From an optimization exercise on the open Yosys and OpenROAD flow, aimed at small area and a short achievable clock period; shortcuts taken in it are not production practice. Where RTL was checked, it was by simulation tests only, not by an equivalence proof against the original. Not every run is shown, and edits may drop behaviour that the tests do not exercise. The RTL of runs 5 to 8 was laid out without a check of its function.

**flow/config.mk**
```make
export PLATFORM = sky130hd
export DESIGN_NAME = exe_muldiv
export DESIGN_NICKNAME = exe_muldiv
export VERILOG_FILES = /design/flow/design.v
export SDC_FILE = /design/flow/constraint.sdc
export NUM_CORES = 4
export LEC_CHECK = 0
export ABC_AREA = 1
export CAP_MARGIN = 20
export CORE_MARGIN = 2
export CORE_UTILIZATION = 40
export SETUP_SLACK_MARGIN = 5
export SLEW_MARGIN = 20
```
**flow/constraint.sdc**
```tcl
create_clock -name core_clock -period 9.5 [get_ports {clk}]
set_input_delay 1.9000 -clock core_clock [delete_from_list [all_inputs] [get_ports {clk}]]
set_output_delay 1.9000 -clock core_clock [all_outputs]
set_load 0.01 [all_outputs]
```
**flow/design.v**
```verilog
module exe_mul
(
    input logic         clk, rst,
    input logic         wb_do_branch,
    input logic         ix_mul_valid,
    input logic[4:0]    ix_mul_rd,
    input logic[31:0]   ix_mul_rs1,
    input logic[31:0]   ix_mul_rs2,
    input logic[1:0]    ix_mul_op,
    output logic        mul_valid,
    output logic[4:0]   mul_rd,
    output logic[31:0]  mul_result
);
    wire sa_in = (ix_mul_op == 2'b01) || (ix_mul_op == 2'b10);
    wire sb_in = (ix_mul_op == 2'b01);
    wire[32:0] a_in = {sa_in & ix_mul_rs1[31], ix_mul_rs1};
    wire[33:0] b_in = {{2{sb_in & ix_mul_rs2[31]}}, ix_mul_rs2};
    logic       s1_valid_reg, s1_lo_reg;
    logic[4:0]  s1_rd_reg;
    logic[32:0] s1_a_reg;
    logic[16:0] s1_one_reg, s1_two_reg, s1_neg_reg;
    always_ff @(posedge clk) begin
        s1_valid_reg <= ix_mul_valid && !wb_do_branch && !rst;
        s1_lo_reg <= ix_mul_op == 2'b00;
        s1_rd_reg <= ix_mul_rd;
        s1_a_reg <= a_in;
        s1_one_reg[0] <= b_in[0] ^ 1'b0;
        s1_two_reg[0] <= (b_in[1] & ~b_in[0] & ~1'b0) | (~b_in[1] & b_in[0] & 1'b0);
        s1_neg_reg[0] <= b_in[1];
        s1_one_reg[1] <= b_in[2] ^ b_in[1];
        s1_two_reg[1] <= (b_in[3] & ~b_in[2] & ~b_in[1]) | (~b_in[3] & b_in[2] & b_in[1]);
        s1_neg_reg[1] <= b_in[3];
        s1_one_reg[2] <= b_in[4] ^ b_in[3];
        s1_two_reg[2] <= (b_in[5] & ~b_in[4] & ~b_in[3]) | (~b_in[5] & b_in[4] & b_in[3]);
        s1_neg_reg[2] <= b_in[5];
        s1_one_reg[3] <= b_in[6] ^ b_in[5];
        s1_two_reg[3] <= (b_in[7] & ~b_in[6] & ~b_in[5]) | (~b_in[7] & b_in[6] & b_in[5]);
        s1_neg_reg[3] <= b_in[7];
        s1_one_reg[4] <= b_in[8] ^ b_in[7];
        s1_two_reg[4] <= (b_in[9] & ~b_in[8] & ~b_in[7]) | (~b_in[9] & b_in[8] & b_in[7]);
        s1_neg_reg[4] <= b_in[9];
        s1_one_reg[5] <= b_in[10] ^ b_in[9];
        s1_two_reg[5] <= (b_in[11] & ~b_in[10] & ~b_in[9]) | (~b_in[11] & b_in[10] & b_in[9]);
        s1_neg_reg[5] <= b_in[11];
        s1_one_reg[6] <= b_in[12] ^ b_in[11];
        s1_two_reg[6] <= (b_in[13] & ~b_in[12] & ~b_in[11]) | (~b_in[13] & b_in[12] & b_in[11]);
        s1_neg_reg[6] <= b_in[13];
        s1_one_reg[7] <= b_in[14] ^ b_in[13];
        s1_two_reg[7] <= (b_in[15] & ~b_in[14] & ~b_in[13]) | (~b_in[15] & b_in[14] & b_in[13]);
        s1_neg_reg[7] <= b_in[15];
        s1_one_reg[8] <= b_in[16] ^ b_in[15];
        s1_two_reg[8] <= (b_in[17] & ~b_in[16] & ~b_in[15]) | (~b_in[17] & b_in[16] & b_in[15]);
        s1_neg_reg[8] <= b_in[17];
        s1_one_reg[9] <= b_in[18] ^ b_in[17];
        s1_two_reg[9] <= (b_in[19] & ~b_in[18] & ~b_in[17]) | (~b_in[19] & b_in[18] & b_in[17]);
        s1_neg_reg[9] <= b_in[19];
        s1_one_reg[10] <= b_in[20] ^ b_in[19];
        s1_two_reg[10] <= (b_in[21] & ~b_in[20] & ~b_in[19]) | (~b_in[21] & b_in[20] & b_in[19]);
        s1_neg_reg[10] <= b_in[21];
        s1_one_reg[11] <= b_in[22] ^ b_in[21];
        s1_two_reg[11] <= (b_in[23] & ~b_in[22] & ~b_in[21]) | (~b_in[23] & b_in[22] & b_in[21]);
        s1_neg_reg[11] <= b_in[23];
        s1_one_reg[12] <= b_in[24] ^ b_in[23];
        s1_two_reg[12] <= (b_in[25] & ~b_in[24] & ~b_in[23]) | (~b_in[25] & b_in[24] & b_in[23]);
        s1_neg_reg[12] <= b_in[25];
        s1_one_reg[13] <= b_in[26] ^ b_in[25];
        s1_two_reg[13] <= (b_in[27] & ~b_in[26] & ~b_in[25]) | (~b_in[27] & b_in[26] & b_in[25]);
        s1_neg_reg[13] <= b_in[27];
        s1_one_reg[14] <= b_in[28] ^ b_in[27];
        s1_two_reg[14] <= (b_in[29] & ~b_in[28] & ~b_in[27]) | (~b_in[29] & b_in[28] & b_in[27]);
        s1_neg_reg[14] <= b_in[29];
        s1_one_reg[15] <= b_in[30] ^ b_in[29];
        s1_two_reg[15] <= (b_in[31] & ~b_in[30] & ~b_in[29]) | (~b_in[31] & b_in[30] & b_in[29]);
        s1_neg_reg[15] <= b_in[31];
        s1_one_reg[16] <= b_in[32] ^ b_in[31];
        s1_two_reg[16] <= (b_in[33] & ~b_in[32] & ~b_in[31]) | (~b_in[33] & b_in[32] & b_in[31]);
        s1_neg_reg[16] <= b_in[33];
    end
    wire[16:0] one = s1_one_reg, two = s1_two_reg, neg = s1_neg_reg;
    wire[34:0] ax = {s1_a_reg[32], s1_a_reg, 1'b0};    
    wire[33:0] pp[17];
    genvar gi, gj;
    generate
        for (gi = 0; gi < 17; gi = gi + 1) begin : row
            for (gj = 0; gj < 34; gj = gj + 1) begin : col
                assign pp[gi][gj] = ((one[gi] & ax[gj+1]) | (two[gi] & ax[gj])) ^ neg[gi];
            end
        end
    endgenerate
    wire t_s0, t_c0;
    wire t_s1, t_c1;
    wire t_s2, t_c2;
    wire t_s3, t_c3;
    wire t_s4, t_c4;
    wire t_s5, t_c5;
    wire t_s6, t_c6;
    wire t_s7, t_c7;
    wire t_s8, t_c8;
    wire t_s9, t_c9;
    wire t_s10, t_c10;
    wire t_s11, t_c11;
    wire t_s12, t_c12;
    wire t_s13, t_c13;
    wire t_s14, t_c14;
    wire t_s15, t_c15;
    wire t_s16, t_c16;
    wire t_s17, t_c17;
    wire t_s18, t_c18;
    wire t_s19, t_c19;
    wire t_s20, t_c20;
    wire t_s21, t_c21;
    wire t_s22, t_c22;
    wire t_s23, t_c23;
    wire t_s24, t_c24;
    wire t_s25, t_c25;
    wire t_s26, t_c26;
    wire t_s27, t_c27;
    wire t_s28, t_c28;
    wire t_s29, t_c29;
    wire t_s30, t_c30;
    wire t_s31, t_c31;
    wire t_s32, t_c32;
    wire t_s33, t_c33;
    wire t_s34, t_c34;
    wire t_s35, t_c35;
    wire t_s36, t_c36;
    wire t_s37, t_c37;
    wire t_s38, t_c38;
    wire t_s39, t_c39;
    wire t_s40, t_c40;
    wire t_s41, t_c41;
    wire t_s42, t_c42;
    wire t_s43, t_c43;
    wire t_s44, t_c44;
    wire t_s45, t_c45;
    wire t_s46, t_c46;
    wire t_s47, t_c47;
    wire t_s48, t_c48;
    wire t_s49, t_c49;
    wire t_s50, t_c50;
    wire t_s51, t_c51;
    wire t_s52, t_c52;
    wire t_s53, t_c53;
    wire t_s54, t_c54;
    wire t_s55, t_c55;
    wire t_s56, t_c56;
    wire t_s57, t_c57;
    wire t_s58, t_c58;
    wire t_s59, t_c59;
    wire t_s60, t_c60;
    wire t_s61, t_c61;
    wire t_s62, t_c62;
    wire t_s63, t_c63;
    wire t_s64, t_c64;
    wire t_s65, t_c65;
    wire t_s66, t_c66;
    wire t_s67, t_c67;
    wire t_s68, t_c68;
    wire t_s69, t_c69;
    wire t_s70, t_c70;
    wire t_s71, t_c71;
    wire t_s72, t_c72;
    wire t_s73, t_c73;
    wire t_s74, t_c74;
    wire t_s75, t_c75;
    wire t_s76, t_c76;
    wire t_s77, t_c77;
    wire t_s78, t_c78;
    wire t_s79, t_c79;
    wire t_s80, t_c80;
    wire t_s81, t_c81;
    wire t_s82, t_c82;
    wire t_s83, t_c83;
    wire t_s84, t_c84;
    wire t_s85, t_c85;
    wire t_s86, t_c86;
    wire t_s87, t_c87;
    wire t_s88, t_c88;
    wire t_s89, t_c89;
    wire t_s90, t_c90;
    wire t_s91, t_c91;
    wire t_s92, t_c92;
    wire t_s93, t_c93;
    wire t_s94, t_c94;
    wire t_s95, t_c95;
    wire t_s96, t_c96;
    wire t_s97, t_c97;
    wire t_s98, t_c98;
    wire t_s99, t_c99;
    wire t_s100, t_c100;
    wire t_s101, t_c101;
    wire t_s102, t_c102;
    wire t_s103, t_c103;
    wire t_s104, t_c104;
    wire t_s105, t_c105;
    wire t_s106, t_c106;
    wire t_s107, t_c107;
    wire t_s108, t_c108;
    wire t_s109, t_c109;
    wire t_s110, t_c110;
    wire t_s111, t_c111;
    wire t_s112, t_c112;
    wire t_s113, t_c113;
    wire t_s114, t_c114;
    wire t_s115, t_c115;
    wire t_s116, t_c116;
    wire t_s117, t_c117;
    wire t_s118, t_c118;
    wire t_s119, t_c119;
    wire t_s120, t_c120;
    wire t_s121, t_c121;
    wire t_s122, t_c122;
    wire t_s123, t_c123;
    wire t_s124, t_c124;
    wire t_s125, t_c125;
    wire t_s126, t_c126;
    wire t_s127, t_c127;
    wire t_s128, t_c128;
    wire t_s129, t_c129;
    wire t_s130, t_c130;
    wire t_s131, t_c131;
    wire t_s132, t_c132;
    wire t_s133, t_c133;
    wire t_s134, t_c134;
    wire t_s135, t_c135;
    wire t_s136, t_c136;
    wire t_s137, t_c137;
    wire t_s138, t_c138;
    wire t_s139, t_c139;
    wire t_s140, t_c140;
    wire t_s141, t_c141;
    wire t_s142, t_c142;
    wire t_s143, t_c143;
    wire t_s144, t_c144;
    wire t_s145, t_c145;
    wire t_s146, t_c146;
    wire t_s147, t_c147;
    wire t_s148, t_c148;
    wire t_s149, t_c149;
    wire t_s150, t_c150;
    wire t_s151, t_c151;
    wire t_s152, t_c152;
    wire t_s153, t_c153;
    wire t_s154, t_c154;
    wire t_s155, t_c155;
    wire t_s156, t_c156;
    wire t_s157, t_c157;
    wire t_s158, t_c158;
    wire t_s159, t_c159;
    wire t_s160, t_c160;
    wire t_s161, t_c161;
    wire t_s162, t_c162;
    wire t_s163, t_c163;
    wire t_s164, t_c164;
    wire t_s165, t_c165;
    wire t_s166, t_c166;
    wire t_s167, t_c167;
    wire t_s168, t_c168;
    wire t_s169, t_c169;
    wire t_s170, t_c170;
    wire t_s171, t_c171;
    wire t_s172, t_c172;
    wire t_s173, t_c173;
    wire t_s174, t_c174;
    wire t_s175, t_c175;
    wire t_s176, t_c176;
    wire t_s177, t_c177;
    wire t_s178, t_c178;
    wire t_s179, t_c179;
    wire t_s180, t_c180;
    wire t_s181, t_c181;
    wire t_s182, t_c182;
    wire t_s183, t_c183;
    wire t_s184, t_c184;
    wire t_s185, t_c185;
    wire t_s186, t_c186;
    wire t_s187, t_c187;
    wire t_s188, t_c188;
    wire t_s189, t_c189;
    wire t_s190, t_c190;
    wire t_s191, t_c191;
    wire t_s192, t_c192;
    wire t_s193, t_c193;
    wire t_s194, t_c194;
    wire t_s195, t_c195;
    wire t_s196, t_c196;
    wire t_s197, t_c197;
    wire t_s198, t_c198;
    wire t_s199, t_c199;
    wire t_s200, t_c200;
    wire t_s201, t_c201;
    wire t_s202, t_c202;
    wire t_s203, t_c203;
    wire t_s204, t_c204;
    wire t_s205, t_c205;
    wire t_s206, t_c206;
    wire t_s207, t_c207;
    wire t_s208, t_c208;
    wire t_s209, t_c209;
    wire t_s210, t_c210;
    wire t_s211, t_c211;
    wire t_s212, t_c212;
    wire t_s213, t_c213;
    wire t_s214, t_c214;
    wire t_s215, t_c215;
    wire t_s216, t_c216;
    wire t_s217, t_c217;
    wire t_s218, t_c218;
    wire t_s219, t_c219;
    wire t_s220, t_c220;
    wire t_s221, t_c221;
    wire t_s222, t_c222;
    wire t_s223, t_c223;
    wire t_s224, t_c224;
    wire t_s225, t_c225;
    wire t_s226, t_c226;
    wire t_s227, t_c227;
    wire t_s228, t_c228;
    wire t_s229, t_c229;
    wire t_s230, t_c230;
    wire t_s231, t_c231;
    wire t_s232, t_c232;
    wire t_s233, t_c233;
    wire t_s234, t_c234;
    wire t_s235, t_c235;
    wire t_s236, t_c236;
    wire t_s237, t_c237;
    wire t_s238, t_c238;
    wire t_s239, t_c239;
    wire t_s240, t_c240;
    wire t_s241, t_c241;
    wire t_s242, t_c242;
    wire t_s243, t_c243;
    wire t_s244, t_c244;
    wire t_s245, t_c245;
    wire t_s246, t_c246;
    wire t_s247, t_c247;
    wire t_s248, t_c248;
    wire t_s249, t_c249;
    wire t_s250, t_c250;
    wire t_s251, t_c251;
    wire t_s252, t_c252;
    wire t_s253, t_c253;
    wire t_s254, t_c254;
    wire t_s255, t_c255;
    wire t_s256, t_c256;
    wire t_s257, t_c257;
    wire t_s258, t_c258;
    wire t_s259, t_c259;
    wire t_s260, t_c260;
    wire t_s261, t_c261;
    wire t_s262, t_c262;
    wire t_s263, t_c263;
    wire t_s264, t_c264;
    wire t_s265, t_c265;
    wire t_s266, t_c266;
    wire t_s267, t_c267;
    wire t_s268, t_c268;
    wire t_s269, t_c269;
    wire t_s270, t_c270;
    wire t_s271, t_c271;
    wire t_s272, t_c272;
    wire t_s273, t_c273;
    wire t_s274, t_c274;
    wire t_s275, t_c275;
    wire t_s276, t_c276;
    wire t_s277, t_c277;
    wire t_s278, t_c278;
    wire t_s279, t_c279;
    wire t_s280, t_c280;
    wire t_s281, t_c281;
    wire t_s282, t_c282;
    wire t_s283, t_c283;
    wire t_s284, t_c284;
    wire t_s285, t_c285;
    wire t_s286, t_c286;
    wire t_s287, t_c287;
    wire t_s288, t_c288;
    wire t_s289, t_c289;
    wire t_s290, t_c290;
    wire t_s291, t_c291;
    wire t_s292, t_c292;
    wire t_s293, t_c293;
    wire t_s294, t_c294;
    wire t_s295, t_c295;
    wire t_s296, t_c296;
    wire t_s297, t_c297;
    wire t_s298, t_c298;
    wire t_s299, t_c299;
    wire t_s300, t_c300;
    wire t_s301, t_c301;
    wire t_s302, t_c302;
    wire t_s303, t_c303;
    wire t_s304, t_c304;
    wire t_s305, t_c305;
    wire t_s306, t_c306;
    wire t_s307, t_c307;
    wire t_s308, t_c308;
    wire t_s309, t_c309;
    wire t_s310, t_c310;
    wire t_s311, t_c311;
    wire t_s312, t_c312;
    wire t_s313, t_c313;
    wire t_s314, t_c314;
    wire t_s315, t_c315;
    wire t_s316, t_c316;
    wire t_s317, t_c317;
    wire t_s318, t_c318;
    wire t_s319, t_c319;
    wire t_s320, t_c320;
    wire t_s321, t_c321;
    wire t_s322, t_c322;
    wire t_s323, t_c323;
    wire t_s324, t_c324;
    wire t_s325, t_c325;
    wire t_s326, t_c326;
    wire t_s327, t_c327;
    wire t_s328, t_c328;
    wire t_s329, t_c329;
    wire t_s330, t_c330;
    wire t_s331, t_c331;
    wire t_s332, t_c332;
    wire t_s333, t_c333;
    wire t_s334, t_c334;
    wire t_s335, t_c335;
    wire t_s336, t_c336;
    wire t_s337, t_c337;
    wire t_s338, t_c338;
    wire t_s339, t_c339;
    wire t_s340, t_c340;
    wire t_s341, t_c341;
    wire t_s342, t_c342;
    wire t_s343, t_c343;
    wire t_s344, t_c344;
    wire t_s345, t_c345;
    wire t_s346, t_c346;
    wire t_s347, t_c347;
    wire t_s348, t_c348;
    wire t_s349, t_c349;
    wire t_s350, t_c350;
    wire t_s351, t_c351;
    wire t_s352, t_c352;
    wire t_s353, t_c353;
    wire t_s354, t_c354;
    wire t_s355, t_c355;
    wire t_s356, t_c356;
    wire t_s357, t_c357;
    wire t_s358, t_c358;
    wire t_s359, t_c359;
    wire t_s360, t_c360;
    wire t_s361, t_c361;
    wire t_s362, t_c362;
    wire t_s363, t_c363;
    wire t_s364, t_c364;
    wire t_s365, t_c365;
    wire t_s366, t_c366;
    wire t_s367, t_c367;
    wire t_s368, t_c368;
    wire t_s369, t_c369;
    wire t_s370, t_c370;
    wire t_s371, t_c371;
    wire t_s372, t_c372;
    wire t_s373, t_c373;
    wire t_s374, t_c374;
    wire t_s375, t_c375;
    wire t_s376, t_c376;
    wire t_s377, t_c377;
    wire t_s378, t_c378;
    wire t_s379, t_c379;
    wire t_s380, t_c380;
    wire t_s381, t_c381;
    wire t_s382, t_c382;
    wire t_s383, t_c383;
    wire t_s384, t_c384;
    wire t_s385, t_c385;
    wire t_s386, t_c386;
    wire t_s387, t_c387;
    wire t_s388, t_c388;
    wire t_s389, t_c389;
    wire t_s390, t_c390;
    wire t_s391, t_c391;
    wire t_s392, t_c392;
    wire t_s393, t_c393;
    wire t_s394, t_c394;
    wire t_s395, t_c395;
    wire t_s396, t_c396;
    wire t_s397, t_c397;
    wire t_s398, t_c398;
    wire t_s399, t_c399;
    wire t_s400, t_c400;
    wire t_s401, t_c401;
    wire t_s402, t_c402;
    wire t_s403, t_c403;
    wire t_s404, t_c404;
    wire t_s405, t_c405;
    wire t_s406, t_c406;
    wire t_s407, t_c407;
    wire t_s408, t_c408;
    wire t_s409, t_c409;
    wire t_s410, t_c410;
    wire t_s411, t_c411;
    wire t_s412, t_c412;
    wire t_s413, t_c413;
    wire t_s414, t_c414;
    wire t_s415, t_c415;
    wire t_s416, t_c416;
    wire t_s417, t_c417;
    wire t_s418, t_c418;
    wire t_s419, t_c419;
    wire t_s420, t_c420;
    wire t_s421, t_c421;
    wire t_s422, t_c422;
    wire t_s423, t_c423;
    wire t_s424, t_c424;
    wire t_s425, t_c425;
    wire t_s426, t_c426;
    wire t_s427, t_c427;
    wire t_s428, t_c428;
    wire t_s429, t_c429;
    wire t_s430, t_c430;
    wire t_s431, t_c431;
    wire t_s432, t_c432;
    wire t_s433, t_c433;
    wire t_s434, t_c434;
    wire t_s435, t_c435;
    wire t_s436, t_c436;
    wire t_s437, t_c437;
    wire t_s438, t_c438;
    wire t_s439, t_c439;
    wire t_s440, t_c440;
    wire t_s441, t_c441;
    wire t_s442, t_c442;
    wire t_s443, t_c443;
    wire t_s444, t_c444;
    wire t_s445, t_c445;
    wire t_s446, t_c446;
    wire t_s447, t_c447;
    wire t_s448, t_c448;
    wire t_s449, t_c449;
    wire t_s450, t_c450;
    wire t_s451, t_c451;
    wire t_s452, t_c452;
    wire t_s453, t_c453;
    wire t_s454, t_c454;
    wire t_s455, t_c455;
    wire t_s456, t_c456;
    wire t_s457, t_c457;
    wire t_s458, t_c458;
    wire t_s459, t_c459;
    wire t_s460, t_c460;
    wire t_s461, t_c461;
    wire t_s462, t_c462;
    wire t_s463, t_c463;
    wire t_s464, t_c464;
    wire t_s465, t_c465;
    wire t_s466, t_c466;
    wire t_s467, t_c467;
    wire t_s468, t_c468;
    wire t_s469, t_c469;
    wire t_s470, t_c470;
    wire t_s471, t_c471;
    wire t_s472, t_c472;
    wire t_s473, t_c473;
    wire t_s474, t_c474;
    wire t_s475, t_c475;
    wire t_s476, t_c476;
    wire t_s477, t_c477;
    wire t_s478, t_c478;
    wire t_s479, t_c479;
    wire t_s480, t_c480;
    wire t_s481, t_c481;
    wire t_s482, t_c482;
    wire t_s483, t_c483;
    wire t_s484, t_c484;
    wire t_s485, t_c485;
    wire t_s486, t_c486;
    wire t_s487, t_c487;
    wire t_s488, t_c488;
    wire t_s489, t_c489;
    wire t_s490, t_c490;
    wire t_s491, t_c491;
    wire t_s492, t_c492;
    wire t_s493, t_c493;
    wire t_s494, t_c494;
    wire t_s495, t_c495;
    wire t_s496, t_c496;
    wire t_s497, t_c497;
    wire t_s498, t_c498;
    wire t_s499, t_c499;
    wire t_s500, t_c500;
    wire t_s501, t_c501;
    wire t_s502, t_c502;
    wire t_s503, t_c503;
    wire t_s504, t_c504;
    wire t_s505, t_c505;
    wire t_s506, t_c506;
    wire t_s507, t_c507;
    wire t_s508, t_c508;
    wire t_s509, t_c509;
    wire t_s510, t_c510;
    wire t_s511, t_c511;
    wire t_s512, t_c512;
    wire t_s513, t_c513;
    wire t_s514, t_c514;
    wire t_s515, t_c515;
    wire t_s516, t_c516;
    wire t_s517, t_c517;
    wire t_s518, t_c518;
    wire t_s519, t_c519;
    wire t_s520, t_c520;
    wire t_s521, t_c521;
    wire t_s522, t_c522;
    wire t_s523, t_c523;
    wire t_s524, t_c524;
    wire t_s525, t_c525;
    wire t_s526, t_c526;
    assign t_s0 = pp[0][24] ^ pp[1][22];
    assign t_c0 = pp[0][24] & pp[1][22];
    assign t_s1 = pp[0][25] ^ pp[1][23];
    assign t_c1 = pp[0][25] & pp[1][23];
    assign t_s2 = pp[0][26] ^ pp[1][24] ^ pp[2][22];
    assign t_c2 = (pp[0][26] & pp[1][24]) | (pp[0][26] & pp[2][22]) | (pp[1][24] & pp[2][22]);
    assign t_s3 = pp[3][20] ^ pp[4][18];
    assign t_c3 = pp[3][20] & pp[4][18];
    assign t_s4 = pp[0][27] ^ pp[1][25] ^ pp[2][23];
    assign t_c4 = (pp[0][27] & pp[1][25]) | (pp[0][27] & pp[2][23]) | (pp[1][25] & pp[2][23]);
    assign t_s5 = pp[3][21] ^ pp[4][19];
    assign t_c5 = pp[3][21] & pp[4][19];
    assign t_s6 = pp[0][28] ^ pp[1][26] ^ pp[2][24];
    assign t_c6 = (pp[0][28] & pp[1][26]) | (pp[0][28] & pp[2][24]) | (pp[1][26] & pp[2][24]);
    assign t_s7 = pp[3][22] ^ pp[4][20] ^ pp[5][18];
    assign t_c7 = (pp[3][22] & pp[4][20]) | (pp[3][22] & pp[5][18]) | (pp[4][20] & pp[5][18]);
    assign t_s8 = pp[6][16] ^ pp[7][14];
    assign t_c8 = pp[6][16] & pp[7][14];
    assign t_s9 = pp[0][29] ^ pp[1][27] ^ pp[2][25];
    assign t_c9 = (pp[0][29] & pp[1][27]) | (pp[0][29] & pp[2][25]) | (pp[1][27] & pp[2][25]);
    assign t_s10 = pp[3][23] ^ pp[4][21] ^ pp[5][19];
    assign t_c10 = (pp[3][23] & pp[4][21]) | (pp[3][23] & pp[5][19]) | (pp[4][21] & pp[5][19]);
    assign t_s11 = pp[6][17] ^ pp[7][15];
    assign t_c11 = pp[6][17] & pp[7][15];
    assign t_s12 = pp[0][30] ^ pp[1][28] ^ pp[2][26];
    assign t_c12 = (pp[0][30] & pp[1][28]) | (pp[0][30] & pp[2][26]) | (pp[1][28] & pp[2][26]);
    assign t_s13 = pp[3][24] ^ pp[4][22] ^ pp[5][20];
    assign t_c13 = (pp[3][24] & pp[4][22]) | (pp[3][24] & pp[5][20]) | (pp[4][22] & pp[5][20]);
    assign t_s14 = pp[6][18] ^ pp[7][16] ^ pp[8][14];
    assign t_c14 = (pp[6][18] & pp[7][16]) | (pp[6][18] & pp[8][14]) | (pp[7][16] & pp[8][14]);
    assign t_s15 = pp[9][12] ^ pp[10][10];
    assign t_c15 = pp[9][12] & pp[10][10];
    assign t_s16 = pp[0][31] ^ pp[1][29] ^ pp[2][27];
    assign t_c16 = (pp[0][31] & pp[1][29]) | (pp[0][31] & pp[2][27]) | (pp[1][29] & pp[2][27]);
    assign t_s17 = pp[3][25] ^ pp[4][23] ^ pp[5][21];
    assign t_c17 = (pp[3][25] & pp[4][23]) | (pp[3][25] & pp[5][21]) | (pp[4][23] & pp[5][21]);
    assign t_s18 = pp[6][19] ^ pp[7][17] ^ pp[8][15];
    assign t_c18 = (pp[6][19] & pp[7][17]) | (pp[6][19] & pp[8][15]) | (pp[7][17] & pp[8][15]);
    assign t_s19 = pp[9][13] ^ pp[10][11];
    assign t_c19 = pp[9][13] & pp[10][11];
    assign t_s20 = pp[0][32] ^ pp[1][30] ^ pp[2][28];
    assign t_c20 = (pp[0][32] & pp[1][30]) | (pp[0][32] & pp[2][28]) | (pp[1][30] & pp[2][28]);
    assign t_s21 = pp[3][26] ^ pp[4][24] ^ pp[5][22];
    assign t_c21 = (pp[3][26] & pp[4][24]) | (pp[3][26] & pp[5][22]) | (pp[4][24] & pp[5][22]);
    assign t_s22 = pp[6][20] ^ pp[7][18] ^ pp[8][16];
    assign t_c22 = (pp[6][20] & pp[7][18]) | (pp[6][20] & pp[8][16]) | (pp[7][18] & pp[8][16]);
    assign t_s23 = pp[9][14] ^ pp[10][12] ^ pp[11][10];
    assign t_c23 = (pp[9][14] & pp[10][12]) | (pp[9][14] & pp[11][10]) | (pp[10][12] & pp[11][10]);
    assign t_s24 = pp[12][8] ^ pp[13][6];
    assign t_c24 = pp[12][8] & pp[13][6];
    assign t_s25 = ~pp[0][33] ^ pp[1][31] ^ pp[2][29];
    assign t_c25 = (~pp[0][33] & pp[1][31]) | (~pp[0][33] & pp[2][29]) | (pp[1][31] & pp[2][29]);
    assign t_s26 = pp[3][27] ^ pp[4][25] ^ pp[5][23];
    assign t_c26 = (pp[3][27] & pp[4][25]) | (pp[3][27] & pp[5][23]) | (pp[4][25] & pp[5][23]);
    assign t_s27 = pp[6][21] ^ pp[7][19] ^ pp[8][17];
    assign t_c27 = (pp[6][21] & pp[7][19]) | (pp[6][21] & pp[8][17]) | (pp[7][19] & pp[8][17]);
    assign t_s28 = pp[9][15] ^ pp[10][13] ^ pp[11][11];
    assign t_c28 = (pp[9][15] & pp[10][13]) | (pp[9][15] & pp[11][11]) | (pp[10][13] & pp[11][11]);
    assign t_s29 = pp[12][9] ^ pp[13][7] ^ pp[14][5];
    assign t_c29 = (pp[12][9] & pp[13][7]) | (pp[12][9] & pp[14][5]) | (pp[13][7] & pp[14][5]);
    assign t_s30 = pp[1][32] ^ pp[2][30] ^ pp[3][28];
    assign t_c30 = (pp[1][32] & pp[2][30]) | (pp[1][32] & pp[3][28]) | (pp[2][30] & pp[3][28]);
    assign t_s31 = pp[4][26] ^ pp[5][24] ^ pp[6][22];
    assign t_c31 = (pp[4][26] & pp[5][24]) | (pp[4][26] & pp[6][22]) | (pp[5][24] & pp[6][22]);
    assign t_s32 = pp[7][20] ^ pp[8][18] ^ pp[9][16];
    assign t_c32 = (pp[7][20] & pp[8][18]) | (pp[7][20] & pp[9][16]) | (pp[8][18] & pp[9][16]);
    assign t_s33 = pp[10][14] ^ pp[11][12] ^ pp[12][10];
    assign t_c33 = (pp[10][14] & pp[11][12]) | (pp[10][14] & pp[12][10]) | (pp[11][12] & pp[12][10]);
    assign t_s34 = pp[13][8] ^ pp[14][6];
    assign t_c34 = pp[13][8] & pp[14][6];
    assign t_s35 = ~pp[1][33] ^ pp[2][31] ^ pp[3][29];
    assign t_c35 = (~pp[1][33] & pp[2][31]) | (~pp[1][33] & pp[3][29]) | (pp[2][31] & pp[3][29]);
    assign t_s36 = pp[4][27] ^ pp[5][25] ^ pp[6][23];
    assign t_c36 = (pp[4][27] & pp[5][25]) | (pp[4][27] & pp[6][23]) | (pp[5][25] & pp[6][23]);
    assign t_s37 = pp[7][21] ^ pp[8][19] ^ pp[9][17];
    assign t_c37 = (pp[7][21] & pp[8][19]) | (pp[7][21] & pp[9][17]) | (pp[8][19] & pp[9][17]);
    assign t_s38 = pp[10][15] ^ pp[11][13] ^ pp[12][11];
    assign t_c38 = (pp[10][15] & pp[11][13]) | (pp[10][15] & pp[12][11]) | (pp[11][13] & pp[12][11]);
    assign t_s39 = pp[2][32] ^ pp[3][30] ^ pp[4][28];
    assign t_c39 = (pp[2][32] & pp[3][30]) | (pp[2][32] & pp[4][28]) | (pp[3][30] & pp[4][28]);
    assign t_s40 = pp[5][26] ^ pp[6][24] ^ pp[7][22];
    assign t_c40 = (pp[5][26] & pp[6][24]) | (pp[5][26] & pp[7][22]) | (pp[6][24] & pp[7][22]);
    assign t_s41 = pp[8][20] ^ pp[9][18] ^ pp[10][16];
    assign t_c41 = (pp[8][20] & pp[9][18]) | (pp[8][20] & pp[10][16]) | (pp[9][18] & pp[10][16]);
    assign t_s42 = pp[11][14] ^ pp[12][12];
    assign t_c42 = pp[11][14] & pp[12][12];
    assign t_s43 = ~pp[2][33] ^ pp[3][31] ^ pp[4][29];
    assign t_c43 = (~pp[2][33] & pp[3][31]) | (~pp[2][33] & pp[4][29]) | (pp[3][31] & pp[4][29]);
    assign t_s44 = pp[5][27] ^ pp[6][25] ^ pp[7][23];
    assign t_c44 = (pp[5][27] & pp[6][25]) | (pp[5][27] & pp[7][23]) | (pp[6][25] & pp[7][23]);
    assign t_s45 = pp[8][21] ^ pp[9][19] ^ pp[10][17];
    assign t_c45 = (pp[8][21] & pp[9][19]) | (pp[8][21] & pp[10][17]) | (pp[9][19] & pp[10][17]);
    assign t_s46 = pp[3][32] ^ pp[4][30] ^ pp[5][28];
    assign t_c46 = (pp[3][32] & pp[4][30]) | (pp[3][32] & pp[5][28]) | (pp[4][30] & pp[5][28]);
    assign t_s47 = pp[6][26] ^ pp[7][24] ^ pp[8][22];
    assign t_c47 = (pp[6][26] & pp[7][24]) | (pp[6][26] & pp[8][22]) | (pp[7][24] & pp[8][22]);
    assign t_s48 = pp[9][20] ^ pp[10][18];
    assign t_c48 = pp[9][20] & pp[10][18];
    assign t_s49 = ~pp[3][33] ^ pp[4][31] ^ pp[5][29];
    assign t_c49 = (~pp[3][33] & pp[4][31]) | (~pp[3][33] & pp[5][29]) | (pp[4][31] & pp[5][29]);
    assign t_s50 = pp[6][27] ^ pp[7][25] ^ pp[8][23];
    assign t_c50 = (pp[6][27] & pp[7][25]) | (pp[6][27] & pp[8][23]) | (pp[7][25] & pp[8][23]);
    assign t_s51 = pp[4][32] ^ pp[5][30] ^ pp[6][28];
    assign t_c51 = (pp[4][32] & pp[5][30]) | (pp[4][32] & pp[6][28]) | (pp[5][30] & pp[6][28]);
    assign t_s52 = pp[7][26] ^ pp[8][24];
    assign t_c52 = pp[7][26] & pp[8][24];
    assign t_s53 = ~pp[4][33] ^ pp[5][31] ^ pp[6][29];
    assign t_c53 = (~pp[4][33] & pp[5][31]) | (~pp[4][33] & pp[6][29]) | (pp[5][31] & pp[6][29]);
    assign t_s54 = pp[5][32] ^ pp[6][30];
    assign t_c54 = pp[5][32] & pp[6][30];
    assign t_s55 = pp[0][16] ^ pp[1][14];
    assign t_c55 = pp[0][16] & pp[1][14];
    assign t_s56 = pp[0][17] ^ pp[1][15];
    assign t_c56 = pp[0][17] & pp[1][15];
    assign t_s57 = pp[0][18] ^ pp[1][16] ^ pp[2][14];
    assign t_c57 = (pp[0][18] & pp[1][16]) | (pp[0][18] & pp[2][14]) | (pp[1][16] & pp[2][14]);
    assign t_s58 = pp[3][12] ^ pp[4][10];
    assign t_c58 = pp[3][12] & pp[4][10];
    assign t_s59 = pp[0][19] ^ pp[1][17] ^ pp[2][15];
    assign t_c59 = (pp[0][19] & pp[1][17]) | (pp[0][19] & pp[2][15]) | (pp[1][17] & pp[2][15]);
    assign t_s60 = pp[3][13] ^ pp[4][11];
    assign t_c60 = pp[3][13] & pp[4][11];
    assign t_s61 = pp[0][20] ^ pp[1][18] ^ pp[2][16];
    assign t_c61 = (pp[0][20] & pp[1][18]) | (pp[0][20] & pp[2][16]) | (pp[1][18] & pp[2][16]);
    assign t_s62 = pp[3][14] ^ pp[4][12] ^ pp[5][10];
    assign t_c62 = (pp[3][14] & pp[4][12]) | (pp[3][14] & pp[5][10]) | (pp[4][12] & pp[5][10]);
    assign t_s63 = pp[6][8] ^ pp[7][6];
    assign t_c63 = pp[6][8] & pp[7][6];
    assign t_s64 = pp[0][21] ^ pp[1][19] ^ pp[2][17];
    assign t_c64 = (pp[0][21] & pp[1][19]) | (pp[0][21] & pp[2][17]) | (pp[1][19] & pp[2][17]);
    assign t_s65 = pp[3][15] ^ pp[4][13] ^ pp[5][11];
    assign t_c65 = (pp[3][15] & pp[4][13]) | (pp[3][15] & pp[5][11]) | (pp[4][13] & pp[5][11]);
    assign t_s66 = pp[6][9] ^ pp[7][7];
    assign t_c66 = pp[6][9] & pp[7][7];
    assign t_s67 = pp[0][22] ^ pp[1][20] ^ pp[2][18];
    assign t_c67 = (pp[0][22] & pp[1][20]) | (pp[0][22] & pp[2][18]) | (pp[1][20] & pp[2][18]);
    assign t_s68 = pp[3][16] ^ pp[4][14] ^ pp[5][12];
    assign t_c68 = (pp[3][16] & pp[4][14]) | (pp[3][16] & pp[5][12]) | (pp[4][14] & pp[5][12]);
    assign t_s69 = pp[6][10] ^ pp[7][8] ^ pp[8][6];
    assign t_c69 = (pp[6][10] & pp[7][8]) | (pp[6][10] & pp[8][6]) | (pp[7][8] & pp[8][6]);
    assign t_s70 = pp[9][4] ^ pp[10][2];
    assign t_c70 = pp[9][4] & pp[10][2];
    assign t_s71 = pp[0][23] ^ pp[1][21] ^ pp[2][19];
    assign t_c71 = (pp[0][23] & pp[1][21]) | (pp[0][23] & pp[2][19]) | (pp[1][21] & pp[2][19]);
    assign t_s72 = pp[3][17] ^ pp[4][15] ^ pp[5][13];
    assign t_c72 = (pp[3][17] & pp[4][15]) | (pp[3][17] & pp[5][13]) | (pp[4][15] & pp[5][13]);
    assign t_s73 = pp[6][11] ^ pp[7][9] ^ pp[8][7];
    assign t_c73 = (pp[6][11] & pp[7][9]) | (pp[6][11] & pp[8][7]) | (pp[7][9] & pp[8][7]);
    assign t_s74 = pp[9][5] ^ pp[10][3];
    assign t_c74 = pp[9][5] & pp[10][3];
    assign t_s75 = t_s0 ^ pp[2][20] ^ pp[3][18];
    assign t_c75 = (t_s0 & pp[2][20]) | (t_s0 & pp[3][18]) | (pp[2][20] & pp[3][18]);
    assign t_s76 = pp[4][16] ^ pp[5][14] ^ pp[6][12];
    assign t_c76 = (pp[4][16] & pp[5][14]) | (pp[4][16] & pp[6][12]) | (pp[5][14] & pp[6][12]);
    assign t_s77 = pp[7][10] ^ pp[8][8] ^ pp[9][6];
    assign t_c77 = (pp[7][10] & pp[8][8]) | (pp[7][10] & pp[9][6]) | (pp[8][8] & pp[9][6]);
    assign t_s78 = pp[10][4] ^ pp[11][2] ^ pp[12][0];
    assign t_c78 = (pp[10][4] & pp[11][2]) | (pp[10][4] & pp[12][0]) | (pp[11][2] & pp[12][0]);
    assign t_s79 = t_c0 ^ t_s1 ^ pp[2][21];
    assign t_c79 = (t_c0 & t_s1) | (t_c0 & pp[2][21]) | (t_s1 & pp[2][21]);
    assign t_s80 = pp[3][19] ^ pp[4][17] ^ pp[5][15];
    assign t_c80 = (pp[3][19] & pp[4][17]) | (pp[3][19] & pp[5][15]) | (pp[4][17] & pp[5][15]);
    assign t_s81 = pp[6][13] ^ pp[7][11] ^ pp[8][9];
    assign t_c81 = (pp[6][13] & pp[7][11]) | (pp[6][13] & pp[8][9]) | (pp[7][11] & pp[8][9]);
    assign t_s82 = pp[9][7] ^ pp[10][5] ^ pp[11][3];
    assign t_c82 = (pp[9][7] & pp[10][5]) | (pp[9][7] & pp[11][3]) | (pp[10][5] & pp[11][3]);
    assign t_s83 = t_c1 ^ t_s2 ^ t_s3;
    assign t_c83 = (t_c1 & t_s2) | (t_c1 & t_s3) | (t_s2 & t_s3);
    assign t_s84 = pp[5][16] ^ pp[6][14] ^ pp[7][12];
    assign t_c84 = (pp[5][16] & pp[6][14]) | (pp[5][16] & pp[7][12]) | (pp[6][14] & pp[7][12]);
    assign t_s85 = pp[8][10] ^ pp[9][8] ^ pp[10][6];
    assign t_c85 = (pp[8][10] & pp[9][8]) | (pp[8][10] & pp[10][6]) | (pp[9][8] & pp[10][6]);
    assign t_s86 = pp[11][4] ^ pp[12][2] ^ pp[13][0];
    assign t_c86 = (pp[11][4] & pp[12][2]) | (pp[11][4] & pp[13][0]) | (pp[12][2] & pp[13][0]);
    assign t_s87 = t_c2 ^ t_c3 ^ t_s4;
    assign t_c87 = (t_c2 & t_c3) | (t_c2 & t_s4) | (t_c3 & t_s4);
    assign t_s88 = t_s5 ^ pp[5][17] ^ pp[6][15];
    assign t_c88 = (t_s5 & pp[5][17]) | (t_s5 & pp[6][15]) | (pp[5][17] & pp[6][15]);
    assign t_s89 = pp[7][13] ^ pp[8][11] ^ pp[9][9];
    assign t_c89 = (pp[7][13] & pp[8][11]) | (pp[7][13] & pp[9][9]) | (pp[8][11] & pp[9][9]);
    assign t_s90 = pp[10][7] ^ pp[11][5] ^ pp[12][3];
    assign t_c90 = (pp[10][7] & pp[11][5]) | (pp[10][7] & pp[12][3]) | (pp[11][5] & pp[12][3]);
    assign t_s91 = t_c4 ^ t_c5 ^ t_s6;
    assign t_c91 = (t_c4 & t_c5) | (t_c4 & t_s6) | (t_c5 & t_s6);
    assign t_s92 = t_s7 ^ t_s8 ^ pp[8][12];
    assign t_c92 = (t_s7 & t_s8) | (t_s7 & pp[8][12]) | (t_s8 & pp[8][12]);
    assign t_s93 = pp[9][10] ^ pp[10][8] ^ pp[11][6];
    assign t_c93 = (pp[9][10] & pp[10][8]) | (pp[9][10] & pp[11][6]) | (pp[10][8] & pp[11][6]);
    assign t_s94 = pp[12][4] ^ pp[13][2] ^ pp[14][0];
    assign t_c94 = (pp[12][4] & pp[13][2]) | (pp[12][4] & pp[14][0]) | (pp[13][2] & pp[14][0]);
    assign t_s95 = t_c6 ^ t_c7 ^ t_c8;
    assign t_c95 = (t_c6 & t_c7) | (t_c6 & t_c8) | (t_c7 & t_c8);
    assign t_s96 = t_s9 ^ t_s10 ^ t_s11;
    assign t_c96 = (t_s9 & t_s10) | (t_s9 & t_s11) | (t_s10 & t_s11);
    assign t_s97 = pp[8][13] ^ pp[9][11] ^ pp[10][9];
    assign t_c97 = (pp[8][13] & pp[9][11]) | (pp[8][13] & pp[10][9]) | (pp[9][11] & pp[10][9]);
    assign t_s98 = pp[11][7] ^ pp[12][5] ^ pp[13][3];
    assign t_c98 = (pp[11][7] & pp[12][5]) | (pp[11][7] & pp[13][3]) | (pp[12][5] & pp[13][3]);
    assign t_s99 = t_c9 ^ t_c10 ^ t_c11;
    assign t_c99 = (t_c9 & t_c10) | (t_c9 & t_c11) | (t_c10 & t_c11);
    assign t_s100 = t_s12 ^ t_s13 ^ t_s14;
    assign t_c100 = (t_s12 & t_s13) | (t_s12 & t_s14) | (t_s13 & t_s14);
    assign t_s101 = t_s15 ^ pp[11][8] ^ pp[12][6];
    assign t_c101 = (t_s15 & pp[11][8]) | (t_s15 & pp[12][6]) | (pp[11][8] & pp[12][6]);
    assign t_s102 = pp[13][4] ^ pp[14][2] ^ pp[15][0];
    assign t_c102 = (pp[13][4] & pp[14][2]) | (pp[13][4] & pp[15][0]) | (pp[14][2] & pp[15][0]);
    assign t_s103 = t_c12 ^ t_c13 ^ t_c14;
    assign t_c103 = (t_c12 & t_c13) | (t_c12 & t_c14) | (t_c13 & t_c14);
    assign t_s104 = t_c15 ^ t_s16 ^ t_s17;
    assign t_c104 = (t_c15 & t_s16) | (t_c15 & t_s17) | (t_s16 & t_s17);
    assign t_s105 = t_s18 ^ t_s19 ^ pp[11][9];
    assign t_c105 = (t_s18 & t_s19) | (t_s18 & pp[11][9]) | (t_s19 & pp[11][9]);
    assign t_s106 = pp[12][7] ^ pp[13][5] ^ pp[14][3];
    assign t_c106 = (pp[12][7] & pp[13][5]) | (pp[12][7] & pp[14][3]) | (pp[13][5] & pp[14][3]);
    assign t_s107 = t_c16 ^ t_c17 ^ t_c18;
    assign t_c107 = (t_c16 & t_c17) | (t_c16 & t_c18) | (t_c17 & t_c18);
    assign t_s108 = t_c19 ^ t_s20 ^ t_s21;
    assign t_c108 = (t_c19 & t_s20) | (t_c19 & t_s21) | (t_s20 & t_s21);
    assign t_s109 = t_s22 ^ t_s23 ^ t_s24;
    assign t_c109 = (t_s22 & t_s23) | (t_s22 & t_s24) | (t_s23 & t_s24);
    assign t_s110 = pp[14][4] ^ pp[15][2] ^ pp[16][0];
    assign t_c110 = (pp[14][4] & pp[15][2]) | (pp[14][4] & pp[16][0]) | (pp[15][2] & pp[16][0]);
    assign t_s111 = t_c20 ^ t_c21 ^ t_c22;
    assign t_c111 = (t_c20 & t_c21) | (t_c20 & t_c22) | (t_c21 & t_c22);
    assign t_s112 = t_c23 ^ t_c24 ^ t_s25;
    assign t_c112 = (t_c23 & t_c24) | (t_c23 & t_s25) | (t_c24 & t_s25);
    assign t_s113 = t_s26 ^ t_s27 ^ t_s28;
    assign t_c113 = (t_s26 & t_s27) | (t_s26 & t_s28) | (t_s27 & t_s28);
    assign t_s114 = t_s29 ^ pp[15][3] ^ pp[16][1];
    assign t_c114 = (t_s29 & pp[15][3]) | (t_s29 & pp[16][1]) | (pp[15][3] & pp[16][1]);
    assign t_s115 = t_c25 ^ t_c26 ^ t_c27;
    assign t_c115 = (t_c25 & t_c26) | (t_c25 & t_c27) | (t_c26 & t_c27);
    assign t_s116 = t_c28 ^ t_c29 ^ t_s30;
    assign t_c116 = (t_c28 & t_c29) | (t_c28 & t_s30) | (t_c29 & t_s30);
    assign t_s117 = t_s31 ^ t_s32 ^ t_s33;
    assign t_c117 = (t_s31 & t_s32) | (t_s31 & t_s33) | (t_s32 & t_s33);
    assign t_s118 = t_s34 ^ pp[15][4] ^ pp[16][2];
    assign t_c118 = (t_s34 & pp[15][4]) | (t_s34 & pp[16][2]) | (pp[15][4] & pp[16][2]);
    assign t_s119 = t_c30 ^ t_c31 ^ t_c32;
    assign t_c119 = (t_c30 & t_c31) | (t_c30 & t_c32) | (t_c31 & t_c32);
    assign t_s120 = t_c33 ^ t_c34 ^ t_s35;
    assign t_c120 = (t_c33 & t_c34) | (t_c33 & t_s35) | (t_c34 & t_s35);
    assign t_s121 = t_s36 ^ t_s37 ^ t_s38;
    assign t_c121 = (t_s36 & t_s37) | (t_s36 & t_s38) | (t_s37 & t_s38);
    assign t_s122 = pp[13][9] ^ pp[14][7] ^ pp[15][5];
    assign t_c122 = (pp[13][9] & pp[14][7]) | (pp[13][9] & pp[15][5]) | (pp[14][7] & pp[15][5]);
    assign t_s123 = t_c35 ^ t_c36 ^ t_c37;
    assign t_c123 = (t_c35 & t_c36) | (t_c35 & t_c37) | (t_c36 & t_c37);
    assign t_s124 = t_c38 ^ t_s39 ^ t_s40;
    assign t_c124 = (t_c38 & t_s39) | (t_c38 & t_s40) | (t_s39 & t_s40);
    assign t_s125 = t_s41 ^ t_s42 ^ pp[13][10];
    assign t_c125 = (t_s41 & t_s42) | (t_s41 & pp[13][10]) | (t_s42 & pp[13][10]);
    assign t_s126 = pp[14][8] ^ pp[15][6] ^ pp[16][4];
    assign t_c126 = (pp[14][8] & pp[15][6]) | (pp[14][8] & pp[16][4]) | (pp[15][6] & pp[16][4]);
    assign t_s127 = t_c39 ^ t_c40 ^ t_c41;
    assign t_c127 = (t_c39 & t_c40) | (t_c39 & t_c41) | (t_c40 & t_c41);
    assign t_s128 = t_c42 ^ t_s43 ^ t_s44;
    assign t_c128 = (t_c42 & t_s43) | (t_c42 & t_s44) | (t_s43 & t_s44);
    assign t_s129 = t_s45 ^ pp[11][15] ^ pp[12][13];
    assign t_c129 = (t_s45 & pp[11][15]) | (t_s45 & pp[12][13]) | (pp[11][15] & pp[12][13]);
    assign t_s130 = pp[13][11] ^ pp[14][9] ^ pp[15][7];
    assign t_c130 = (pp[13][11] & pp[14][9]) | (pp[13][11] & pp[15][7]) | (pp[14][9] & pp[15][7]);
    assign t_s131 = t_c43 ^ t_c44 ^ t_c45;
    assign t_c131 = (t_c43 & t_c44) | (t_c43 & t_c45) | (t_c44 & t_c45);
    assign t_s132 = t_s46 ^ t_s47 ^ t_s48;
    assign t_c132 = (t_s46 & t_s47) | (t_s46 & t_s48) | (t_s47 & t_s48);
    assign t_s133 = pp[11][16] ^ pp[12][14] ^ pp[13][12];
    assign t_c133 = (pp[11][16] & pp[12][14]) | (pp[11][16] & pp[13][12]) | (pp[12][14] & pp[13][12]);
    assign t_s134 = pp[14][10] ^ pp[15][8] ^ pp[16][6];
    assign t_c134 = (pp[14][10] & pp[15][8]) | (pp[14][10] & pp[16][6]) | (pp[15][8] & pp[16][6]);
    assign t_s135 = t_c46 ^ t_c47 ^ t_c48;
    assign t_c135 = (t_c46 & t_c47) | (t_c46 & t_c48) | (t_c47 & t_c48);
    assign t_s136 = t_s49 ^ t_s50 ^ pp[9][21];
    assign t_c136 = (t_s49 & t_s50) | (t_s49 & pp[9][21]) | (t_s50 & pp[9][21]);
    assign t_s137 = pp[10][19] ^ pp[11][17] ^ pp[12][15];
    assign t_c137 = (pp[10][19] & pp[11][17]) | (pp[10][19] & pp[12][15]) | (pp[11][17] & pp[12][15]);
    assign t_s138 = pp[13][13] ^ pp[14][11] ^ pp[15][9];
    assign t_c138 = (pp[13][13] & pp[14][11]) | (pp[13][13] & pp[15][9]) | (pp[14][11] & pp[15][9]);
    assign t_s139 = t_c49 ^ t_c50 ^ t_s51;
    assign t_c139 = (t_c49 & t_c50) | (t_c49 & t_s51) | (t_c50 & t_s51);
    assign t_s140 = t_s52 ^ pp[9][22] ^ pp[10][20];
    assign t_c140 = (t_s52 & pp[9][22]) | (t_s52 & pp[10][20]) | (pp[9][22] & pp[10][20]);
    assign t_s141 = pp[11][18] ^ pp[12][16] ^ pp[13][14];
    assign t_c141 = (pp[11][18] & pp[12][16]) | (pp[11][18] & pp[13][14]) | (pp[12][16] & pp[13][14]);
    assign t_s142 = pp[14][12] ^ pp[15][10] ^ pp[16][8];
    assign t_c142 = (pp[14][12] & pp[15][10]) | (pp[14][12] & pp[16][8]) | (pp[15][10] & pp[16][8]);
    assign t_s143 = t_c51 ^ t_c52 ^ t_s53;
    assign t_c143 = (t_c51 & t_c52) | (t_c51 & t_s53) | (t_c52 & t_s53);
    assign t_s144 = pp[7][27] ^ pp[8][25] ^ pp[9][23];
    assign t_c144 = (pp[7][27] & pp[8][25]) | (pp[7][27] & pp[9][23]) | (pp[8][25] & pp[9][23]);
    assign t_s145 = pp[10][21] ^ pp[11][19] ^ pp[12][17];
    assign t_c145 = (pp[10][21] & pp[11][19]) | (pp[10][21] & pp[12][17]) | (pp[11][19] & pp[12][17]);
    assign t_s146 = pp[13][15] ^ pp[14][13] ^ pp[15][11];
    assign t_c146 = (pp[13][15] & pp[14][13]) | (pp[13][15] & pp[15][11]) | (pp[14][13] & pp[15][11]);
    assign t_s147 = t_c53 ^ t_s54 ^ pp[7][28];
    assign t_c147 = (t_c53 & t_s54) | (t_c53 & pp[7][28]) | (t_s54 & pp[7][28]);
    assign t_s148 = pp[8][26] ^ pp[9][24] ^ pp[10][22];
    assign t_c148 = (pp[8][26] & pp[9][24]) | (pp[8][26] & pp[10][22]) | (pp[9][24] & pp[10][22]);
    assign t_s149 = pp[11][20] ^ pp[12][18] ^ pp[13][16];
    assign t_c149 = (pp[11][20] & pp[12][18]) | (pp[11][20] & pp[13][16]) | (pp[12][18] & pp[13][16]);
    assign t_s150 = pp[14][14] ^ pp[15][12] ^ pp[16][10];
    assign t_c150 = (pp[14][14] & pp[15][12]) | (pp[14][14] & pp[16][10]) | (pp[15][12] & pp[16][10]);
    assign t_s151 = t_c54 ^ ~pp[5][33] ^ pp[6][31];
    assign t_c151 = (t_c54 & ~pp[5][33]) | (t_c54 & pp[6][31]) | (~pp[5][33] & pp[6][31]);
    assign t_s152 = pp[7][29] ^ pp[8][27] ^ pp[9][25];
    assign t_c152 = (pp[7][29] & pp[8][27]) | (pp[7][29] & pp[9][25]) | (pp[8][27] & pp[9][25]);
    assign t_s153 = pp[10][23] ^ pp[11][21] ^ pp[12][19];
    assign t_c153 = (pp[10][23] & pp[11][21]) | (pp[10][23] & pp[12][19]) | (pp[11][21] & pp[12][19]);
    assign t_s154 = pp[13][17] ^ pp[14][15] ^ pp[15][13];
    assign t_c154 = (pp[13][17] & pp[14][15]) | (pp[13][17] & pp[15][13]) | (pp[14][15] & pp[15][13]);
    assign t_s155 = pp[6][32] ^ pp[7][30] ^ pp[8][28];
    assign t_c155 = (pp[6][32] & pp[7][30]) | (pp[6][32] & pp[8][28]) | (pp[7][30] & pp[8][28]);
    assign t_s156 = pp[9][26] ^ pp[10][24] ^ pp[11][22];
    assign t_c156 = (pp[9][26] & pp[10][24]) | (pp[9][26] & pp[11][22]) | (pp[10][24] & pp[11][22]);
    assign t_s157 = pp[12][20] ^ pp[13][18] ^ pp[14][16];
    assign t_c157 = (pp[12][20] & pp[13][18]) | (pp[12][20] & pp[14][16]) | (pp[13][18] & pp[14][16]);
    assign t_s158 = pp[15][14] ^ pp[16][12];
    assign t_c158 = pp[15][14] & pp[16][12];
    assign t_s159 = ~pp[6][33] ^ pp[7][31] ^ pp[8][29];
    assign t_c159 = (~pp[6][33] & pp[7][31]) | (~pp[6][33] & pp[8][29]) | (pp[7][31] & pp[8][29]);
    assign t_s160 = pp[9][27] ^ pp[10][25] ^ pp[11][23];
    assign t_c160 = (pp[9][27] & pp[10][25]) | (pp[9][27] & pp[11][23]) | (pp[10][25] & pp[11][23]);
    assign t_s161 = pp[12][21] ^ pp[13][19] ^ pp[14][17];
    assign t_c161 = (pp[12][21] & pp[13][19]) | (pp[12][21] & pp[14][17]) | (pp[13][19] & pp[14][17]);
    assign t_s162 = pp[7][32] ^ pp[8][30] ^ pp[9][28];
    assign t_c162 = (pp[7][32] & pp[8][30]) | (pp[7][32] & pp[9][28]) | (pp[8][30] & pp[9][28]);
    assign t_s163 = pp[10][26] ^ pp[11][24] ^ pp[12][22];
    assign t_c163 = (pp[10][26] & pp[11][24]) | (pp[10][26] & pp[12][22]) | (pp[11][24] & pp[12][22]);
    assign t_s164 = pp[13][20] ^ pp[14][18];
    assign t_c164 = pp[13][20] & pp[14][18];
    assign t_s165 = ~pp[7][33] ^ pp[8][31] ^ pp[9][29];
    assign t_c165 = (~pp[7][33] & pp[8][31]) | (~pp[7][33] & pp[9][29]) | (pp[8][31] & pp[9][29]);
    assign t_s166 = pp[10][27] ^ pp[11][25] ^ pp[12][23];
    assign t_c166 = (pp[10][27] & pp[11][25]) | (pp[10][27] & pp[12][23]) | (pp[11][25] & pp[12][23]);
    assign t_s167 = pp[8][32] ^ pp[9][30] ^ pp[10][28];
    assign t_c167 = (pp[8][32] & pp[9][30]) | (pp[8][32] & pp[10][28]) | (pp[9][30] & pp[10][28]);
    assign t_s168 = pp[11][26] ^ pp[12][24];
    assign t_c168 = pp[11][26] & pp[12][24];
    assign t_s169 = ~pp[8][33] ^ pp[9][31] ^ pp[10][29];
    assign t_c169 = (~pp[8][33] & pp[9][31]) | (~pp[8][33] & pp[10][29]) | (pp[9][31] & pp[10][29]);
    assign t_s170 = pp[9][32] ^ pp[10][30];
    assign t_c170 = pp[9][32] & pp[10][30];
    assign t_s171 = pp[0][10] ^ pp[1][8];
    assign t_c171 = pp[0][10] & pp[1][8];
    assign t_s172 = pp[0][11] ^ pp[1][9];
    assign t_c172 = pp[0][11] & pp[1][9];
    assign t_s173 = pp[0][12] ^ pp[1][10] ^ pp[2][8];
    assign t_c173 = (pp[0][12] & pp[1][10]) | (pp[0][12] & pp[2][8]) | (pp[1][10] & pp[2][8]);
    assign t_s174 = pp[3][6] ^ pp[4][4];
    assign t_c174 = pp[3][6] & pp[4][4];
    assign t_s175 = pp[0][13] ^ pp[1][11] ^ pp[2][9];
    assign t_c175 = (pp[0][13] & pp[1][11]) | (pp[0][13] & pp[2][9]) | (pp[1][11] & pp[2][9]);
    assign t_s176 = pp[3][7] ^ pp[4][5];
    assign t_c176 = pp[3][7] & pp[4][5];
    assign t_s177 = pp[0][14] ^ pp[1][12] ^ pp[2][10];
    assign t_c177 = (pp[0][14] & pp[1][12]) | (pp[0][14] & pp[2][10]) | (pp[1][12] & pp[2][10]);
    assign t_s178 = pp[3][8] ^ pp[4][6] ^ pp[5][4];
    assign t_c178 = (pp[3][8] & pp[4][6]) | (pp[3][8] & pp[5][4]) | (pp[4][6] & pp[5][4]);
    assign t_s179 = pp[6][2] ^ pp[7][0];
    assign t_c179 = pp[6][2] & pp[7][0];
    assign t_s180 = pp[0][15] ^ pp[1][13] ^ pp[2][11];
    assign t_c180 = (pp[0][15] & pp[1][13]) | (pp[0][15] & pp[2][11]) | (pp[1][13] & pp[2][11]);
    assign t_s181 = pp[3][9] ^ pp[4][7] ^ pp[5][5];
    assign t_c181 = (pp[3][9] & pp[4][7]) | (pp[3][9] & pp[5][5]) | (pp[4][7] & pp[5][5]);
    assign t_s182 = pp[6][3] ^ pp[7][1];
    assign t_c182 = pp[6][3] & pp[7][1];
    assign t_s183 = t_s55 ^ pp[2][12] ^ pp[3][10];
    assign t_c183 = (t_s55 & pp[2][12]) | (t_s55 & pp[3][10]) | (pp[2][12] & pp[3][10]);
    assign t_s184 = pp[4][8] ^ pp[5][6] ^ pp[6][4];
    assign t_c184 = (pp[4][8] & pp[5][6]) | (pp[4][8] & pp[6][4]) | (pp[5][6] & pp[6][4]);
    assign t_s185 = pp[7][2] ^ pp[8][0] ^ neg[8];
    assign t_c185 = (pp[7][2] & pp[8][0]) | (pp[7][2] & neg[8]) | (pp[8][0] & neg[8]);
    assign t_s186 = t_c55 ^ t_s56 ^ pp[2][13];
    assign t_c186 = (t_c55 & t_s56) | (t_c55 & pp[2][13]) | (t_s56 & pp[2][13]);
    assign t_s187 = pp[3][11] ^ pp[4][9] ^ pp[5][7];
    assign t_c187 = (pp[3][11] & pp[4][9]) | (pp[3][11] & pp[5][7]) | (pp[4][9] & pp[5][7]);
    assign t_s188 = pp[6][5] ^ pp[7][3] ^ pp[8][1];
    assign t_c188 = (pp[6][5] & pp[7][3]) | (pp[6][5] & pp[8][1]) | (pp[7][3] & pp[8][1]);
    assign t_s189 = t_c56 ^ t_s57 ^ t_s58;
    assign t_c189 = (t_c56 & t_s57) | (t_c56 & t_s58) | (t_s57 & t_s58);
    assign t_s190 = pp[5][8] ^ pp[6][6] ^ pp[7][4];
    assign t_c190 = (pp[5][8] & pp[6][6]) | (pp[5][8] & pp[7][4]) | (pp[6][6] & pp[7][4]);
    assign t_s191 = pp[8][2] ^ pp[9][0] ^ neg[9];
    assign t_c191 = (pp[8][2] & pp[9][0]) | (pp[8][2] & neg[9]) | (pp[9][0] & neg[9]);
    assign t_s192 = t_c57 ^ t_c58 ^ t_s59;
    assign t_c192 = (t_c57 & t_c58) | (t_c57 & t_s59) | (t_c58 & t_s59);
    assign t_s193 = t_s60 ^ pp[5][9] ^ pp[6][7];
    assign t_c193 = (t_s60 & pp[5][9]) | (t_s60 & pp[6][7]) | (pp[5][9] & pp[6][7]);
    assign t_s194 = pp[7][5] ^ pp[8][3] ^ pp[9][1];
    assign t_c194 = (pp[7][5] & pp[8][3]) | (pp[7][5] & pp[9][1]) | (pp[8][3] & pp[9][1]);
    assign t_s195 = t_c59 ^ t_c60 ^ t_s61;
    assign t_c195 = (t_c59 & t_c60) | (t_c59 & t_s61) | (t_c60 & t_s61);
    assign t_s196 = t_s62 ^ t_s63 ^ pp[8][4];
    assign t_c196 = (t_s62 & t_s63) | (t_s62 & pp[8][4]) | (t_s63 & pp[8][4]);
    assign t_s197 = pp[9][2] ^ pp[10][0] ^ neg[10];
    assign t_c197 = (pp[9][2] & pp[10][0]) | (pp[9][2] & neg[10]) | (pp[10][0] & neg[10]);
    assign t_s198 = t_c61 ^ t_c62 ^ t_c63;
    assign t_c198 = (t_c61 & t_c62) | (t_c61 & t_c63) | (t_c62 & t_c63);
    assign t_s199 = t_s64 ^ t_s65 ^ t_s66;
    assign t_c199 = (t_s64 & t_s65) | (t_s64 & t_s66) | (t_s65 & t_s66);
    assign t_s200 = pp[8][5] ^ pp[9][3] ^ pp[10][1];
    assign t_c200 = (pp[8][5] & pp[9][3]) | (pp[8][5] & pp[10][1]) | (pp[9][3] & pp[10][1]);
    assign t_s201 = t_c64 ^ t_c65 ^ t_c66;
    assign t_c201 = (t_c64 & t_c65) | (t_c64 & t_c66) | (t_c65 & t_c66);
    assign t_s202 = t_s67 ^ t_s68 ^ t_s69;
    assign t_c202 = (t_s67 & t_s68) | (t_s67 & t_s69) | (t_s68 & t_s69);
    assign t_s203 = t_s70 ^ pp[11][0] ^ neg[11];
    assign t_c203 = (t_s70 & pp[11][0]) | (t_s70 & neg[11]) | (pp[11][0] & neg[11]);
    assign t_s204 = t_c67 ^ t_c68 ^ t_c69;
    assign t_c204 = (t_c67 & t_c68) | (t_c67 & t_c69) | (t_c68 & t_c69);
    assign t_s205 = t_c70 ^ t_s71 ^ t_s72;
    assign t_c205 = (t_c70 & t_s71) | (t_c70 & t_s72) | (t_s71 & t_s72);
    assign t_s206 = t_s73 ^ t_s74 ^ pp[11][1];
    assign t_c206 = (t_s73 & t_s74) | (t_s73 & pp[11][1]) | (t_s74 & pp[11][1]);
    assign t_s207 = t_c71 ^ t_c72 ^ t_c73;
    assign t_c207 = (t_c71 & t_c72) | (t_c71 & t_c73) | (t_c72 & t_c73);
    assign t_s208 = t_c74 ^ t_s75 ^ t_s76;
    assign t_c208 = (t_c74 & t_s75) | (t_c74 & t_s76) | (t_s75 & t_s76);
    assign t_s209 = t_s77 ^ t_s78 ^ neg[12];
    assign t_c209 = (t_s77 & t_s78) | (t_s77 & neg[12]) | (t_s78 & neg[12]);
    assign t_s210 = t_c75 ^ t_c76 ^ t_c77;
    assign t_c210 = (t_c75 & t_c76) | (t_c75 & t_c77) | (t_c76 & t_c77);
    assign t_s211 = t_c78 ^ t_s79 ^ t_s80;
    assign t_c211 = (t_c78 & t_s79) | (t_c78 & t_s80) | (t_s79 & t_s80);
    assign t_s212 = t_s81 ^ t_s82 ^ pp[12][1];
    assign t_c212 = (t_s81 & t_s82) | (t_s81 & pp[12][1]) | (t_s82 & pp[12][1]);
    assign t_s213 = t_c79 ^ t_c80 ^ t_c81;
    assign t_c213 = (t_c79 & t_c80) | (t_c79 & t_c81) | (t_c80 & t_c81);
    assign t_s214 = t_c82 ^ t_s83 ^ t_s84;
    assign t_c214 = (t_c82 & t_s83) | (t_c82 & t_s84) | (t_s83 & t_s84);
    assign t_s215 = t_s85 ^ t_s86 ^ neg[13];
    assign t_c215 = (t_s85 & t_s86) | (t_s85 & neg[13]) | (t_s86 & neg[13]);
    assign t_s216 = t_c83 ^ t_c84 ^ t_c85;
    assign t_c216 = (t_c83 & t_c84) | (t_c83 & t_c85) | (t_c84 & t_c85);
    assign t_s217 = t_c86 ^ t_s87 ^ t_s88;
    assign t_c217 = (t_c86 & t_s87) | (t_c86 & t_s88) | (t_s87 & t_s88);
    assign t_s218 = t_s89 ^ t_s90 ^ pp[13][1];
    assign t_c218 = (t_s89 & t_s90) | (t_s89 & pp[13][1]) | (t_s90 & pp[13][1]);
    assign t_s219 = t_c87 ^ t_c88 ^ t_c89;
    assign t_c219 = (t_c87 & t_c88) | (t_c87 & t_c89) | (t_c88 & t_c89);
    assign t_s220 = t_c90 ^ t_s91 ^ t_s92;
    assign t_c220 = (t_c90 & t_s91) | (t_c90 & t_s92) | (t_s91 & t_s92);
    assign t_s221 = t_s93 ^ t_s94 ^ neg[14];
    assign t_c221 = (t_s93 & t_s94) | (t_s93 & neg[14]) | (t_s94 & neg[14]);
    assign t_s222 = t_c91 ^ t_c92 ^ t_c93;
    assign t_c222 = (t_c91 & t_c92) | (t_c91 & t_c93) | (t_c92 & t_c93);
    assign t_s223 = t_c94 ^ t_s95 ^ t_s96;
    assign t_c223 = (t_c94 & t_s95) | (t_c94 & t_s96) | (t_s95 & t_s96);
    assign t_s224 = t_s97 ^ t_s98 ^ pp[14][1];
    assign t_c224 = (t_s97 & t_s98) | (t_s97 & pp[14][1]) | (t_s98 & pp[14][1]);
    assign t_s225 = t_c95 ^ t_c96 ^ t_c97;
    assign t_c225 = (t_c95 & t_c96) | (t_c95 & t_c97) | (t_c96 & t_c97);
    assign t_s226 = t_c98 ^ t_s99 ^ t_s100;
    assign t_c226 = (t_c98 & t_s99) | (t_c98 & t_s100) | (t_s99 & t_s100);
    assign t_s227 = t_s101 ^ t_s102 ^ neg[15];
    assign t_c227 = (t_s101 & t_s102) | (t_s101 & neg[15]) | (t_s102 & neg[15]);
    assign t_s228 = t_c99 ^ t_c100 ^ t_c101;
    assign t_c228 = (t_c99 & t_c100) | (t_c99 & t_c101) | (t_c100 & t_c101);
    assign t_s229 = t_c102 ^ t_s103 ^ t_s104;
    assign t_c229 = (t_c102 & t_s103) | (t_c102 & t_s104) | (t_s103 & t_s104);
    assign t_s230 = t_s105 ^ t_s106 ^ pp[15][1];
    assign t_c230 = (t_s105 & t_s106) | (t_s105 & pp[15][1]) | (t_s106 & pp[15][1]);
    assign t_s231 = t_c103 ^ t_c104 ^ t_c105;
    assign t_c231 = (t_c103 & t_c104) | (t_c103 & t_c105) | (t_c104 & t_c105);
    assign t_s232 = t_c106 ^ t_s107 ^ t_s108;
    assign t_c232 = (t_c106 & t_s107) | (t_c106 & t_s108) | (t_s107 & t_s108);
    assign t_s233 = t_s109 ^ t_s110 ^ neg[16];
    assign t_c233 = (t_s109 & t_s110) | (t_s109 & neg[16]) | (t_s110 & neg[16]);
    assign t_s234 = t_c107 ^ t_c108 ^ t_c109;
    assign t_c234 = (t_c107 & t_c108) | (t_c107 & t_c109) | (t_c108 & t_c109);
    assign t_s235 = t_c110 ^ t_s111 ^ t_s112;
    assign t_c235 = (t_c110 & t_s111) | (t_c110 & t_s112) | (t_s111 & t_s112);
    assign t_s236 = t_s113 ^ t_s114 ^ 1'b1;
    assign t_c236 = (t_s113 & t_s114) | (t_s113 & 1'b1) | (t_s114 & 1'b1);
    assign t_s237 = t_c111 ^ t_c112 ^ t_c113;
    assign t_c237 = (t_c111 & t_c112) | (t_c111 & t_c113) | (t_c112 & t_c113);
    assign t_s238 = t_c114 ^ t_s115 ^ t_s116;
    assign t_c238 = (t_c114 & t_s115) | (t_c114 & t_s116) | (t_s115 & t_s116);
    assign t_s239 = t_s117 ^ t_s118 ^ 1'b1;
    assign t_c239 = (t_s117 & t_s118) | (t_s117 & 1'b1) | (t_s118 & 1'b1);
    assign t_s240 = t_c115 ^ t_c116 ^ t_c117;
    assign t_c240 = (t_c115 & t_c116) | (t_c115 & t_c117) | (t_c116 & t_c117);
    assign t_s241 = t_c118 ^ t_s119 ^ t_s120;
    assign t_c241 = (t_c118 & t_s119) | (t_c118 & t_s120) | (t_s119 & t_s120);
    assign t_s242 = t_s121 ^ t_s122 ^ pp[16][3];
    assign t_c242 = (t_s121 & t_s122) | (t_s121 & pp[16][3]) | (t_s122 & pp[16][3]);
    assign t_s243 = t_c119 ^ t_c120 ^ t_c121;
    assign t_c243 = (t_c119 & t_c120) | (t_c119 & t_c121) | (t_c120 & t_c121);
    assign t_s244 = t_c122 ^ t_s123 ^ t_s124;
    assign t_c244 = (t_c122 & t_s123) | (t_c122 & t_s124) | (t_s123 & t_s124);
    assign t_s245 = t_s125 ^ t_s126 ^ 1'b1;
    assign t_c245 = (t_s125 & t_s126) | (t_s125 & 1'b1) | (t_s126 & 1'b1);
    assign t_s246 = t_c123 ^ t_c124 ^ t_c125;
    assign t_c246 = (t_c123 & t_c124) | (t_c123 & t_c125) | (t_c124 & t_c125);
    assign t_s247 = t_c126 ^ t_s127 ^ t_s128;
    assign t_c247 = (t_c126 & t_s127) | (t_c126 & t_s128) | (t_s127 & t_s128);
    assign t_s248 = t_s129 ^ t_s130 ^ pp[16][5];
    assign t_c248 = (t_s129 & t_s130) | (t_s129 & pp[16][5]) | (t_s130 & pp[16][5]);
    assign t_s249 = t_c127 ^ t_c128 ^ t_c129;
    assign t_c249 = (t_c127 & t_c128) | (t_c127 & t_c129) | (t_c128 & t_c129);
    assign t_s250 = t_c130 ^ t_s131 ^ t_s132;
    assign t_c250 = (t_c130 & t_s131) | (t_c130 & t_s132) | (t_s131 & t_s132);
    assign t_s251 = t_s133 ^ t_s134 ^ 1'b1;
    assign t_c251 = (t_s133 & t_s134) | (t_s133 & 1'b1) | (t_s134 & 1'b1);
    assign t_s252 = t_c131 ^ t_c132 ^ t_c133;
    assign t_c252 = (t_c131 & t_c132) | (t_c131 & t_c133) | (t_c132 & t_c133);
    assign t_s253 = t_c134 ^ t_s135 ^ t_s136;
    assign t_c253 = (t_c134 & t_s135) | (t_c134 & t_s136) | (t_s135 & t_s136);
    assign t_s254 = t_s137 ^ t_s138 ^ pp[16][7];
    assign t_c254 = (t_s137 & t_s138) | (t_s137 & pp[16][7]) | (t_s138 & pp[16][7]);
    assign t_s255 = t_c135 ^ t_c136 ^ t_c137;
    assign t_c255 = (t_c135 & t_c136) | (t_c135 & t_c137) | (t_c136 & t_c137);
    assign t_s256 = t_c138 ^ t_s139 ^ t_s140;
    assign t_c256 = (t_c138 & t_s139) | (t_c138 & t_s140) | (t_s139 & t_s140);
    assign t_s257 = t_s141 ^ t_s142 ^ 1'b1;
    assign t_c257 = (t_s141 & t_s142) | (t_s141 & 1'b1) | (t_s142 & 1'b1);
    assign t_s258 = t_c139 ^ t_c140 ^ t_c141;
    assign t_c258 = (t_c139 & t_c140) | (t_c139 & t_c141) | (t_c140 & t_c141);
    assign t_s259 = t_c142 ^ t_s143 ^ t_s144;
    assign t_c259 = (t_c142 & t_s143) | (t_c142 & t_s144) | (t_s143 & t_s144);
    assign t_s260 = t_s145 ^ t_s146 ^ pp[16][9];
    assign t_c260 = (t_s145 & t_s146) | (t_s145 & pp[16][9]) | (t_s146 & pp[16][9]);
    assign t_s261 = t_c143 ^ t_c144 ^ t_c145;
    assign t_c261 = (t_c143 & t_c144) | (t_c143 & t_c145) | (t_c144 & t_c145);
    assign t_s262 = t_c146 ^ t_s147 ^ t_s148;
    assign t_c262 = (t_c146 & t_s147) | (t_c146 & t_s148) | (t_s147 & t_s148);
    assign t_s263 = t_s149 ^ t_s150 ^ 1'b1;
    assign t_c263 = (t_s149 & t_s150) | (t_s149 & 1'b1) | (t_s150 & 1'b1);
    assign t_s264 = t_c147 ^ t_c148 ^ t_c149;
    assign t_c264 = (t_c147 & t_c148) | (t_c147 & t_c149) | (t_c148 & t_c149);
    assign t_s265 = t_c150 ^ t_s151 ^ t_s152;
    assign t_c265 = (t_c150 & t_s151) | (t_c150 & t_s152) | (t_s151 & t_s152);
    assign t_s266 = t_s153 ^ t_s154 ^ pp[16][11];
    assign t_c266 = (t_s153 & t_s154) | (t_s153 & pp[16][11]) | (t_s154 & pp[16][11]);
    assign t_s267 = t_c151 ^ t_c152 ^ t_c153;
    assign t_c267 = (t_c151 & t_c152) | (t_c151 & t_c153) | (t_c152 & t_c153);
    assign t_s268 = t_c154 ^ t_s155 ^ t_s156;
    assign t_c268 = (t_c154 & t_s155) | (t_c154 & t_s156) | (t_s155 & t_s156);
    assign t_s269 = t_s157 ^ t_s158 ^ 1'b1;
    assign t_c269 = (t_s157 & t_s158) | (t_s157 & 1'b1) | (t_s158 & 1'b1);
    assign t_s270 = t_c155 ^ t_c156 ^ t_c157;
    assign t_c270 = (t_c155 & t_c156) | (t_c155 & t_c157) | (t_c156 & t_c157);
    assign t_s271 = t_c158 ^ t_s159 ^ t_s160;
    assign t_c271 = (t_c158 & t_s159) | (t_c158 & t_s160) | (t_s159 & t_s160);
    assign t_s272 = t_s161 ^ pp[15][15] ^ pp[16][13];
    assign t_c272 = (t_s161 & pp[15][15]) | (t_s161 & pp[16][13]) | (pp[15][15] & pp[16][13]);
    assign t_s273 = t_c159 ^ t_c160 ^ t_c161;
    assign t_c273 = (t_c159 & t_c160) | (t_c159 & t_c161) | (t_c160 & t_c161);
    assign t_s274 = t_s162 ^ t_s163 ^ t_s164;
    assign t_c274 = (t_s162 & t_s163) | (t_s162 & t_s164) | (t_s163 & t_s164);
    assign t_s275 = pp[15][16] ^ pp[16][14] ^ 1'b1;
    assign t_c275 = (pp[15][16] & pp[16][14]) | (pp[15][16] & 1'b1) | (pp[16][14] & 1'b1);
    assign t_s276 = t_c162 ^ t_c163 ^ t_c164;
    assign t_c276 = (t_c162 & t_c163) | (t_c162 & t_c164) | (t_c163 & t_c164);
    assign t_s277 = t_s165 ^ t_s166 ^ pp[13][21];
    assign t_c277 = (t_s165 & t_s166) | (t_s165 & pp[13][21]) | (t_s166 & pp[13][21]);
    assign t_s278 = pp[14][19] ^ pp[15][17] ^ pp[16][15];
    assign t_c278 = (pp[14][19] & pp[15][17]) | (pp[14][19] & pp[16][15]) | (pp[15][17] & pp[16][15]);
    assign t_s279 = t_c165 ^ t_c166 ^ t_s167;
    assign t_c279 = (t_c165 & t_c166) | (t_c165 & t_s167) | (t_c166 & t_s167);
    assign t_s280 = t_s168 ^ pp[13][22] ^ pp[14][20];
    assign t_c280 = (t_s168 & pp[13][22]) | (t_s168 & pp[14][20]) | (pp[13][22] & pp[14][20]);
    assign t_s281 = pp[15][18] ^ pp[16][16] ^ 1'b1;
    assign t_c281 = (pp[15][18] & pp[16][16]) | (pp[15][18] & 1'b1) | (pp[16][16] & 1'b1);
    assign t_s282 = t_c167 ^ t_c168 ^ t_s169;
    assign t_c282 = (t_c167 & t_c168) | (t_c167 & t_s169) | (t_c168 & t_s169);
    assign t_s283 = pp[11][27] ^ pp[12][25] ^ pp[13][23];
    assign t_c283 = (pp[11][27] & pp[12][25]) | (pp[11][27] & pp[13][23]) | (pp[12][25] & pp[13][23]);
    assign t_s284 = pp[14][21] ^ pp[15][19] ^ pp[16][17];
    assign t_c284 = (pp[14][21] & pp[15][19]) | (pp[14][21] & pp[16][17]) | (pp[15][19] & pp[16][17]);
    assign t_s285 = t_c169 ^ t_s170 ^ pp[11][28];
    assign t_c285 = (t_c169 & t_s170) | (t_c169 & pp[11][28]) | (t_s170 & pp[11][28]);
    assign t_s286 = pp[12][26] ^ pp[13][24] ^ pp[14][22];
    assign t_c286 = (pp[12][26] & pp[13][24]) | (pp[12][26] & pp[14][22]) | (pp[13][24] & pp[14][22]);
    assign t_s287 = pp[15][20] ^ pp[16][18] ^ 1'b1;
    assign t_c287 = (pp[15][20] & pp[16][18]) | (pp[15][20] & 1'b1) | (pp[16][18] & 1'b1);
    assign t_s288 = t_c170 ^ ~pp[9][33] ^ pp[10][31];
    assign t_c288 = (t_c170 & ~pp[9][33]) | (t_c170 & pp[10][31]) | (~pp[9][33] & pp[10][31]);
    assign t_s289 = pp[11][29] ^ pp[12][27] ^ pp[13][25];
    assign t_c289 = (pp[11][29] & pp[12][27]) | (pp[11][29] & pp[13][25]) | (pp[12][27] & pp[13][25]);
    assign t_s290 = pp[14][23] ^ pp[15][21] ^ pp[16][19];
    assign t_c290 = (pp[14][23] & pp[15][21]) | (pp[14][23] & pp[16][19]) | (pp[15][21] & pp[16][19]);
    assign t_s291 = pp[10][32] ^ pp[11][30] ^ pp[12][28];
    assign t_c291 = (pp[10][32] & pp[11][30]) | (pp[10][32] & pp[12][28]) | (pp[11][30] & pp[12][28]);
    assign t_s292 = pp[13][26] ^ pp[14][24] ^ pp[15][22];
    assign t_c292 = (pp[13][26] & pp[14][24]) | (pp[13][26] & pp[15][22]) | (pp[14][24] & pp[15][22]);
    assign t_s293 = pp[16][20] ^ 1'b1;
    assign t_c293 = pp[16][20] & 1'b1;
    assign t_s294 = ~pp[10][33] ^ pp[11][31] ^ pp[12][29];
    assign t_c294 = (~pp[10][33] & pp[11][31]) | (~pp[10][33] & pp[12][29]) | (pp[11][31] & pp[12][29]);
    assign t_s295 = pp[13][27] ^ pp[14][25] ^ pp[15][23];
    assign t_c295 = (pp[13][27] & pp[14][25]) | (pp[13][27] & pp[15][23]) | (pp[14][25] & pp[15][23]);
    assign t_s296 = pp[11][32] ^ pp[12][30] ^ pp[13][28];
    assign t_c296 = (pp[11][32] & pp[12][30]) | (pp[11][32] & pp[13][28]) | (pp[12][30] & pp[13][28]);
    assign t_s297 = pp[14][26] ^ pp[15][24];
    assign t_c297 = pp[14][26] & pp[15][24];
    assign t_s298 = ~pp[11][33] ^ pp[12][31] ^ pp[13][29];
    assign t_c298 = (~pp[11][33] & pp[12][31]) | (~pp[11][33] & pp[13][29]) | (pp[12][31] & pp[13][29]);
    assign t_s299 = pp[12][32] ^ pp[13][30];
    assign t_c299 = pp[12][32] & pp[13][30];
    assign t_s300 = pp[0][6] ^ pp[1][4];
    assign t_c300 = pp[0][6] & pp[1][4];
    assign t_s301 = pp[0][7] ^ pp[1][5];
    assign t_c301 = pp[0][7] & pp[1][5];
    assign t_s302 = pp[0][8] ^ pp[1][6] ^ pp[2][4];
    assign t_c302 = (pp[0][8] & pp[1][6]) | (pp[0][8] & pp[2][4]) | (pp[1][6] & pp[2][4]);
    assign t_s303 = pp[3][2] ^ pp[4][0];
    assign t_c303 = pp[3][2] & pp[4][0];
    assign t_s304 = pp[0][9] ^ pp[1][7] ^ pp[2][5];
    assign t_c304 = (pp[0][9] & pp[1][7]) | (pp[0][9] & pp[2][5]) | (pp[1][7] & pp[2][5]);
    assign t_s305 = pp[3][3] ^ pp[4][1];
    assign t_c305 = pp[3][3] & pp[4][1];
    assign t_s306 = t_s171 ^ pp[2][6] ^ pp[3][4];
    assign t_c306 = (t_s171 & pp[2][6]) | (t_s171 & pp[3][4]) | (pp[2][6] & pp[3][4]);
    assign t_s307 = pp[4][2] ^ pp[5][0] ^ neg[5];
    assign t_c307 = (pp[4][2] & pp[5][0]) | (pp[4][2] & neg[5]) | (pp[5][0] & neg[5]);
    assign t_s308 = t_c171 ^ t_s172 ^ pp[2][7];
    assign t_c308 = (t_c171 & t_s172) | (t_c171 & pp[2][7]) | (t_s172 & pp[2][7]);
    assign t_s309 = pp[3][5] ^ pp[4][3] ^ pp[5][1];
    assign t_c309 = (pp[3][5] & pp[4][3]) | (pp[3][5] & pp[5][1]) | (pp[4][3] & pp[5][1]);
    assign t_s310 = t_c172 ^ t_s173 ^ t_s174;
    assign t_c310 = (t_c172 & t_s173) | (t_c172 & t_s174) | (t_s173 & t_s174);
    assign t_s311 = pp[5][2] ^ pp[6][0] ^ neg[6];
    assign t_c311 = (pp[5][2] & pp[6][0]) | (pp[5][2] & neg[6]) | (pp[6][0] & neg[6]);
    assign t_s312 = t_c173 ^ t_c174 ^ t_s175;
    assign t_c312 = (t_c173 & t_c174) | (t_c173 & t_s175) | (t_c174 & t_s175);
    assign t_s313 = t_s176 ^ pp[5][3] ^ pp[6][1];
    assign t_c313 = (t_s176 & pp[5][3]) | (t_s176 & pp[6][1]) | (pp[5][3] & pp[6][1]);
    assign t_s314 = t_c175 ^ t_c176 ^ t_s177;
    assign t_c314 = (t_c175 & t_c176) | (t_c175 & t_s177) | (t_c176 & t_s177);
    assign t_s315 = t_s178 ^ t_s179 ^ neg[7];
    assign t_c315 = (t_s178 & t_s179) | (t_s178 & neg[7]) | (t_s179 & neg[7]);
    assign t_s316 = t_c177 ^ t_c178 ^ t_c179;
    assign t_c316 = (t_c177 & t_c178) | (t_c177 & t_c179) | (t_c178 & t_c179);
    assign t_s317 = t_s180 ^ t_s181 ^ t_s182;
    assign t_c317 = (t_s180 & t_s181) | (t_s180 & t_s182) | (t_s181 & t_s182);
    assign t_s318 = t_c180 ^ t_c181 ^ t_c182;
    assign t_c318 = (t_c180 & t_c181) | (t_c180 & t_c182) | (t_c181 & t_c182);
    assign t_s319 = t_s183 ^ t_s184 ^ t_s185;
    assign t_c319 = (t_s183 & t_s184) | (t_s183 & t_s185) | (t_s184 & t_s185);
    assign t_s320 = t_c183 ^ t_c184 ^ t_c185;
    assign t_c320 = (t_c183 & t_c184) | (t_c183 & t_c185) | (t_c184 & t_c185);
    assign t_s321 = t_s186 ^ t_s187 ^ t_s188;
    assign t_c321 = (t_s186 & t_s187) | (t_s186 & t_s188) | (t_s187 & t_s188);
    assign t_s322 = t_c186 ^ t_c187 ^ t_c188;
    assign t_c322 = (t_c186 & t_c187) | (t_c186 & t_c188) | (t_c187 & t_c188);
    assign t_s323 = t_s189 ^ t_s190 ^ t_s191;
    assign t_c323 = (t_s189 & t_s190) | (t_s189 & t_s191) | (t_s190 & t_s191);
    assign t_s324 = t_c189 ^ t_c190 ^ t_c191;
    assign t_c324 = (t_c189 & t_c190) | (t_c189 & t_c191) | (t_c190 & t_c191);
    assign t_s325 = t_s192 ^ t_s193 ^ t_s194;
    assign t_c325 = (t_s192 & t_s193) | (t_s192 & t_s194) | (t_s193 & t_s194);
    assign t_s326 = t_c192 ^ t_c193 ^ t_c194;
    assign t_c326 = (t_c192 & t_c193) | (t_c192 & t_c194) | (t_c193 & t_c194);
    assign t_s327 = t_s195 ^ t_s196 ^ t_s197;
    assign t_c327 = (t_s195 & t_s196) | (t_s195 & t_s197) | (t_s196 & t_s197);
    assign t_s328 = t_c195 ^ t_c196 ^ t_c197;
    assign t_c328 = (t_c195 & t_c196) | (t_c195 & t_c197) | (t_c196 & t_c197);
    assign t_s329 = t_s198 ^ t_s199 ^ t_s200;
    assign t_c329 = (t_s198 & t_s199) | (t_s198 & t_s200) | (t_s199 & t_s200);
    assign t_s330 = t_c198 ^ t_c199 ^ t_c200;
    assign t_c330 = (t_c198 & t_c199) | (t_c198 & t_c200) | (t_c199 & t_c200);
    assign t_s331 = t_s201 ^ t_s202 ^ t_s203;
    assign t_c331 = (t_s201 & t_s202) | (t_s201 & t_s203) | (t_s202 & t_s203);
    assign t_s332 = t_c201 ^ t_c202 ^ t_c203;
    assign t_c332 = (t_c201 & t_c202) | (t_c201 & t_c203) | (t_c202 & t_c203);
    assign t_s333 = t_s204 ^ t_s205 ^ t_s206;
    assign t_c333 = (t_s204 & t_s205) | (t_s204 & t_s206) | (t_s205 & t_s206);
    assign t_s334 = t_c204 ^ t_c205 ^ t_c206;
    assign t_c334 = (t_c204 & t_c205) | (t_c204 & t_c206) | (t_c205 & t_c206);
    assign t_s335 = t_s207 ^ t_s208 ^ t_s209;
    assign t_c335 = (t_s207 & t_s208) | (t_s207 & t_s209) | (t_s208 & t_s209);
    assign t_s336 = t_c207 ^ t_c208 ^ t_c209;
    assign t_c336 = (t_c207 & t_c208) | (t_c207 & t_c209) | (t_c208 & t_c209);
    assign t_s337 = t_s210 ^ t_s211 ^ t_s212;
    assign t_c337 = (t_s210 & t_s211) | (t_s210 & t_s212) | (t_s211 & t_s212);
    assign t_s338 = t_c210 ^ t_c211 ^ t_c212;
    assign t_c338 = (t_c210 & t_c211) | (t_c210 & t_c212) | (t_c211 & t_c212);
    assign t_s339 = t_s213 ^ t_s214 ^ t_s215;
    assign t_c339 = (t_s213 & t_s214) | (t_s213 & t_s215) | (t_s214 & t_s215);
    assign t_s340 = t_c213 ^ t_c214 ^ t_c215;
    assign t_c340 = (t_c213 & t_c214) | (t_c213 & t_c215) | (t_c214 & t_c215);
    assign t_s341 = t_s216 ^ t_s217 ^ t_s218;
    assign t_c341 = (t_s216 & t_s217) | (t_s216 & t_s218) | (t_s217 & t_s218);
    assign t_s342 = t_c216 ^ t_c217 ^ t_c218;
    assign t_c342 = (t_c216 & t_c217) | (t_c216 & t_c218) | (t_c217 & t_c218);
    assign t_s343 = t_s219 ^ t_s220 ^ t_s221;
    assign t_c343 = (t_s219 & t_s220) | (t_s219 & t_s221) | (t_s220 & t_s221);
    assign t_s344 = t_c219 ^ t_c220 ^ t_c221;
    assign t_c344 = (t_c219 & t_c220) | (t_c219 & t_c221) | (t_c220 & t_c221);
    assign t_s345 = t_s222 ^ t_s223 ^ t_s224;
    assign t_c345 = (t_s222 & t_s223) | (t_s222 & t_s224) | (t_s223 & t_s224);
    assign t_s346 = t_c222 ^ t_c223 ^ t_c224;
    assign t_c346 = (t_c222 & t_c223) | (t_c222 & t_c224) | (t_c223 & t_c224);
    assign t_s347 = t_s225 ^ t_s226 ^ t_s227;
    assign t_c347 = (t_s225 & t_s226) | (t_s225 & t_s227) | (t_s226 & t_s227);
    assign t_s348 = t_c225 ^ t_c226 ^ t_c227;
    assign t_c348 = (t_c225 & t_c226) | (t_c225 & t_c227) | (t_c226 & t_c227);
    assign t_s349 = t_s228 ^ t_s229 ^ t_s230;
    assign t_c349 = (t_s228 & t_s229) | (t_s228 & t_s230) | (t_s229 & t_s230);
    assign t_s350 = t_c228 ^ t_c229 ^ t_c230;
    assign t_c350 = (t_c228 & t_c229) | (t_c228 & t_c230) | (t_c229 & t_c230);
    assign t_s351 = t_s231 ^ t_s232 ^ t_s233;
    assign t_c351 = (t_s231 & t_s232) | (t_s231 & t_s233) | (t_s232 & t_s233);
    assign t_s352 = t_c231 ^ t_c232 ^ t_c233;
    assign t_c352 = (t_c231 & t_c232) | (t_c231 & t_c233) | (t_c232 & t_c233);
    assign t_s353 = t_s234 ^ t_s235 ^ t_s236;
    assign t_c353 = (t_s234 & t_s235) | (t_s234 & t_s236) | (t_s235 & t_s236);
    assign t_s354 = t_c234 ^ t_c235 ^ t_c236;
    assign t_c354 = (t_c234 & t_c235) | (t_c234 & t_c236) | (t_c235 & t_c236);
    assign t_s355 = t_s237 ^ t_s238 ^ t_s239;
    assign t_c355 = (t_s237 & t_s238) | (t_s237 & t_s239) | (t_s238 & t_s239);
    assign t_s356 = t_c237 ^ t_c238 ^ t_c239;
    assign t_c356 = (t_c237 & t_c238) | (t_c237 & t_c239) | (t_c238 & t_c239);
    assign t_s357 = t_s240 ^ t_s241 ^ t_s242;
    assign t_c357 = (t_s240 & t_s241) | (t_s240 & t_s242) | (t_s241 & t_s242);
    assign t_s358 = t_c240 ^ t_c241 ^ t_c242;
    assign t_c358 = (t_c240 & t_c241) | (t_c240 & t_c242) | (t_c241 & t_c242);
    assign t_s359 = t_s243 ^ t_s244 ^ t_s245;
    assign t_c359 = (t_s243 & t_s244) | (t_s243 & t_s245) | (t_s244 & t_s245);
    assign t_s360 = t_c243 ^ t_c244 ^ t_c245;
    assign t_c360 = (t_c243 & t_c244) | (t_c243 & t_c245) | (t_c244 & t_c245);
    assign t_s361 = t_s246 ^ t_s247 ^ t_s248;
    assign t_c361 = (t_s246 & t_s247) | (t_s246 & t_s248) | (t_s247 & t_s248);
    assign t_s362 = t_c246 ^ t_c247 ^ t_c248;
    assign t_c362 = (t_c246 & t_c247) | (t_c246 & t_c248) | (t_c247 & t_c248);
    assign t_s363 = t_s249 ^ t_s250 ^ t_s251;
    assign t_c363 = (t_s249 & t_s250) | (t_s249 & t_s251) | (t_s250 & t_s251);
    assign t_s364 = t_c249 ^ t_c250 ^ t_c251;
    assign t_c364 = (t_c249 & t_c250) | (t_c249 & t_c251) | (t_c250 & t_c251);
    assign t_s365 = t_s252 ^ t_s253 ^ t_s254;
    assign t_c365 = (t_s252 & t_s253) | (t_s252 & t_s254) | (t_s253 & t_s254);
    assign t_s366 = t_c252 ^ t_c253 ^ t_c254;
    assign t_c366 = (t_c252 & t_c253) | (t_c252 & t_c254) | (t_c253 & t_c254);
    assign t_s367 = t_s255 ^ t_s256 ^ t_s257;
    assign t_c367 = (t_s255 & t_s256) | (t_s255 & t_s257) | (t_s256 & t_s257);
    assign t_s368 = t_c255 ^ t_c256 ^ t_c257;
    assign t_c368 = (t_c255 & t_c256) | (t_c255 & t_c257) | (t_c256 & t_c257);
    assign t_s369 = t_s258 ^ t_s259 ^ t_s260;
    assign t_c369 = (t_s258 & t_s259) | (t_s258 & t_s260) | (t_s259 & t_s260);
    assign t_s370 = t_c258 ^ t_c259 ^ t_c260;
    assign t_c370 = (t_c258 & t_c259) | (t_c258 & t_c260) | (t_c259 & t_c260);
    assign t_s371 = t_s261 ^ t_s262 ^ t_s263;
    assign t_c371 = (t_s261 & t_s262) | (t_s261 & t_s263) | (t_s262 & t_s263);
    assign t_s372 = t_c261 ^ t_c262 ^ t_c263;
    assign t_c372 = (t_c261 & t_c262) | (t_c261 & t_c263) | (t_c262 & t_c263);
    assign t_s373 = t_s264 ^ t_s265 ^ t_s266;
    assign t_c373 = (t_s264 & t_s265) | (t_s264 & t_s266) | (t_s265 & t_s266);
    assign t_s374 = t_c264 ^ t_c265 ^ t_c266;
    assign t_c374 = (t_c264 & t_c265) | (t_c264 & t_c266) | (t_c265 & t_c266);
    assign t_s375 = t_s267 ^ t_s268 ^ t_s269;
    assign t_c375 = (t_s267 & t_s268) | (t_s267 & t_s269) | (t_s268 & t_s269);
    assign t_s376 = t_c267 ^ t_c268 ^ t_c269;
    assign t_c376 = (t_c267 & t_c268) | (t_c267 & t_c269) | (t_c268 & t_c269);
    assign t_s377 = t_s270 ^ t_s271 ^ t_s272;
    assign t_c377 = (t_s270 & t_s271) | (t_s270 & t_s272) | (t_s271 & t_s272);
    assign t_s378 = t_c270 ^ t_c271 ^ t_c272;
    assign t_c378 = (t_c270 & t_c271) | (t_c270 & t_c272) | (t_c271 & t_c272);
    assign t_s379 = t_s273 ^ t_s274 ^ t_s275;
    assign t_c379 = (t_s273 & t_s274) | (t_s273 & t_s275) | (t_s274 & t_s275);
    assign t_s380 = t_c273 ^ t_c274 ^ t_c275;
    assign t_c380 = (t_c273 & t_c274) | (t_c273 & t_c275) | (t_c274 & t_c275);
    assign t_s381 = t_s276 ^ t_s277 ^ t_s278;
    assign t_c381 = (t_s276 & t_s277) | (t_s276 & t_s278) | (t_s277 & t_s278);
    assign t_s382 = t_c276 ^ t_c277 ^ t_c278;
    assign t_c382 = (t_c276 & t_c277) | (t_c276 & t_c278) | (t_c277 & t_c278);
    assign t_s383 = t_s279 ^ t_s280 ^ t_s281;
    assign t_c383 = (t_s279 & t_s280) | (t_s279 & t_s281) | (t_s280 & t_s281);
    assign t_s384 = t_c279 ^ t_c280 ^ t_c281;
    assign t_c384 = (t_c279 & t_c280) | (t_c279 & t_c281) | (t_c280 & t_c281);
    assign t_s385 = t_s282 ^ t_s283 ^ t_s284;
    assign t_c385 = (t_s282 & t_s283) | (t_s282 & t_s284) | (t_s283 & t_s284);
    assign t_s386 = t_c282 ^ t_c283 ^ t_c284;
    assign t_c386 = (t_c282 & t_c283) | (t_c282 & t_c284) | (t_c283 & t_c284);
    assign t_s387 = t_s285 ^ t_s286 ^ t_s287;
    assign t_c387 = (t_s285 & t_s286) | (t_s285 & t_s287) | (t_s286 & t_s287);
    assign t_s388 = t_c285 ^ t_c286 ^ t_c287;
    assign t_c388 = (t_c285 & t_c286) | (t_c285 & t_c287) | (t_c286 & t_c287);
    assign t_s389 = t_s288 ^ t_s289 ^ t_s290;
    assign t_c389 = (t_s288 & t_s289) | (t_s288 & t_s290) | (t_s289 & t_s290);
    assign t_s390 = t_c288 ^ t_c289 ^ t_c290;
    assign t_c390 = (t_c288 & t_c289) | (t_c288 & t_c290) | (t_c289 & t_c290);
    assign t_s391 = t_s291 ^ t_s292 ^ t_s293;
    assign t_c391 = (t_s291 & t_s292) | (t_s291 & t_s293) | (t_s292 & t_s293);
    assign t_s392 = t_c291 ^ t_c292 ^ t_c293;
    assign t_c392 = (t_c291 & t_c292) | (t_c291 & t_c293) | (t_c292 & t_c293);
    assign t_s393 = t_s294 ^ t_s295 ^ pp[16][21];
    assign t_c393 = (t_s294 & t_s295) | (t_s294 & pp[16][21]) | (t_s295 & pp[16][21]);
    assign t_s394 = t_c294 ^ t_c295 ^ t_s296;
    assign t_c394 = (t_c294 & t_c295) | (t_c294 & t_s296) | (t_c295 & t_s296);
    assign t_s395 = t_s297 ^ pp[16][22] ^ 1'b1;
    assign t_c395 = (t_s297 & pp[16][22]) | (t_s297 & 1'b1) | (pp[16][22] & 1'b1);
    assign t_s396 = t_c296 ^ t_c297 ^ t_s298;
    assign t_c396 = (t_c296 & t_c297) | (t_c296 & t_s298) | (t_c297 & t_s298);
    assign t_s397 = pp[14][27] ^ pp[15][25] ^ pp[16][23];
    assign t_c397 = (pp[14][27] & pp[15][25]) | (pp[14][27] & pp[16][23]) | (pp[15][25] & pp[16][23]);
    assign t_s398 = t_c298 ^ t_s299 ^ pp[14][28];
    assign t_c398 = (t_c298 & t_s299) | (t_c298 & pp[14][28]) | (t_s299 & pp[14][28]);
    assign t_s399 = pp[15][26] ^ pp[16][24] ^ 1'b1;
    assign t_c399 = (pp[15][26] & pp[16][24]) | (pp[15][26] & 1'b1) | (pp[16][24] & 1'b1);
    assign t_s400 = t_c299 ^ ~pp[12][33] ^ pp[13][31];
    assign t_c400 = (t_c299 & ~pp[12][33]) | (t_c299 & pp[13][31]) | (~pp[12][33] & pp[13][31]);
    assign t_s401 = pp[14][29] ^ pp[15][27] ^ pp[16][25];
    assign t_c401 = (pp[14][29] & pp[15][27]) | (pp[14][29] & pp[16][25]) | (pp[15][27] & pp[16][25]);
    assign t_s402 = pp[13][32] ^ pp[14][30] ^ pp[15][28];
    assign t_c402 = (pp[13][32] & pp[14][30]) | (pp[13][32] & pp[15][28]) | (pp[14][30] & pp[15][28]);
    assign t_s403 = pp[16][26] ^ 1'b1;
    assign t_c403 = pp[16][26] & 1'b1;
    assign t_s404 = ~pp[13][33] ^ pp[14][31] ^ pp[15][29];
    assign t_c404 = (~pp[13][33] & pp[14][31]) | (~pp[13][33] & pp[15][29]) | (pp[14][31] & pp[15][29]);
    assign t_s405 = pp[14][32] ^ pp[15][30];
    assign t_c405 = pp[14][32] & pp[15][30];
    assign t_s406 = pp[0][4] ^ pp[1][2];
    assign t_c406 = pp[0][4] & pp[1][2];
    assign t_s407 = pp[0][5] ^ pp[1][3];
    assign t_c407 = pp[0][5] & pp[1][3];
    assign t_s408 = t_s300 ^ pp[2][2] ^ pp[3][0];
    assign t_c408 = (t_s300 & pp[2][2]) | (t_s300 & pp[3][0]) | (pp[2][2] & pp[3][0]);
    assign t_s409 = t_c300 ^ t_s301 ^ pp[2][3];
    assign t_c409 = (t_c300 & t_s301) | (t_c300 & pp[2][3]) | (t_s301 & pp[2][3]);
    assign t_s410 = t_c301 ^ t_s302 ^ t_s303;
    assign t_c410 = (t_c301 & t_s302) | (t_c301 & t_s303) | (t_s302 & t_s303);
    assign t_s411 = t_c302 ^ t_c303 ^ t_s304;
    assign t_c411 = (t_c302 & t_c303) | (t_c302 & t_s304) | (t_c303 & t_s304);
    assign t_s412 = t_c304 ^ t_c305 ^ t_s306;
    assign t_c412 = (t_c304 & t_c305) | (t_c304 & t_s306) | (t_c305 & t_s306);
    assign t_s413 = t_c306 ^ t_c307 ^ t_s308;
    assign t_c413 = (t_c306 & t_c307) | (t_c306 & t_s308) | (t_c307 & t_s308);
    assign t_s414 = t_c308 ^ t_c309 ^ t_s310;
    assign t_c414 = (t_c308 & t_c309) | (t_c308 & t_s310) | (t_c309 & t_s310);
    assign t_s415 = t_c310 ^ t_c311 ^ t_s312;
    assign t_c415 = (t_c310 & t_c311) | (t_c310 & t_s312) | (t_c311 & t_s312);
    assign t_s416 = t_c312 ^ t_c313 ^ t_s314;
    assign t_c416 = (t_c312 & t_c313) | (t_c312 & t_s314) | (t_c313 & t_s314);
    assign t_s417 = t_c314 ^ t_c315 ^ t_s316;
    assign t_c417 = (t_c314 & t_c315) | (t_c314 & t_s316) | (t_c315 & t_s316);
    assign t_s418 = t_c316 ^ t_c317 ^ t_s318;
    assign t_c418 = (t_c316 & t_c317) | (t_c316 & t_s318) | (t_c317 & t_s318);
    assign t_s419 = t_c318 ^ t_c319 ^ t_s320;
    assign t_c419 = (t_c318 & t_c319) | (t_c318 & t_s320) | (t_c319 & t_s320);
    assign t_s420 = t_c320 ^ t_c321 ^ t_s322;
    assign t_c420 = (t_c320 & t_c321) | (t_c320 & t_s322) | (t_c321 & t_s322);
    assign t_s421 = t_c322 ^ t_c323 ^ t_s324;
    assign t_c421 = (t_c322 & t_c323) | (t_c322 & t_s324) | (t_c323 & t_s324);
    assign t_s422 = t_c324 ^ t_c325 ^ t_s326;
    assign t_c422 = (t_c324 & t_c325) | (t_c324 & t_s326) | (t_c325 & t_s326);
    assign t_s423 = t_c326 ^ t_c327 ^ t_s328;
    assign t_c423 = (t_c326 & t_c327) | (t_c326 & t_s328) | (t_c327 & t_s328);
    assign t_s424 = t_c328 ^ t_c329 ^ t_s330;
    assign t_c424 = (t_c328 & t_c329) | (t_c328 & t_s330) | (t_c329 & t_s330);
    assign t_s425 = t_c330 ^ t_c331 ^ t_s332;
    assign t_c425 = (t_c330 & t_c331) | (t_c330 & t_s332) | (t_c331 & t_s332);
    assign t_s426 = t_c332 ^ t_c333 ^ t_s334;
    assign t_c426 = (t_c332 & t_c333) | (t_c332 & t_s334) | (t_c333 & t_s334);
    assign t_s427 = t_c334 ^ t_c335 ^ t_s336;
    assign t_c427 = (t_c334 & t_c335) | (t_c334 & t_s336) | (t_c335 & t_s336);
    assign t_s428 = t_c336 ^ t_c337 ^ t_s338;
    assign t_c428 = (t_c336 & t_c337) | (t_c336 & t_s338) | (t_c337 & t_s338);
    assign t_s429 = t_c338 ^ t_c339 ^ t_s340;
    assign t_c429 = (t_c338 & t_c339) | (t_c338 & t_s340) | (t_c339 & t_s340);
    assign t_s430 = t_c340 ^ t_c341 ^ t_s342;
    assign t_c430 = (t_c340 & t_c341) | (t_c340 & t_s342) | (t_c341 & t_s342);
    assign t_s431 = t_c342 ^ t_c343 ^ t_s344;
    assign t_c431 = (t_c342 & t_c343) | (t_c342 & t_s344) | (t_c343 & t_s344);
    assign t_s432 = t_c344 ^ t_c345 ^ t_s346;
    assign t_c432 = (t_c344 & t_c345) | (t_c344 & t_s346) | (t_c345 & t_s346);
    assign t_s433 = t_c346 ^ t_c347 ^ t_s348;
    assign t_c433 = (t_c346 & t_c347) | (t_c346 & t_s348) | (t_c347 & t_s348);
    assign t_s434 = t_c348 ^ t_c349 ^ t_s350;
    assign t_c434 = (t_c348 & t_c349) | (t_c348 & t_s350) | (t_c349 & t_s350);
    assign t_s435 = t_c350 ^ t_c351 ^ t_s352;
    assign t_c435 = (t_c350 & t_c351) | (t_c350 & t_s352) | (t_c351 & t_s352);
    assign t_s436 = t_c352 ^ t_c353 ^ t_s354;
    assign t_c436 = (t_c352 & t_c353) | (t_c352 & t_s354) | (t_c353 & t_s354);
    assign t_s437 = t_c354 ^ t_c355 ^ t_s356;
    assign t_c437 = (t_c354 & t_c355) | (t_c354 & t_s356) | (t_c355 & t_s356);
    assign t_s438 = t_c356 ^ t_c357 ^ t_s358;
    assign t_c438 = (t_c356 & t_c357) | (t_c356 & t_s358) | (t_c357 & t_s358);
    assign t_s439 = t_c358 ^ t_c359 ^ t_s360;
    assign t_c439 = (t_c358 & t_c359) | (t_c358 & t_s360) | (t_c359 & t_s360);
    assign t_s440 = t_c360 ^ t_c361 ^ t_s362;
    assign t_c440 = (t_c360 & t_c361) | (t_c360 & t_s362) | (t_c361 & t_s362);
    assign t_s441 = t_c362 ^ t_c363 ^ t_s364;
    assign t_c441 = (t_c362 & t_c363) | (t_c362 & t_s364) | (t_c363 & t_s364);
    assign t_s442 = t_c364 ^ t_c365 ^ t_s366;
    assign t_c442 = (t_c364 & t_c365) | (t_c364 & t_s366) | (t_c365 & t_s366);
    assign t_s443 = t_c366 ^ t_c367 ^ t_s368;
    assign t_c443 = (t_c366 & t_c367) | (t_c366 & t_s368) | (t_c367 & t_s368);
    assign t_s444 = t_c368 ^ t_c369 ^ t_s370;
    assign t_c444 = (t_c368 & t_c369) | (t_c368 & t_s370) | (t_c369 & t_s370);
    assign t_s445 = t_c370 ^ t_c371 ^ t_s372;
    assign t_c445 = (t_c370 & t_c371) | (t_c370 & t_s372) | (t_c371 & t_s372);
    assign t_s446 = t_c372 ^ t_c373 ^ t_s374;
    assign t_c446 = (t_c372 & t_c373) | (t_c372 & t_s374) | (t_c373 & t_s374);
    assign t_s447 = t_c374 ^ t_c375 ^ t_s376;
    assign t_c447 = (t_c374 & t_c375) | (t_c374 & t_s376) | (t_c375 & t_s376);
    assign t_s448 = t_c376 ^ t_c377 ^ t_s378;
    assign t_c448 = (t_c376 & t_c377) | (t_c376 & t_s378) | (t_c377 & t_s378);
    assign t_s449 = t_c378 ^ t_c379 ^ t_s380;
    assign t_c449 = (t_c378 & t_c379) | (t_c378 & t_s380) | (t_c379 & t_s380);
    assign t_s450 = t_c380 ^ t_c381 ^ t_s382;
    assign t_c450 = (t_c380 & t_c381) | (t_c380 & t_s382) | (t_c381 & t_s382);
    assign t_s451 = t_c382 ^ t_c383 ^ t_s384;
    assign t_c451 = (t_c382 & t_c383) | (t_c382 & t_s384) | (t_c383 & t_s384);
    assign t_s452 = t_c384 ^ t_c385 ^ t_s386;
    assign t_c452 = (t_c384 & t_c385) | (t_c384 & t_s386) | (t_c385 & t_s386);
    assign t_s453 = t_c386 ^ t_c387 ^ t_s388;
    assign t_c453 = (t_c386 & t_c387) | (t_c386 & t_s388) | (t_c387 & t_s388);
    assign t_s454 = t_c388 ^ t_c389 ^ t_s390;
    assign t_c454 = (t_c388 & t_c389) | (t_c388 & t_s390) | (t_c389 & t_s390);
    assign t_s455 = t_c390 ^ t_c391 ^ t_s392;
    assign t_c455 = (t_c390 & t_c391) | (t_c390 & t_s392) | (t_c391 & t_s392);
    assign t_s456 = t_c392 ^ t_c393 ^ t_s394;
    assign t_c456 = (t_c392 & t_c393) | (t_c392 & t_s394) | (t_c393 & t_s394);
    assign t_s457 = t_c394 ^ t_c395 ^ t_s396;
    assign t_c457 = (t_c394 & t_c395) | (t_c394 & t_s396) | (t_c395 & t_s396);
    assign t_s458 = t_c396 ^ t_c397 ^ t_s398;
    assign t_c458 = (t_c396 & t_c397) | (t_c396 & t_s398) | (t_c397 & t_s398);
    assign t_s459 = t_c398 ^ t_c399 ^ t_s400;
    assign t_c459 = (t_c398 & t_c399) | (t_c398 & t_s400) | (t_c399 & t_s400);
    assign t_s460 = t_c400 ^ t_c401 ^ t_s402;
    assign t_c460 = (t_c400 & t_c401) | (t_c400 & t_s402) | (t_c401 & t_s402);
    assign t_s461 = t_c402 ^ t_c403 ^ t_s404;
    assign t_c461 = (t_c402 & t_c403) | (t_c402 & t_s404) | (t_c403 & t_s404);
    assign t_s462 = t_c404 ^ t_s405 ^ pp[16][28];
    assign t_c462 = (t_c404 & t_s405) | (t_c404 & pp[16][28]) | (t_s405 & pp[16][28]);
    assign t_s463 = t_c405 ^ ~pp[14][33] ^ pp[15][31];
    assign t_c463 = (t_c405 & ~pp[14][33]) | (t_c405 & pp[15][31]) | (~pp[14][33] & pp[15][31]);
    assign t_s464 = pp[15][32] ^ pp[16][30];
    assign t_c464 = pp[15][32] & pp[16][30];
    assign t_s465 = pp[0][2] ^ pp[1][0];
    assign t_c465 = pp[0][2] & pp[1][0];
    assign t_s466 = pp[0][3] ^ pp[1][1];
    assign t_c466 = pp[0][3] & pp[1][1];
    assign t_s467 = t_s406 ^ pp[2][0] ^ neg[2];
    assign t_c467 = (t_s406 & pp[2][0]) | (t_s406 & neg[2]) | (pp[2][0] & neg[2]);
    assign t_s468 = t_c406 ^ t_s407 ^ pp[2][1];
    assign t_c468 = (t_c406 & t_s407) | (t_c406 & pp[2][1]) | (t_s407 & pp[2][1]);
    assign t_s469 = t_c407 ^ t_s408 ^ neg[3];
    assign t_c469 = (t_c407 & t_s408) | (t_c407 & neg[3]) | (t_s408 & neg[3]);
    assign t_s470 = t_c408 ^ t_s409 ^ pp[3][1];
    assign t_c470 = (t_c408 & t_s409) | (t_c408 & pp[3][1]) | (t_s409 & pp[3][1]);
    assign t_s471 = t_c409 ^ t_s410 ^ neg[4];
    assign t_c471 = (t_c409 & t_s410) | (t_c409 & neg[4]) | (t_s410 & neg[4]);
    assign t_s472 = t_c410 ^ t_s411 ^ t_s305;
    assign t_c472 = (t_c410 & t_s411) | (t_c410 & t_s305) | (t_s411 & t_s305);
    assign t_s473 = t_c411 ^ t_s412 ^ t_s307;
    assign t_c473 = (t_c411 & t_s412) | (t_c411 & t_s307) | (t_s412 & t_s307);
    assign t_s474 = t_c412 ^ t_s413 ^ t_s309;
    assign t_c474 = (t_c412 & t_s413) | (t_c412 & t_s309) | (t_s413 & t_s309);
    assign t_s475 = t_c413 ^ t_s414 ^ t_s311;
    assign t_c475 = (t_c413 & t_s414) | (t_c413 & t_s311) | (t_s414 & t_s311);
    assign t_s476 = t_c414 ^ t_s415 ^ t_s313;
    assign t_c476 = (t_c414 & t_s415) | (t_c414 & t_s313) | (t_s415 & t_s313);
    assign t_s477 = t_c415 ^ t_s416 ^ t_s315;
    assign t_c477 = (t_c415 & t_s416) | (t_c415 & t_s315) | (t_s416 & t_s315);
    assign t_s478 = t_c416 ^ t_s417 ^ t_s317;
    assign t_c478 = (t_c416 & t_s417) | (t_c416 & t_s317) | (t_s417 & t_s317);
    assign t_s479 = t_c417 ^ t_s418 ^ t_s319;
    assign t_c479 = (t_c417 & t_s418) | (t_c417 & t_s319) | (t_s418 & t_s319);
    assign t_s480 = t_c418 ^ t_s419 ^ t_s321;
    assign t_c480 = (t_c418 & t_s419) | (t_c418 & t_s321) | (t_s419 & t_s321);
    assign t_s481 = t_c419 ^ t_s420 ^ t_s323;
    assign t_c481 = (t_c419 & t_s420) | (t_c419 & t_s323) | (t_s420 & t_s323);
    assign t_s482 = t_c420 ^ t_s421 ^ t_s325;
    assign t_c482 = (t_c420 & t_s421) | (t_c420 & t_s325) | (t_s421 & t_s325);
    assign t_s483 = t_c421 ^ t_s422 ^ t_s327;
    assign t_c483 = (t_c421 & t_s422) | (t_c421 & t_s327) | (t_s422 & t_s327);
    assign t_s484 = t_c422 ^ t_s423 ^ t_s329;
    assign t_c484 = (t_c422 & t_s423) | (t_c422 & t_s329) | (t_s423 & t_s329);
    assign t_s485 = t_c423 ^ t_s424 ^ t_s331;
    assign t_c485 = (t_c423 & t_s424) | (t_c423 & t_s331) | (t_s424 & t_s331);
    assign t_s486 = t_c424 ^ t_s425 ^ t_s333;
    assign t_c486 = (t_c424 & t_s425) | (t_c424 & t_s333) | (t_s425 & t_s333);
    assign t_s487 = t_c425 ^ t_s426 ^ t_s335;
    assign t_c487 = (t_c425 & t_s426) | (t_c425 & t_s335) | (t_s426 & t_s335);
    assign t_s488 = t_c426 ^ t_s427 ^ t_s337;
    assign t_c488 = (t_c426 & t_s427) | (t_c426 & t_s337) | (t_s427 & t_s337);
    assign t_s489 = t_c427 ^ t_s428 ^ t_s339;
    assign t_c489 = (t_c427 & t_s428) | (t_c427 & t_s339) | (t_s428 & t_s339);
    assign t_s490 = t_c428 ^ t_s429 ^ t_s341;
    assign t_c490 = (t_c428 & t_s429) | (t_c428 & t_s341) | (t_s429 & t_s341);
    assign t_s491 = t_c429 ^ t_s430 ^ t_s343;
    assign t_c491 = (t_c429 & t_s430) | (t_c429 & t_s343) | (t_s430 & t_s343);
    assign t_s492 = t_c430 ^ t_s431 ^ t_s345;
    assign t_c492 = (t_c430 & t_s431) | (t_c430 & t_s345) | (t_s431 & t_s345);
    assign t_s493 = t_c431 ^ t_s432 ^ t_s347;
    assign t_c493 = (t_c431 & t_s432) | (t_c431 & t_s347) | (t_s432 & t_s347);
    assign t_s494 = t_c432 ^ t_s433 ^ t_s349;
    assign t_c494 = (t_c432 & t_s433) | (t_c432 & t_s349) | (t_s433 & t_s349);
    assign t_s495 = t_c433 ^ t_s434 ^ t_s351;
    assign t_c495 = (t_c433 & t_s434) | (t_c433 & t_s351) | (t_s434 & t_s351);
    assign t_s496 = t_c434 ^ t_s435 ^ t_s353;
    assign t_c496 = (t_c434 & t_s435) | (t_c434 & t_s353) | (t_s435 & t_s353);
    assign t_s497 = t_c435 ^ t_s436 ^ t_s355;
    assign t_c497 = (t_c435 & t_s436) | (t_c435 & t_s355) | (t_s436 & t_s355);
    assign t_s498 = t_c436 ^ t_s437 ^ t_s357;
    assign t_c498 = (t_c436 & t_s437) | (t_c436 & t_s357) | (t_s437 & t_s357);
    assign t_s499 = t_c437 ^ t_s438 ^ t_s359;
    assign t_c499 = (t_c437 & t_s438) | (t_c437 & t_s359) | (t_s438 & t_s359);
    assign t_s500 = t_c438 ^ t_s439 ^ t_s361;
    assign t_c500 = (t_c438 & t_s439) | (t_c438 & t_s361) | (t_s439 & t_s361);
    assign t_s501 = t_c439 ^ t_s440 ^ t_s363;
    assign t_c501 = (t_c439 & t_s440) | (t_c439 & t_s363) | (t_s440 & t_s363);
    assign t_s502 = t_c440 ^ t_s441 ^ t_s365;
    assign t_c502 = (t_c440 & t_s441) | (t_c440 & t_s365) | (t_s441 & t_s365);
    assign t_s503 = t_c441 ^ t_s442 ^ t_s367;
    assign t_c503 = (t_c441 & t_s442) | (t_c441 & t_s367) | (t_s442 & t_s367);
    assign t_s504 = t_c442 ^ t_s443 ^ t_s369;
    assign t_c504 = (t_c442 & t_s443) | (t_c442 & t_s369) | (t_s443 & t_s369);
    assign t_s505 = t_c443 ^ t_s444 ^ t_s371;
    assign t_c505 = (t_c443 & t_s444) | (t_c443 & t_s371) | (t_s444 & t_s371);
    assign t_s506 = t_c444 ^ t_s445 ^ t_s373;
    assign t_c506 = (t_c444 & t_s445) | (t_c444 & t_s373) | (t_s445 & t_s373);
    assign t_s507 = t_c445 ^ t_s446 ^ t_s375;
    assign t_c507 = (t_c445 & t_s446) | (t_c445 & t_s375) | (t_s446 & t_s375);
    assign t_s508 = t_c446 ^ t_s447 ^ t_s377;
    assign t_c508 = (t_c446 & t_s447) | (t_c446 & t_s377) | (t_s447 & t_s377);
    assign t_s509 = t_c447 ^ t_s448 ^ t_s379;
    assign t_c509 = (t_c447 & t_s448) | (t_c447 & t_s379) | (t_s448 & t_s379);
    assign t_s510 = t_c448 ^ t_s449 ^ t_s381;
    assign t_c510 = (t_c448 & t_s449) | (t_c448 & t_s381) | (t_s449 & t_s381);
    assign t_s511 = t_c449 ^ t_s450 ^ t_s383;
    assign t_c511 = (t_c449 & t_s450) | (t_c449 & t_s383) | (t_s450 & t_s383);
    assign t_s512 = t_c450 ^ t_s451 ^ t_s385;
    assign t_c512 = (t_c450 & t_s451) | (t_c450 & t_s385) | (t_s451 & t_s385);
    assign t_s513 = t_c451 ^ t_s452 ^ t_s387;
    assign t_c513 = (t_c451 & t_s452) | (t_c451 & t_s387) | (t_s452 & t_s387);
    assign t_s514 = t_c452 ^ t_s453 ^ t_s389;
    assign t_c514 = (t_c452 & t_s453) | (t_c452 & t_s389) | (t_s453 & t_s389);
    assign t_s515 = t_c453 ^ t_s454 ^ t_s391;
    assign t_c515 = (t_c453 & t_s454) | (t_c453 & t_s391) | (t_s454 & t_s391);
    assign t_s516 = t_c454 ^ t_s455 ^ t_s393;
    assign t_c516 = (t_c454 & t_s455) | (t_c454 & t_s393) | (t_s455 & t_s393);
    assign t_s517 = t_c455 ^ t_s456 ^ t_s395;
    assign t_c517 = (t_c455 & t_s456) | (t_c455 & t_s395) | (t_s456 & t_s395);
    assign t_s518 = t_c456 ^ t_s457 ^ t_s397;
    assign t_c518 = (t_c456 & t_s457) | (t_c456 & t_s397) | (t_s457 & t_s397);
    assign t_s519 = t_c457 ^ t_s458 ^ t_s399;
    assign t_c519 = (t_c457 & t_s458) | (t_c457 & t_s399) | (t_s458 & t_s399);
    assign t_s520 = t_c458 ^ t_s459 ^ t_s401;
    assign t_c520 = (t_c458 & t_s459) | (t_c458 & t_s401) | (t_s459 & t_s401);
    assign t_s521 = t_c459 ^ t_s460 ^ t_s403;
    assign t_c521 = (t_c459 & t_s460) | (t_c459 & t_s403) | (t_s460 & t_s403);
    assign t_s522 = t_c460 ^ t_s461 ^ pp[16][27];
    assign t_c522 = (t_c460 & t_s461) | (t_c460 & pp[16][27]) | (t_s461 & pp[16][27]);
    assign t_s523 = t_c461 ^ t_s462 ^ 1'b1;
    assign t_c523 = (t_c461 & t_s462) | (t_c461 & 1'b1) | (t_s462 & 1'b1);
    assign t_s524 = t_c462 ^ t_s463 ^ pp[16][29];
    assign t_c524 = (t_c462 & t_s463) | (t_c462 & pp[16][29]) | (t_s463 & pp[16][29]);
    assign t_s525 = t_c463 ^ t_s464 ^ 1'b1;
    assign t_c525 = (t_c463 & t_s464) | (t_c463 & 1'b1) | (t_s464 & 1'b1);
    assign t_s526 = t_c464 ^ ~pp[15][33] ^ pp[16][31];
    assign t_c526 = (t_c464 & ~pp[15][33]) | (t_c464 & pp[16][31]) | (~pp[15][33] & pp[16][31]);
    logic       s2_valid_reg, s2_lo_reg;
    logic[4:0]  s2_rd_reg;
    logic[126:0] s2_t_reg;
    always_ff @(posedge clk) begin
        s2_valid_reg <= s1_valid_reg;
        s2_lo_reg <= s1_lo_reg;
        s2_rd_reg <= s1_rd_reg;
        s2_t_reg[0] <= pp[0][0];
        s2_t_reg[1] <= neg[0];
        s2_t_reg[2] <= pp[0][1];
        s2_t_reg[3] <= t_s465;
        s2_t_reg[4] <= neg[1];
        s2_t_reg[5] <= t_c465;
        s2_t_reg[6] <= t_s466;
        s2_t_reg[7] <= t_c466;
        s2_t_reg[8] <= t_s467;
        s2_t_reg[9] <= t_c467;
        s2_t_reg[10] <= t_s468;
        s2_t_reg[11] <= t_c468;
        s2_t_reg[12] <= t_s469;
        s2_t_reg[13] <= t_c469;
        s2_t_reg[14] <= t_s470;
        s2_t_reg[15] <= t_c470;
        s2_t_reg[16] <= t_s471;
        s2_t_reg[17] <= t_c471;
        s2_t_reg[18] <= t_s472;
        s2_t_reg[19] <= t_c472;
        s2_t_reg[20] <= t_s473;
        s2_t_reg[21] <= t_c473;
        s2_t_reg[22] <= t_s474;
        s2_t_reg[23] <= t_c474;
        s2_t_reg[24] <= t_s475;
        s2_t_reg[25] <= t_c475;
        s2_t_reg[26] <= t_s476;
        s2_t_reg[27] <= t_c476;
        s2_t_reg[28] <= t_s477;
        s2_t_reg[29] <= t_c477;
        s2_t_reg[30] <= t_s478;
        s2_t_reg[31] <= t_c478;
        s2_t_reg[32] <= t_s479;
        s2_t_reg[33] <= t_c479;
        s2_t_reg[34] <= t_s480;
        s2_t_reg[35] <= t_c480;
        s2_t_reg[36] <= t_s481;
        s2_t_reg[37] <= t_c481;
        s2_t_reg[38] <= t_s482;
        s2_t_reg[39] <= t_c482;
        s2_t_reg[40] <= t_s483;
        s2_t_reg[41] <= t_c483;
        s2_t_reg[42] <= t_s484;
        s2_t_reg[43] <= t_c484;
        s2_t_reg[44] <= t_s485;
        s2_t_reg[45] <= t_c485;
        s2_t_reg[46] <= t_s486;
        s2_t_reg[47] <= t_c486;
        s2_t_reg[48] <= t_s487;
        s2_t_reg[49] <= t_c487;
        s2_t_reg[50] <= t_s488;
        s2_t_reg[51] <= t_c488;
        s2_t_reg[52] <= t_s489;
        s2_t_reg[53] <= t_c489;
        s2_t_reg[54] <= t_s490;
        s2_t_reg[55] <= t_c490;
        s2_t_reg[56] <= t_s491;
        s2_t_reg[57] <= t_c491;
        s2_t_reg[58] <= t_s492;
        s2_t_reg[59] <= t_c492;
        s2_t_reg[60] <= t_s493;
        s2_t_reg[61] <= t_c493;
        s2_t_reg[62] <= t_s494;
        s2_t_reg[63] <= t_c494;
        s2_t_reg[64] <= t_s495;
        s2_t_reg[65] <= t_c495;
        s2_t_reg[66] <= t_s496;
        s2_t_reg[67] <= t_c496;
        s2_t_reg[68] <= t_s497;
        s2_t_reg[69] <= t_c497;
        s2_t_reg[70] <= t_s498;
        s2_t_reg[71] <= t_c498;
        s2_t_reg[72] <= t_s499;
        s2_t_reg[73] <= t_c499;
        s2_t_reg[74] <= t_s500;
        s2_t_reg[75] <= t_c500;
        s2_t_reg[76] <= t_s501;
        s2_t_reg[77] <= t_c501;
        s2_t_reg[78] <= t_s502;
        s2_t_reg[79] <= t_c502;
        s2_t_reg[80] <= t_s503;
        s2_t_reg[81] <= t_c503;
        s2_t_reg[82] <= t_s504;
        s2_t_reg[83] <= t_c504;
        s2_t_reg[84] <= t_s505;
        s2_t_reg[85] <= t_c505;
        s2_t_reg[86] <= t_s506;
        s2_t_reg[87] <= t_c506;
        s2_t_reg[88] <= t_s507;
        s2_t_reg[89] <= t_c507;
        s2_t_reg[90] <= t_s508;
        s2_t_reg[91] <= t_c508;
        s2_t_reg[92] <= t_s509;
        s2_t_reg[93] <= t_c509;
        s2_t_reg[94] <= t_s510;
        s2_t_reg[95] <= t_c510;
        s2_t_reg[96] <= t_s511;
        s2_t_reg[97] <= t_c511;
        s2_t_reg[98] <= t_s512;
        s2_t_reg[99] <= t_c512;
        s2_t_reg[100] <= t_s513;
        s2_t_reg[101] <= t_c513;
        s2_t_reg[102] <= t_s514;
        s2_t_reg[103] <= t_c514;
        s2_t_reg[104] <= t_s515;
        s2_t_reg[105] <= t_c515;
        s2_t_reg[106] <= t_s516;
        s2_t_reg[107] <= t_c516;
        s2_t_reg[108] <= t_s517;
        s2_t_reg[109] <= t_c517;
        s2_t_reg[110] <= t_s518;
        s2_t_reg[111] <= t_c518;
        s2_t_reg[112] <= t_s519;
        s2_t_reg[113] <= t_c519;
        s2_t_reg[114] <= t_s520;
        s2_t_reg[115] <= t_c520;
        s2_t_reg[116] <= t_s521;
        s2_t_reg[117] <= t_c521;
        s2_t_reg[118] <= t_s522;
        s2_t_reg[119] <= t_c522;
        s2_t_reg[120] <= t_s523;
        s2_t_reg[121] <= t_c523;
        s2_t_reg[122] <= t_s524;
        s2_t_reg[123] <= t_c524;
        s2_t_reg[124] <= t_s525;
        s2_t_reg[125] <= t_c525;
        s2_t_reg[126] <= t_s526;
    end
    wire[63:0] row0 = {s2_t_reg[125], s2_t_reg[123], s2_t_reg[121], s2_t_reg[119], s2_t_reg[117], s2_t_reg[115], s2_t_reg[113], s2_t_reg[111], s2_t_reg[109], s2_t_reg[107], s2_t_reg[105], s2_t_reg[103], s2_t_reg[101], s2_t_reg[99], s2_t_reg[97], s2_t_reg[95], s2_t_reg[93], s2_t_reg[91], s2_t_reg[89], s2_t_reg[87], s2_t_reg[85], s2_t_reg[83], s2_t_reg[81], s2_t_reg[79], s2_t_reg[77], s2_t_reg[75], s2_t_reg[73], s2_t_reg[71], s2_t_reg[69], s2_t_reg[67], s2_t_reg[65], s2_t_reg[63], s2_t_reg[61], s2_t_reg[59], s2_t_reg[57], s2_t_reg[55], s2_t_reg[53], s2_t_reg[51], s2_t_reg[49], s2_t_reg[47], s2_t_reg[45], s2_t_reg[43], s2_t_reg[41], s2_t_reg[39], s2_t_reg[37], s2_t_reg[35], s2_t_reg[33], s2_t_reg[31], s2_t_reg[29], s2_t_reg[27], s2_t_reg[25], s2_t_reg[23], s2_t_reg[21], s2_t_reg[19], s2_t_reg[17], s2_t_reg[15], s2_t_reg[13], s2_t_reg[11], s2_t_reg[9], s2_t_reg[7], s2_t_reg[5], s2_t_reg[3], s2_t_reg[2], s2_t_reg[0]};
    wire[63:0] row1 = {s2_t_reg[126], s2_t_reg[124], s2_t_reg[122], s2_t_reg[120], s2_t_reg[118], s2_t_reg[116], s2_t_reg[114], s2_t_reg[112], s2_t_reg[110], s2_t_reg[108], s2_t_reg[106], s2_t_reg[104], s2_t_reg[102], s2_t_reg[100], s2_t_reg[98], s2_t_reg[96], s2_t_reg[94], s2_t_reg[92], s2_t_reg[90], s2_t_reg[88], s2_t_reg[86], s2_t_reg[84], s2_t_reg[82], s2_t_reg[80], s2_t_reg[78], s2_t_reg[76], s2_t_reg[74], s2_t_reg[72], s2_t_reg[70], s2_t_reg[68], s2_t_reg[66], s2_t_reg[64], s2_t_reg[62], s2_t_reg[60], s2_t_reg[58], s2_t_reg[56], s2_t_reg[54], s2_t_reg[52], s2_t_reg[50], s2_t_reg[48], s2_t_reg[46], s2_t_reg[44], s2_t_reg[42], s2_t_reg[40], s2_t_reg[38], s2_t_reg[36], s2_t_reg[34], s2_t_reg[32], s2_t_reg[30], s2_t_reg[28], s2_t_reg[26], s2_t_reg[24], s2_t_reg[22], s2_t_reg[20], s2_t_reg[18], s2_t_reg[16], s2_t_reg[14], s2_t_reg[12], s2_t_reg[10], s2_t_reg[8], s2_t_reg[6], s2_t_reg[4], 1'b0, s2_t_reg[1]};
    wire[63:0] prod = row0 + row1;
    always_ff @(posedge clk) begin
        mul_valid <= s2_valid_reg;
        mul_rd <= s2_rd_reg;
        mul_result <= s2_lo_reg ? prod[31:0] : prod[63:32];
    end
endmodule
module exe_div
(
    input logic         clk, rst,
    input logic         wb_do_branch,
    input logic         ix_div_valid,
    input logic[4:0]    ix_div_rd,
    input logic[31:0]   ix_div_rs1,
    input logic[31:0]   ix_div_rs2,
    input logic[1:0]    ix_div_op,
    output logic        div_valid,
    output logic[4:0]   div_rd,
    output logic[31:0]  div_result
);
    wire sgn_in = ~ix_div_op[0];
    wire rem_in = ix_div_op[1];
    wire neg_in = sgn_in & (rem_in ? ix_div_rs1[31] : ((ix_div_rs1[31] ^ ix_div_rs2[31]) & (|ix_div_rs2)));
    logic       v0_reg, rem0_reg, neg0_reg;
    logic[4:0]  rd0_reg;
    logic[31:0] d0_reg;
    logic[31:0] rn0_reg;    
    logic       v1_reg, rem1_reg, neg1_reg;
    logic[4:0]  rd1_reg;
    logic[31:0] d1_reg;
    logic[31:0] rn1_reg;    
    logic[3:0] q1_reg;
    logic       v2_reg, rem2_reg, neg2_reg;
    logic[4:0]  rd2_reg;
    logic[31:0] d2_reg;
    logic[31:0] rn2_reg;    
    logic[6:0] q2_reg;
    logic       v3_reg, rem3_reg, neg3_reg;
    logic[4:0]  rd3_reg;
    logic[31:0] d3_reg;
    logic[31:0] rn3_reg;    
    logic[9:0] q3_reg;
    logic       v4_reg, rem4_reg, neg4_reg;
    logic[4:0]  rd4_reg;
    logic[31:0] d4_reg;
    logic[31:0] rn4_reg;    
    logic[12:0] q4_reg;
    logic       v5_reg, rem5_reg, neg5_reg;
    logic[4:0]  rd5_reg;
    logic[31:0] d5_reg;
    logic[31:0] rn5_reg;    
    logic[14:0] q5_reg;
    logic       v6_reg, rem6_reg, neg6_reg;
    logic[4:0]  rd6_reg;
    logic[31:0] d6_reg;
    logic[31:0] rn6_reg;    
    logic[16:0] q6_reg;
    logic       v7_reg, rem7_reg, neg7_reg;
    logic[4:0]  rd7_reg;
    logic[31:0] d7_reg;
    logic[31:0] rn7_reg;    
    logic[18:0] q7_reg;
    logic       v8_reg, rem8_reg, neg8_reg;
    logic[4:0]  rd8_reg;
    logic[31:0] d8_reg;
    logic[31:0] rn8_reg;    
    logic[20:0] q8_reg;
    logic       v9_reg, rem9_reg, neg9_reg;
    logic[4:0]  rd9_reg;
    logic[31:0] d9_reg;
    logic[31:0] rn9_reg;    
    logic[22:0] q9_reg;
    logic       v10_reg, rem10_reg, neg10_reg;
    logic[4:0]  rd10_reg;
    logic[31:0] d10_reg;
    logic[31:0] rn10_reg;    
    logic[24:0] q10_reg;
    logic       v11_reg, rem11_reg, neg11_reg;
    logic[4:0]  rd11_reg;
    logic[31:0] d11_reg;
    logic[31:0] rn11_reg;    
    logic[26:0] q11_reg;
    logic       v12_reg, rem12_reg, neg12_reg;
    logic[4:0]  rd12_reg;
    logic[31:0] d12_reg;
    logic[31:0] rn12_reg;    
    logic[28:0] q12_reg;
    logic       v13_reg, rem13_reg, neg13_reg;
    logic[4:0]  rd13_reg;
    logic[31:0] d13_reg;
    logic[31:0] rn13_reg;    
    logic[30:0] q13_reg;
    logic       v14_reg, rem14_reg, neg14_reg;
    logic[4:0]  rd14_reg;
    logic[31:0] x14_reg;     
    wire[31:0] ua_in = (sgn_in & ix_div_rs1[31]) ? -ix_div_rs1 : ix_div_rs1;
    wire[31:0] ud_in = (sgn_in & ix_div_rs2[31]) ? -ix_div_rs2 : ix_div_rs2;
    always_ff @(posedge clk) begin
        v0_reg <= ix_div_valid && !wb_do_branch && !rst;
        rem0_reg <= rem_in;
        neg0_reg <= neg_in;
        rd0_reg <= ix_div_rd;
        d0_reg <= ud_in;
        rn0_reg <= ua_in;
    end
    wire[0:0] s1_t = rn0_reg[31];
    wire[1:0] s1_diff = {1'b0, s1_t} - {1'b0, d0_reg[0:0]};
    wire s1_ge = ~s1_diff[1] & ~|d0_reg[31:1];
    wire[0:0] s1_r = s1_ge ? s1_diff[0:0] : s1_t;
    wire[1:0] s2_t = {s1_r, rn0_reg[30]};
    wire[2:0] s2_diff = {1'b0, s2_t} - {1'b0, d0_reg[1:0]};
    wire s2_ge = ~s2_diff[2] & ~|d0_reg[31:2];
    wire[1:0] s2_r = s2_ge ? s2_diff[1:0] : s2_t;
    wire[2:0] s3_t = {s2_r, rn0_reg[29]};
    wire[3:0] s3_diff = {1'b0, s3_t} - {1'b0, d0_reg[2:0]};
    wire s3_ge = ~s3_diff[3] & ~|d0_reg[31:3];
    wire[2:0] s3_r = s3_ge ? s3_diff[2:0] : s3_t;
    wire[3:0] s4_t = {s3_r, rn0_reg[28]};
    wire[4:0] s4_diff = {1'b0, s4_t} - {1'b0, d0_reg[3:0]};
    wire s4_ge = ~s4_diff[4] & ~|d0_reg[31:4];
    wire[3:0] s4_r = s4_ge ? s4_diff[3:0] : s4_t;
    always_ff @(posedge clk) begin
        v1_reg <= v0_reg;
        rem1_reg <= rem0_reg;
        neg1_reg <= neg0_reg;
        rd1_reg <= rd0_reg;
        d1_reg <= d0_reg;
        rn1_reg <= {s4_r, rn0_reg[27:0]};
        q1_reg <= {s1_ge, s2_ge, s3_ge, s4_ge};
    end
    wire[4:0] s5_t = {rn1_reg[31:28], rn1_reg[27]};
    wire[5:0] s5_diff = {1'b0, s5_t} - {1'b0, d1_reg[4:0]};
    wire s5_ge = ~s5_diff[5] & ~|d1_reg[31:5];
    wire[4:0] s5_r = s5_ge ? s5_diff[4:0] : s5_t;
    wire[5:0] s6_t = {s5_r, rn1_reg[26]};
    wire[6:0] s6_diff = {1'b0, s6_t} - {1'b0, d1_reg[5:0]};
    wire s6_ge = ~s6_diff[6] & ~|d1_reg[31:6];
    wire[5:0] s6_r = s6_ge ? s6_diff[5:0] : s6_t;
    wire[6:0] s7_t = {s6_r, rn1_reg[25]};
    wire[7:0] s7_diff = {1'b0, s7_t} - {1'b0, d1_reg[6:0]};
    wire s7_ge = ~s7_diff[7] & ~|d1_reg[31:7];
    wire[6:0] s7_r = s7_ge ? s7_diff[6:0] : s7_t;
    always_ff @(posedge clk) begin
        v2_reg <= v1_reg;
        rem2_reg <= rem1_reg;
        neg2_reg <= neg1_reg;
        rd2_reg <= rd1_reg;
        d2_reg <= d1_reg;
        rn2_reg <= {s7_r, rn1_reg[24:0]};
        q2_reg <= {q1_reg, s5_ge, s6_ge, s7_ge};
    end
    wire[7:0] s8_t = {rn2_reg[31:25], rn2_reg[24]};
    wire[8:0] s8_diff = {1'b0, s8_t} - {1'b0, d2_reg[7:0]};
    wire s8_ge = ~s8_diff[8] & ~|d2_reg[31:8];
    wire[7:0] s8_r = s8_ge ? s8_diff[7:0] : s8_t;
    wire[8:0] s9_t = {s8_r, rn2_reg[23]};
    wire[9:0] s9_diff = {1'b0, s9_t} - {1'b0, d2_reg[8:0]};
    wire s9_ge = ~s9_diff[9] & ~|d2_reg[31:9];
    wire[8:0] s9_r = s9_ge ? s9_diff[8:0] : s9_t;
    wire[9:0] s10_t = {s9_r, rn2_reg[22]};
    wire[10:0] s10_diff = {1'b0, s10_t} - {1'b0, d2_reg[9:0]};
    wire s10_ge = ~s10_diff[10] & ~|d2_reg[31:10];
    wire[9:0] s10_r = s10_ge ? s10_diff[9:0] : s10_t;
    always_ff @(posedge clk) begin
        v3_reg <= v2_reg;
        rem3_reg <= rem2_reg;
        neg3_reg <= neg2_reg;
        rd3_reg <= rd2_reg;
        d3_reg <= d2_reg;
        rn3_reg <= {s10_r, rn2_reg[21:0]};
        q3_reg <= {q2_reg, s8_ge, s9_ge, s10_ge};
    end
    wire[10:0] s11_t = {rn3_reg[31:22], rn3_reg[21]};
    wire[11:0] s11_diff = {1'b0, s11_t} - {1'b0, d3_reg[10:0]};
    wire s11_ge = ~s11_diff[11] & ~|d3_reg[31:11];
    wire[10:0] s11_r = s11_ge ? s11_diff[10:0] : s11_t;
    wire[11:0] s12_t = {s11_r, rn3_reg[20]};
    wire[12:0] s12_diff = {1'b0, s12_t} - {1'b0, d3_reg[11:0]};
    wire s12_ge = ~s12_diff[12] & ~|d3_reg[31:12];
    wire[11:0] s12_r = s12_ge ? s12_diff[11:0] : s12_t;
    wire[12:0] s13_t = {s12_r, rn3_reg[19]};
    wire[13:0] s13_diff = {1'b0, s13_t} - {1'b0, d3_reg[12:0]};
    wire s13_ge = ~s13_diff[13] & ~|d3_reg[31:13];
    wire[12:0] s13_r = s13_ge ? s13_diff[12:0] : s13_t;
    always_ff @(posedge clk) begin
        v4_reg <= v3_reg;
        rem4_reg <= rem3_reg;
        neg4_reg <= neg3_reg;
        rd4_reg <= rd3_reg;
        d4_reg <= d3_reg;
        rn4_reg <= {s13_r, rn3_reg[18:0]};
        q4_reg <= {q3_reg, s11_ge, s12_ge, s13_ge};
    end
    wire[13:0] s14_t = {rn4_reg[31:19], rn4_reg[18]};
    wire[14:0] s14_diff = {1'b0, s14_t} - {1'b0, d4_reg[13:0]};
    wire s14_ge = ~s14_diff[14] & ~|d4_reg[31:14];
    wire[13:0] s14_r = s14_ge ? s14_diff[13:0] : s14_t;
    wire[14:0] s15_t = {s14_r, rn4_reg[17]};
    wire[15:0] s15_diff = {1'b0, s15_t} - {1'b0, d4_reg[14:0]};
    wire s15_ge = ~s15_diff[15] & ~|d4_reg[31:15];
    wire[14:0] s15_r = s15_ge ? s15_diff[14:0] : s15_t;
    always_ff @(posedge clk) begin
        v5_reg <= v4_reg;
        rem5_reg <= rem4_reg;
        neg5_reg <= neg4_reg;
        rd5_reg <= rd4_reg;
        d5_reg <= d4_reg;
        rn5_reg <= {s15_r, rn4_reg[16:0]};
        q5_reg <= {q4_reg, s14_ge, s15_ge};
    end
    wire[15:0] s16_t = {rn5_reg[31:17], rn5_reg[16]};
    wire[16:0] s16_diff = {1'b0, s16_t} - {1'b0, d5_reg[15:0]};
    wire s16_ge = ~s16_diff[16] & ~|d5_reg[31:16];
    wire[15:0] s16_r = s16_ge ? s16_diff[15:0] : s16_t;
    wire[16:0] s17_t = {s16_r, rn5_reg[15]};
    wire[17:0] s17_diff = {1'b0, s17_t} - {1'b0, d5_reg[16:0]};
    wire s17_ge = ~s17_diff[17] & ~|d5_reg[31:17];
    wire[16:0] s17_r = s17_ge ? s17_diff[16:0] : s17_t;
    always_ff @(posedge clk) begin
        v6_reg <= v5_reg;
        rem6_reg <= rem5_reg;
        neg6_reg <= neg5_reg;
        rd6_reg <= rd5_reg;
        d6_reg <= d5_reg;
        rn6_reg <= {s17_r, rn5_reg[14:0]};
        q6_reg <= {q5_reg, s16_ge, s17_ge};
    end
    wire[17:0] s18_t = {rn6_reg[31:15], rn6_reg[14]};
    wire[18:0] s18_diff = {1'b0, s18_t} - {1'b0, d6_reg[17:0]};
    wire s18_ge = ~s18_diff[18] & ~|d6_reg[31:18];
    wire[17:0] s18_r = s18_ge ? s18_diff[17:0] : s18_t;
    wire[18:0] s19_t = {s18_r, rn6_reg[13]};
    wire[19:0] s19_diff = {1'b0, s19_t} - {1'b0, d6_reg[18:0]};
    wire s19_ge = ~s19_diff[19] & ~|d6_reg[31:19];
    wire[18:0] s19_r = s19_ge ? s19_diff[18:0] : s19_t;
    always_ff @(posedge clk) begin
        v7_reg <= v6_reg;
        rem7_reg <= rem6_reg;
        neg7_reg <= neg6_reg;
        rd7_reg <= rd6_reg;
        d7_reg <= d6_reg;
        rn7_reg <= {s19_r, rn6_reg[12:0]};
        q7_reg <= {q6_reg, s18_ge, s19_ge};
    end
    wire[19:0] s20_t = {rn7_reg[31:13], rn7_reg[12]};
    wire[20:0] s20_diff = {1'b0, s20_t} - {1'b0, d7_reg[19:0]};
    wire s20_ge = ~s20_diff[20] & ~|d7_reg[31:20];
    wire[19:0] s20_r = s20_ge ? s20_diff[19:0] : s20_t;
    wire[20:0] s21_t = {s20_r, rn7_reg[11]};
    wire[21:0] s21_diff = {1'b0, s21_t} - {1'b0, d7_reg[20:0]};
    wire s21_ge = ~s21_diff[21] & ~|d7_reg[31:21];
    wire[20:0] s21_r = s21_ge ? s21_diff[20:0] : s21_t;
    always_ff @(posedge clk) begin
        v8_reg <= v7_reg;
        rem8_reg <= rem7_reg;
        neg8_reg <= neg7_reg;
        rd8_reg <= rd7_reg;
        d8_reg <= d7_reg;
        rn8_reg <= {s21_r, rn7_reg[10:0]};
        q8_reg <= {q7_reg, s20_ge, s21_ge};
    end
    wire[21:0] s22_t = {rn8_reg[31:11], rn8_reg[10]};
    wire[22:0] s22_diff = {1'b0, s22_t} - {1'b0, d8_reg[21:0]};
    wire s22_ge = ~s22_diff[22] & ~|d8_reg[31:22];
    wire[21:0] s22_r = s22_ge ? s22_diff[21:0] : s22_t;
    wire[22:0] s23_t = {s22_r, rn8_reg[9]};
    wire[23:0] s23_diff = {1'b0, s23_t} - {1'b0, d8_reg[22:0]};
    wire s23_ge = ~s23_diff[23] & ~|d8_reg[31:23];
    wire[22:0] s23_r = s23_ge ? s23_diff[22:0] : s23_t;
    always_ff @(posedge clk) begin
        v9_reg <= v8_reg;
        rem9_reg <= rem8_reg;
        neg9_reg <= neg8_reg;
        rd9_reg <= rd8_reg;
        d9_reg <= d8_reg;
        rn9_reg <= {s23_r, rn8_reg[8:0]};
        q9_reg <= {q8_reg, s22_ge, s23_ge};
    end
    wire[23:0] s24_t = {rn9_reg[31:9], rn9_reg[8]};
    wire[24:0] s24_diff = {1'b0, s24_t} - {1'b0, d9_reg[23:0]};
    wire s24_ge = ~s24_diff[24] & ~|d9_reg[31:24];
    wire[23:0] s24_r = s24_ge ? s24_diff[23:0] : s24_t;
    wire[24:0] s25_t = {s24_r, rn9_reg[7]};
    wire[25:0] s25_diff = {1'b0, s25_t} - {1'b0, d9_reg[24:0]};
    wire s25_ge = ~s25_diff[25] & ~|d9_reg[31:25];
    wire[24:0] s25_r = s25_ge ? s25_diff[24:0] : s25_t;
    always_ff @(posedge clk) begin
        v10_reg <= v9_reg;
        rem10_reg <= rem9_reg;
        neg10_reg <= neg9_reg;
        rd10_reg <= rd9_reg;
        d10_reg <= d9_reg;
        rn10_reg <= {s25_r, rn9_reg[6:0]};
        q10_reg <= {q9_reg, s24_ge, s25_ge};
    end
    wire[25:0] s26_t = {rn10_reg[31:7], rn10_reg[6]};
    wire[26:0] s26_diff = {1'b0, s26_t} - {1'b0, d10_reg[25:0]};
    wire s26_ge = ~s26_diff[26] & ~|d10_reg[31:26];
    wire[25:0] s26_r = s26_ge ? s26_diff[25:0] : s26_t;
    wire[26:0] s27_t = {s26_r, rn10_reg[5]};
    wire[27:0] s27_diff = {1'b0, s27_t} - {1'b0, d10_reg[26:0]};
    wire s27_ge = ~s27_diff[27] & ~|d10_reg[31:27];
    wire[26:0] s27_r = s27_ge ? s27_diff[26:0] : s27_t;
    always_ff @(posedge clk) begin
        v11_reg <= v10_reg;
        rem11_reg <= rem10_reg;
        neg11_reg <= neg10_reg;
        rd11_reg <= rd10_reg;
        d11_reg <= d10_reg;
        rn11_reg <= {s27_r, rn10_reg[4:0]};
        q11_reg <= {q10_reg, s26_ge, s27_ge};
    end
    wire[27:0] s28_t = {rn11_reg[31:5], rn11_reg[4]};
    wire[28:0] s28_diff = {1'b0, s28_t} - {1'b0, d11_reg[27:0]};
    wire s28_ge = ~s28_diff[28] & ~|d11_reg[31:28];
    wire[27:0] s28_r = s28_ge ? s28_diff[27:0] : s28_t;
    wire[28:0] s29_t = {s28_r, rn11_reg[3]};
    wire[29:0] s29_diff = {1'b0, s29_t} - {1'b0, d11_reg[28:0]};
    wire s29_ge = ~s29_diff[29] & ~|d11_reg[31:29];
    wire[28:0] s29_r = s29_ge ? s29_diff[28:0] : s29_t;
    always_ff @(posedge clk) begin
        v12_reg <= v11_reg;
        rem12_reg <= rem11_reg;
        neg12_reg <= neg11_reg;
        rd12_reg <= rd11_reg;
        d12_reg <= d11_reg;
        rn12_reg <= {s29_r, rn11_reg[2:0]};
        q12_reg <= {q11_reg, s28_ge, s29_ge};
    end
    wire[29:0] s30_t = {rn12_reg[31:3], rn12_reg[2]};
    wire[30:0] s30_diff = {1'b0, s30_t} - {1'b0, d12_reg[29:0]};
    wire s30_ge = ~s30_diff[30] & ~|d12_reg[31:30];
    wire[29:0] s30_r = s30_ge ? s30_diff[29:0] : s30_t;
    wire[30:0] s31_t = {s30_r, rn12_reg[1]};
    wire[31:0] s31_diff = {1'b0, s31_t} - {1'b0, d12_reg[30:0]};
    wire s31_ge = ~s31_diff[31] & ~|d12_reg[31:31];
    wire[30:0] s31_r = s31_ge ? s31_diff[30:0] : s31_t;
    always_ff @(posedge clk) begin
        v13_reg <= v12_reg;
        rem13_reg <= rem12_reg;
        neg13_reg <= neg12_reg;
        rd13_reg <= rd12_reg;
        d13_reg <= d12_reg;
        rn13_reg <= {s31_r, rn12_reg[0:0]};
        q13_reg <= {q12_reg, s30_ge, s31_ge};
    end
    wire[31:0] s32_t = {rn13_reg[31:1], rn13_reg[0]};
    wire[32:0] s32_diff = {1'b0, s32_t} - {1'b0, d13_reg[31:0]};
    wire s32_ge = ~s32_diff[32];
    wire[31:0] s32_r = s32_ge ? s32_diff[31:0] : s32_t;
    always_ff @(posedge clk) begin
        v14_reg <= v13_reg;
        rem14_reg <= rem13_reg;
        neg14_reg <= neg13_reg;
        rd14_reg <= rd13_reg;
        x14_reg <= (rem13_reg ? s32_r : {q13_reg, s32_ge});
    end
    wire[31:0] xo = x14_reg;
    always_ff @(posedge clk) begin
        div_valid <= v14_reg;
        div_rd <= rd14_reg;
        div_result <= neg14_reg ? -xo : xo;
    end
endmodule
module exe_muldiv
(
    input logic         clk, rst,
    input logic         wb_do_branch,
    input logic         ix_mul_valid,
    input logic[4:0]    ix_mul_rd,
    input logic[31:0]   ix_mul_rs1,
    input logic[31:0]   ix_mul_rs2,
    input logic[1:0]    ix_mul_op,
    input logic         ix_div_valid,
    input logic[4:0]    ix_div_rd,
    input logic[31:0]   ix_div_rs1,
    input logic[31:0]   ix_div_rs2,
    input logic[1:0]    ix_div_op,
    output logic        mul_valid,
    output logic[4:0]   mul_rd,
    output logic[31:0]  mul_result,
    output logic        div_valid,
    output logic[4:0]   div_rd,
    output logic[31:0]  div_result
);
    exe_mul mul(
        .clk(clk), .rst(rst), .wb_do_branch(wb_do_branch),
        .ix_mul_valid(ix_mul_valid), .ix_mul_rd(ix_mul_rd),
        .ix_mul_rs1(ix_mul_rs1), .ix_mul_rs2(ix_mul_rs2), .ix_mul_op(ix_mul_op),
        .mul_valid(mul_valid), .mul_rd(mul_rd), .mul_result(mul_result));
    exe_div div(
        .clk(clk), .rst(rst), .wb_do_branch(wb_do_branch),
        .ix_div_valid(ix_div_valid), .ix_div_rd(ix_div_rd),
        .ix_div_rs1(ix_div_rs1), .ix_div_rs2(ix_div_rs2), .ix_div_op(ix_div_op),
        .div_valid(div_valid), .div_rd(div_rd), .div_result(div_result));
endmodule
```
**flow/run.sh**
```bash
#!/bin/bash
# synth_recipe.tcl (not shown) runs the flow's synth.tcl, then flattens the netlist and writes it again
# the make line also repeats each setting of config.mk as NAME=value (left out here)
make -C /OpenROAD-flow-scripts/flow DESIGN_CONFIG=/design/flow/config.mk WORK_HOME=/design/flow/orfs CLKGATE_MAP_FILE= SYNTH_SCRIPT=/design/flow/synth_recipe.tcl finish
```
Run 1, M4 wires:
Scale: 1 px per um. Supply wires on this layer in gray.
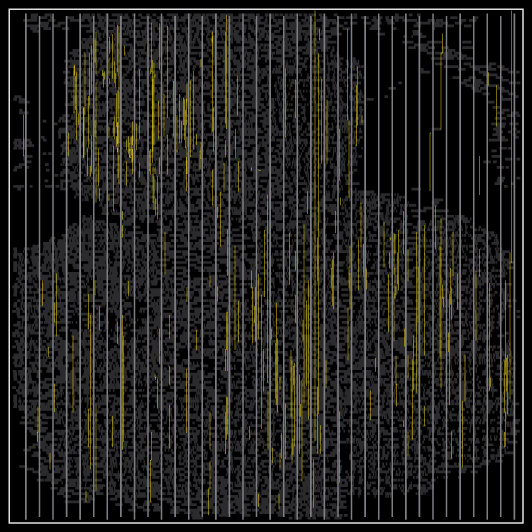
share of all routed wire = 3.7%
nets with wire on the layer = 211
main direction = vertical
wire length on this layer = 12800 um
via total after detailed routing: 90900
total wire length: 346000 um

Run 1, congestion heat map:
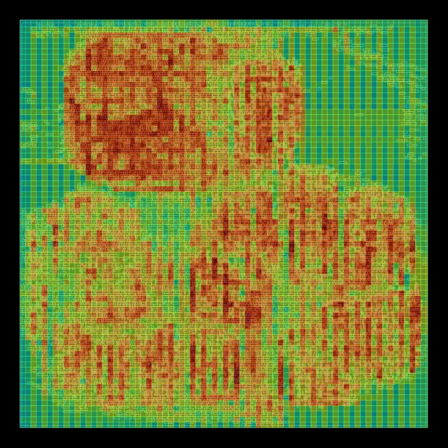
Routed WL per cell: 19.3 um
met1 Track Usage GR: 34.6%
final core utilization: 46.6%
grt peak-use layer: met2

Run 1, top view of the die:
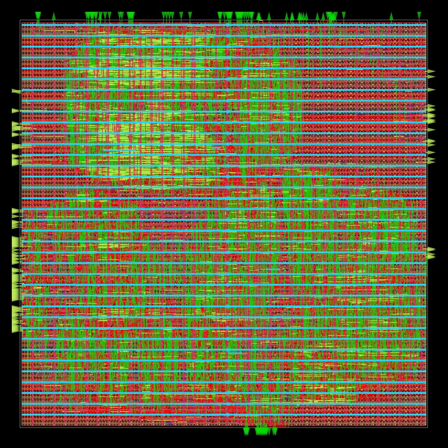
top-level I/O count: 223
fin cells: 17900
die area: 262000 um^2
Site Rows: 186
DIE WIDTH: 512 um

==> impl_metrics.csv, run 1 <==
group,metric,value,unit
sta,fin_skew,0.0789,ns
setup_path,r2r-start,"div.rn3_reg[21]",
setup_path,worstSetupStartpoint,"div.rn3_reg[21]",
setup_path,worstReg2RegEnd,"div.rn4_reg[30]",
final_layout,layout.nets,15700,
flow_run,maxCapViolCount,0,
synthesis,synthAdderAreaFrac,17.4,%
setup_path,slowest_stage,"fa_2",
setup_path,crit_type,"reg -> reg",
clock_tree,hold_buffers,0,
clock_tree,clkLatencyLatePin,0.86,ns
synthesis,syn-num-nets,15300,
synthesis,synth_xor_xnor_area_share,8.20,%
setup_path,critPathArrivalTime,5.24,ns
final_layout,largest_reg_flops,127,
synthesis,yosys.area.top_type,"dfxtp_1",
sta,tightest_slew,1.43,ns
synthesis,ys_seq_area_share,30.8,%
status,status,"timing/DRC/antenna clean",
synthesis,synth_top_area_share,30.8,%
final_layout,final_common_cell,"nand2_1",
clock_tree,cts_tree,"yes",
sta,hold_viol,0,
clock_tree,numClockSinks,1588,
detailed_routing,ant_nets,0,
clock_tree,root_buffer,"clkbuf_16",
detailed_routing,top_layer_used,"met5",
sta,relSlewSlack,3.89,%
synthesis,synth_area_leaders,"dfxtp_1 31%, nand2_1 14%, fa_1 9.5%, inv_1 8.6%, ha_1 7.9%",
synthesis,synthMuxAreaShare,0.153,%
detailed_routing,drt_first_pass_iters,6,
detailed_routing,drt_iter0_drc,7904,
grt,grt_max_degree,39,
setup_path,cpPeakStageDelay,0.44,ns
sta,slew_viol_final,0,
setup_path,setup.worst_path.start_class,"flip-flop",
==> run 1: cell usage after synthesis (all sizes together) <==
cell     count
o211ai       9
nand3b     104
o21a        16
or2         16
ha         653
a31oi       12
a21o        31
nor2b        2
nand2     3764
nor3b        7
and2       203
xor2       797
inv       2386
a211oi       5
o221ai       1
o311ai       1
buf        120
a21boi      14
clkinv      11
o22ai      512
o31ai        9
or3          4
and3         4
mux2        14
nor3       116
o21ai      359
o2111ai      2
nor2       820
o21bai      45
nand3      797
clkbuf     239
fa         490
nand4      110
a21oi      583
nor4        36
dfxtp     1588
xnor2      171
==> run 1: area by class of cell <==
type                    count  area, um^2
repair inverters            7        58.8
fillers                 26000      137000
flip-flops and latches   1588       31900
repair buffers            465        4510
clock inverters            91        1240
clock buffers             230        5030
diodes                      5        12.5
inverters                2397        9210
well taps                3384        4230
multi-input cells        9729       63500
==> run 1: critical path, delay by kind of cell (launching register included) <==
kind / cells / cell delay (ns)
XOR/XNOR: 1 / 0.14
AND/OR/NAND/NOR: 12 / 1.18
buffers and inverters: 8 / 0.76
flip-flops: 1 / 0.31
adder cells (fa/ha/maj): 4 / 1.12
AO/OA/AOI/OAI: 6 / 0.86
==> run 1: through the flow <==
step,utilization (%),setup WS [ns],std cells,cell area (um^2)
2_1_floorplan,-,5.04,14100,103000
3_3_place_gp,42.4,3.08,17400,109000
3_5_place_dp,42.4,3.02,17400,109000
4_1_cts,45.5,4.97,17800,117000
5_1_grt,46.6,4.77,17900,120000
6_report,46.6,4.99,17900,120000
==> run 1: how the worst min path moves through the flow <==
stage / start / endpoint / cells past startpoint
floorplan: div.rd14_reg[0] / div.div_rd[0] / 0
global placement: div.rn0_reg[18] / div.rn1_reg[18] / 0
detailed placement: div.neg5_reg / div.neg6_reg / 0
CTS: div.q3_reg[6] / div.q4_reg[9] / 0
global route: div.q3_reg[5] / div.q4_reg[8] / 0
finish: div.q3_reg[7] / div.q4_reg[10] / 0
==> run 1: what timing repair did <==
item | 4_1_cts | 5_1_grt
buffers inserted | 62 | 80
pin swaps | 36 | 124
gates resized for setup | 284 | 468
endpoints found under the setup margin | 302 | 291
cloned | 19 | 16
hold endpoints to repair | 0 | 0
Run 1, I/O pins on the die edge:
Pins as bars across the die edge, other pins in gray.
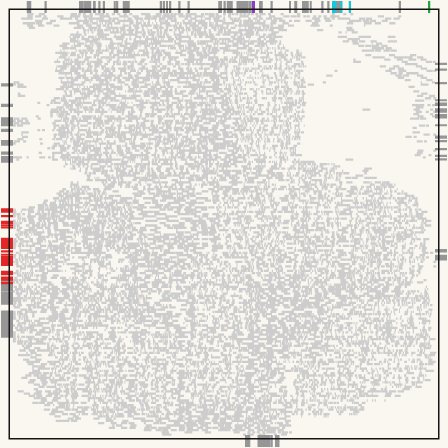

==> run 1 -> run 2 <==
--- a/flow/config.mk
+++ b/flow/config.mk
@@ -10,4 +10,3 @@
 export CORE_MARGIN = 2
 export CORE_UTILIZATION = 40
-export SETUP_SLACK_MARGIN = 5
 export SLEW_MARGIN = 20
Run 2, I/O pins on the die edge:
Pins as bars across the die edge, other pins in gray.
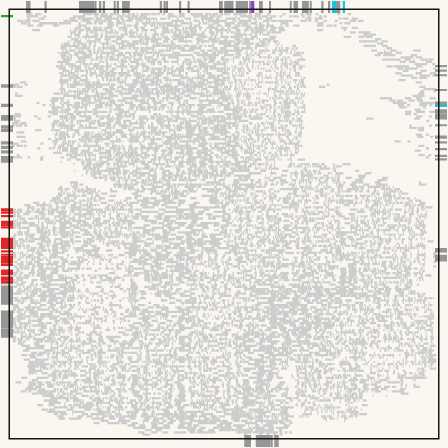
cyan -> `ix_div_rd`  # pins 5, direction input, edge 4 north, 1 east
purple -> `ix_mul_op`  # pins 2, direction input, edge north
green -> `clk`  # pins 1, direction input, edge west
red -> `ix_div_rs2`  # pins 32, direction input, edge west
die height: 512 um
IO buf count: 222

Run 2, top view of the die:
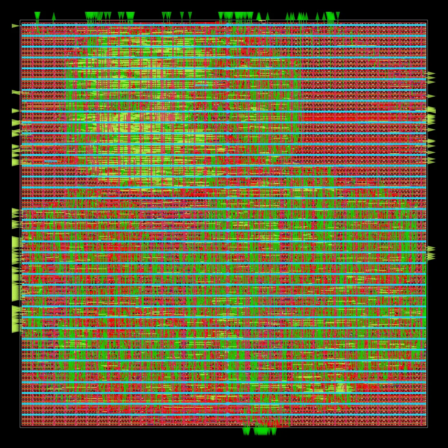
final core utilization: 44.9%
total wire length: 335000 um
fin cells: 17700
cell area after layout: 115000 um^2

Run 2, wires at chosen ports, followed through buffers:
Scale: 1 px per um.
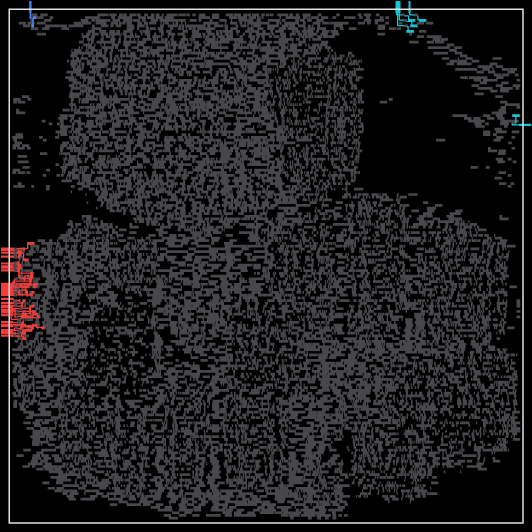
blue -> `rst`  # direction input, edge north, end cells 2, buffers 1, wire 17.5 um
cyan -> `ix_div_rd`  # direction input, edge 4 north, 1 east, end cells 5, buffers 5, wire 106 um
red -> `ix_div_rs2`  # direction input, edge west, end cells 68, buffers 32, wire 707 um

Run 2, M4 wires:
Scale: 1 px per um. Supply wires on this layer in gray.
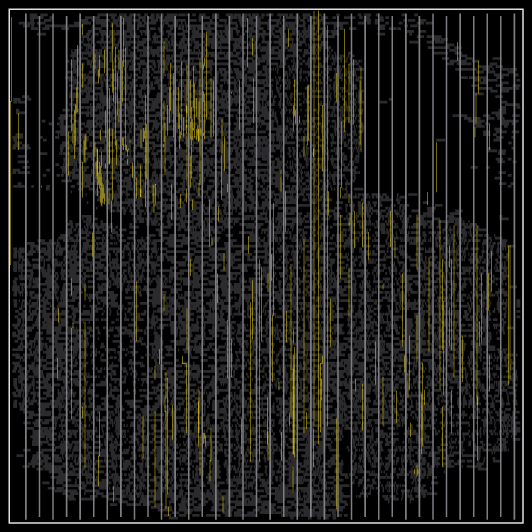
nets with wire on the layer = 195
wire length on this layer = 12300 um
share of all routed wire = 3.7%
main direction = vertical
longest straight run = 434 um
via total after detailed routing: 88900

==> impl_metrics.csv, run 2 <==
group,metric,value,unit
clock_tree,htreeDepth,4,
sta,fin_skew,0.107,ns
clock_tree,numClockSinks,1588,
synthesis,synth_area_leaders,"dfxtp_1 31%, nand2_1 14%, fa_1 9.5%, inv_1 8.6%, ha_1 7.9%",
setup_path,worstSetupStartpoint,"div.d3_reg[1]",
setup_path,required,10.26,ns
sta,worst_hold_slack,0.301,ns
clock_tree,clock_path_buffers,4,
synthesis,yosysMostFrequentCell,"nand2_1",
status,status,"timing/DRC/antenna clean",
setup_path,slowest_stage,"fa_1",
final_layout,register_area,31800,um^2
clock_tree,hold_buffers,0,
synthesis,synth_top_area_share,30.8,%
synthesis,synth_edf_count,0,
floorplan,die-area,262000,um^2
synthesis,yosysUniqueCellTypes,60,
synthesis,synth_common_cells,"3737 x nand2_1, 2368 x inv_1, 1588 x dfxtp_1, 811 x nor2_1, 797 x xor2_1",
clock_tree,cts_tree,"yes",
detailed_routing,wl_per_cell,18.9,um
synthesis,syn-num-nets,15300,
clock_tree,cts_resized,0,
detailed_routing,m1WireLength,150000,um
flow_run,maxCapViolCount,0,
floorplan,num_rows,186,
setup_path,critPathArrivalTime,7.57,ns
final_layout,final_common_cell,"nand2_1",
setup_path,worstReg2RegEnd,"div.rn4_reg[28]",
floorplan,num_io_pins,223,
clock_tree,cts_setup_buffers,0,
setup_path,setup.worst_path.start_class,"flip-flop",
placement,gp_congestion,0.976,
clock_tree,clkLatencyLatePin,0.88,ns
sta,hold_viol,0,
sta,relSlewSlack,21.6,%
detailed_routing,ant_nets,0,
clock_tree,numCtsBuffers,182,
placement,pre_cts_slack,2.66,ns
detailed_routing,top_layer_used,"met5",
synthesis,synth_ff_type,"dfxtp_1",
sta,slew_viol_final,0,
final_layout,largest_reg_flops,127,
final_layout,syn_to_final_growth,11.6,%
grt,grt_use_total,25.0,%
setup_path,r2r_cells,31,
sta,setup_ws,2.69,ns
synthesis,ys_seq_area_share,30.8,%
synthesis,avgSynthCellArea,7.35,um^2
sta,clock.fmax,147,MHz
setup_path,crit_path_end,"div.rn4_reg[28]",
final_layout,multi_input_area,60900,um^2
grt,first_global_vias,86300,
detailed_routing,vias_per_cell,5.01,
sta,tightest_slew,1.18,ns
final_layout,layout.nets,15500,
detailed_routing,drc_errors,0,
synthesis,ys.warnings.count,2,
setup_path,crit_type,"reg -> reg",
setup_path,cp_common_cell,"nand2_1",
sta,fin_crit_sh,71.7,%
final_layout,drive_gt1_share,3.72,%
grt,antenna_found_initial,19,
synthesis,ys_ff_latch,1588,
clock_tree,path_clk_slew,0.07,ns
clock_tree,root_buffer,"clkbuf_16",
sta,fin_crit,6.81,ns
floorplan,die_w,512,um
hold_path,min_path_type,"reg -> reg",
setup_path,cpPeakStageDelay,0.48,ns
synthesis,async_flop_share,0,%
setup_path,r2r-start,"div.d3_reg[1]",
detailed_routing,drt_iter0_drc,7403,
final_layout,nFillCells,26400,
grt,grt_overflow,0,
setup_path,rrSetupSlack,2.69,ns
grt,grt_max_degree,42,
floorplan,core,257000,um^2
floorplan,initial_core_util,40.2,%
synthesis,yosys.area.top_type,"dfxtp_1",
setup_path,cp-end-kind,"flip-flop",
sta,setup_tns,0,ns
final_layout,final_cell_mix,"3737 x nand2_1, 2362 x inv_1, 1585 x dfxtp_1, 811 x nor2_1, 797 x xor2_1",
synthesis,syn_area,103000,um^2
detailed_routing,drt_first_pass_iters,6,
## run 2: cell counts after synthesis
No cell type changed its count.
## run 2: cell families after synthesis
family / after synthesis / synth area share, %
flip-flops: 1588 / 30.8
buffers and inverters: 2756 / 10.3
AND/OR/NAND/NOR: 5983 / 24.3
AO/OA/AOI/OAI: 1599 / 8.86
XOR/XNOR: 968 / 8.20
adder cells (fa/ha/maj): 1143 / 17.4
multiplexers: 14 / 0.153
## run 2: stage by stage
stage	instances	cell area (um^2)
2_1_floorplan	14100	103000
3_3_place_gp	17400	109000
3_5_place_dp	17400	109000
4_1_cts	17700	115000
5_1_grt	17700	115000
6_report	17700	115000
## run 2: layer usage
metal | up-vias | track usage, %
li1 | 44400 | -
met1 | 40700 | 33.9
met2 | 3243 | 39.6
met3 | 613 | 4.87
met4 | 4 | 8.04
met5 | - | 0
## run 2: critical path: cells and delay by family, from the launching register on
| family | cells | cell delay, ns |
|---|---|---|
| compound gates | 3 | 0.69 |
| fa+ha+maj | 3 | 1.15 |
| buf+inv | 5 | 1.43 |
| flops | 1 | 0.36 |
| simple gates | 20 | 3.05 |
## run 2: area by class of cell
class | count | area share, %
Clock buffer | 232 | 4.38
Clock inverter | 96 | 1.15
Timing Repair Buffer | 317 | 2.55
Antenna cell | 9 | 0.0195
Tap cell | 3384 | 3.67
Multi-Input combinational cell | 9707 | 52.9
Inverter | 2397 | 7.81
Sequential cell | 1588 | 27.6
## run 2: how the worst min path moves through the flow
stage	depth (start not counted)	endpoint	slack (ns)	from
after floorplan	0	div.div_rd[0]	0.31	div.rd14_reg[0]
final	0	div.rn12_reg[2]	0.30	div.rn11_reg[2]
after CTS	0	div.rn12_reg[2]	0.29	div.rn11_reg[2]
after detailed placement	0	div.neg8_reg	0.31	div.neg7_reg
after global routing	0	div.rn12_reg[2]	0.30	div.rn11_reg[2]
after global placement	0	div.rn2_reg[5]	0.31	div.rn1_reg[5]
==> run 2 -> run 3 <==
--- a/flow/config.mk
+++ b/flow/config.mk
@@ -7,6 +7,8 @@
 export LEC_CHECK = 0
 export ABC_AREA = 1
+export ABC_CLOCK_PERIOD_IN_PS = 4000
 export CAP_MARGIN = 20
 export CORE_MARGIN = 2
 export CORE_UTILIZATION = 40
+export SETUP_SLACK_MARGIN = 5
 export SLEW_MARGIN = 20
Run 3, wires at chosen ports, followed through buffers:
Scale: 1 px per um.
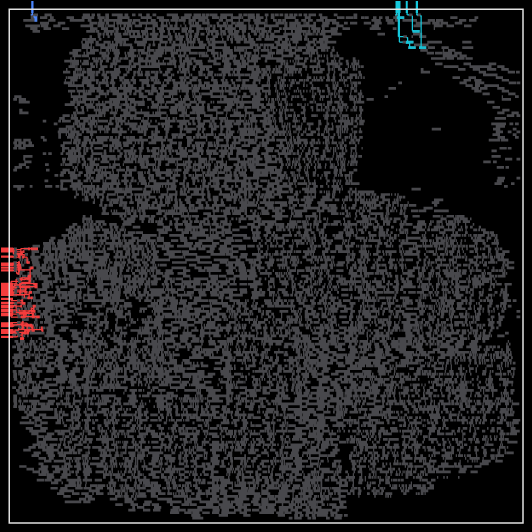

==> impl_metrics.csv, run 3 <==
group,metric,value,unit
status,status,"timing/DRC/antenna clean",
detailed_routing,wl_met2,153000,um
detailed_routing,finalWirelength,346000,um
synthesis,yosys.area.top_type,"dfxtp_1",
setup_path,crit_type,"reg -> reg",
detailed_routing,m1WireLength,153000,um
detailed_routing,vias,90900,
clock_tree,htreeDepth,4,
clock_tree,numCtsBuffers,182,
final_layout,final_cell_area,120000,um^2
final_layout,final_cell_mix,"3636 x nand2_1, 2307 x inv_1, 1541 x dfxtp_1, 795 x nor2_1, 794 x xor2_1",
floorplan,die-area,262000,um^2
setup_path,required,10.23,ns
floorplan,num_rows,186,
final_layout,final_common_cell,"nand2_1",
placement,dp.cells,17400,
sta,relSlewSlack,3.89,%
grt,grt_use_met1,34.6,%
setup_path,cp-end-kind,"flip-flop",
sta,worst_hold_slack,0.281,ns
grt,grt_overflow,0,
grt,grt_max_degree,39,
setup_path,r2r_cells,31,
sta,tightest_slew,1.43,ns
final_layout,syn_to_final_growth,15.8,%
synthesis,syn_inst,14100,
synthesis,syn-num-nets,15300,
clock_tree,root_buffer,"clkbuf_16",
clock_tree,cts_tree,"yes",
synthesis,syn_area,103000,um^2
floorplan,core,257000,um^2
detailed_routing,ant_nets,0,
hold_path,min_from,"div.q3_reg[7]",
detailed_routing,top_layer_used,"met5",
placement,numPortBuffers,222,
setup_path,r2r-start,"div.rn3_reg[21]",
grt,top_usage_layer,"met2",
synthesis,synth_ff_type,"dfxtp_1",
setup_path,critPathArrivalTime,5.24,ns
sta,fin_skew,0.0789,ns
floorplan,num_io_pins,223,
grt,groute.layer.met2.usage,40.3,%
floorplan,die_h,512,um
synthesis,synth_edf_count,0,
synthesis,synth_common_cells,"3737 x nand2_1, 2368 x inv_1, 1588 x dfxtp_1, 811 x nor2_1, 797 x xor2_1",
sta,fin_crit,4.51,ns
setup_path,slowest_stage,"fa_2",
clock_tree,numClockSinks,1588,
detailed_routing,drt_first_pass_iters,6,
setup_path,rrSetupSlack,4.99,ns
sta,clock.fmax,222,MHz
grt,grt_use_met3,4.71,%
synthesis,async_flop_share,0,%
sta,setup_tns,0,ns
hold_path,min_path_type,"reg -> reg",
flow_run,maxCapViolCount,0,
floorplan,initial_core_util,40.2,%
grt,antenna_found_initial,20,
detailed_routing,drc_errors,0,
floorplan,die_w,512,um
placement,placed_cell_area,109000,um^2
setup_path,worstReg2RegEnd,"div.rn4_reg[30]",
final_layout,layout.nets,15700,
final_layout,stdcell_count,17900,
detailed_routing,wl_per_cell,19.3,um
synthesis,ys_ff_latch,1588,
clock_tree,clkLatencyLatePin,0.86,ns
setup_path,worstSetupStartpoint,"div.rn3_reg[21]",
clock_tree,path_clk_slew,0.06,ns
sta,fin_crit_sh,47.5,%
sta,slew_viol_final,0,
clock_tree,clock_path_buffers,4,
synthesis,synth_top_area_share,30.8,%
sta,rsz0062_at_grt,"true",
final_layout,largest_reg_flops,127,
placement,gp_congestion,0.972,
synthesis,ys_seq_area_share,30.8,%
synthesis,synth_area_leaders,"dfxtp_1 31%, nand2_1 14%, fa_1 9.5%, inv_1 8.6%, ha_1 7.9%",
detailed_routing,drt_iter0_drc,7904,
grt,grt_use_total,25.4,%
synthesis,yosysMostFrequentCell,"nand2_1",
setup_path,crit_path_end,"div.rn4_reg[30]",
final_layout,nFillCells,26000,
sta,hold_viol,0,
setup_path,setup.worst_path.start_class,"flip-flop",
setup_path,cp_common_cell,"nand2_2",
synthesis,ys.warnings.count,2,
synthesis,yosysUniqueCellTypes,60,
synthesis,avgSynthCellArea,7.35,um^2
final_layout,drive_gt1_share,8.02,%
setup_path,cpPeakStageDelay,0.44,ns
grt,first_global_vias,87300,
==> run 3: cell counts after synthesis <==
No cell type changed its count.
==> run 3: timing repair <==
item / in CTS / in global routing
pin swaps: 36 / 124
hold endpoints to repair: 0 / 0
gates resized for setup: 284 / 468
endpoints found under the setup margin: 302 / 291
gates cloned: 19 / 16
hold buffers: 0 / 0
buffers inserted: 62 / 80
==> run 3: per-stage QoR <==
step	util (%)	setup slack, ns
floorplan	-	5.04
global placement	42.4	3.08
detailed placement	42.4	3.02
CTS	45.5	4.97
global route	46.6	4.77
finish	46.6	4.99
==> run 3: worst min-delay path by stage <==
| stage | to | depth (start not counted) | slack (ns) |
|---|---|---|---|
| 2_1_floorplan | div.div_rd[0] | 0 | 0.31 |
| 3_3_place_gp | div.rn1_reg[18] | 0 | 0.31 |
| 3_5_place_dp | div.neg6_reg | 0 | 0.31 |
| 4_1_cts | div.q4_reg[9] | 0 | 0.27 |
| 5_1_grt | div.q4_reg[8] | 0 | 0.29 |
| 6_report | div.q4_reg[10] | 0 | 0.28 |
==> run 3: worst max-delay path: cells and delay by family, from the launching register on <==
kind	cells	cell delay [ns]
flops	1	0.31
compound gates	6	0.86
simple gates	12	1.18
xor+xnor	1	0.14
fa+ha+maj	4	1.12
buf+inv	8	0.76
==> run 3: logic make-up after synthesis <==
| logic type | after synthesis | synth area share (%) |
|---|---|---|
| xor gates and xnor gates | 968 | 8.20 |
| and+or+nand+nor | 5983 | 24.3 |
| adders and majority gates | 1143 | 17.4 |
| AOI/OAI and AO/OA | 1599 | 8.86 |
| buffers and inverters | 2756 | 10.3 |
| DFF | 1588 | 30.8 |
| muxes | 14 | 0.153 |
==> run 3: area by class of cell <==
class,count,area [um^2],area share [%]
Clock inverter,91,1240,1.03
Clock buffer,230,5030,4.20
Timing Repair inverter,7,58.8,0.0491
Timing Repair Buffer,465,4510,3.76
Sequential cell,1588,31900,26.6
Inverter,2397,9210,7.70
Tap cell,3384,4230,3.54
Antenna cell,5,12.5,0.0105
Multi-Input combinational cell,9729,63500,53.1
==> run 3 -> run 4 <==
==> flow/flow/run.sh (new file) <==
#!/bin/bash
# The standard layout (standard.sh, all steps), with one change to
# synthesis: no full/half-adder cell extraction (ADDER_MAP_FILE empty), so
# that ABC maps the adders into plain gates. Registers are unchanged.
set -euo pipefail
export ADDER_MAP_FILE=
bash standard.sh > standard.log 2>&1
==> flow/standard.sh (new file) <==
#!/bin/bash
# synth_recipe.tcl (not shown) runs the flow's synth.tcl, then flattens the netlist and writes it again
# the make line also repeats each setting of config.mk as NAME=value (left out here)
make -C /OpenROAD-flow-scripts/flow DESIGN_CONFIG=/design/flow/config.mk WORK_HOME=/design/flow/orfs CLKGATE_MAP_FILE= SYNTH_SCRIPT=/design/flow/synth_recipe.tcl "${@:-finish}"
--- a/flow/config.mk
+++ b/flow/config.mk
@@ -7,5 +7,4 @@
 export LEC_CHECK = 0
 export ABC_AREA = 1
-export ABC_CLOCK_PERIOD_IN_PS = 4000
 export CAP_MARGIN = 20
 export CORE_MARGIN = 2
removed: flow/run.sh
Run 4, M4 wires:
Scale: 1 px per um. Supply wires on this layer in gray.
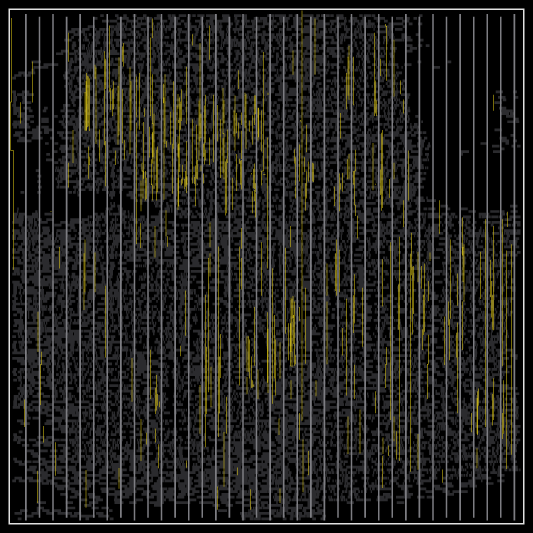
share of all routed wire = 4.0%
wire length on this layer = 14300 um
total wire length: 362000 um
via total after detailed routing: 102000

Run 4, top view of the die:
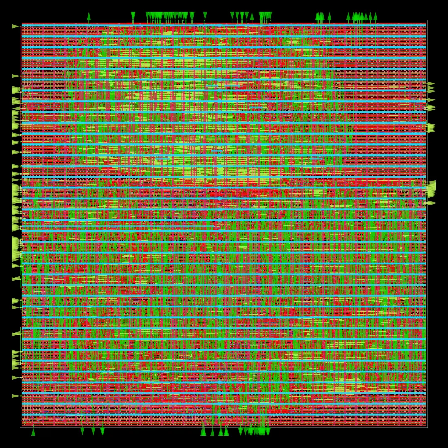
cell area after layout: 118000 um^2
fin cells: 20500
DIE WIDTH: 513 um
die area: 263000 um^2

==> impl_metrics.csv, run 4 <==
group,metric,value,unit
grt,antenna_found_initial,30,
detailed_routing,drc_errors,0,
clock_tree,numCtsBuffers,180,
setup_path,critPathArrivalTime,5.06,ns
floorplan,initial_core_util,40.3,%
setup_path,crit_type,"reg -> reg",
synthesis,synth_area_leaders,"dfxtp_1 31%, nand2_1 19%, xor2_1 10%, inv_1 8.9%, nor2_1 6.9%",
synthesis,synth_common_cells,"5322 x nand2_1, 2451 x inv_1, 1909 x nor2_1, 1588 x dfxtp_1, 1219 x xor2_1",
clock_tree,hold_buffers,0,
detailed_routing,top_layer_used,"met5",
sta,relSlewSlack,23.5,%
clock_tree,clkLatencyLatePin,0.88,ns
setup_path,path_buf_inv,4,
placement,gp_congestion,0.977,
final_layout,layout.nets,17100,
grt,first_global_vias,94200,
setup_path,setup.worst_path.start_class,"flip-flop",
clock_tree,numClockSinks,1588,
clock_tree,path_clk_slew,0.06,ns
final_layout,final_cell_mix,"5267 x nand2_1, 2407 x inv_1, 1841 x nor2_1, 1531 x dfxtp_1, 1209 x xor2_1",
synthesis,async_flop_share,0,%
sta,clock.fmax,226,MHz
status,status,"timing/DRC/antenna clean",
placement,numPortBuffers,222,
placement,pre_cts_slack,4.00,ns
flow_run,maxCapViolCount,0,
synthesis,synth_ff_type,"dfxtp_1",
sta,worst_hold_slack,0.301,ns
sta,fin_skew,0.0772,ns
synthesis,ys.warnings.count,2,
grt,grt_overflow,0,
sta,setup_tns,0,ns
synthesis,syn_inst,16800,
synthesis,syn-num-nets,16900,
sta,rsz0062_at_grt,"false",
clock_tree,root_buffer,"clkbuf_16",
clock_tree,clock_path_buffers,4,
detailed_routing,wl_met2,156000,um
Run 4, congestion heat map:
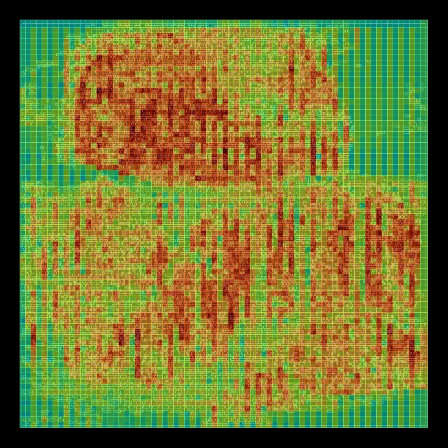
met3 GRT Util: 5.15%
Routed WL per cell: 17.6 um
Total Routing Usage GR: 26.4%
met2 GRT Util: 42.0%

Run 4, I/O pins on the die edge:
Pins as bars across the die edge, other pins in gray.
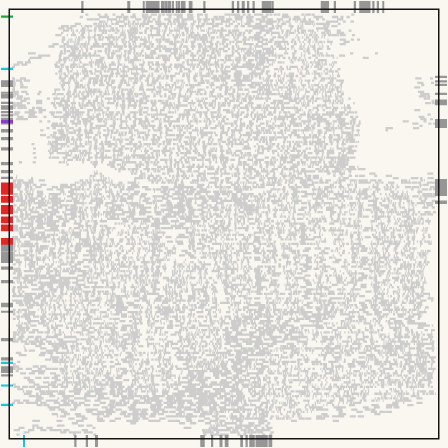
die height: 513 um

run 4: changes by cell type in the layout (fill, tap and decap cells not counted), moves of 170 or more:
cell	delta
fa_1	-476
ha_1	-573
nor2_1	+1046
or2_2	+176
nand2_1	+1631
and2_1	-170
xor2_1	+415
o21ai_0	+311
run 4: per-stage QoR:
stage	area [um^2]
after floorplan	104000
after global placement	109000
after detailed placement	109000
after CTS	116000
after global routing	118000
final	118000
run 4: kinds of logic after synthesis:
| kind of cell | share of synthesized area, % |
|---|---|
| XOR/XNOR | 12.7 |
| multiplexers | 0.163 |
| adder cells (fa/ha/maj) | 0.0483 |
| AND/OR/NAND/NOR | 33.8 |
| flip-flops | 30.7 |
| AO/OA/AOI/OAI | 11.9 |
| buffers and inverters | 10.7 |
run 4: final cells by class:
type,instances,area (um^2),area share (%)
Clock inverter,77,1000,0.853
Timing Repair inverter,3,20.0,0.0170
Timing Repair Buffer,423,4150,3.52
Tap cell,3384,4230,3.59
Inverter,2505,9530,8.09
Antenna cell,13,32.5,0.0276
Multi-Input combinational cell,12300,61900,52.6
Clock buffer,240,5030,4.27
Sequential cell,1588,31900,27.1
run 4: repair_timing:
action	4_1_cts	5_1_grt
gates cloned	4	16
pin swaps	8	45
setup endpoints to repair	263	335
resized for setup	121	373
endpoints found under the hold margin	0	0
setup buffers	22	65
run 4: path summary, 6_finish.rpt:
kind	slack [ns]	start	endpoint	cells after the start
worst max-delay path	5.08	mul.s1_one_reg[2]	mul.s2_t_reg[72]	21
worst min-delay path	0.30	div.rn10_reg[3]	div.rn11_reg[3]	0
worst max register to register	5.08	mul.s1_one_reg[2]	mul.s2_t_reg[72]	21
worst min register to register	0.30	div.rn10_reg[3]	div.rn11_reg[3]	0
run 4: metal layers:
layer	GRT usage, %	vias up
met2	42.0	3413
li1	-	52600
met3	5.15	752
met4	9.37	16
met5	0	-
met1	35.3	45600
Run 4, wires at chosen ports, followed through buffers:
Scale: 1 px per um.
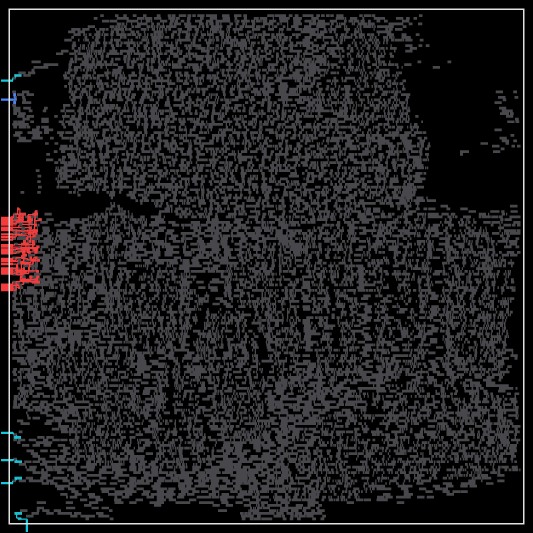

==> run 5: too many edits to list; what changed since run 4 <==
flow/design.v: 2203 -> 2266 lines; modules unchanged: 1
  exe_mul: edited, 1814 -> 1873 lines
  exe_div: edited, 357 -> 361 lines
==> module exe_div as of run 5 <==
module exe_div
(
    input logic         clk, rst,
    input logic         wb_do_branch,
    input logic         ix_div_valid,
    input logic[4:0]    ix_div_rd,
    input logic[31:0]   ix_div_rs1,
    input logic[31:0]   ix_div_rs2,
    input logic[1:0]    ix_div_op,
    output logic        div_valid,
    output logic[4:0]   div_rd,
    output logic[31:0]  div_result
);
    wire sgn_in = ~ix_div_op[0];
    wire rem_in = ix_div_op[1];
    wire neg_in = sgn_in & (rem_in ? ix_div_rs1[31] : ((ix_div_rs1[31] ^ ix_div_rs2[31]) & (|ix_div_rs2)));
    logic       v0_reg, rem0_reg, neg0_reg;
    logic[4:0]  rd0_reg;
    logic[31:0] d0_reg;
    logic[31:0] rn0_reg;    
    logic       v1_reg, rem1_reg, neg1_reg;
    logic[4:0]  rd1_reg;
    logic[31:0] d1_reg;
    logic[31:0] rn1_reg;    
    logic[2:0] q1_reg;
    logic       v2_reg, rem2_reg, neg2_reg;
    logic[4:0]  rd2_reg;
    logic[31:0] d2_reg;
    logic[31:0] rn2_reg;    
    logic[5:0] q2_reg;
    logic       v3_reg, rem3_reg, neg3_reg;
    logic[4:0]  rd3_reg;
    logic[31:0] d3_reg;
    logic[31:0] rn3_reg;    
    logic[8:0] q3_reg;
    logic       v4_reg, rem4_reg, neg4_reg;
    logic[4:0]  rd4_reg;
    logic[31:0] d4_reg;
    logic[31:0] rn4_reg;    
    logic[10:0] q4_reg;
    logic       v5_reg, rem5_reg, neg5_reg;
    logic[4:0]  rd5_reg;
    logic[31:0] d5_reg;
    logic[31:0] rn5_reg;    
    logic[12:0] q5_reg;
    logic       v6_reg, rem6_reg, neg6_reg;
    logic[4:0]  rd6_reg;
    logic[31:0] d6_reg;
    logic[31:0] rn6_reg;    
    logic[14:0] q6_reg;
    logic       v7_reg, rem7_reg, neg7_reg;
    logic[4:0]  rd7_reg;
    logic[31:0] d7_reg;
    logic[31:0] rn7_reg;    
    logic[16:0] q7_reg;
    logic       v8_reg, rem8_reg, neg8_reg;
    logic[4:0]  rd8_reg;
    logic[31:0] d8_reg;
    logic[31:0] rn8_reg;    
    logic[18:0] q8_reg;
    logic       v9_reg, rem9_reg, neg9_reg;
    logic[4:0]  rd9_reg;
    logic[31:0] d9_reg;
    logic[31:0] rn9_reg;    
    logic[20:0] q9_reg;
    logic       v10_reg, rem10_reg, neg10_reg;
    logic[4:0]  rd10_reg;
    logic[31:0] d10_reg;
    logic[31:0] rn10_reg;    
    logic[22:0] q10_reg;
    logic       v11_reg, rem11_reg, neg11_reg;
    logic[4:0]  rd11_reg;
    logic[31:0] d11_reg;
    logic[31:0] rn11_reg;    
    logic[24:0] q11_reg;
    logic       v12_reg, rem12_reg, neg12_reg;
    logic[4:0]  rd12_reg;
    logic[31:0] d12_reg;
    logic[31:0] rn12_reg;    
    logic[26:0] q12_reg;
    logic       v13_reg, rem13_reg, neg13_reg;
    logic[4:0]  rd13_reg;
    logic[31:0] d13_reg;
    logic[31:0] rn13_reg;    
    logic[28:0] q13_reg;
    logic       v14_reg, rem14_reg, neg14_reg;
    logic[4:0]  rd14_reg;
    logic[31:0] d14_reg;
    logic[31:0] rn14_reg;    
    logic[30:0] q14_reg;
    wire[31:0] ua_in = (sgn_in & ix_div_rs1[31]) ? -ix_div_rs1 : ix_div_rs1;
    wire[31:0] ud_in = (sgn_in & ix_div_rs2[31]) ? -ix_div_rs2 : ix_div_rs2;
    always_ff @(posedge clk) begin
        v0_reg <= ix_div_valid && !wb_do_branch && !rst;
        rem0_reg <= rem_in;
        neg0_reg <= neg_in;
        rd0_reg <= ix_div_rd;
        d0_reg <= ud_in;
        rn0_reg <= ua_in;
    end
    wire[0:0] s1_t = rn0_reg[31];
    wire[1:0] s1_diff = {1'b0, s1_t} - {1'b0, d0_reg[0:0]};
    wire s1_ge = ~s1_diff[1] & ~|d0_reg[31:1];
    wire[0:0] s1_r = s1_ge ? s1_diff[0:0] : s1_t;
    wire[1:0] s2_t = {s1_r, rn0_reg[30]};
    wire[2:0] s2_diff = {1'b0, s2_t} - {1'b0, d0_reg[1:0]};
    wire s2_ge = ~s2_diff[2] & ~|d0_reg[31:2];
    wire[1:0] s2_r = s2_ge ? s2_diff[1:0] : s2_t;
    wire[2:0] s3_t = {s2_r, rn0_reg[29]};
    wire[3:0] s3_diff = {1'b0, s3_t} - {1'b0, d0_reg[2:0]};
    wire s3_ge = ~s3_diff[3] & ~|d0_reg[31:3];
    wire[2:0] s3_r = s3_ge ? s3_diff[2:0] : s3_t;
    always_ff @(posedge clk) begin
        v1_reg <= v0_reg;
        rem1_reg <= rem0_reg;
        neg1_reg <= neg0_reg;
        rd1_reg <= rd0_reg;
        d1_reg <= d0_reg;
        rn1_reg <= {s3_r, rn0_reg[28:0]};
        q1_reg <= {s1_ge, s2_ge, s3_ge};
    end
    wire[3:0] s4_t = {rn1_reg[31:29], rn1_reg[28]};
    wire[4:0] s4_diff = {1'b0, s4_t} - {1'b0, d1_reg[3:0]};
    wire s4_ge = ~s4_diff[4] & ~|d1_reg[31:4];
    wire[3:0] s4_r = s4_ge ? s4_diff[3:0] : s4_t;
    wire[4:0] s5_t = {s4_r, rn1_reg[27]};
    wire[5:0] s5_diff = {1'b0, s5_t} - {1'b0, d1_reg[4:0]};
    wire s5_ge = ~s5_diff[5] & ~|d1_reg[31:5];
    wire[4:0] s5_r = s5_ge ? s5_diff[4:0] : s5_t;
    wire[5:0] s6_t = {s5_r, rn1_reg[26]};
    wire[6:0] s6_diff = {1'b0, s6_t} - {1'b0, d1_reg[5:0]};
    wire s6_ge = ~s6_diff[6] & ~|d1_reg[31:6];
    wire[5:0] s6_r = s6_ge ? s6_diff[5:0] : s6_t;
    always_ff @(posedge clk) begin
        v2_reg <= v1_reg;
        rem2_reg <= rem1_reg;
        neg2_reg <= neg1_reg;
        rd2_reg <= rd1_reg;
        d2_reg <= d1_reg;
        rn2_reg <= {s6_r, rn1_reg[25:0]};
        q2_reg <= {q1_reg, s4_ge, s5_ge, s6_ge};
    end
    wire[6:0] s7_t = {rn2_reg[31:26], rn2_reg[25]};
    wire[7:0] s7_diff = {1'b0, s7_t} - {1'b0, d2_reg[6:0]};
    wire s7_ge = ~s7_diff[7] & ~|d2_reg[31:7];
    wire[6:0] s7_r = s7_ge ? s7_diff[6:0] : s7_t;
    wire[7:0] s8_t = {s7_r, rn2_reg[24]};
    wire[8:0] s8_diff = {1'b0, s8_t} - {1'b0, d2_reg[7:0]};
    wire s8_ge = ~s8_diff[8] & ~|d2_reg[31:8];
    wire[7:0] s8_r = s8_ge ? s8_diff[7:0] : s8_t;
    wire[8:0] s9_t = {s8_r, rn2_reg[23]};
    wire[9:0] s9_diff = {1'b0, s9_t} - {1'b0, d2_reg[8:0]};
    wire s9_ge = ~s9_diff[9] & ~|d2_reg[31:9];
    wire[8:0] s9_r = s9_ge ? s9_diff[8:0] : s9_t;
    always_ff @(posedge clk) begin
        v3_reg <= v2_reg;
        rem3_reg <= rem2_reg;
        neg3_reg <= neg2_reg;
        rd3_reg <= rd2_reg;
        d3_reg <= d2_reg;
        rn3_reg <= {s9_r, rn2_reg[22:0]};
        q3_reg <= {q2_reg, s7_ge, s8_ge, s9_ge};
    end
    wire[9:0] s10_t = {rn3_reg[31:23], rn3_reg[22]};
    wire[10:0] s10_diff = {1'b0, s10_t} - {1'b0, d3_reg[9:0]};
    wire s10_ge = ~s10_diff[10] & ~|d3_reg[31:10];
    wire[9:0] s10_r = s10_ge ? s10_diff[9:0] : s10_t;
    wire[10:0] s11_t = {s10_r, rn3_reg[21]};
    wire[11:0] s11_diff = {1'b0, s11_t} - {1'b0, d3_reg[10:0]};
    wire s11_ge = ~s11_diff[11] & ~|d3_reg[31:11];
    wire[10:0] s11_r = s11_ge ? s11_diff[10:0] : s11_t;
    always_ff @(posedge clk) begin
        v4_reg <= v3_reg;
        rem4_reg <= rem3_reg;
        neg4_reg <= neg3_reg;
        rd4_reg <= rd3_reg;
        d4_reg <= d3_reg;
        rn4_reg <= {s11_r, rn3_reg[20:0]};
        q4_reg <= {q3_reg, s10_ge, s11_ge};
    end
    wire[11:0] s12_t = {rn4_reg[31:21], rn4_reg[20]};
    wire[12:0] s12_diff = {1'b0, s12_t} - {1'b0, d4_reg[11:0]};
    wire s12_ge = ~s12_diff[12] & ~|d4_reg[31:12];
    wire[11:0] s12_r = s12_ge ? s12_diff[11:0] : s12_t;
    wire[12:0] s13_t = {s12_r, rn4_reg[19]};
    wire[13:0] s13_diff = {1'b0, s13_t} - {1'b0, d4_reg[12:0]};
    wire s13_ge = ~s13_diff[13] & ~|d4_reg[31:13];
    wire[12:0] s13_r = s13_ge ? s13_diff[12:0] : s13_t;
    always_ff @(posedge clk) begin
        v5_reg <= v4_reg;
        rem5_reg <= rem4_reg;
        neg5_reg <= neg4_reg;
        rd5_reg <= rd4_reg;
        d5_reg <= d4_reg;
        rn5_reg <= {s13_r, rn4_reg[18:0]};
        q5_reg <= {q4_reg, s12_ge, s13_ge};
    end
    wire[13:0] s14_t = {rn5_reg[31:19], rn5_reg[18]};
    wire[14:0] s14_diff = {1'b0, s14_t} - {1'b0, d5_reg[13:0]};
    wire s14_ge = ~s14_diff[14] & ~|d5_reg[31:14];
    wire[13:0] s14_r = s14_ge ? s14_diff[13:0] : s14_t;
    wire[14:0] s15_t = {s14_r, rn5_reg[17]};
    wire[15:0] s15_diff = {1'b0, s15_t} - {1'b0, d5_reg[14:0]};
    wire s15_ge = ~s15_diff[15] & ~|d5_reg[31:15];
    wire[14:0] s15_r = s15_ge ? s15_diff[14:0] : s15_t;
    always_ff @(posedge clk) begin
        v6_reg <= v5_reg;
        rem6_reg <= rem5_reg;
        neg6_reg <= neg5_reg;
        rd6_reg <= rd5_reg;
        d6_reg <= d5_reg;
        rn6_reg <= {s15_r, rn5_reg[16:0]};
        q6_reg <= {q5_reg, s14_ge, s15_ge};
    end
    wire[15:0] s16_t = {rn6_reg[31:17], rn6_reg[16]};
    wire[16:0] s16_diff = {1'b0, s16_t} - {1'b0, d6_reg[15:0]};
    wire s16_ge = ~s16_diff[16] & ~|d6_reg[31:16];
    wire[15:0] s16_r = s16_ge ? s16_diff[15:0] : s16_t;
    wire[16:0] s17_t = {s16_r, rn6_reg[15]};
    wire[17:0] s17_diff = {1'b0, s17_t} - {1'b0, d6_reg[16:0]};
    wire s17_ge = ~s17_diff[17] & ~|d6_reg[31:17];
    wire[16:0] s17_r = s17_ge ? s17_diff[16:0] : s17_t;
    always_ff @(posedge clk) begin
        v7_reg <= v6_reg;
        rem7_reg <= rem6_reg;
        neg7_reg <= neg6_reg;
        rd7_reg <= rd6_reg;
        d7_reg <= d6_reg;
        rn7_reg <= {s17_r, rn6_reg[14:0]};
        q7_reg <= {q6_reg, s16_ge, s17_ge};
    end
    wire[17:0] s18_t = {rn7_reg[31:15], rn7_reg[14]};
    wire[18:0] s18_diff = {1'b0, s18_t} - {1'b0, d7_reg[17:0]};
    wire s18_ge = ~s18_diff[18] & ~|d7_reg[31:18];
    wire[17:0] s18_r = s18_ge ? s18_diff[17:0] : s18_t;
    wire[18:0] s19_t = {s18_r, rn7_reg[13]};
    wire[19:0] s19_diff = {1'b0, s19_t} - {1'b0, d7_reg[18:0]};
    wire s19_ge = ~s19_diff[19] & ~|d7_reg[31:19];
    wire[18:0] s19_r = s19_ge ? s19_diff[18:0] : s19_t;
    always_ff @(posedge clk) begin
        v8_reg <= v7_reg;
        rem8_reg <= rem7_reg;
        neg8_reg <= neg7_reg;
        rd8_reg <= rd7_reg;
        d8_reg <= d7_reg;
        rn8_reg <= {s19_r, rn7_reg[12:0]};
        q8_reg <= {q7_reg, s18_ge, s19_ge};
    end
    wire[19:0] s20_t = {rn8_reg[31:13], rn8_reg[12]};
    wire[20:0] s20_diff = {1'b0, s20_t} - {1'b0, d8_reg[19:0]};
    wire s20_ge = ~s20_diff[20] & ~|d8_reg[31:20];
    wire[19:0] s20_r = s20_ge ? s20_diff[19:0] : s20_t;
    wire[20:0] s21_t = {s20_r, rn8_reg[11]};
    wire[21:0] s21_diff = {1'b0, s21_t} - {1'b0, d8_reg[20:0]};
    wire s21_ge = ~s21_diff[21] & ~|d8_reg[31:21];
    wire[20:0] s21_r = s21_ge ? s21_diff[20:0] : s21_t;
    always_ff @(posedge clk) begin
        v9_reg <= v8_reg;
        rem9_reg <= rem8_reg;
        neg9_reg <= neg8_reg;
        rd9_reg <= rd8_reg;
        d9_reg <= d8_reg;
        rn9_reg <= {s21_r, rn8_reg[10:0]};
        q9_reg <= {q8_reg, s20_ge, s21_ge};
    end
    wire[21:0] s22_t = {rn9_reg[31:11], rn9_reg[10]};
    wire[22:0] s22_diff = {1'b0, s22_t} - {1'b0, d9_reg[21:0]};
    wire s22_ge = ~s22_diff[22] & ~|d9_reg[31:22];
    wire[21:0] s22_r = s22_ge ? s22_diff[21:0] : s22_t;
    wire[22:0] s23_t = {s22_r, rn9_reg[9]};
    wire[23:0] s23_diff = {1'b0, s23_t} - {1'b0, d9_reg[22:0]};
    wire s23_ge = ~s23_diff[23] & ~|d9_reg[31:23];
    wire[22:0] s23_r = s23_ge ? s23_diff[22:0] : s23_t;
    always_ff @(posedge clk) begin
        v10_reg <= v9_reg;
        rem10_reg <= rem9_reg;
        neg10_reg <= neg9_reg;
        rd10_reg <= rd9_reg;
        d10_reg <= d9_reg;
        rn10_reg <= {s23_r, rn9_reg[8:0]};
        q10_reg <= {q9_reg, s22_ge, s23_ge};
    end
    wire[23:0] s24_t = {rn10_reg[31:9], rn10_reg[8]};
    wire[24:0] s24_diff = {1'b0, s24_t} - {1'b0, d10_reg[23:0]};
    wire s24_ge = ~s24_diff[24] & ~|d10_reg[31:24];
    wire[23:0] s24_r = s24_ge ? s24_diff[23:0] : s24_t;
    wire[24:0] s25_t = {s24_r, rn10_reg[7]};
    wire[25:0] s25_diff = {1'b0, s25_t} - {1'b0, d10_reg[24:0]};
    wire s25_ge = ~s25_diff[25] & ~|d10_reg[31:25];
    wire[24:0] s25_r = s25_ge ? s25_diff[24:0] : s25_t;
    always_ff @(posedge clk) begin
        v11_reg <= v10_reg;
        rem11_reg <= rem10_reg;
        neg11_reg <= neg10_reg;
        rd11_reg <= rd10_reg;
        d11_reg <= d10_reg;
        rn11_reg <= {s25_r, rn10_reg[6:0]};
        q11_reg <= {q10_reg, s24_ge, s25_ge};
    end
    wire[25:0] s26_t = {rn11_reg[31:7], rn11_reg[6]};
    wire[26:0] s26_diff = {1'b0, s26_t} - {1'b0, d11_reg[25:0]};
    wire s26_ge = ~s26_diff[26] & ~|d11_reg[31:26];
    wire[25:0] s26_r = s26_ge ? s26_diff[25:0] : s26_t;
    wire[26:0] s27_t = {s26_r, rn11_reg[5]};
    wire[27:0] s27_diff = {1'b0, s27_t} - {1'b0, d11_reg[26:0]};
    wire s27_ge = ~s27_diff[27] & ~|d11_reg[31:27];
    wire[26:0] s27_r = s27_ge ? s27_diff[26:0] : s27_t;
    always_ff @(posedge clk) begin
        v12_reg <= v11_reg;
        rem12_reg <= rem11_reg;
        neg12_reg <= neg11_reg;
        rd12_reg <= rd11_reg;
        d12_reg <= d11_reg;
        rn12_reg <= {s27_r, rn11_reg[4:0]};
        q12_reg <= {q11_reg, s26_ge, s27_ge};
    end
    wire[27:0] s28_t = {rn12_reg[31:5], rn12_reg[4]};
    wire[28:0] s28_diff = {1'b0, s28_t} - {1'b0, d12_reg[27:0]};
    wire s28_ge = ~s28_diff[28] & ~|d12_reg[31:28];
    wire[27:0] s28_r = s28_ge ? s28_diff[27:0] : s28_t;
    wire[28:0] s29_t = {s28_r, rn12_reg[3]};
    wire[29:0] s29_diff = {1'b0, s29_t} - {1'b0, d12_reg[28:0]};
    wire s29_ge = ~s29_diff[29] & ~|d12_reg[31:29];
    wire[28:0] s29_r = s29_ge ? s29_diff[28:0] : s29_t;
    always_ff @(posedge clk) begin
        v13_reg <= v12_reg;
        rem13_reg <= rem12_reg;
        neg13_reg <= neg12_reg;
        rd13_reg <= rd12_reg;
        d13_reg <= d12_reg;
        rn13_reg <= {s29_r, rn12_reg[2:0]};
        q13_reg <= {q12_reg, s28_ge, s29_ge};
    end
    wire[29:0] s30_t = {rn13_reg[31:3], rn13_reg[2]};
    wire[30:0] s30_diff = {1'b0, s30_t} - {1'b0, d13_reg[29:0]};
    wire s30_ge = ~s30_diff[30] & ~|d13_reg[31:30];
    wire[29:0] s30_r = s30_ge ? s30_diff[29:0] : s30_t;
    wire[30:0] s31_t = {s30_r, rn13_reg[1]};
    wire[31:0] s31_diff = {1'b0, s31_t} - {1'b0, d13_reg[30:0]};
    wire s31_ge = ~s31_diff[31] & ~|d13_reg[31:31];
    wire[30:0] s31_r = s31_ge ? s31_diff[30:0] : s31_t;
    always_ff @(posedge clk) begin
        v14_reg <= v13_reg;
        rem14_reg <= rem13_reg;
        neg14_reg <= neg13_reg;
        rd14_reg <= rd13_reg;
        d14_reg <= d13_reg;
        rn14_reg <= {s31_r, rn13_reg[0:0]};
        q14_reg <= {q13_reg, s30_ge, s31_ge};
    end
    wire[31:0] s32_t = {rn14_reg[31:1], rn14_reg[0]};
    wire[32:0] s32_diff = {1'b0, s32_t} - {1'b0, d14_reg[31:0]};
    wire s32_ge = ~s32_diff[32];
    wire[31:0] s32_r = s32_ge ? s32_diff[31:0] : s32_t;
    wire[31:0] xo = (rem14_reg ? s32_r : {q14_reg, s32_ge});
    always_ff @(posedge clk) begin
        div_valid <= v14_reg;
        div_rd <= rd14_reg;
        div_result <= neg14_reg ? -xo : xo;
    end
endmodule
==> flow/run.sh (new file) <==
#!/bin/bash
# synth_recipe.tcl (not shown) runs the flow's synth.tcl, then flattens the netlist and writes it again
# the make line also repeats each setting of config.mk as NAME=value (left out here)
make -C /OpenROAD-flow-scripts/flow DESIGN_CONFIG=/design/flow/config.mk WORK_HOME=/design/flow/orfs CLKGATE_MAP_FILE= SYNTH_SCRIPT=/design/flow/synth_recipe.tcl finish
removed: flow/flow/run.sh
removed: flow/standard.sh
Run 5, wires at chosen ports, followed through buffers:
Scale: 1 px per um.
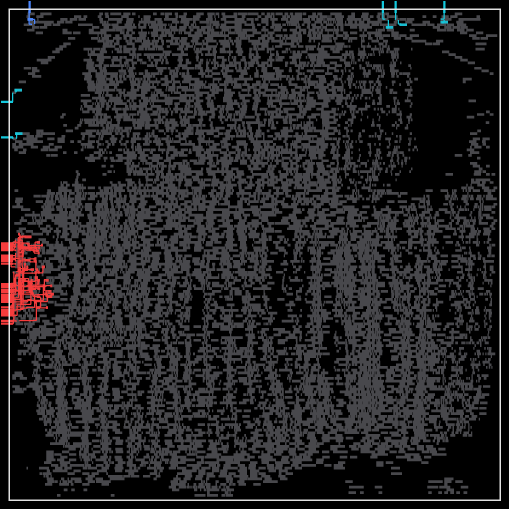
red -> `ix_div_rs2`  # direction input, edge west, end cells 61, buffers 32, wire 1460 um
cyan -> `ix_div_rd`  # direction input, edge 3 north, 2 west, end cells 5, buffers 5, wire 75.8 um
blue -> `rst`  # direction input, edge north, end cells 2, buffers 1, wire 27.4 um

Run 5, congestion heat map:
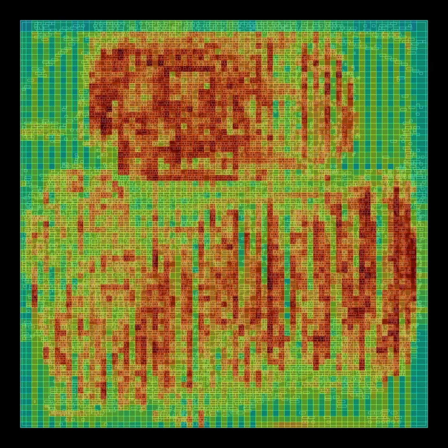
final core utilization: 49.4%
met2 GRT Util: 41.1%
met1 Track Usage GR: 32.0%
Routed WL per cell: 21.7 um

==> impl_metrics.csv, run 5 <==
group,metric,value,unit
detailed_routing,ant_nets,0,
final_layout,nFillCells,21900,
synthesis,ys_ff_latch,1688,
clock_tree,hold_buffers,0,
grt,grt_max_degree,42,
hold_path,min_path_type,"reg -> reg",
sta,hold_viol,0,
setup_path,setup.worst_path.start_class,"flip-flop",
synthesis,avgSynthCellArea,8.43,um^2
hold_path,hold_end,"div.rn1_reg[9]",
status,status,"timing/DRC/antenna clean",
detailed_routing,drt_iter0_drc,6820,
synthesis,ys.warnings.count,2,
final_layout,drive_gt1_share,16.0,%
setup_path,crit_type,"reg -> reg",
synthesis,async_flop_share,0,%
floorplan,num_io_pins,223,
grt,grt_use_total,25.9,%
final_layout,layout.nets,13000,
synthesis,synth_xor_xnor_area_share,10.2,%
floorplan,core,235000,um^2
grt,grt_use_met3,7.52,%
synthesis,yosysUniqueCellTypes,63,
setup_path,critPathTopFamily,"compound AO/OA/AOI/OAI gates",
detailed_routing,drc_errors,0,
synthesis,syn_inst,11200,
clock_tree,numClockSinks,1688,
synthesis,yosys.area.top_type,"dfxtp_1",
sta,relSlewSlack,29.6,%
synthesis,syn_area,94200,um^2
setup_path,path_depth,36,
clock_tree,root_buffer,"clkbuf_16",
hold_path,holdPathStages,0,
sta,slew_viol_final,0,
clock_tree,numCtsBuffers,184,
detailed_routing,m1WireLength,132000,um
final_layout,largest_reg_flops,186,
grt,top_usage_layer,"met2",
detailed_routing,top_layer_used,"met5",
synthesis,synth_compound_area_share,13.3,%
placement,numPortBuffers,222,
sta,tightest_slew,1.06,ns
floorplan,die-area,239000,um^2
synthesis,synth_simple_gate_area_share,13.7,%
synthesis,synthMuxAreaShare,0.178,%
detailed_routing,wl_met2,145000,um
clock_tree,clock_path_buffers,3,
setup_path,crit_path_max_fanout,8,
floorplan,initial_core_util,40.1,%
synthesis,synth_area_leaders,"dfxtp_1 36%, fa_1 10%, ha_1 8.7%, xor2_1 8.2%, nand2_1 7.8%",
setup_path,cp-end-kind,"flip-flop",
sta,fin_crit,4.86,ns
synthesis,synth_edf_count,0,
grt,antenna_found_initial,23,
final_layout,final_cell_mix,"1784 x nand2_1, 1625 x dfxtp_1, 1396 x inv_1, 874 x xor2_1, 518 x ha_1",
synthesis,synth_top_family_by_area,"adder cells",
sta,setup_tns,0,ns
setup_path,cpPeakStageDelay,0.36,ns
setup_path,r2r-start,"div.d2_reg[2]",
final_layout,syn_to_final_growth,23.0,%
clock_tree,clkLatencyLatePin,0.86,ns
placement,placed_cell_area,99900,um^2
detailed_routing,met3WireLength,29800,um
grt,grt_overflow,0,
detailed_routing,vias_per_cell,5.30,
synthesis,ys_seq_area_share,35.9,%
clock_tree,htreeDepth,4,
sta,setup_viol,0,
setup_path,path_buf_inv,4,
grt,first_global_vias,80300,
setup_path,slowest_stage,"dfxtp_4",
clock_tree,cts_tree,"yes",
hold_path,min_from,"div.rn0_reg[9]",
sta,worst_hold_slack,0.292,ns
setup_path,r2r_cells,36,
placement,gp_congestion,0.981,
setup_path,cp_common_cell,"nand2_1",
setup_path,required,10.23,ns
synthesis,synthAdderAreaFrac,19.1,%
final_layout,final_common_cell,"nand2_1",
synthesis,synth_common_cells,"1970 x nand2_1, 1688 x dfxtp_1, 1507 x inv_1, 877 x xor2_1, 721 x o21ai_0",
synthesis,syn-num-nets,12500,
sta,fin_skew,0.0588,ns
synthesis,synth_ff_type,"dfxtp_1",
setup_path,rrSetupSlack,4.64,ns
sta,rsz0062_at_grt,"true",
setup_path,worstReg2RegEnd,"div.rn3_reg[28]",
flow_run,maxCapViolCount,0,
sta,clock.fmax,206,MHz
synthesis,synth_top_area_share,35.9,%
sta,fin_crit_sh,51.1,%
setup_path,critPathArrivalTime,5.59,ns
clock_tree,path_clk_slew,0.06,ns
synthesis,yosysMostFrequentCell,"nand2_1",
detailed_routing,drt_first_pass_iters,6,
Run 5, M4 wires:
Scale: 1 px per um. Supply wires on this layer in gray.
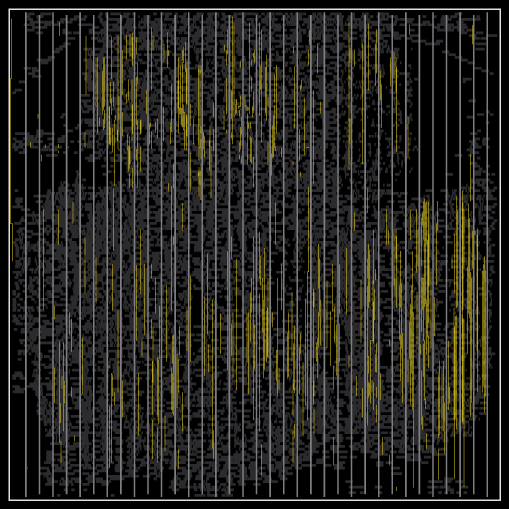
main direction = vertical
nets with wire on the layer = 301
wire length on this layer = 18900 um
total wire length: 327000 um
via total after detailed routing: 79800

Run 5, top view of the die:
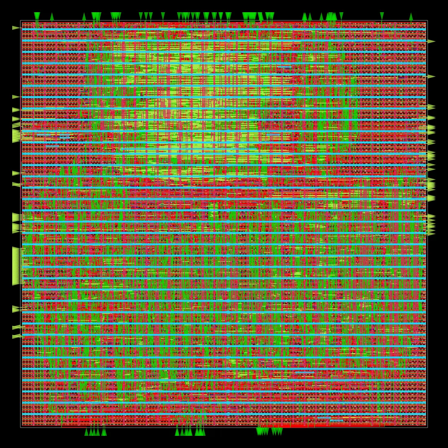
DIE WIDTH: 489 um
cell area after layout: 116000 um^2
die height: 489 um
fin cells: 15100
Site Rows: 178

==> run 5: cell types whose count changed after synthesis, moves of 53 or more <==
| cell | change |
|---|---|
| nand2_1 | -3352 |
| nor2_1 | -1390 |
| inv_1 | -944 |
| ha_1 | +653 |
| fa_1 | +491 |
| nand3_1 | -451 |
| xor2_1 | -342 |
| or2_2 | -144 |
| clkbuf_1 | +118 |
| dfxtp_1 | +100 |
| buf_2 | -70 |
| xnor2_1 | -60 |
| o21ai_0 | +54 |
| nand4_1 | -53 |
==> run 5: how the worst max path moves through the flow <==
stage                                 end            start  slack, ns
final                     div.rn3_reg[28]    div.d2_reg[2]       4.64
after global routing      div.rn3_reg[31]    div.d2_reg[2]       4.30
after CTS                 div.rn3_reg[30]    div.d2_reg[2]       4.83
after detailed placement  div.rn14_reg[4]   div.d13_reg[0]       3.04
after global placement    div.rn14_reg[2]  div.rn13_reg[2]       3.18
after floorplan           div.rn3_reg[26]    div.d2_reg[2]       4.99
==> run 5: per-stage QoR <==
step	setup WS (ns)	cells
finish	4.64	15100
floorplan	4.99	11200
global placement	3.18	14300
detailed placement	3.04	14300
global route	4.30	15100
CTS	4.83	14800
==> run 5: cell type report <==
cell class                      count  area, um^2  area share [%]
Multi-Input combinational cell   7605       58500            50.4
Sequential cell                  1688       33900            29.2
Timing Repair Buffer              726        7150            6.17
Inverter                         1535        5880            5.07
Clock buffer                      244        5170            4.46
Tap cell                         3150        3940            3.40
Clock inverter                    101        1350            1.17
Antenna cell                        9        22.5          0.0194
Timing Repair inverter              3        21.3          0.0184
==> run 5: cell families (layout without fill, tap and decap cells) <==
logic type,count (synthesis),count (layout)
AOI/OAI and AO/OA,2219,2219
and+or+nand+nor,3116,3127
other,0,9
buffers and inverters,1902,2609
muxes,15,15
adders and majority gates,1144,1144
xor gates and xnor gates,1100,1100
DFF,1688,1688
==> run 5: what timing repair did <==
item                       4_1_cts  5_1_grt
resized for setup              586      923
setup buffers                  156      207
pin swaps                      140      291
gates cloned                    30       18
setup endpoints to repair      295      291
Run 5, I/O pins on the die edge:
Pins as bars across the die edge, other pins in gray.
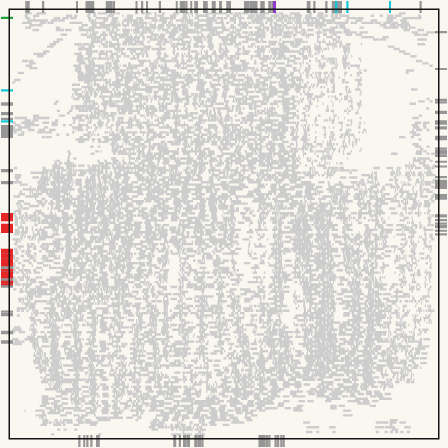

==> run 5 -> run 6 <==
--- a/flow/design.v
+++ b/flow/design.v
@@ -1896,10 +1896,10 @@
     logic[31:0] d1_reg;
     logic[31:0] rn1_reg;    
-    logic[2:0] q1_reg;
+    logic[3:0] q1_reg;
     logic       v2_reg, rem2_reg, neg2_reg;
     logic[4:0]  rd2_reg;
     logic[31:0] d2_reg;
     logic[31:0] rn2_reg;    
-    logic[5:0] q2_reg;
+    logic[6:0] q2_reg;
     logic       v3_reg, rem3_reg, neg3_reg;
     logic[4:0]  rd3_reg;
@@ -1984,4 +1984,8 @@
     wire s3_ge = ~s3_diff[3] & ~|d0_reg[31:3];
     wire[2:0] s3_r = s3_ge ? s3_diff[2:0] : s3_t;
+    wire[3:0] s4_t = {s3_r, rn0_reg[28]};
+    wire[4:0] s4_diff = {1'b0, s4_t} - {1'b0, d0_reg[3:0]};
+    wire s4_ge = ~s4_diff[4] & ~|d0_reg[31:4];
+    wire[3:0] s4_r = s4_ge ? s4_diff[3:0] : s4_t;
     always_ff @(posedge clk) begin
         v1_reg <= v0_reg;
@@ -1990,12 +1994,8 @@
         rd1_reg <= rd0_reg;
         d1_reg <= d0_reg;
-        rn1_reg <= {s3_r, rn0_reg[28:0]};
-        q1_reg <= {s1_ge, s2_ge, s3_ge};
+        rn1_reg <= {s4_r, rn0_reg[27:0]};
+        q1_reg <= {s1_ge, s2_ge, s3_ge, s4_ge};
     end
-    wire[3:0] s4_t = {rn1_reg[31:29], rn1_reg[28]};
-    wire[4:0] s4_diff = {1'b0, s4_t} - {1'b0, d1_reg[3:0]};
-    wire s4_ge = ~s4_diff[4] & ~|d1_reg[31:4];
-    wire[3:0] s4_r = s4_ge ? s4_diff[3:0] : s4_t;
-    wire[4:0] s5_t = {s4_r, rn1_reg[27]};
+    wire[4:0] s5_t = {rn1_reg[31:28], rn1_reg[27]};
     wire[5:0] s5_diff = {1'b0, s5_t} - {1'b0, d1_reg[4:0]};
     wire s5_ge = ~s5_diff[5] & ~|d1_reg[31:5];
@@ -2005,4 +2005,8 @@
     wire s6_ge = ~s6_diff[6] & ~|d1_reg[31:6];
     wire[5:0] s6_r = s6_ge ? s6_diff[5:0] : s6_t;
+    wire[6:0] s7_t = {s6_r, rn1_reg[25]};
+    wire[7:0] s7_diff = {1'b0, s7_t} - {1'b0, d1_reg[6:0]};
+    wire s7_ge = ~s7_diff[7] & ~|d1_reg[31:7];
+    wire[6:0] s7_r = s7_ge ? s7_diff[6:0] : s7_t;
     always_ff @(posedge clk) begin
         v2_reg <= v1_reg;
@@ -2011,12 +2015,8 @@
         rd2_reg <= rd1_reg;
         d2_reg <= d1_reg;
-        rn2_reg <= {s6_r, rn1_reg[25:0]};
-        q2_reg <= {q1_reg, s4_ge, s5_ge, s6_ge};
+        rn2_reg <= {s7_r, rn1_reg[24:0]};
+        q2_reg <= {q1_reg, s5_ge, s6_ge, s7_ge};
     end
-    wire[6:0] s7_t = {rn2_reg[31:26], rn2_reg[25]};
-    wire[7:0] s7_diff = {1'b0, s7_t} - {1'b0, d2_reg[6:0]};
-    wire s7_ge = ~s7_diff[7] & ~|d2_reg[31:7];
-    wire[6:0] s7_r = s7_ge ? s7_diff[6:0] : s7_t;
-    wire[7:0] s8_t = {s7_r, rn2_reg[24]};
+    wire[7:0] s8_t = {rn2_reg[31:25], rn2_reg[24]};
     wire[8:0] s8_diff = {1'b0, s8_t} - {1'b0, d2_reg[7:0]};
     wire s8_ge = ~s8_diff[8] & ~|d2_reg[31:8];
@@ -2033,5 +2033,5 @@
         d3_reg <= d2_reg;
         rn3_reg <= {s9_r, rn2_reg[22:0]};
-        q3_reg <= {q2_reg, s7_ge, s8_ge, s9_ge};
+        q3_reg <= {q2_reg, s8_ge, s9_ge};
     end
     wire[9:0] s10_t = {rn3_reg[31:23], rn3_reg[22]};
--- a/flow/config.mk
+++ b/flow/config.mk
@@ -9,5 +9,5 @@
 export CAP_MARGIN = 20
 export CORE_MARGIN = 2
-export CORE_UTILIZATION = 40
+export CORE_UTILIZATION = 50
 export SETUP_SLACK_MARGIN = 5
 export SLEW_MARGIN = 20
Run 6, I/O pins on the die edge:
Pins as bars across the die edge, other pins in gray.
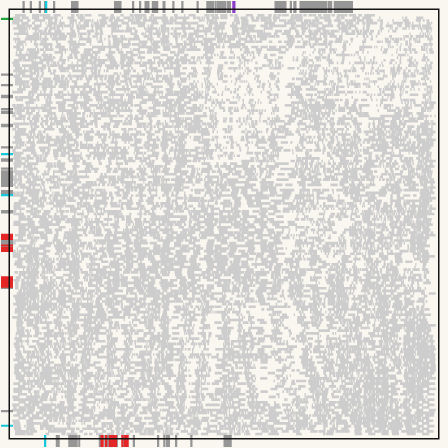
purple -> `ix_mul_op`  # pins 2, direction input, edge north
red -> `ix_div_rs2`  # pins 32, direction input, edge 16 west, 16 south
cyan -> `ix_div_rd`  # pins 5, direction input, edge 3 west, 1 south, 1 north
green -> `clk`  # pins 1, direction input, edge west
all pins by edge = 116 north, 57 west, 50 south
die height: 439 um
DIE WIDTH: 439 um

Run 6, wires at chosen ports, followed through buffers:
Scale: 1 px per um.
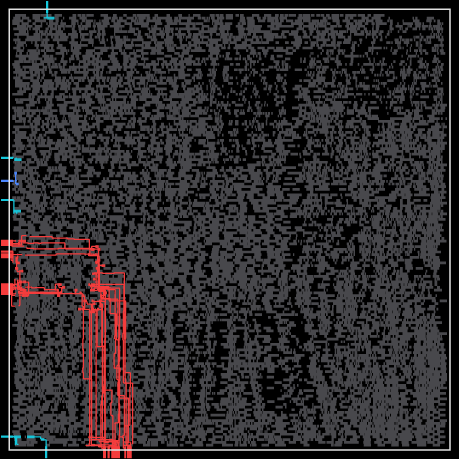

==> impl_metrics.csv, run 6 <==
group,metric,value,unit
floorplan,core,188000,um^2
sta,fin_crit,4.78,ns
sta,rsz0062_at_grt,"true",
placement,dp.cells,13700,
synthesis,synth_ff_type,"dfxtp_1",
final_layout,drive_gt1_share,16.9,%
final_layout,syn_to_final_growth,23.5,%
synthesis,synth_top_area_share,35.7,%
clock_tree,path_clk_slew,0.07,ns
grt,first_global_vias,80800,
synthesis,syn_inst,11200,
setup_path,cp_common_cell,"nand2_1",
setup_path,crit_type,"reg -> reg",
detailed_routing,ant_nets,0,
synthesis,ys_ff_latch,1690,
grt,grt_max_degree,65,
final_layout,layout.nets,13100,
grt,antenna_found_initial,7,
detailed_routing,vias_per_cell,5.55,
hold_path,hold_end,"div.rn5_reg[8]",
setup_path,path_buf_inv,7,
sta,hold_viol,0,
detailed_routing,drt_first_pass_iters,8,
setup_path,worstReg2RegEnd,"div.rn14_reg[22]",
status,status,"timing/DRC/antenna clean",
setup_path,critPathArrivalTime,5.47,ns
hold_path,min_from,"div.rn4_reg[8]",
synthesis,synth_edf_count,0,
floorplan,initial_core_util,50.4,%
detailed_routing,vias,80500,
sta,setup_ws,4.72,ns
setup_path,rrSetupSlack,4.72,ns
clock_tree,hold_buffers,0,
synthesis,syn_area,94700,um^2
sta,tightest_slew,1.18,ns
sta,relSlewSlack,20.6,%
final_layout,multi_input_area,59100,um^2
final_layout,nFillCells,16000,
synthesis,synth_area_leaders,"dfxtp_1 36%, fa_1 10%, ha_1 8.6%, xor2_1 7.9%, nand2_1 7.6%",
synthesis,syn-num-nets,12500,
setup_path,slowest_stage,"ha_1",
sta,slew_viol_final,0,
synthesis,yosys.area.top_type,"dfxtp_1",
setup_path,crit_path_max_fanout,8,
placement,placed_cell_area,99400,um^2
synthesis,yosysMostFrequentCell,"nand2_1",
synthesis,synth_common_cells,"1929 x nand2_1, 1690 x dfxtp_1, 1568 x inv_1, 854 x xor2_1, 701 x o21ai_0",
placement,gp_congestion,0.995,
synthesis,avgSynthCellArea,8.42,um^2
final_layout,final_cell_mix,"1719 x nand2_1, 1596 x dfxtp_1, 1483 x inv_1, 853 x xor2_1, 512 x o22ai_1",
hold_path,holdPathStages,0,
sta,clock.fmax,209,MHz
synthesis,ys.warnings.count,2,
final_layout,register_area,34000,um^2
detailed_routing,drt_iter0_drc,6840,
synthesis,yosysUniqueCellTypes,62,
setup_path,required,10.19,ns
clock_tree,htreeDepth,4,
sta,setup_tns,0,ns
placement,numPortBuffers,222,
clock_tree,numClockSinks,1690,
hold_path,min_path_type,"reg -> reg",
sta,fin_crit_sh,50.3,%
clock_tree,clkLatencyLatePin,0.86,ns
setup_path,r2r-start,"div.rn13_reg[2]",
grt,grt_overflow,0,
final_layout,largest_reg_flops,186,
flow_run,maxCapViolCount,0,
clock_tree,clock_path_buffers,3,
synthesis,ys_seq_area_share,35.7,%
sta,setup_viol,0,
final_layout,final_common_cell,"nand2_1",
setup_path,r2r_cells,33,
clock_tree,numCtsBuffers,180,
detailed_routing,drc_errors,0,
synthesis,async_flop_share,0,%
sta,worst_hold_slack,0.269,ns
setup_path,cpPeakStageDelay,0.36,ns
sta,fin_skew,0.0752,ns
clock_tree,root_buffer,"clkbuf_16",
placement,pre_cts_slack,2.77,ns
clock_tree,cts_tree,"yes",
setup_path,setup.worst_path.start_class,"flip-flop",
setup_path,critPathTopFamily,"compound AO/OA/AOI/OAI gates",
Run 6, congestion heat map:
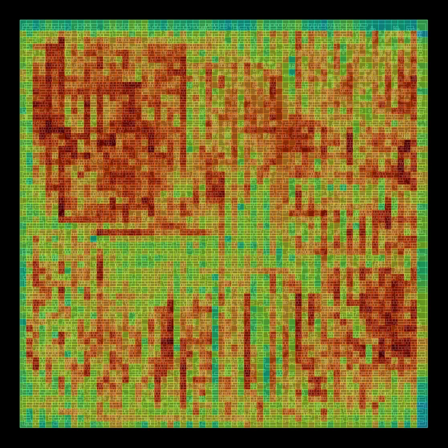
met1 Track Usage GR: 40.2%
met2 GRT Util: 53.2%
Total Routing Usage GR: 32.1%
Routed WL per cell: 22.3 um
met3 GRT Util: 6.44%

Run 6, top view of the die:
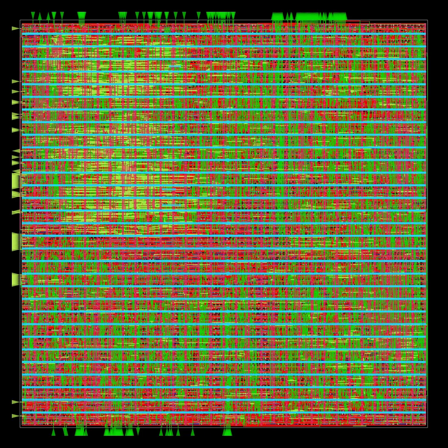
total wire length: 323000 um
final core utilization: 62.2%
fin cells: 14500
cell area after layout: 117000 um^2
die area: 193000 um^2

## run 6: cell types whose count changed in the layout (fill, tap and decap cells not counted), sizes merged, moves of 27 or more
cell	previous run	this run
and2	8	36
nand3	285	312
nand2	2002	1962
buf	485	532
inv	1513	1564
nor2	532	498
## run 6: how the worst max path moves through the flow
stage / startpoint / slack, ns / end / depth (start not counted)
after floorplan: div.d1_reg[2] / 5.00 / div.rn2_reg[27] / 30
after global placement: div.rn13_reg[2] / 2.81 / div.rn14_reg[27] / 34
after detailed placement: div.rn13_reg[2] / 2.77 / div.rn14_reg[4] / 34
after CTS: div.rn13_reg[2] / 4.86 / div.rn14_reg[22] / 34
final: div.rn13_reg[2] / 4.72 / div.rn14_reg[22] / 33
after global routing: div.rn13_reg[2] / 4.43 / div.rn14_reg[22] / 33
## run 6: cell type report
cell class              count  area share, %
diodes                      6         0.0128
clock inverters           100           1.31
inverters                1594           5.23
repair inverters            3         0.0460
repair buffers            776           6.76
clock buffers             237           4.32
flip-flops and latches   1690           29.1
well taps                2495           2.67
multi-input cells        7609           50.6
## run 6: per-layer routing
| layer | up-vias | track usage (%) | part of all wire (%) |
|---|---|---|---|
| met1 | 38400 | 40.2 | 41 |
| met2 | 3256 | 53.2 | 46 |
| met5 | - | 0 | 0.013 |
| li1 | 37900 | - | - |
| met3 | 954 | 6.44 | 7.3 |
| met4 | 6 | 14.9 | 5.6 |
## run 6: logic make-up after synthesis
kind of cell / synth area share (%)
AO/OA/AOI/OAI: 13.5
XOR/XNOR: 10.2
adder cells (fa/ha/maj): 19.0
buffers and inverters: 7.86
flip-flops: 35.7
multiplexers: 0.166
AND/OR/NAND/NOR: 13.6
## run 6: what timing repair did
action | 4_1_cts | 5_1_grt
gates cloned | 44 | 26
resized for setup | 833 | 882
endpoints found under the setup margin | 271 | 302
pin swaps | 223 | 316
endpoints found under the hold margin | 0 | 0
buffers inserted | 222 | 176
## Run 7: files that changed since run 6, shown whole
==> flow/design.v <==
package defines;
localparam  XLEN                    = 32;
localparam  FLEN                    = 32;
localparam  NUM_REGS                = XLEN;
localparam  REG_WIDTH               = $clog2(NUM_REGS);
localparam  NUM_EXE_PIPES           = 4;  
localparam  NUM_IO_CORES            = 4;  
localparam  EXE_PIPE_ID_ALU         = 0;
localparam  EXE_PIPE_ID_LSU         = 1;
localparam  EXE_PIPE_ID_MUL         = 2;
localparam  EXE_PIPE_ID_DIV         = 3;
localparam  ICACHE_NUM_WAYS         = 4;
localparam  ICACHE_NUM_SETS         = 64;
localparam  ICACHE_CL_SIZE          = 64;  
localparam  ICACHE_NUM_BLOCK_BITS   = $clog2(ICACHE_CL_SIZE);
localparam  ICACHE_NUM_SET_BITS     = $clog2(ICACHE_NUM_SETS);
localparam  ICACHE_NUM_TAG_BITS     = 32 - (ICACHE_NUM_BLOCK_BITS + ICACHE_NUM_SET_BITS);
localparam  ICACHE_NUM_WAY_BITS     = $clog2(ICACHE_NUM_WAYS);
localparam  DCACHE_NUM_WAYS         = 4;
localparam  DCACHE_NUM_SETS         = 128;
localparam  DCACHE_CL_SIZE          = 64;  
localparam  DCACHE_NUM_BLOCK_BITS   = $clog2(DCACHE_CL_SIZE);
localparam  DCACHE_NUM_SET_BITS     = $clog2(DCACHE_NUM_SETS);
localparam  DCACHE_NUM_TAG_BITS     = 32 - (DCACHE_NUM_BLOCK_BITS + DCACHE_NUM_SET_BITS);
localparam  DCACHE_NUM_WAY_BITS     = $clog2(DCACHE_NUM_WAYS);
typedef struct packed {
    logic[ICACHE_NUM_TAG_BITS-1:0]      tag_idx;
    logic[ICACHE_NUM_SET_BITS-1:0]      set_idx;
    logic[ICACHE_NUM_BLOCK_BITS-1:0]    block_idx;
} ifu_address_t;
typedef struct packed {
    logic[DCACHE_NUM_TAG_BITS-1:0]      tag_idx;
    logic[DCACHE_NUM_SET_BITS-1:0]      set_idx;
    logic[DCACHE_NUM_BLOCK_BITS-1:0]    block_idx;
} lsu_address_t;
typedef logic[ICACHE_NUM_TAG_BITS-1:0]  icache_tag_t;
typedef logic[DCACHE_NUM_TAG_BITS-1:0]  dcache_tag_t;
typedef enum logic[NUM_EXE_PIPES-1:0] {
    EXE_PIPE_INVALID    = 0,
    EXE_PIPE_ALU        = 1 << EXE_PIPE_ID_ALU,
    EXE_PIPE_LSU        = 1 << EXE_PIPE_ID_LSU,
    EXE_PIPE_MUL        = 1 << EXE_PIPE_ID_MUL,
    EXE_PIPE_DIV        = 1 << EXE_PIPE_ID_DIV
} exe_pipe_e;
typedef enum logic[6:0] {
    INSTR_OPCODE_ALU_MUL_DIV_R  = 7'b0110011,    
    INSTR_OPCODE_ALU_BRANCH     = 7'b1100011,    
    INSTR_OPCODE_ALU_I          = 7'b0010011,    
    INSTR_OPCODE_ALU_JALR       = 7'b1100111,    
    INSTR_OPCODE_ALU_JAL        = 7'b1101111,    
    INSTR_OPCODE_ALU_LUI        = 7'b0110111,    
    INSTR_OPCODE_ALU_AUIPC      = 7'b0010111,    
    INSTR_OPCODE_LSU_LOAD       = 7'b0000011,    
    INSTR_OPCODE_LSU_STORE      = 7'b0100011,    
    INSTR_OPCODE_FENCE          = 7'b0001111,    
    INSTR_OPCODE_CSR            = 7'b1110011     
} instr_opcode_e;
typedef enum logic[3:0] {
    ALU_OP_ADD      = 4'b0000,
    ALU_OP_SUB      = 4'b1000,
    ALU_OP_SLL      = 4'b0001,
    ALU_OP_LT       = 4'b0010,
    ALU_OP_LTU      = 4'b0011,
    ALU_OP_XOR      = 4'b0100,
    ALU_OP_SRL      = 4'b0101,
    ALU_OP_SRA      = 4'b1101,
    ALU_OP_OR       = 4'b0110,
    ALU_OP_AND      = 4'b0111,
    ALU_OP_LUI      = 4'b1111,
    ALU_OP_AUIPC    = 4'b1110
} alu_op_e;
typedef enum logic[1:0] {
    MUL_OP_MUL      = 2'b00,
    MUL_OP_MULH     = 2'b01,
    MUL_OP_MULHSU   = 2'b10,
    MUL_OP_MULHU    = 2'b11
} mul_op_e;
typedef enum logic[1:0] {
    DIV_OP_DIV  = 2'b00,
    DIV_OP_DIVU = 2'b01,
    DIV_OP_REM  = 2'b10,
    DIV_OP_REMU = 2'b11
} div_op_e;
typedef enum logic[2:0] {
    IMM_TYPE_I  = 3'b000,
    IMM_TYPE_S  = 3'b001,
    IMM_TYPE_B  = 3'b010,
    IMM_TYPE_J  = 3'b011,
    IMM_TYPE_SH = 3'b100,
    IMM_TYPE_U  = 3'b101
} imm_type_e;
typedef enum logic[2:0] {
    BRANCH_OP_BEQ   = 3'b000,
    BRANCH_OP_BNE   = 3'b001,
    BRANCH_OP_BLT   = 3'b100,
    BRANCH_OP_BGE   = 3'b101,
    BRANCH_OP_BLTU  = 3'b110,
    BRANCH_OP_BGEU  = 3'b111
} branch_op_e;
typedef enum logic[2:0] {
    LOAD_OP_LB  = 3'b000,
    LOAD_OP_LH  = 3'b001,
    LOAD_OP_LW  = 3'b010,
    LOAD_OP_LBU = 3'b100,
    LOAD_OP_LHU = 3'b101
} load_op_e;
typedef enum logic[1:0] {
    STORE_OP_SB = 2'b00,
    STORE_OP_SH = 2'b01,
    STORE_OP_SW = 2'b10
} store_op_e;
typedef enum logic[2:0] {
    CSR_OP_RW   = 3'b001,
    CSR_OP_RS   = 3'b010,
    CSR_OP_RC   = 3'b011,
    CSR_OP_RWI  = 3'b101,
    CSR_OP_RSI  = 3'b110,
    CSR_OP_RCI  = 3'b111
} csr_op_e;
typedef enum logic[11:0] {
    CSR_REG_DCACHE_FLUSH    = 12'h3a0
} csr_reg_e;
typedef struct packed {
    logic       branch_taken;
    logic[29:0] branch_target;
} btp_info_t;
typedef struct packed {
    ifu_address_t                       fetched_pc;
    logic[ICACHE_NUM_WAYS-1:0]          valid_bits;
    icache_tag_t[ICACHE_NUM_WAYS-1:0]   tags_read;
} ift_ifd_inf_t;
typedef struct packed {
    logic                           cache_miss;
    logic                           resume_fetch;
    logic[ICACHE_NUM_WAYS-1:0]      update_tag_en;
    logic[ICACHE_NUM_SET_BITS-1:0]  update_tag_set;
    icache_tag_t                    update_tag;
} ifd_ift_inf_t;
typedef struct packed {
    logic[31:0] pc;
    logic[31:0] pc_inc;
    logic[31:0] instr;
} ifd_id_inf_t;
typedef struct packed {
    logic[REG_WIDTH-1:0]    a1;
    logic[REG_WIDTH-1:0]    a2;
    logic[REG_WIDTH-1:0]    rd;
    logic[31:0]             pc;
    logic[31:0]             pc_inc;
    logic[31:0]             imm_ext;
    logic                   register_write;
    logic                   branch, jal, jalr;
    branch_op_e             branch_op;
    btp_info_t              btp_info;
    logic                   result_src;
    logic                   mem_store;
    logic                   mem_load;
    logic                   icache_invalidate;
    logic                   dcache_flush;
    alu_op_e                alu_control;
    mul_op_e                mul_control;
    div_op_e                div_control;
    logic[2:0]              lsu_control;
    logic                   alu_src;
    exe_pipe_e              exe_pipe;
} id_ix_inf_t;
typedef struct packed {
    logic                   icache_invalidate;
    logic                   register_write;
    logic                   branch, jump;
    btp_info_t              btp_info;
    branch_op_e             branch_op;
    logic                   result_src;
    alu_op_e                alu_control;
    logic[REG_WIDTH-1:0]    rd;
    logic[31:0]             pc;
    logic[31:0]             pc_inc;
    logic[31:0]             pc_base;
    logic[31:0]             rs1;
    logic[31:0]             rs2;
    logic[31:0]             imm_ext;
} ix_alu_inf_t;
typedef struct packed {
    logic[REG_WIDTH-1:0]    rd;
    logic                   register_write;
    logic                   mem_store;
    logic                   mem_load;
    logic                   dcache_flush;
    logic[2:0]              lsu_control;
    logic[31:0]             write_data;
    logic[31:0]             rs1;
    logic[31:0]             imm_ext;
    logic[31:0]             pc;
} ix_lst_inf_t;
typedef struct packed {
    logic                               register_write;
    logic                               mem_store;
    logic                               mem_load;
    logic                               dcache_flush;
    logic                               cacheable_mem_access;
    logic                               unaligned_mem_access;
    logic[REG_WIDTH-1:0]                rd;
    lsu_address_t                       mem_addr;
    load_op_e                           mem_load_op;
    logic[3:0]                          write_strobe;
    logic[31:0]                         write_data;
    logic[31:0]                         pc;
    logic[31:0]                         dcache_flush_start_addr;
    logic[31:0]                         dcache_flush_end_addr;
    logic[DCACHE_NUM_WAYS-1:0]          valid_bits;
    dcache_tag_t[DCACHE_NUM_WAYS-1:0]   tags_read;
    logic                               io_rd_en;
    logic                               io_wr_en;
    logic[NUM_IO_CORES-1:0]             io_cs;
} lst_lsd_inf_t;
typedef struct packed {
    logic[DCACHE_NUM_WAYS-1:0]      update_tag_en;
    logic[DCACHE_NUM_SET_BITS-1:0]  update_tag_set;
    logic[DCACHE_NUM_SET_BITS-1:0]  evict_set;
    dcache_tag_t                    update_tag;
} lsd_lst_inf_t;
typedef struct packed {
    logic[REG_WIDTH-1:0]    rd;
    logic[31:0]             rs1;
    logic[31:0]             rs2;
    mul_op_e                mul_control;
} ix_mul_inf_t;
typedef struct packed {
    logic[REG_WIDTH-1:0]    rd;
    logic[31:0]             rs1;
    logic[31:0]             rs2;
    div_op_e                div_control;
} ix_div_inf_t;
typedef struct packed {
    logic                   do_branch;
    logic                   icache_invalidate;
    logic[31:0]             branch_target;
    logic[31:0]             control_flow_pc;
    logic                   register_write;
    logic[REG_WIDTH-1:0]    rd;
    logic[31:0]             exe_result;
} alu_wb_inf_t;
typedef struct packed {
    logic                   do_branch;
    logic[31:0]             control_flow_pc;
    logic                   register_write;
    logic                   unaligned_mem_access;
    logic[1:0]              load_selector;
    load_op_e               load_control;
    logic[REG_WIDTH-1:0]    rd;
    logic[31:0]             load_result;
    logic[31:0]             branch_target;
} lsd_wb_inf_t;
typedef struct packed {
    logic[4:0]  rd;
    logic[31:0] result;
} mul_wb_inf_t;
typedef struct packed {
    logic[4:0]  rd;
    logic[31:0] result;
} div_wb_inf_t;
typedef struct packed {
    logic                   wr_en;
    logic[REG_WIDTH-1:0]    rd;
    logic[31:0]             wr_data;
} wb_ix_inf_t;
endpackage
module shift_register
#
(
    parameter WIDTH         = 1,     
    parameter DELAY_COUNT   = 3      
)
(
    input logic             clk,
    input logic[WIDTH-1:0]  d,
    output logic[WIDTH-1:0] q 
);
    logic[WIDTH-1:0]   q_reg[DELAY_COUNT-1:0];
    always_ff @(posedge clk) begin
        for (integer i = 0; i < DELAY_COUNT-1; i=i+1)
            q_reg[i + 1] <= q_reg[i];
        q_reg[0] <= d;
    end
    assign q = q_reg[DELAY_COUNT-1];
endmodule
module pipelined_divider
(
    input logic         aclk,
    input logic         s_axis_divisor_tvalid,
    input logic[31:0]   s_axis_divisor_tdata,
    input logic         s_axis_dividend_tvalid,
    input logic[31:0]   s_axis_dividend_tdata,
    output logic        m_axis_dout_tvalid,
    output logic[63:0]  m_axis_dout_tdata
);
    localparam NUM_STAGES = 14;
    logic           valid_reg[NUM_STAGES];
    logic[31:0]     rem_reg[NUM_STAGES];
    logic[31:0]     nq_reg[NUM_STAGES];      
    logic[31:0]     divisor_reg[NUM_STAGES];
    function automatic integer stage_bits(input integer s);
        stage_bits = (s < 4) ? 3 : 2;
    endfunction
    genvar s;
    generate
        for (s = 0; s < NUM_STAGES; s = s + 1) begin : stage
            logic       v_in;
            logic[31:0] r_in, nq_in, d_in;
            logic[31:0] r_out, nq_out;
            if (s == 0) begin : first
                assign v_in = s_axis_divisor_tvalid & s_axis_dividend_tvalid;
                assign r_in = 32'd0;
                assign nq_in = s_axis_dividend_tdata;
                assign d_in = s_axis_divisor_tdata;
            end else begin : rest
                assign v_in = valid_reg[s-1];
                assign r_in = rem_reg[s-1];
                assign nq_in = nq_reg[s-1];
                assign d_in = divisor_reg[s-1];
            end
            always_comb begin
                logic[32:0] tmp;
                logic[31:0] r, nq;
                r = r_in;
                nq = nq_in;
                for (integer b = 0; b < stage_bits(s); b = b + 1) begin
                    tmp = {r, nq[31]};
                    nq = {nq[30:0], 1'b0};
                    if (tmp >= {1'b0, d_in}) begin
                        r = tmp[31:0] - d_in;
                        nq[0] = 1'b1;
                    end else begin
                        r = tmp[31:0];
                    end
                end
                r_out = r;
                nq_out = nq;
            end
            always_ff @(posedge aclk) begin
                valid_reg[s] <= v_in;
                rem_reg[s] <= r_out;
                nq_reg[s] <= nq_out;
                divisor_reg[s] <= d_in;
            end
        end
    endgenerate
    assign m_axis_dout_tvalid = valid_reg[NUM_STAGES-1];
    assign m_axis_dout_tdata = {nq_reg[NUM_STAGES-1], rem_reg[NUM_STAGES-1]};
endmodule
module exe_mul
(
    input logic         clk, rst,
    input logic         wb_do_branch,
    input logic         ix_mul_valid,
    input defines::ix_mul_inf_t  ix_mul_inf,
    output logic        mul_valid,
    output defines::mul_wb_inf_t mul_wb_inf
);
    logic       s1_valid_reg;
    logic       s1_output_lower_reg;
    logic[4:0]  s1_rd_reg;
    logic[32:0] s1_a_reg, s1_b_reg;
    logic       s2_valid_reg;
    logic       s2_output_lower_reg;
    logic[4:0]  s2_rd_reg;
    logic[65:0] s2_result_reg;
    always_ff @(posedge clk) begin
        if (rst || wb_do_branch)
            s1_valid_reg <= 1'b0;
        else
            s1_valid_reg <= ix_mul_valid;
    end
    always_ff @(posedge clk) begin
        s1_output_lower_reg <= ix_mul_inf.mul_control == defines::MUL_OP_MUL;
        s1_a_reg <= {((ix_mul_inf.mul_control == defines::MUL_OP_MUL) || (ix_mul_inf.mul_control == defines::MUL_OP_MULHU)) ? 1'b0 : ix_mul_inf.rs1[31], ix_mul_inf.rs1};;
        s1_b_reg <= {(ix_mul_inf.mul_control == defines::MUL_OP_MULH) ? ix_mul_inf.rs2[31] : 1'b0, ix_mul_inf.rs2};
        s1_rd_reg <= ix_mul_inf.rd[4:0];  
    end
    always_ff @(posedge clk) begin
        s2_valid_reg <= s1_valid_reg;
        s2_output_lower_reg <= s1_output_lower_reg;
        s2_rd_reg <= s1_rd_reg;
        s2_result_reg <= $signed(s1_a_reg) * $signed(s1_b_reg);
    end
    always_ff @(posedge clk) begin
        mul_valid <= s2_valid_reg;
        mul_wb_inf.rd <= s2_rd_reg;
        mul_wb_inf.result <= s2_output_lower_reg ? s2_result_reg[31:0] : s2_result_reg[63:32];
    end
endmodule
module exe_div
(
    input logic         clk, rst,
    input logic         wb_do_branch,
    input logic         ix_div_valid,
    input defines::ix_div_inf_t  ix_div_inf,
    output logic        div_valid,
    output defines::div_wb_inf_t div_wb_inf
);
    localparam  PIPE_DIV_LATENCY = 14;
    logic           flip_sign_rem, flip_sign_qout;
    logic           div_valid_tmp;
    logic[4:0]      rd_dly;
    logic[63:0]     div_result_tmp;
    logic           flip_quot_sign_dly, flip_rem_sign_dly, div_op_dly;
    logic           div_input_valid_reg, div_valid_reg;
    logic[4:0]      rd_reg;
    logic[31:0]     divisor_reg, dividend_reg, div_output_reg;
    always_ff @(posedge clk) begin
        div_input_valid_reg <= ix_div_valid && !wb_do_branch && !rst;
        divisor_reg <= {((~ix_div_inf.div_control[0]) & ix_div_inf.rs2[31]) ? -$signed(ix_div_inf.rs2) : ix_div_inf.rs2};
        dividend_reg <= {((~ix_div_inf.div_control[0]) & ix_div_inf.rs1[31]) ? -$signed(ix_div_inf.rs1) : ix_div_inf.rs1};
    end
    pipelined_divider divider(
        .aclk(clk),
        .s_axis_divisor_tvalid(div_input_valid_reg),
        .s_axis_divisor_tdata(divisor_reg),
        .s_axis_dividend_tvalid(div_input_valid_reg),
        .s_axis_dividend_tdata(dividend_reg),
        .m_axis_dout_tvalid(div_valid_tmp),
        .m_axis_dout_tdata(div_result_tmp));
    always_ff @(posedge clk) begin
        div_valid_reg <= div_valid_tmp;
        rd_reg <= rd_dly;
        div_output_reg <= div_op_dly ? (flip_quot_sign_dly ? -$signed(div_result_tmp[63:32]) : div_result_tmp[63:32]) :
                          (flip_rem_sign_dly ? -$signed(div_result_tmp[31:0]) : div_result_tmp[31:0]);
    end
    shift_register #(.WIDTH(5), .DELAY_COUNT(PIPE_DIV_LATENCY+1)) dly_rd(
    	.clk(clk),
        .d(ix_div_inf.rd),
        .q(rd_dly));
    shift_register #(.WIDTH(1), .DELAY_COUNT(PIPE_DIV_LATENCY+1)) dly_flip_sign_rem(
        .clk(clk),
        .d(flip_sign_rem),
        .q(flip_rem_sign_dly));
    shift_register #(.WIDTH(1), .DELAY_COUNT(PIPE_DIV_LATENCY+1)) dly_flip_sign_qout(
        .clk(clk),
        .d(flip_sign_qout),
        .q(flip_quot_sign_dly));
    shift_register #(.WIDTH(1), .DELAY_COUNT(PIPE_DIV_LATENCY+1)) dly_div_op(
        .clk(clk),
        .d(~ix_div_inf.div_control[1]),  
        .q(div_op_dly));
    assign flip_sign_qout = (ix_div_inf.rs1[31] ^ ix_div_inf.rs2[31]) &
                            (~ix_div_inf.div_control[0]) &  
                            (|ix_div_inf.rs2);  
    assign flip_sign_rem = ix_div_inf.rs1[31] &
                           (~ix_div_inf.div_control[0]);  
    assign div_valid = div_valid_reg;
    assign div_wb_inf.rd = rd_reg;
    assign div_wb_inf.result = div_output_reg;
endmodule
module exe_muldiv
(
    input logic         clk, rst,
    input logic         wb_do_branch,
    input logic         ix_mul_valid,
    input logic[4:0]    ix_mul_rd,
    input logic[31:0]   ix_mul_rs1,
    input logic[31:0]   ix_mul_rs2,
    input logic[1:0]    ix_mul_op,
    input logic         ix_div_valid,
    input logic[4:0]    ix_div_rd,
    input logic[31:0]   ix_div_rs1,
    input logic[31:0]   ix_div_rs2,
    input logic[1:0]    ix_div_op,
    output logic        mul_valid,
    output logic[4:0]   mul_rd,
    output logic[31:0]  mul_result,
    output logic        div_valid,
    output logic[4:0]   div_rd,
    output logic[31:0]  div_result
);
    defines::ix_mul_inf_t    ix_mul_inf;
    defines::ix_div_inf_t    ix_div_inf;
    defines::mul_wb_inf_t    mul_wb_inf;
    defines::div_wb_inf_t    div_wb_inf;
    assign ix_mul_inf.rd = ix_mul_rd;
    assign ix_mul_inf.rs1 = ix_mul_rs1;
    assign ix_mul_inf.rs2 = ix_mul_rs2;
    assign ix_mul_inf.mul_control = defines::mul_op_e'(ix_mul_op);
    assign ix_div_inf.rd = ix_div_rd;
    assign ix_div_inf.rs1 = ix_div_rs1;
    assign ix_div_inf.rs2 = ix_div_rs2;
    assign ix_div_inf.div_control = defines::div_op_e'(ix_div_op);
    exe_mul mul(
        .clk(clk),
        .rst(rst),
        .wb_do_branch(wb_do_branch),
        .ix_mul_valid(ix_mul_valid),
        .ix_mul_inf(ix_mul_inf),
        .mul_valid(mul_valid),
        .mul_wb_inf(mul_wb_inf));
    exe_div div(
        .clk(clk),
        .rst(rst),
        .wb_do_branch(wb_do_branch),
        .ix_div_valid(ix_div_valid),
        .ix_div_inf(ix_div_inf),
        .div_valid(div_valid),
        .div_wb_inf(div_wb_inf));
    assign mul_rd = mul_wb_inf.rd;
    assign mul_result = mul_wb_inf.result;
    assign div_rd = div_wb_inf.rd;
    assign div_result = div_wb_inf.result;
endmodule
==> flow/config.mk <==
export PLATFORM = sky130hd
export DESIGN_NAME = exe_muldiv
export DESIGN_NICKNAME = exe_muldiv
export VERILOG_FILES = /design/flow/design.v
export SDC_FILE = /design/flow/constraint.sdc
export NUM_CORES = 4
export LEC_CHECK = 0
export CAP_MARGIN = 20
export CORE_MARGIN = 2
export CORE_UTILIZATION = 40
export SLEW_MARGIN = 20
Run 7, sequential cells colored by netlist name:
Scale: 1 px per um. Other sequential cells in the stronger gray, the rest of the logic in the fainter gray.
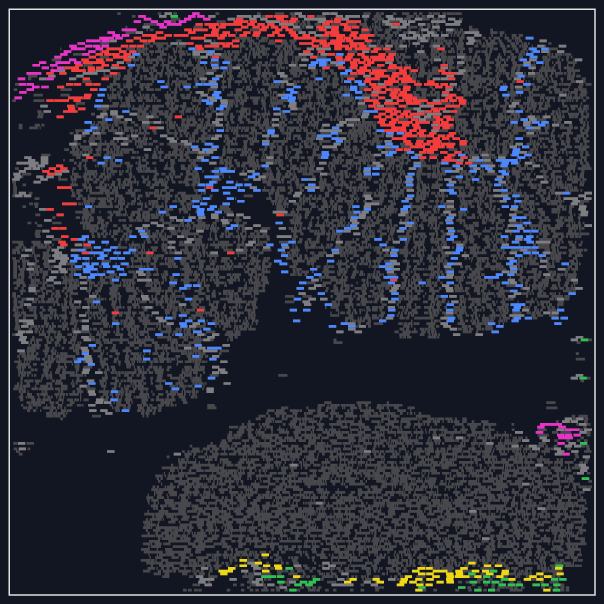
yellow -> `mul.s2_result_reg`  # sequential cells 64
blue -> `div.divider.divisor_reg`  # sequential cells 416
magenta -> `div.dly_rd.q_reg`  # sequential cells 75, where all over the die
green -> `mul.mul_wb_inf`  # sequential cells 37
red -> `div.divider.nq_reg`  # sequential cells 448, where a band across the top
final core utilization: 44.6%
fraction of area in registers: 23.2%
FF+latch area: 34700 um^2

Run 7, congestion heat map:
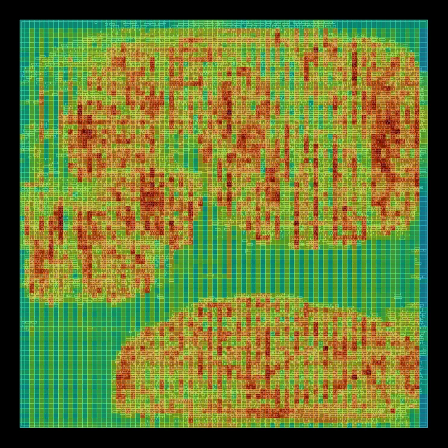
met2 GRT Util: 36.6%
Total Routing Usage GR: 22.4%
Routed WL per cell: 19.8 um
met1 Track Usage GR: 30.4%

Run 7, I/O pins on the die edge:
Scale: 0.5 px per um. Pins as bars across the die edge, other pins in gray.
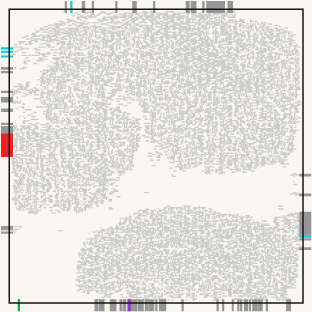
green -> `clk`  # pins 1, direction input, edge south
purple -> `ix_mul_op`  # pins 2, direction input, edge south
red -> `ix_div_rs2`  # pins 32, direction input, edge west
cyan -> `ix_div_rd`  # pins 5, direction input, edge 3 west, 1 east, 1 north
all pins by edge = 70 south, 63 west, 55 north, 35 east
die height: 584 um
DIE WIDTH: 584 um

Run 7, top view of the die:
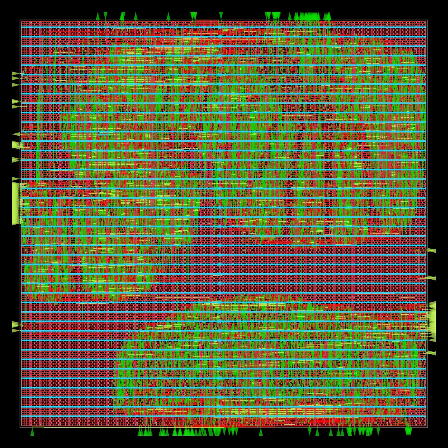
Site Rows: 213
cell area after layout: 150000 um^2
die area: 341000 um^2

==> impl_metrics.csv, run 7 <==
group,metric,value,unit
status,status,"timing/DRC/antenna clean",
detailed_routing,m1WireLength,176000,um
synthesis,synth_common_cells,"1802 x inv_1, 1731 x dfxtp_1, 1539 x nand2_1, 1212 x ha_1, 1156 x fa_1",
detailed_routing,vias,105000,
synthesis,yosys.area.top_type,"dfxtp_1",
synthesis,synth_ff_type,"dfxtp_1",
grt,first_global_vias,103000,
clock_tree,htreeDepth,4,
synthesis,syn-num-nets,17500,
detailed_routing,vias_per_cell,5.34,
setup_path,crit_path_max_fanout,21,
detailed_routing,ant_nets,0,
clock_tree,path_clk_slew,0.06,ns
setup_path,slowest_stage,"a2111o_1",
clock_tree,numCtsBuffers,199,
synthesis,syn_inst,15000,
floorplan,core,336000,um^2
synthesis,synth_area_leaders,"dfxtp_1 26%, fa_1 17%, ha_1 11%, inv_1 5.0%, nand2_1 4.3%",
setup_path,cpPeakStageDelay,0.49,ns
clock_tree,numClockSinks,1731,
synthesis,yosysUniqueCellTypes,100,
synthesis,yosysMostFrequentCell,"inv_1",
placement,placed_cell_area,143000,um^2
synthesis,synth_compound_area_share,15.3,%
synthesis,avgSynthCellArea,9.01,um^2
sta,fin_crit_sh,96.0,%
final_layout,multi_input_area,91700,um^2
sta,setup_viol,0,
setup_path,crit_type,"reg -> reg",
synthesis,syn_area,135000,um^2
synthesis,synth_xor_xnor_area_share,6.42,%
synthesis,synth_top_area_share,25.7,%
sta,slew_viol_final,0,
clock_tree,clock_path_buffers,4,
detailed_routing,met3WireLength,20400,um
detailed_routing,finalWirelength,390000,um
clock_tree,cts_tree,"yes",
final_layout,drive_gt1_share,7.84,%
clock_tree,clkLatencyLatePin,0.91,ns
synthesis,ys_seq_area_share,25.7,%
synthesis,ys.warnings.count,11,
setup_path,setup.worst_path.start_class,"flip-flop",
flow_run,maxCapViolCount,0,
sta,setup_ws,0.385,ns
setup_path,cp-end-kind,"flip-flop",
[run 7: final timing paths]
check / start / end / cells past startpoint
setup / recovery: div.divider.divisor_reg[2][2] / div.divider.rem_reg[3][30] / 38
hold / removal: div.divider.divisor_reg[7][12] / div.divider.divisor_reg[8][12] / 0
setup reg to reg: div.divider.divisor_reg[2][2] / div.divider.rem_reg[3][30] / 38
hold reg to reg: div.divider.divisor_reg[7][12] / div.divider.divisor_reg[8][12] / 0
[run 7: cell type report]
class | count | share of cell area, %
clock inverter | 102 | 0.811
sequential | 1731 | 23.2
tap | 4407 | 3.69
multi-input combinational | 11000 | 61.3
antenna | 13 | 0.0217
timing repair buffer | 473 | 2.81
inverter | 1812 | 4.55
clock buffer | 256 | 3.63
[run 7: metrics by stage]
stage          cells  TNS, ns
2_1_floorplan  15000        0
3_3_place_gp   19400    -2.01
3_5_place_dp   19400   -0.778
4_1_cts        19700        0
5_1_grt        19700   -0.119
6_report       19800        0
[run 7: what timing repair did]
action	in CTS	in global routing
resized for setup	2	56
setup buffers	0	4
pin swaps	0	4
setup endpoints to repair	29	105
hold endpoints to repair	0	0
[run 7: critical path: cells and delay by family (launching register included)]
kind / cells / cell delay, ns
AO/OA/AOI/OAI: 20 / 4.67
XOR/XNOR: 1 / 0.08
adder cells (fa/ha/maj): 3 / 1.16
buffers and inverters: 5 / 0.92
flip-flops: 1 / 0.45
multiplexers: 3 / 0.96
AND/OR/NAND/NOR: 6 / 0.80
[run 7: cell families (layout without fill, tap and decap cells)]
| kind of cell | Yosys count | in the layout |
|---|---|---|
| compound gates | 3263 | 3263 |
| xor+xnor | 987 | 987 |
| fa+ha+maj | 2368 | 2368 |
| buf+inv | 2260 | 2643 |
| flops | 1731 | 1731 |
| mux | 522 | 522 |
| other cells | 0 | 13 |
| simple gates | 3822 | 3822 |
Run 7, wires at chosen ports, followed through buffers:
Scale: 1 px per um.
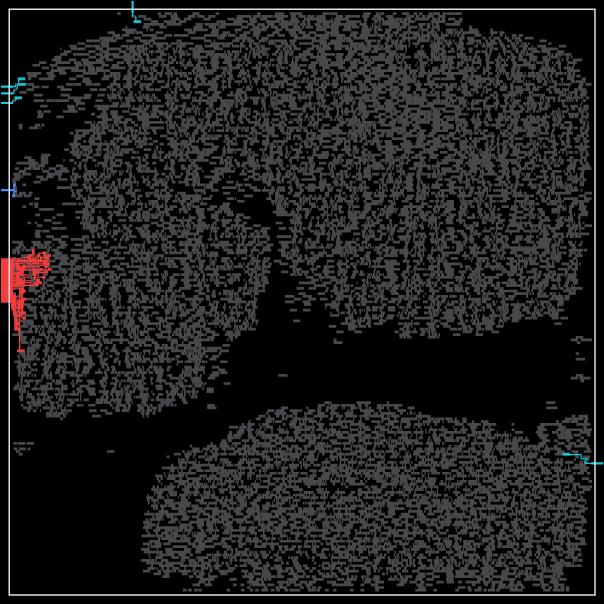

## Run 8: large edit since run 7, in outline
flow/design.v: 507 -> 1785 lines; modules unchanged: 0
  exe_mul: edited, 41 -> 1392 lines
  exe_div: edited, 62 -> 361 lines
  exe_muldiv: edited, 54 -> 32 lines
  removed: shift_register, pipelined_divider
==> module exe_muldiv as of run 8 <==
module exe_muldiv
(
    input logic         clk, rst,
    input logic         wb_do_branch,
    input logic         ix_mul_valid,
    input logic[4:0]    ix_mul_rd,
    input logic[31:0]   ix_mul_rs1,
    input logic[31:0]   ix_mul_rs2,
    input logic[1:0]    ix_mul_op,
    input logic         ix_div_valid,
    input logic[4:0]    ix_div_rd,
    input logic[31:0]   ix_div_rs1,
    input logic[31:0]   ix_div_rs2,
    input logic[1:0]    ix_div_op,
    output logic        mul_valid,
    output logic[4:0]   mul_rd,
    output logic[31:0]  mul_result,
    output logic        div_valid,
    output logic[4:0]   div_rd,
    output logic[31:0]  div_result
);
    exe_mul mul(
        .clk(clk), .rst(rst), .wb_do_branch(wb_do_branch),
        .ix_mul_valid(ix_mul_valid), .ix_mul_rd(ix_mul_rd),
        .ix_mul_rs1(ix_mul_rs1), .ix_mul_rs2(ix_mul_rs2), .ix_mul_op(ix_mul_op),
        .mul_valid(mul_valid), .mul_rd(mul_rd), .mul_result(mul_result));
    exe_div div(
        .clk(clk), .rst(rst), .wb_do_branch(wb_do_branch),
        .ix_div_valid(ix_div_valid), .ix_div_rd(ix_div_rd),
        .ix_div_rs1(ix_div_rs1), .ix_div_rs2(ix_div_rs2), .ix_div_op(ix_div_op),
        .div_valid(div_valid), .div_rd(div_rd), .div_result(div_result));
endmodule
--- a/flow/config.mk
+++ b/flow/config.mk
@@ -6,6 +6,8 @@
 export NUM_CORES = 4
 export LEC_CHECK = 0
+export ABC_AREA = 1
 export CAP_MARGIN = 20
 export CORE_MARGIN = 2
-export CORE_UTILIZATION = 40
+export CORE_UTILIZATION = 50
+export SETUP_SLACK_MARGIN = 5
 export SLEW_MARGIN = 20
Run 8, wires at chosen ports, followed through buffers:
Scale: 1 px per um.
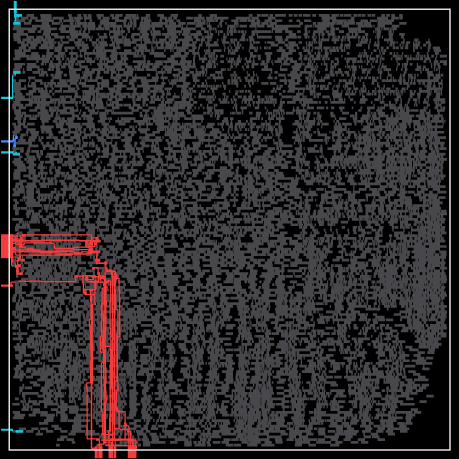

Run 8, congestion heat map:
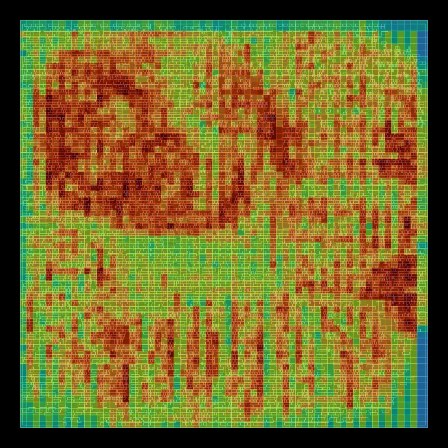
Total Routing Usage GR: 31.5%
met3 GRT Util: 7.52%
met1 Track Usage GR: 40.2%
Routed WL per cell: 21.9 um
final core utilization: 61.7%

Run 8, M4 wires:
Scale: 1 px per um. Supply wires on this layer in gray.
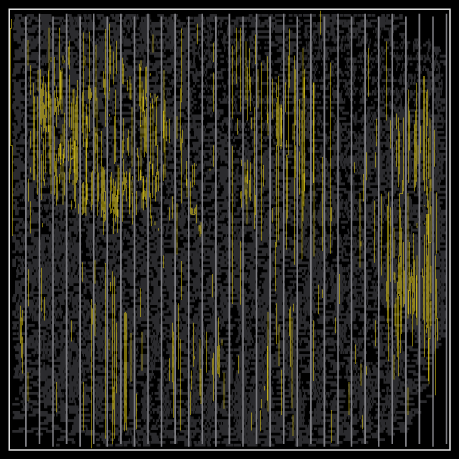
total wire length: 318000 um
via total after detailed routing: 80500

Run 8, I/O pins on the die edge:
Pins as bars across the die edge, other pins in gray.
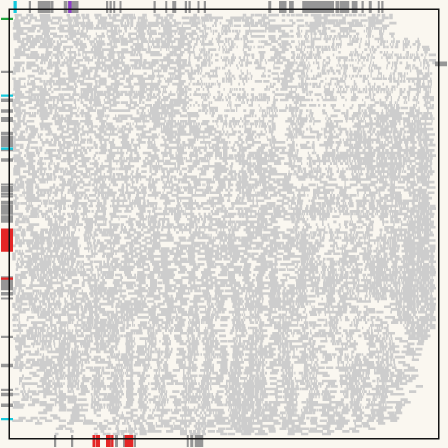
red -> `ix_div_rs2`  # pins 32, direction input, edge 18 west, 14 south
cyan -> `ix_div_rd`  # pins 5, direction input, edge 3 west, 2 north
purple -> `ix_mul_op`  # pins 2, direction input, edge north
green -> `clk`  # pins 1, direction input, edge west
DIE WIDTH: 439 um
die height: 439 um

==> impl_metrics.csv, run 8 <==
group,metric,value,unit
status,status,"timing/DRC/antenna clean",
sta,rsz0062_at_grt,"true",
synthesis,ys_ff_latch,1690,
synthesis,async_flop_share,0,%
setup_path,r2r_cells,31,
sta,setup_tns,0,ns
setup_path,path_depth,31,
placement,pre_cts_slack,3.01,ns
setup_path,slowest_stage,"dfxtp_2",
clock_tree,htreeDepth,4,
final_layout,final_cell_area,116000,um^2
synthesis,synth_area_leaders,"dfxtp_1 36%, fa_1 10%, ha_1 8.6%, xor2_1 7.8%, nand2_1 7.7%",
synthesis,synth_simple_gate_area_share,13.9,%
final_layout,drive_gt1_share,16.6,%
floorplan,initial_core_util,50.4,%
grt,grt_overflow,0,
synthesis,syn_inst,11200,
sta,tightest_slew,1.27,ns
flow_run,maxCapViolCount,0,
hold_path,min_from,"div.q3_reg[4]",
clock_tree,root_buffer,"clkbuf_16",
synthesis,yosysMostFrequentCell,"nand2_1",
final_layout,largest_reg_flops,186,
hold_path,min_path_type,"reg -> reg",
clock_tree,clock_path_buffers,3,
floorplan,num_io_pins,223,
clock_tree,clkLatencyLatePin,0.87,ns
sta,slew_viol_final,0,
setup_path,rrSetupSlack,4.75,ns
setup_path,required,10.21,ns
sta,setup_viol,0,
placement,numPortBuffers,222,
setup_path,r2r-start,"div.d11_reg[3]",
detailed_routing,drc_errors,0,
synthesis,synth_top_area_share,35.7,%
detailed_routing,drt_first_pass_iters,18,
synthesis,syn_area,94700,um^2
detailed_routing,drt_iter0_drc,6994,
sta,clock.fmax,211,MHz
setup_path,path_buf_inv,9,
sta,setup_ws,4.75,ns
sta,hold_viol,0,
grt,first_global_vias,79400,
synthesis,yosys.area.top_type,"dfxtp_1",
setup_path,cp-end-kind,"flip-flop",
floorplan,die-area,193000,um^2
setup_path,critPathArrivalTime,5.46,ns
synthesis,synth_edf_count,0,
synthesis,synth_compound_area_share,13.2,%
setup_path,cpPeakStageDelay,0.43,ns
synthesis,syn-num-nets,12500,
clock_tree,hold_buffers,0,
clock_tree,numClockSinks,1690,
placement,gp_congestion,0.969,
synthesis,synth_ff_type,"dfxtp_1",
final_layout,layout.nets,13100,
setup_path,worstSetupStartpoint,"div.d11_reg[3]",
setup_path,crit_path_max_fanout,7,
synthesis,ys.warnings.count,2,
sta,relSlewSlack,15.0,%
synthesis,ys_seq_area_share,35.7,%
floorplan,core,188000,um^2
setup_path,cp_common_cell,"nand2_2",
synthesis,synth_top_family_by_area,"adder cells",
synthesis,synthMuxAreaShare,0.178,%
clock_tree,cts_tree,"yes",
synthesis,synth_common_cells,"1946 x nand2_1, 1690 x dfxtp_1, 1562 x inv_1, 840 x xor2_1, 704 x o21ai_0",
sta,fin_crit,4.75,ns
final_layout,syn_to_final_growth,22.6,%
sta,fin_skew,0.0705,ns
final_layout,final_common_cell,"nand2_1",
setup_path,critPathTopFamily,"simple AND/OR/NAND/NOR gates",
clock_tree,path_clk_slew,0.06,ns
placement,place_hpwl,223000,um
synthesis,synthAdderAreaFrac,19.0,%
grt,antenna_found_initial,17,
sta,worst_hold_slack,0.262,ns
setup_path,crit_type,"reg -> reg",
setup_path,setup.worst_path.start_class,"flip-flop",
detailed_routing,vias_per_cell,5.56,
grt,grt_max_degree,65,
floorplan,num_rows,159,
placement,placed_cell_area,99300,um^2
==> run 8: changes by cell type after synthesis, moves of 407 or more <==
cell | previous run | this run
ha_1 | 1212 | 653
fa_1 | 1156 | 491
o22ai_1 | 8 | 513
xor2_1 | 338 | 840
mux2_2 | 468 | 15
nand2_1 | 1539 | 1946
==> run 8: final timing paths <==
kind	to
max	div.rn12_reg[5]
min	div.q4_reg[6]
max reg2reg	div.rn12_reg[5]
min reg2reg	div.q4_reg[6]
==> run 8: logic make-up after synthesis <==
| group | Yosys count |
|---|---|
| AO/OA/AOI/OAI | 2207 |
| buffers and inverters | 1959 |
| XOR/XNOR | 1098 |
| flip-flops | 1690 |
| adder cells (fa/ha/maj) | 1144 |
| AND/OR/NAND/NOR | 3129 |
| multiplexers | 15 |
==> run 8: per-stage QoR <==
step	instances
global placement	13700
finish	14500
floorplan	11200
global route	14500
CTS	14300
detailed placement	13700
==> run 8: timing repair <==
action	in CTS	in global routing
gates cloned	38	15
endpoints found under the setup margin	317	277
setup buffers	206	210
pin swaps	158	300
resized for setup	742	878
==> run 8: cell type report <==
type | count | area [um^2]
fillers | 16000 | 71900
repair buffers | 764 | 7470
clock buffers | 229 | 4950
inverters | 1591 | 6160
diodes | 3 | 7.51
clock inverters | 103 | 1570
well taps | 2495 | 3120
repair inverters | 4 | 51.3
multi-input cells | 7608 | 58800
flip-flops and latches | 1690 | 34000
==> run 8: metal layers <==
metal	GRT usage (%)	up-vias	wire [um]
li1	-	37800	-
met1	40.2	37900	130000
met2	49.8	3729	141000
met3	7.52	1027	28000
met4	15.8	16	19000
met5	0.0496	-	110

## afterwards: timing with drivers on the ports
Ports are ideal in the flow. The routed layouts listed here were re-timed in OpenROAD. Step 1 (the two cells are an assumption about what drives the block):
set clk [get_ports {clk}]
set_driving_cell -lib_cell sky130_fd_sc_hd__clkbuf_16 $clk
set_driving_cell -lib_cell sky130_fd_sc_hd__buf_2 [delete_from_list [all_inputs] $clk]
Step 2 moves the port delays by t, midway between the first and last clock arrival at a register: inputs arrive t later, outputs are due t later. That takes back most of the time a late clock gives input paths. Slacks: ideal / step 1 / step 2; pairs: ideal / step 1.
| run | shift t [ns] | slack for setup (ns) | hold WS [ns] | worst register clock-pin slew, ns |
|---|---|---|---|---|
| run 1 | 0.930 | 4.987 / 4.987 / 4.987 | 0.281 / 0.281 / 0.281 | 0.07 / 0.07 |
| run 2 | 0.916 | 2.690 / 2.690 / 2.690 | 0.301 / 0.301 / 0.301 | 0.07 / 0.07 |
| run 3 | 0.930 | 4.987 / 4.987 / 4.987 | 0.281 / 0.281 / 0.281 | 0.07 / 0.07 |
| run 4 | 0.933 | 5.084 / 5.084 / 4.422 | 0.301 / 0.301 / 0.301 | 0.07 / 0.07 |
| run 5 | 0.920 | 4.641 / 4.641 / 4.485 | 0.292 / 0.292 / 0.292 | 0.07 / 0.07 |
| run 6 | 0.911 | 4.720 / 4.720 / 4.386 | 0.269 / 0.269 / 0.269 | 0.07 / 0.07 |
| run 7 | 0.956 | 0.385 / 0.385 / 0.385 | 0.283 / 0.283 / 0.283 | 0.07 / 0.07 |
| run 8 | 0.922 | 4.753 / 4.753 / 4.474 | 0.262 / 0.262 / 0.262 | 0.07 / 0.07 |
After both steps every run listed still meets setup and hold. The setup slack of run 4, which loses most, moves by 0.000 ns with the drivers and by -0.662 ns with both steps.
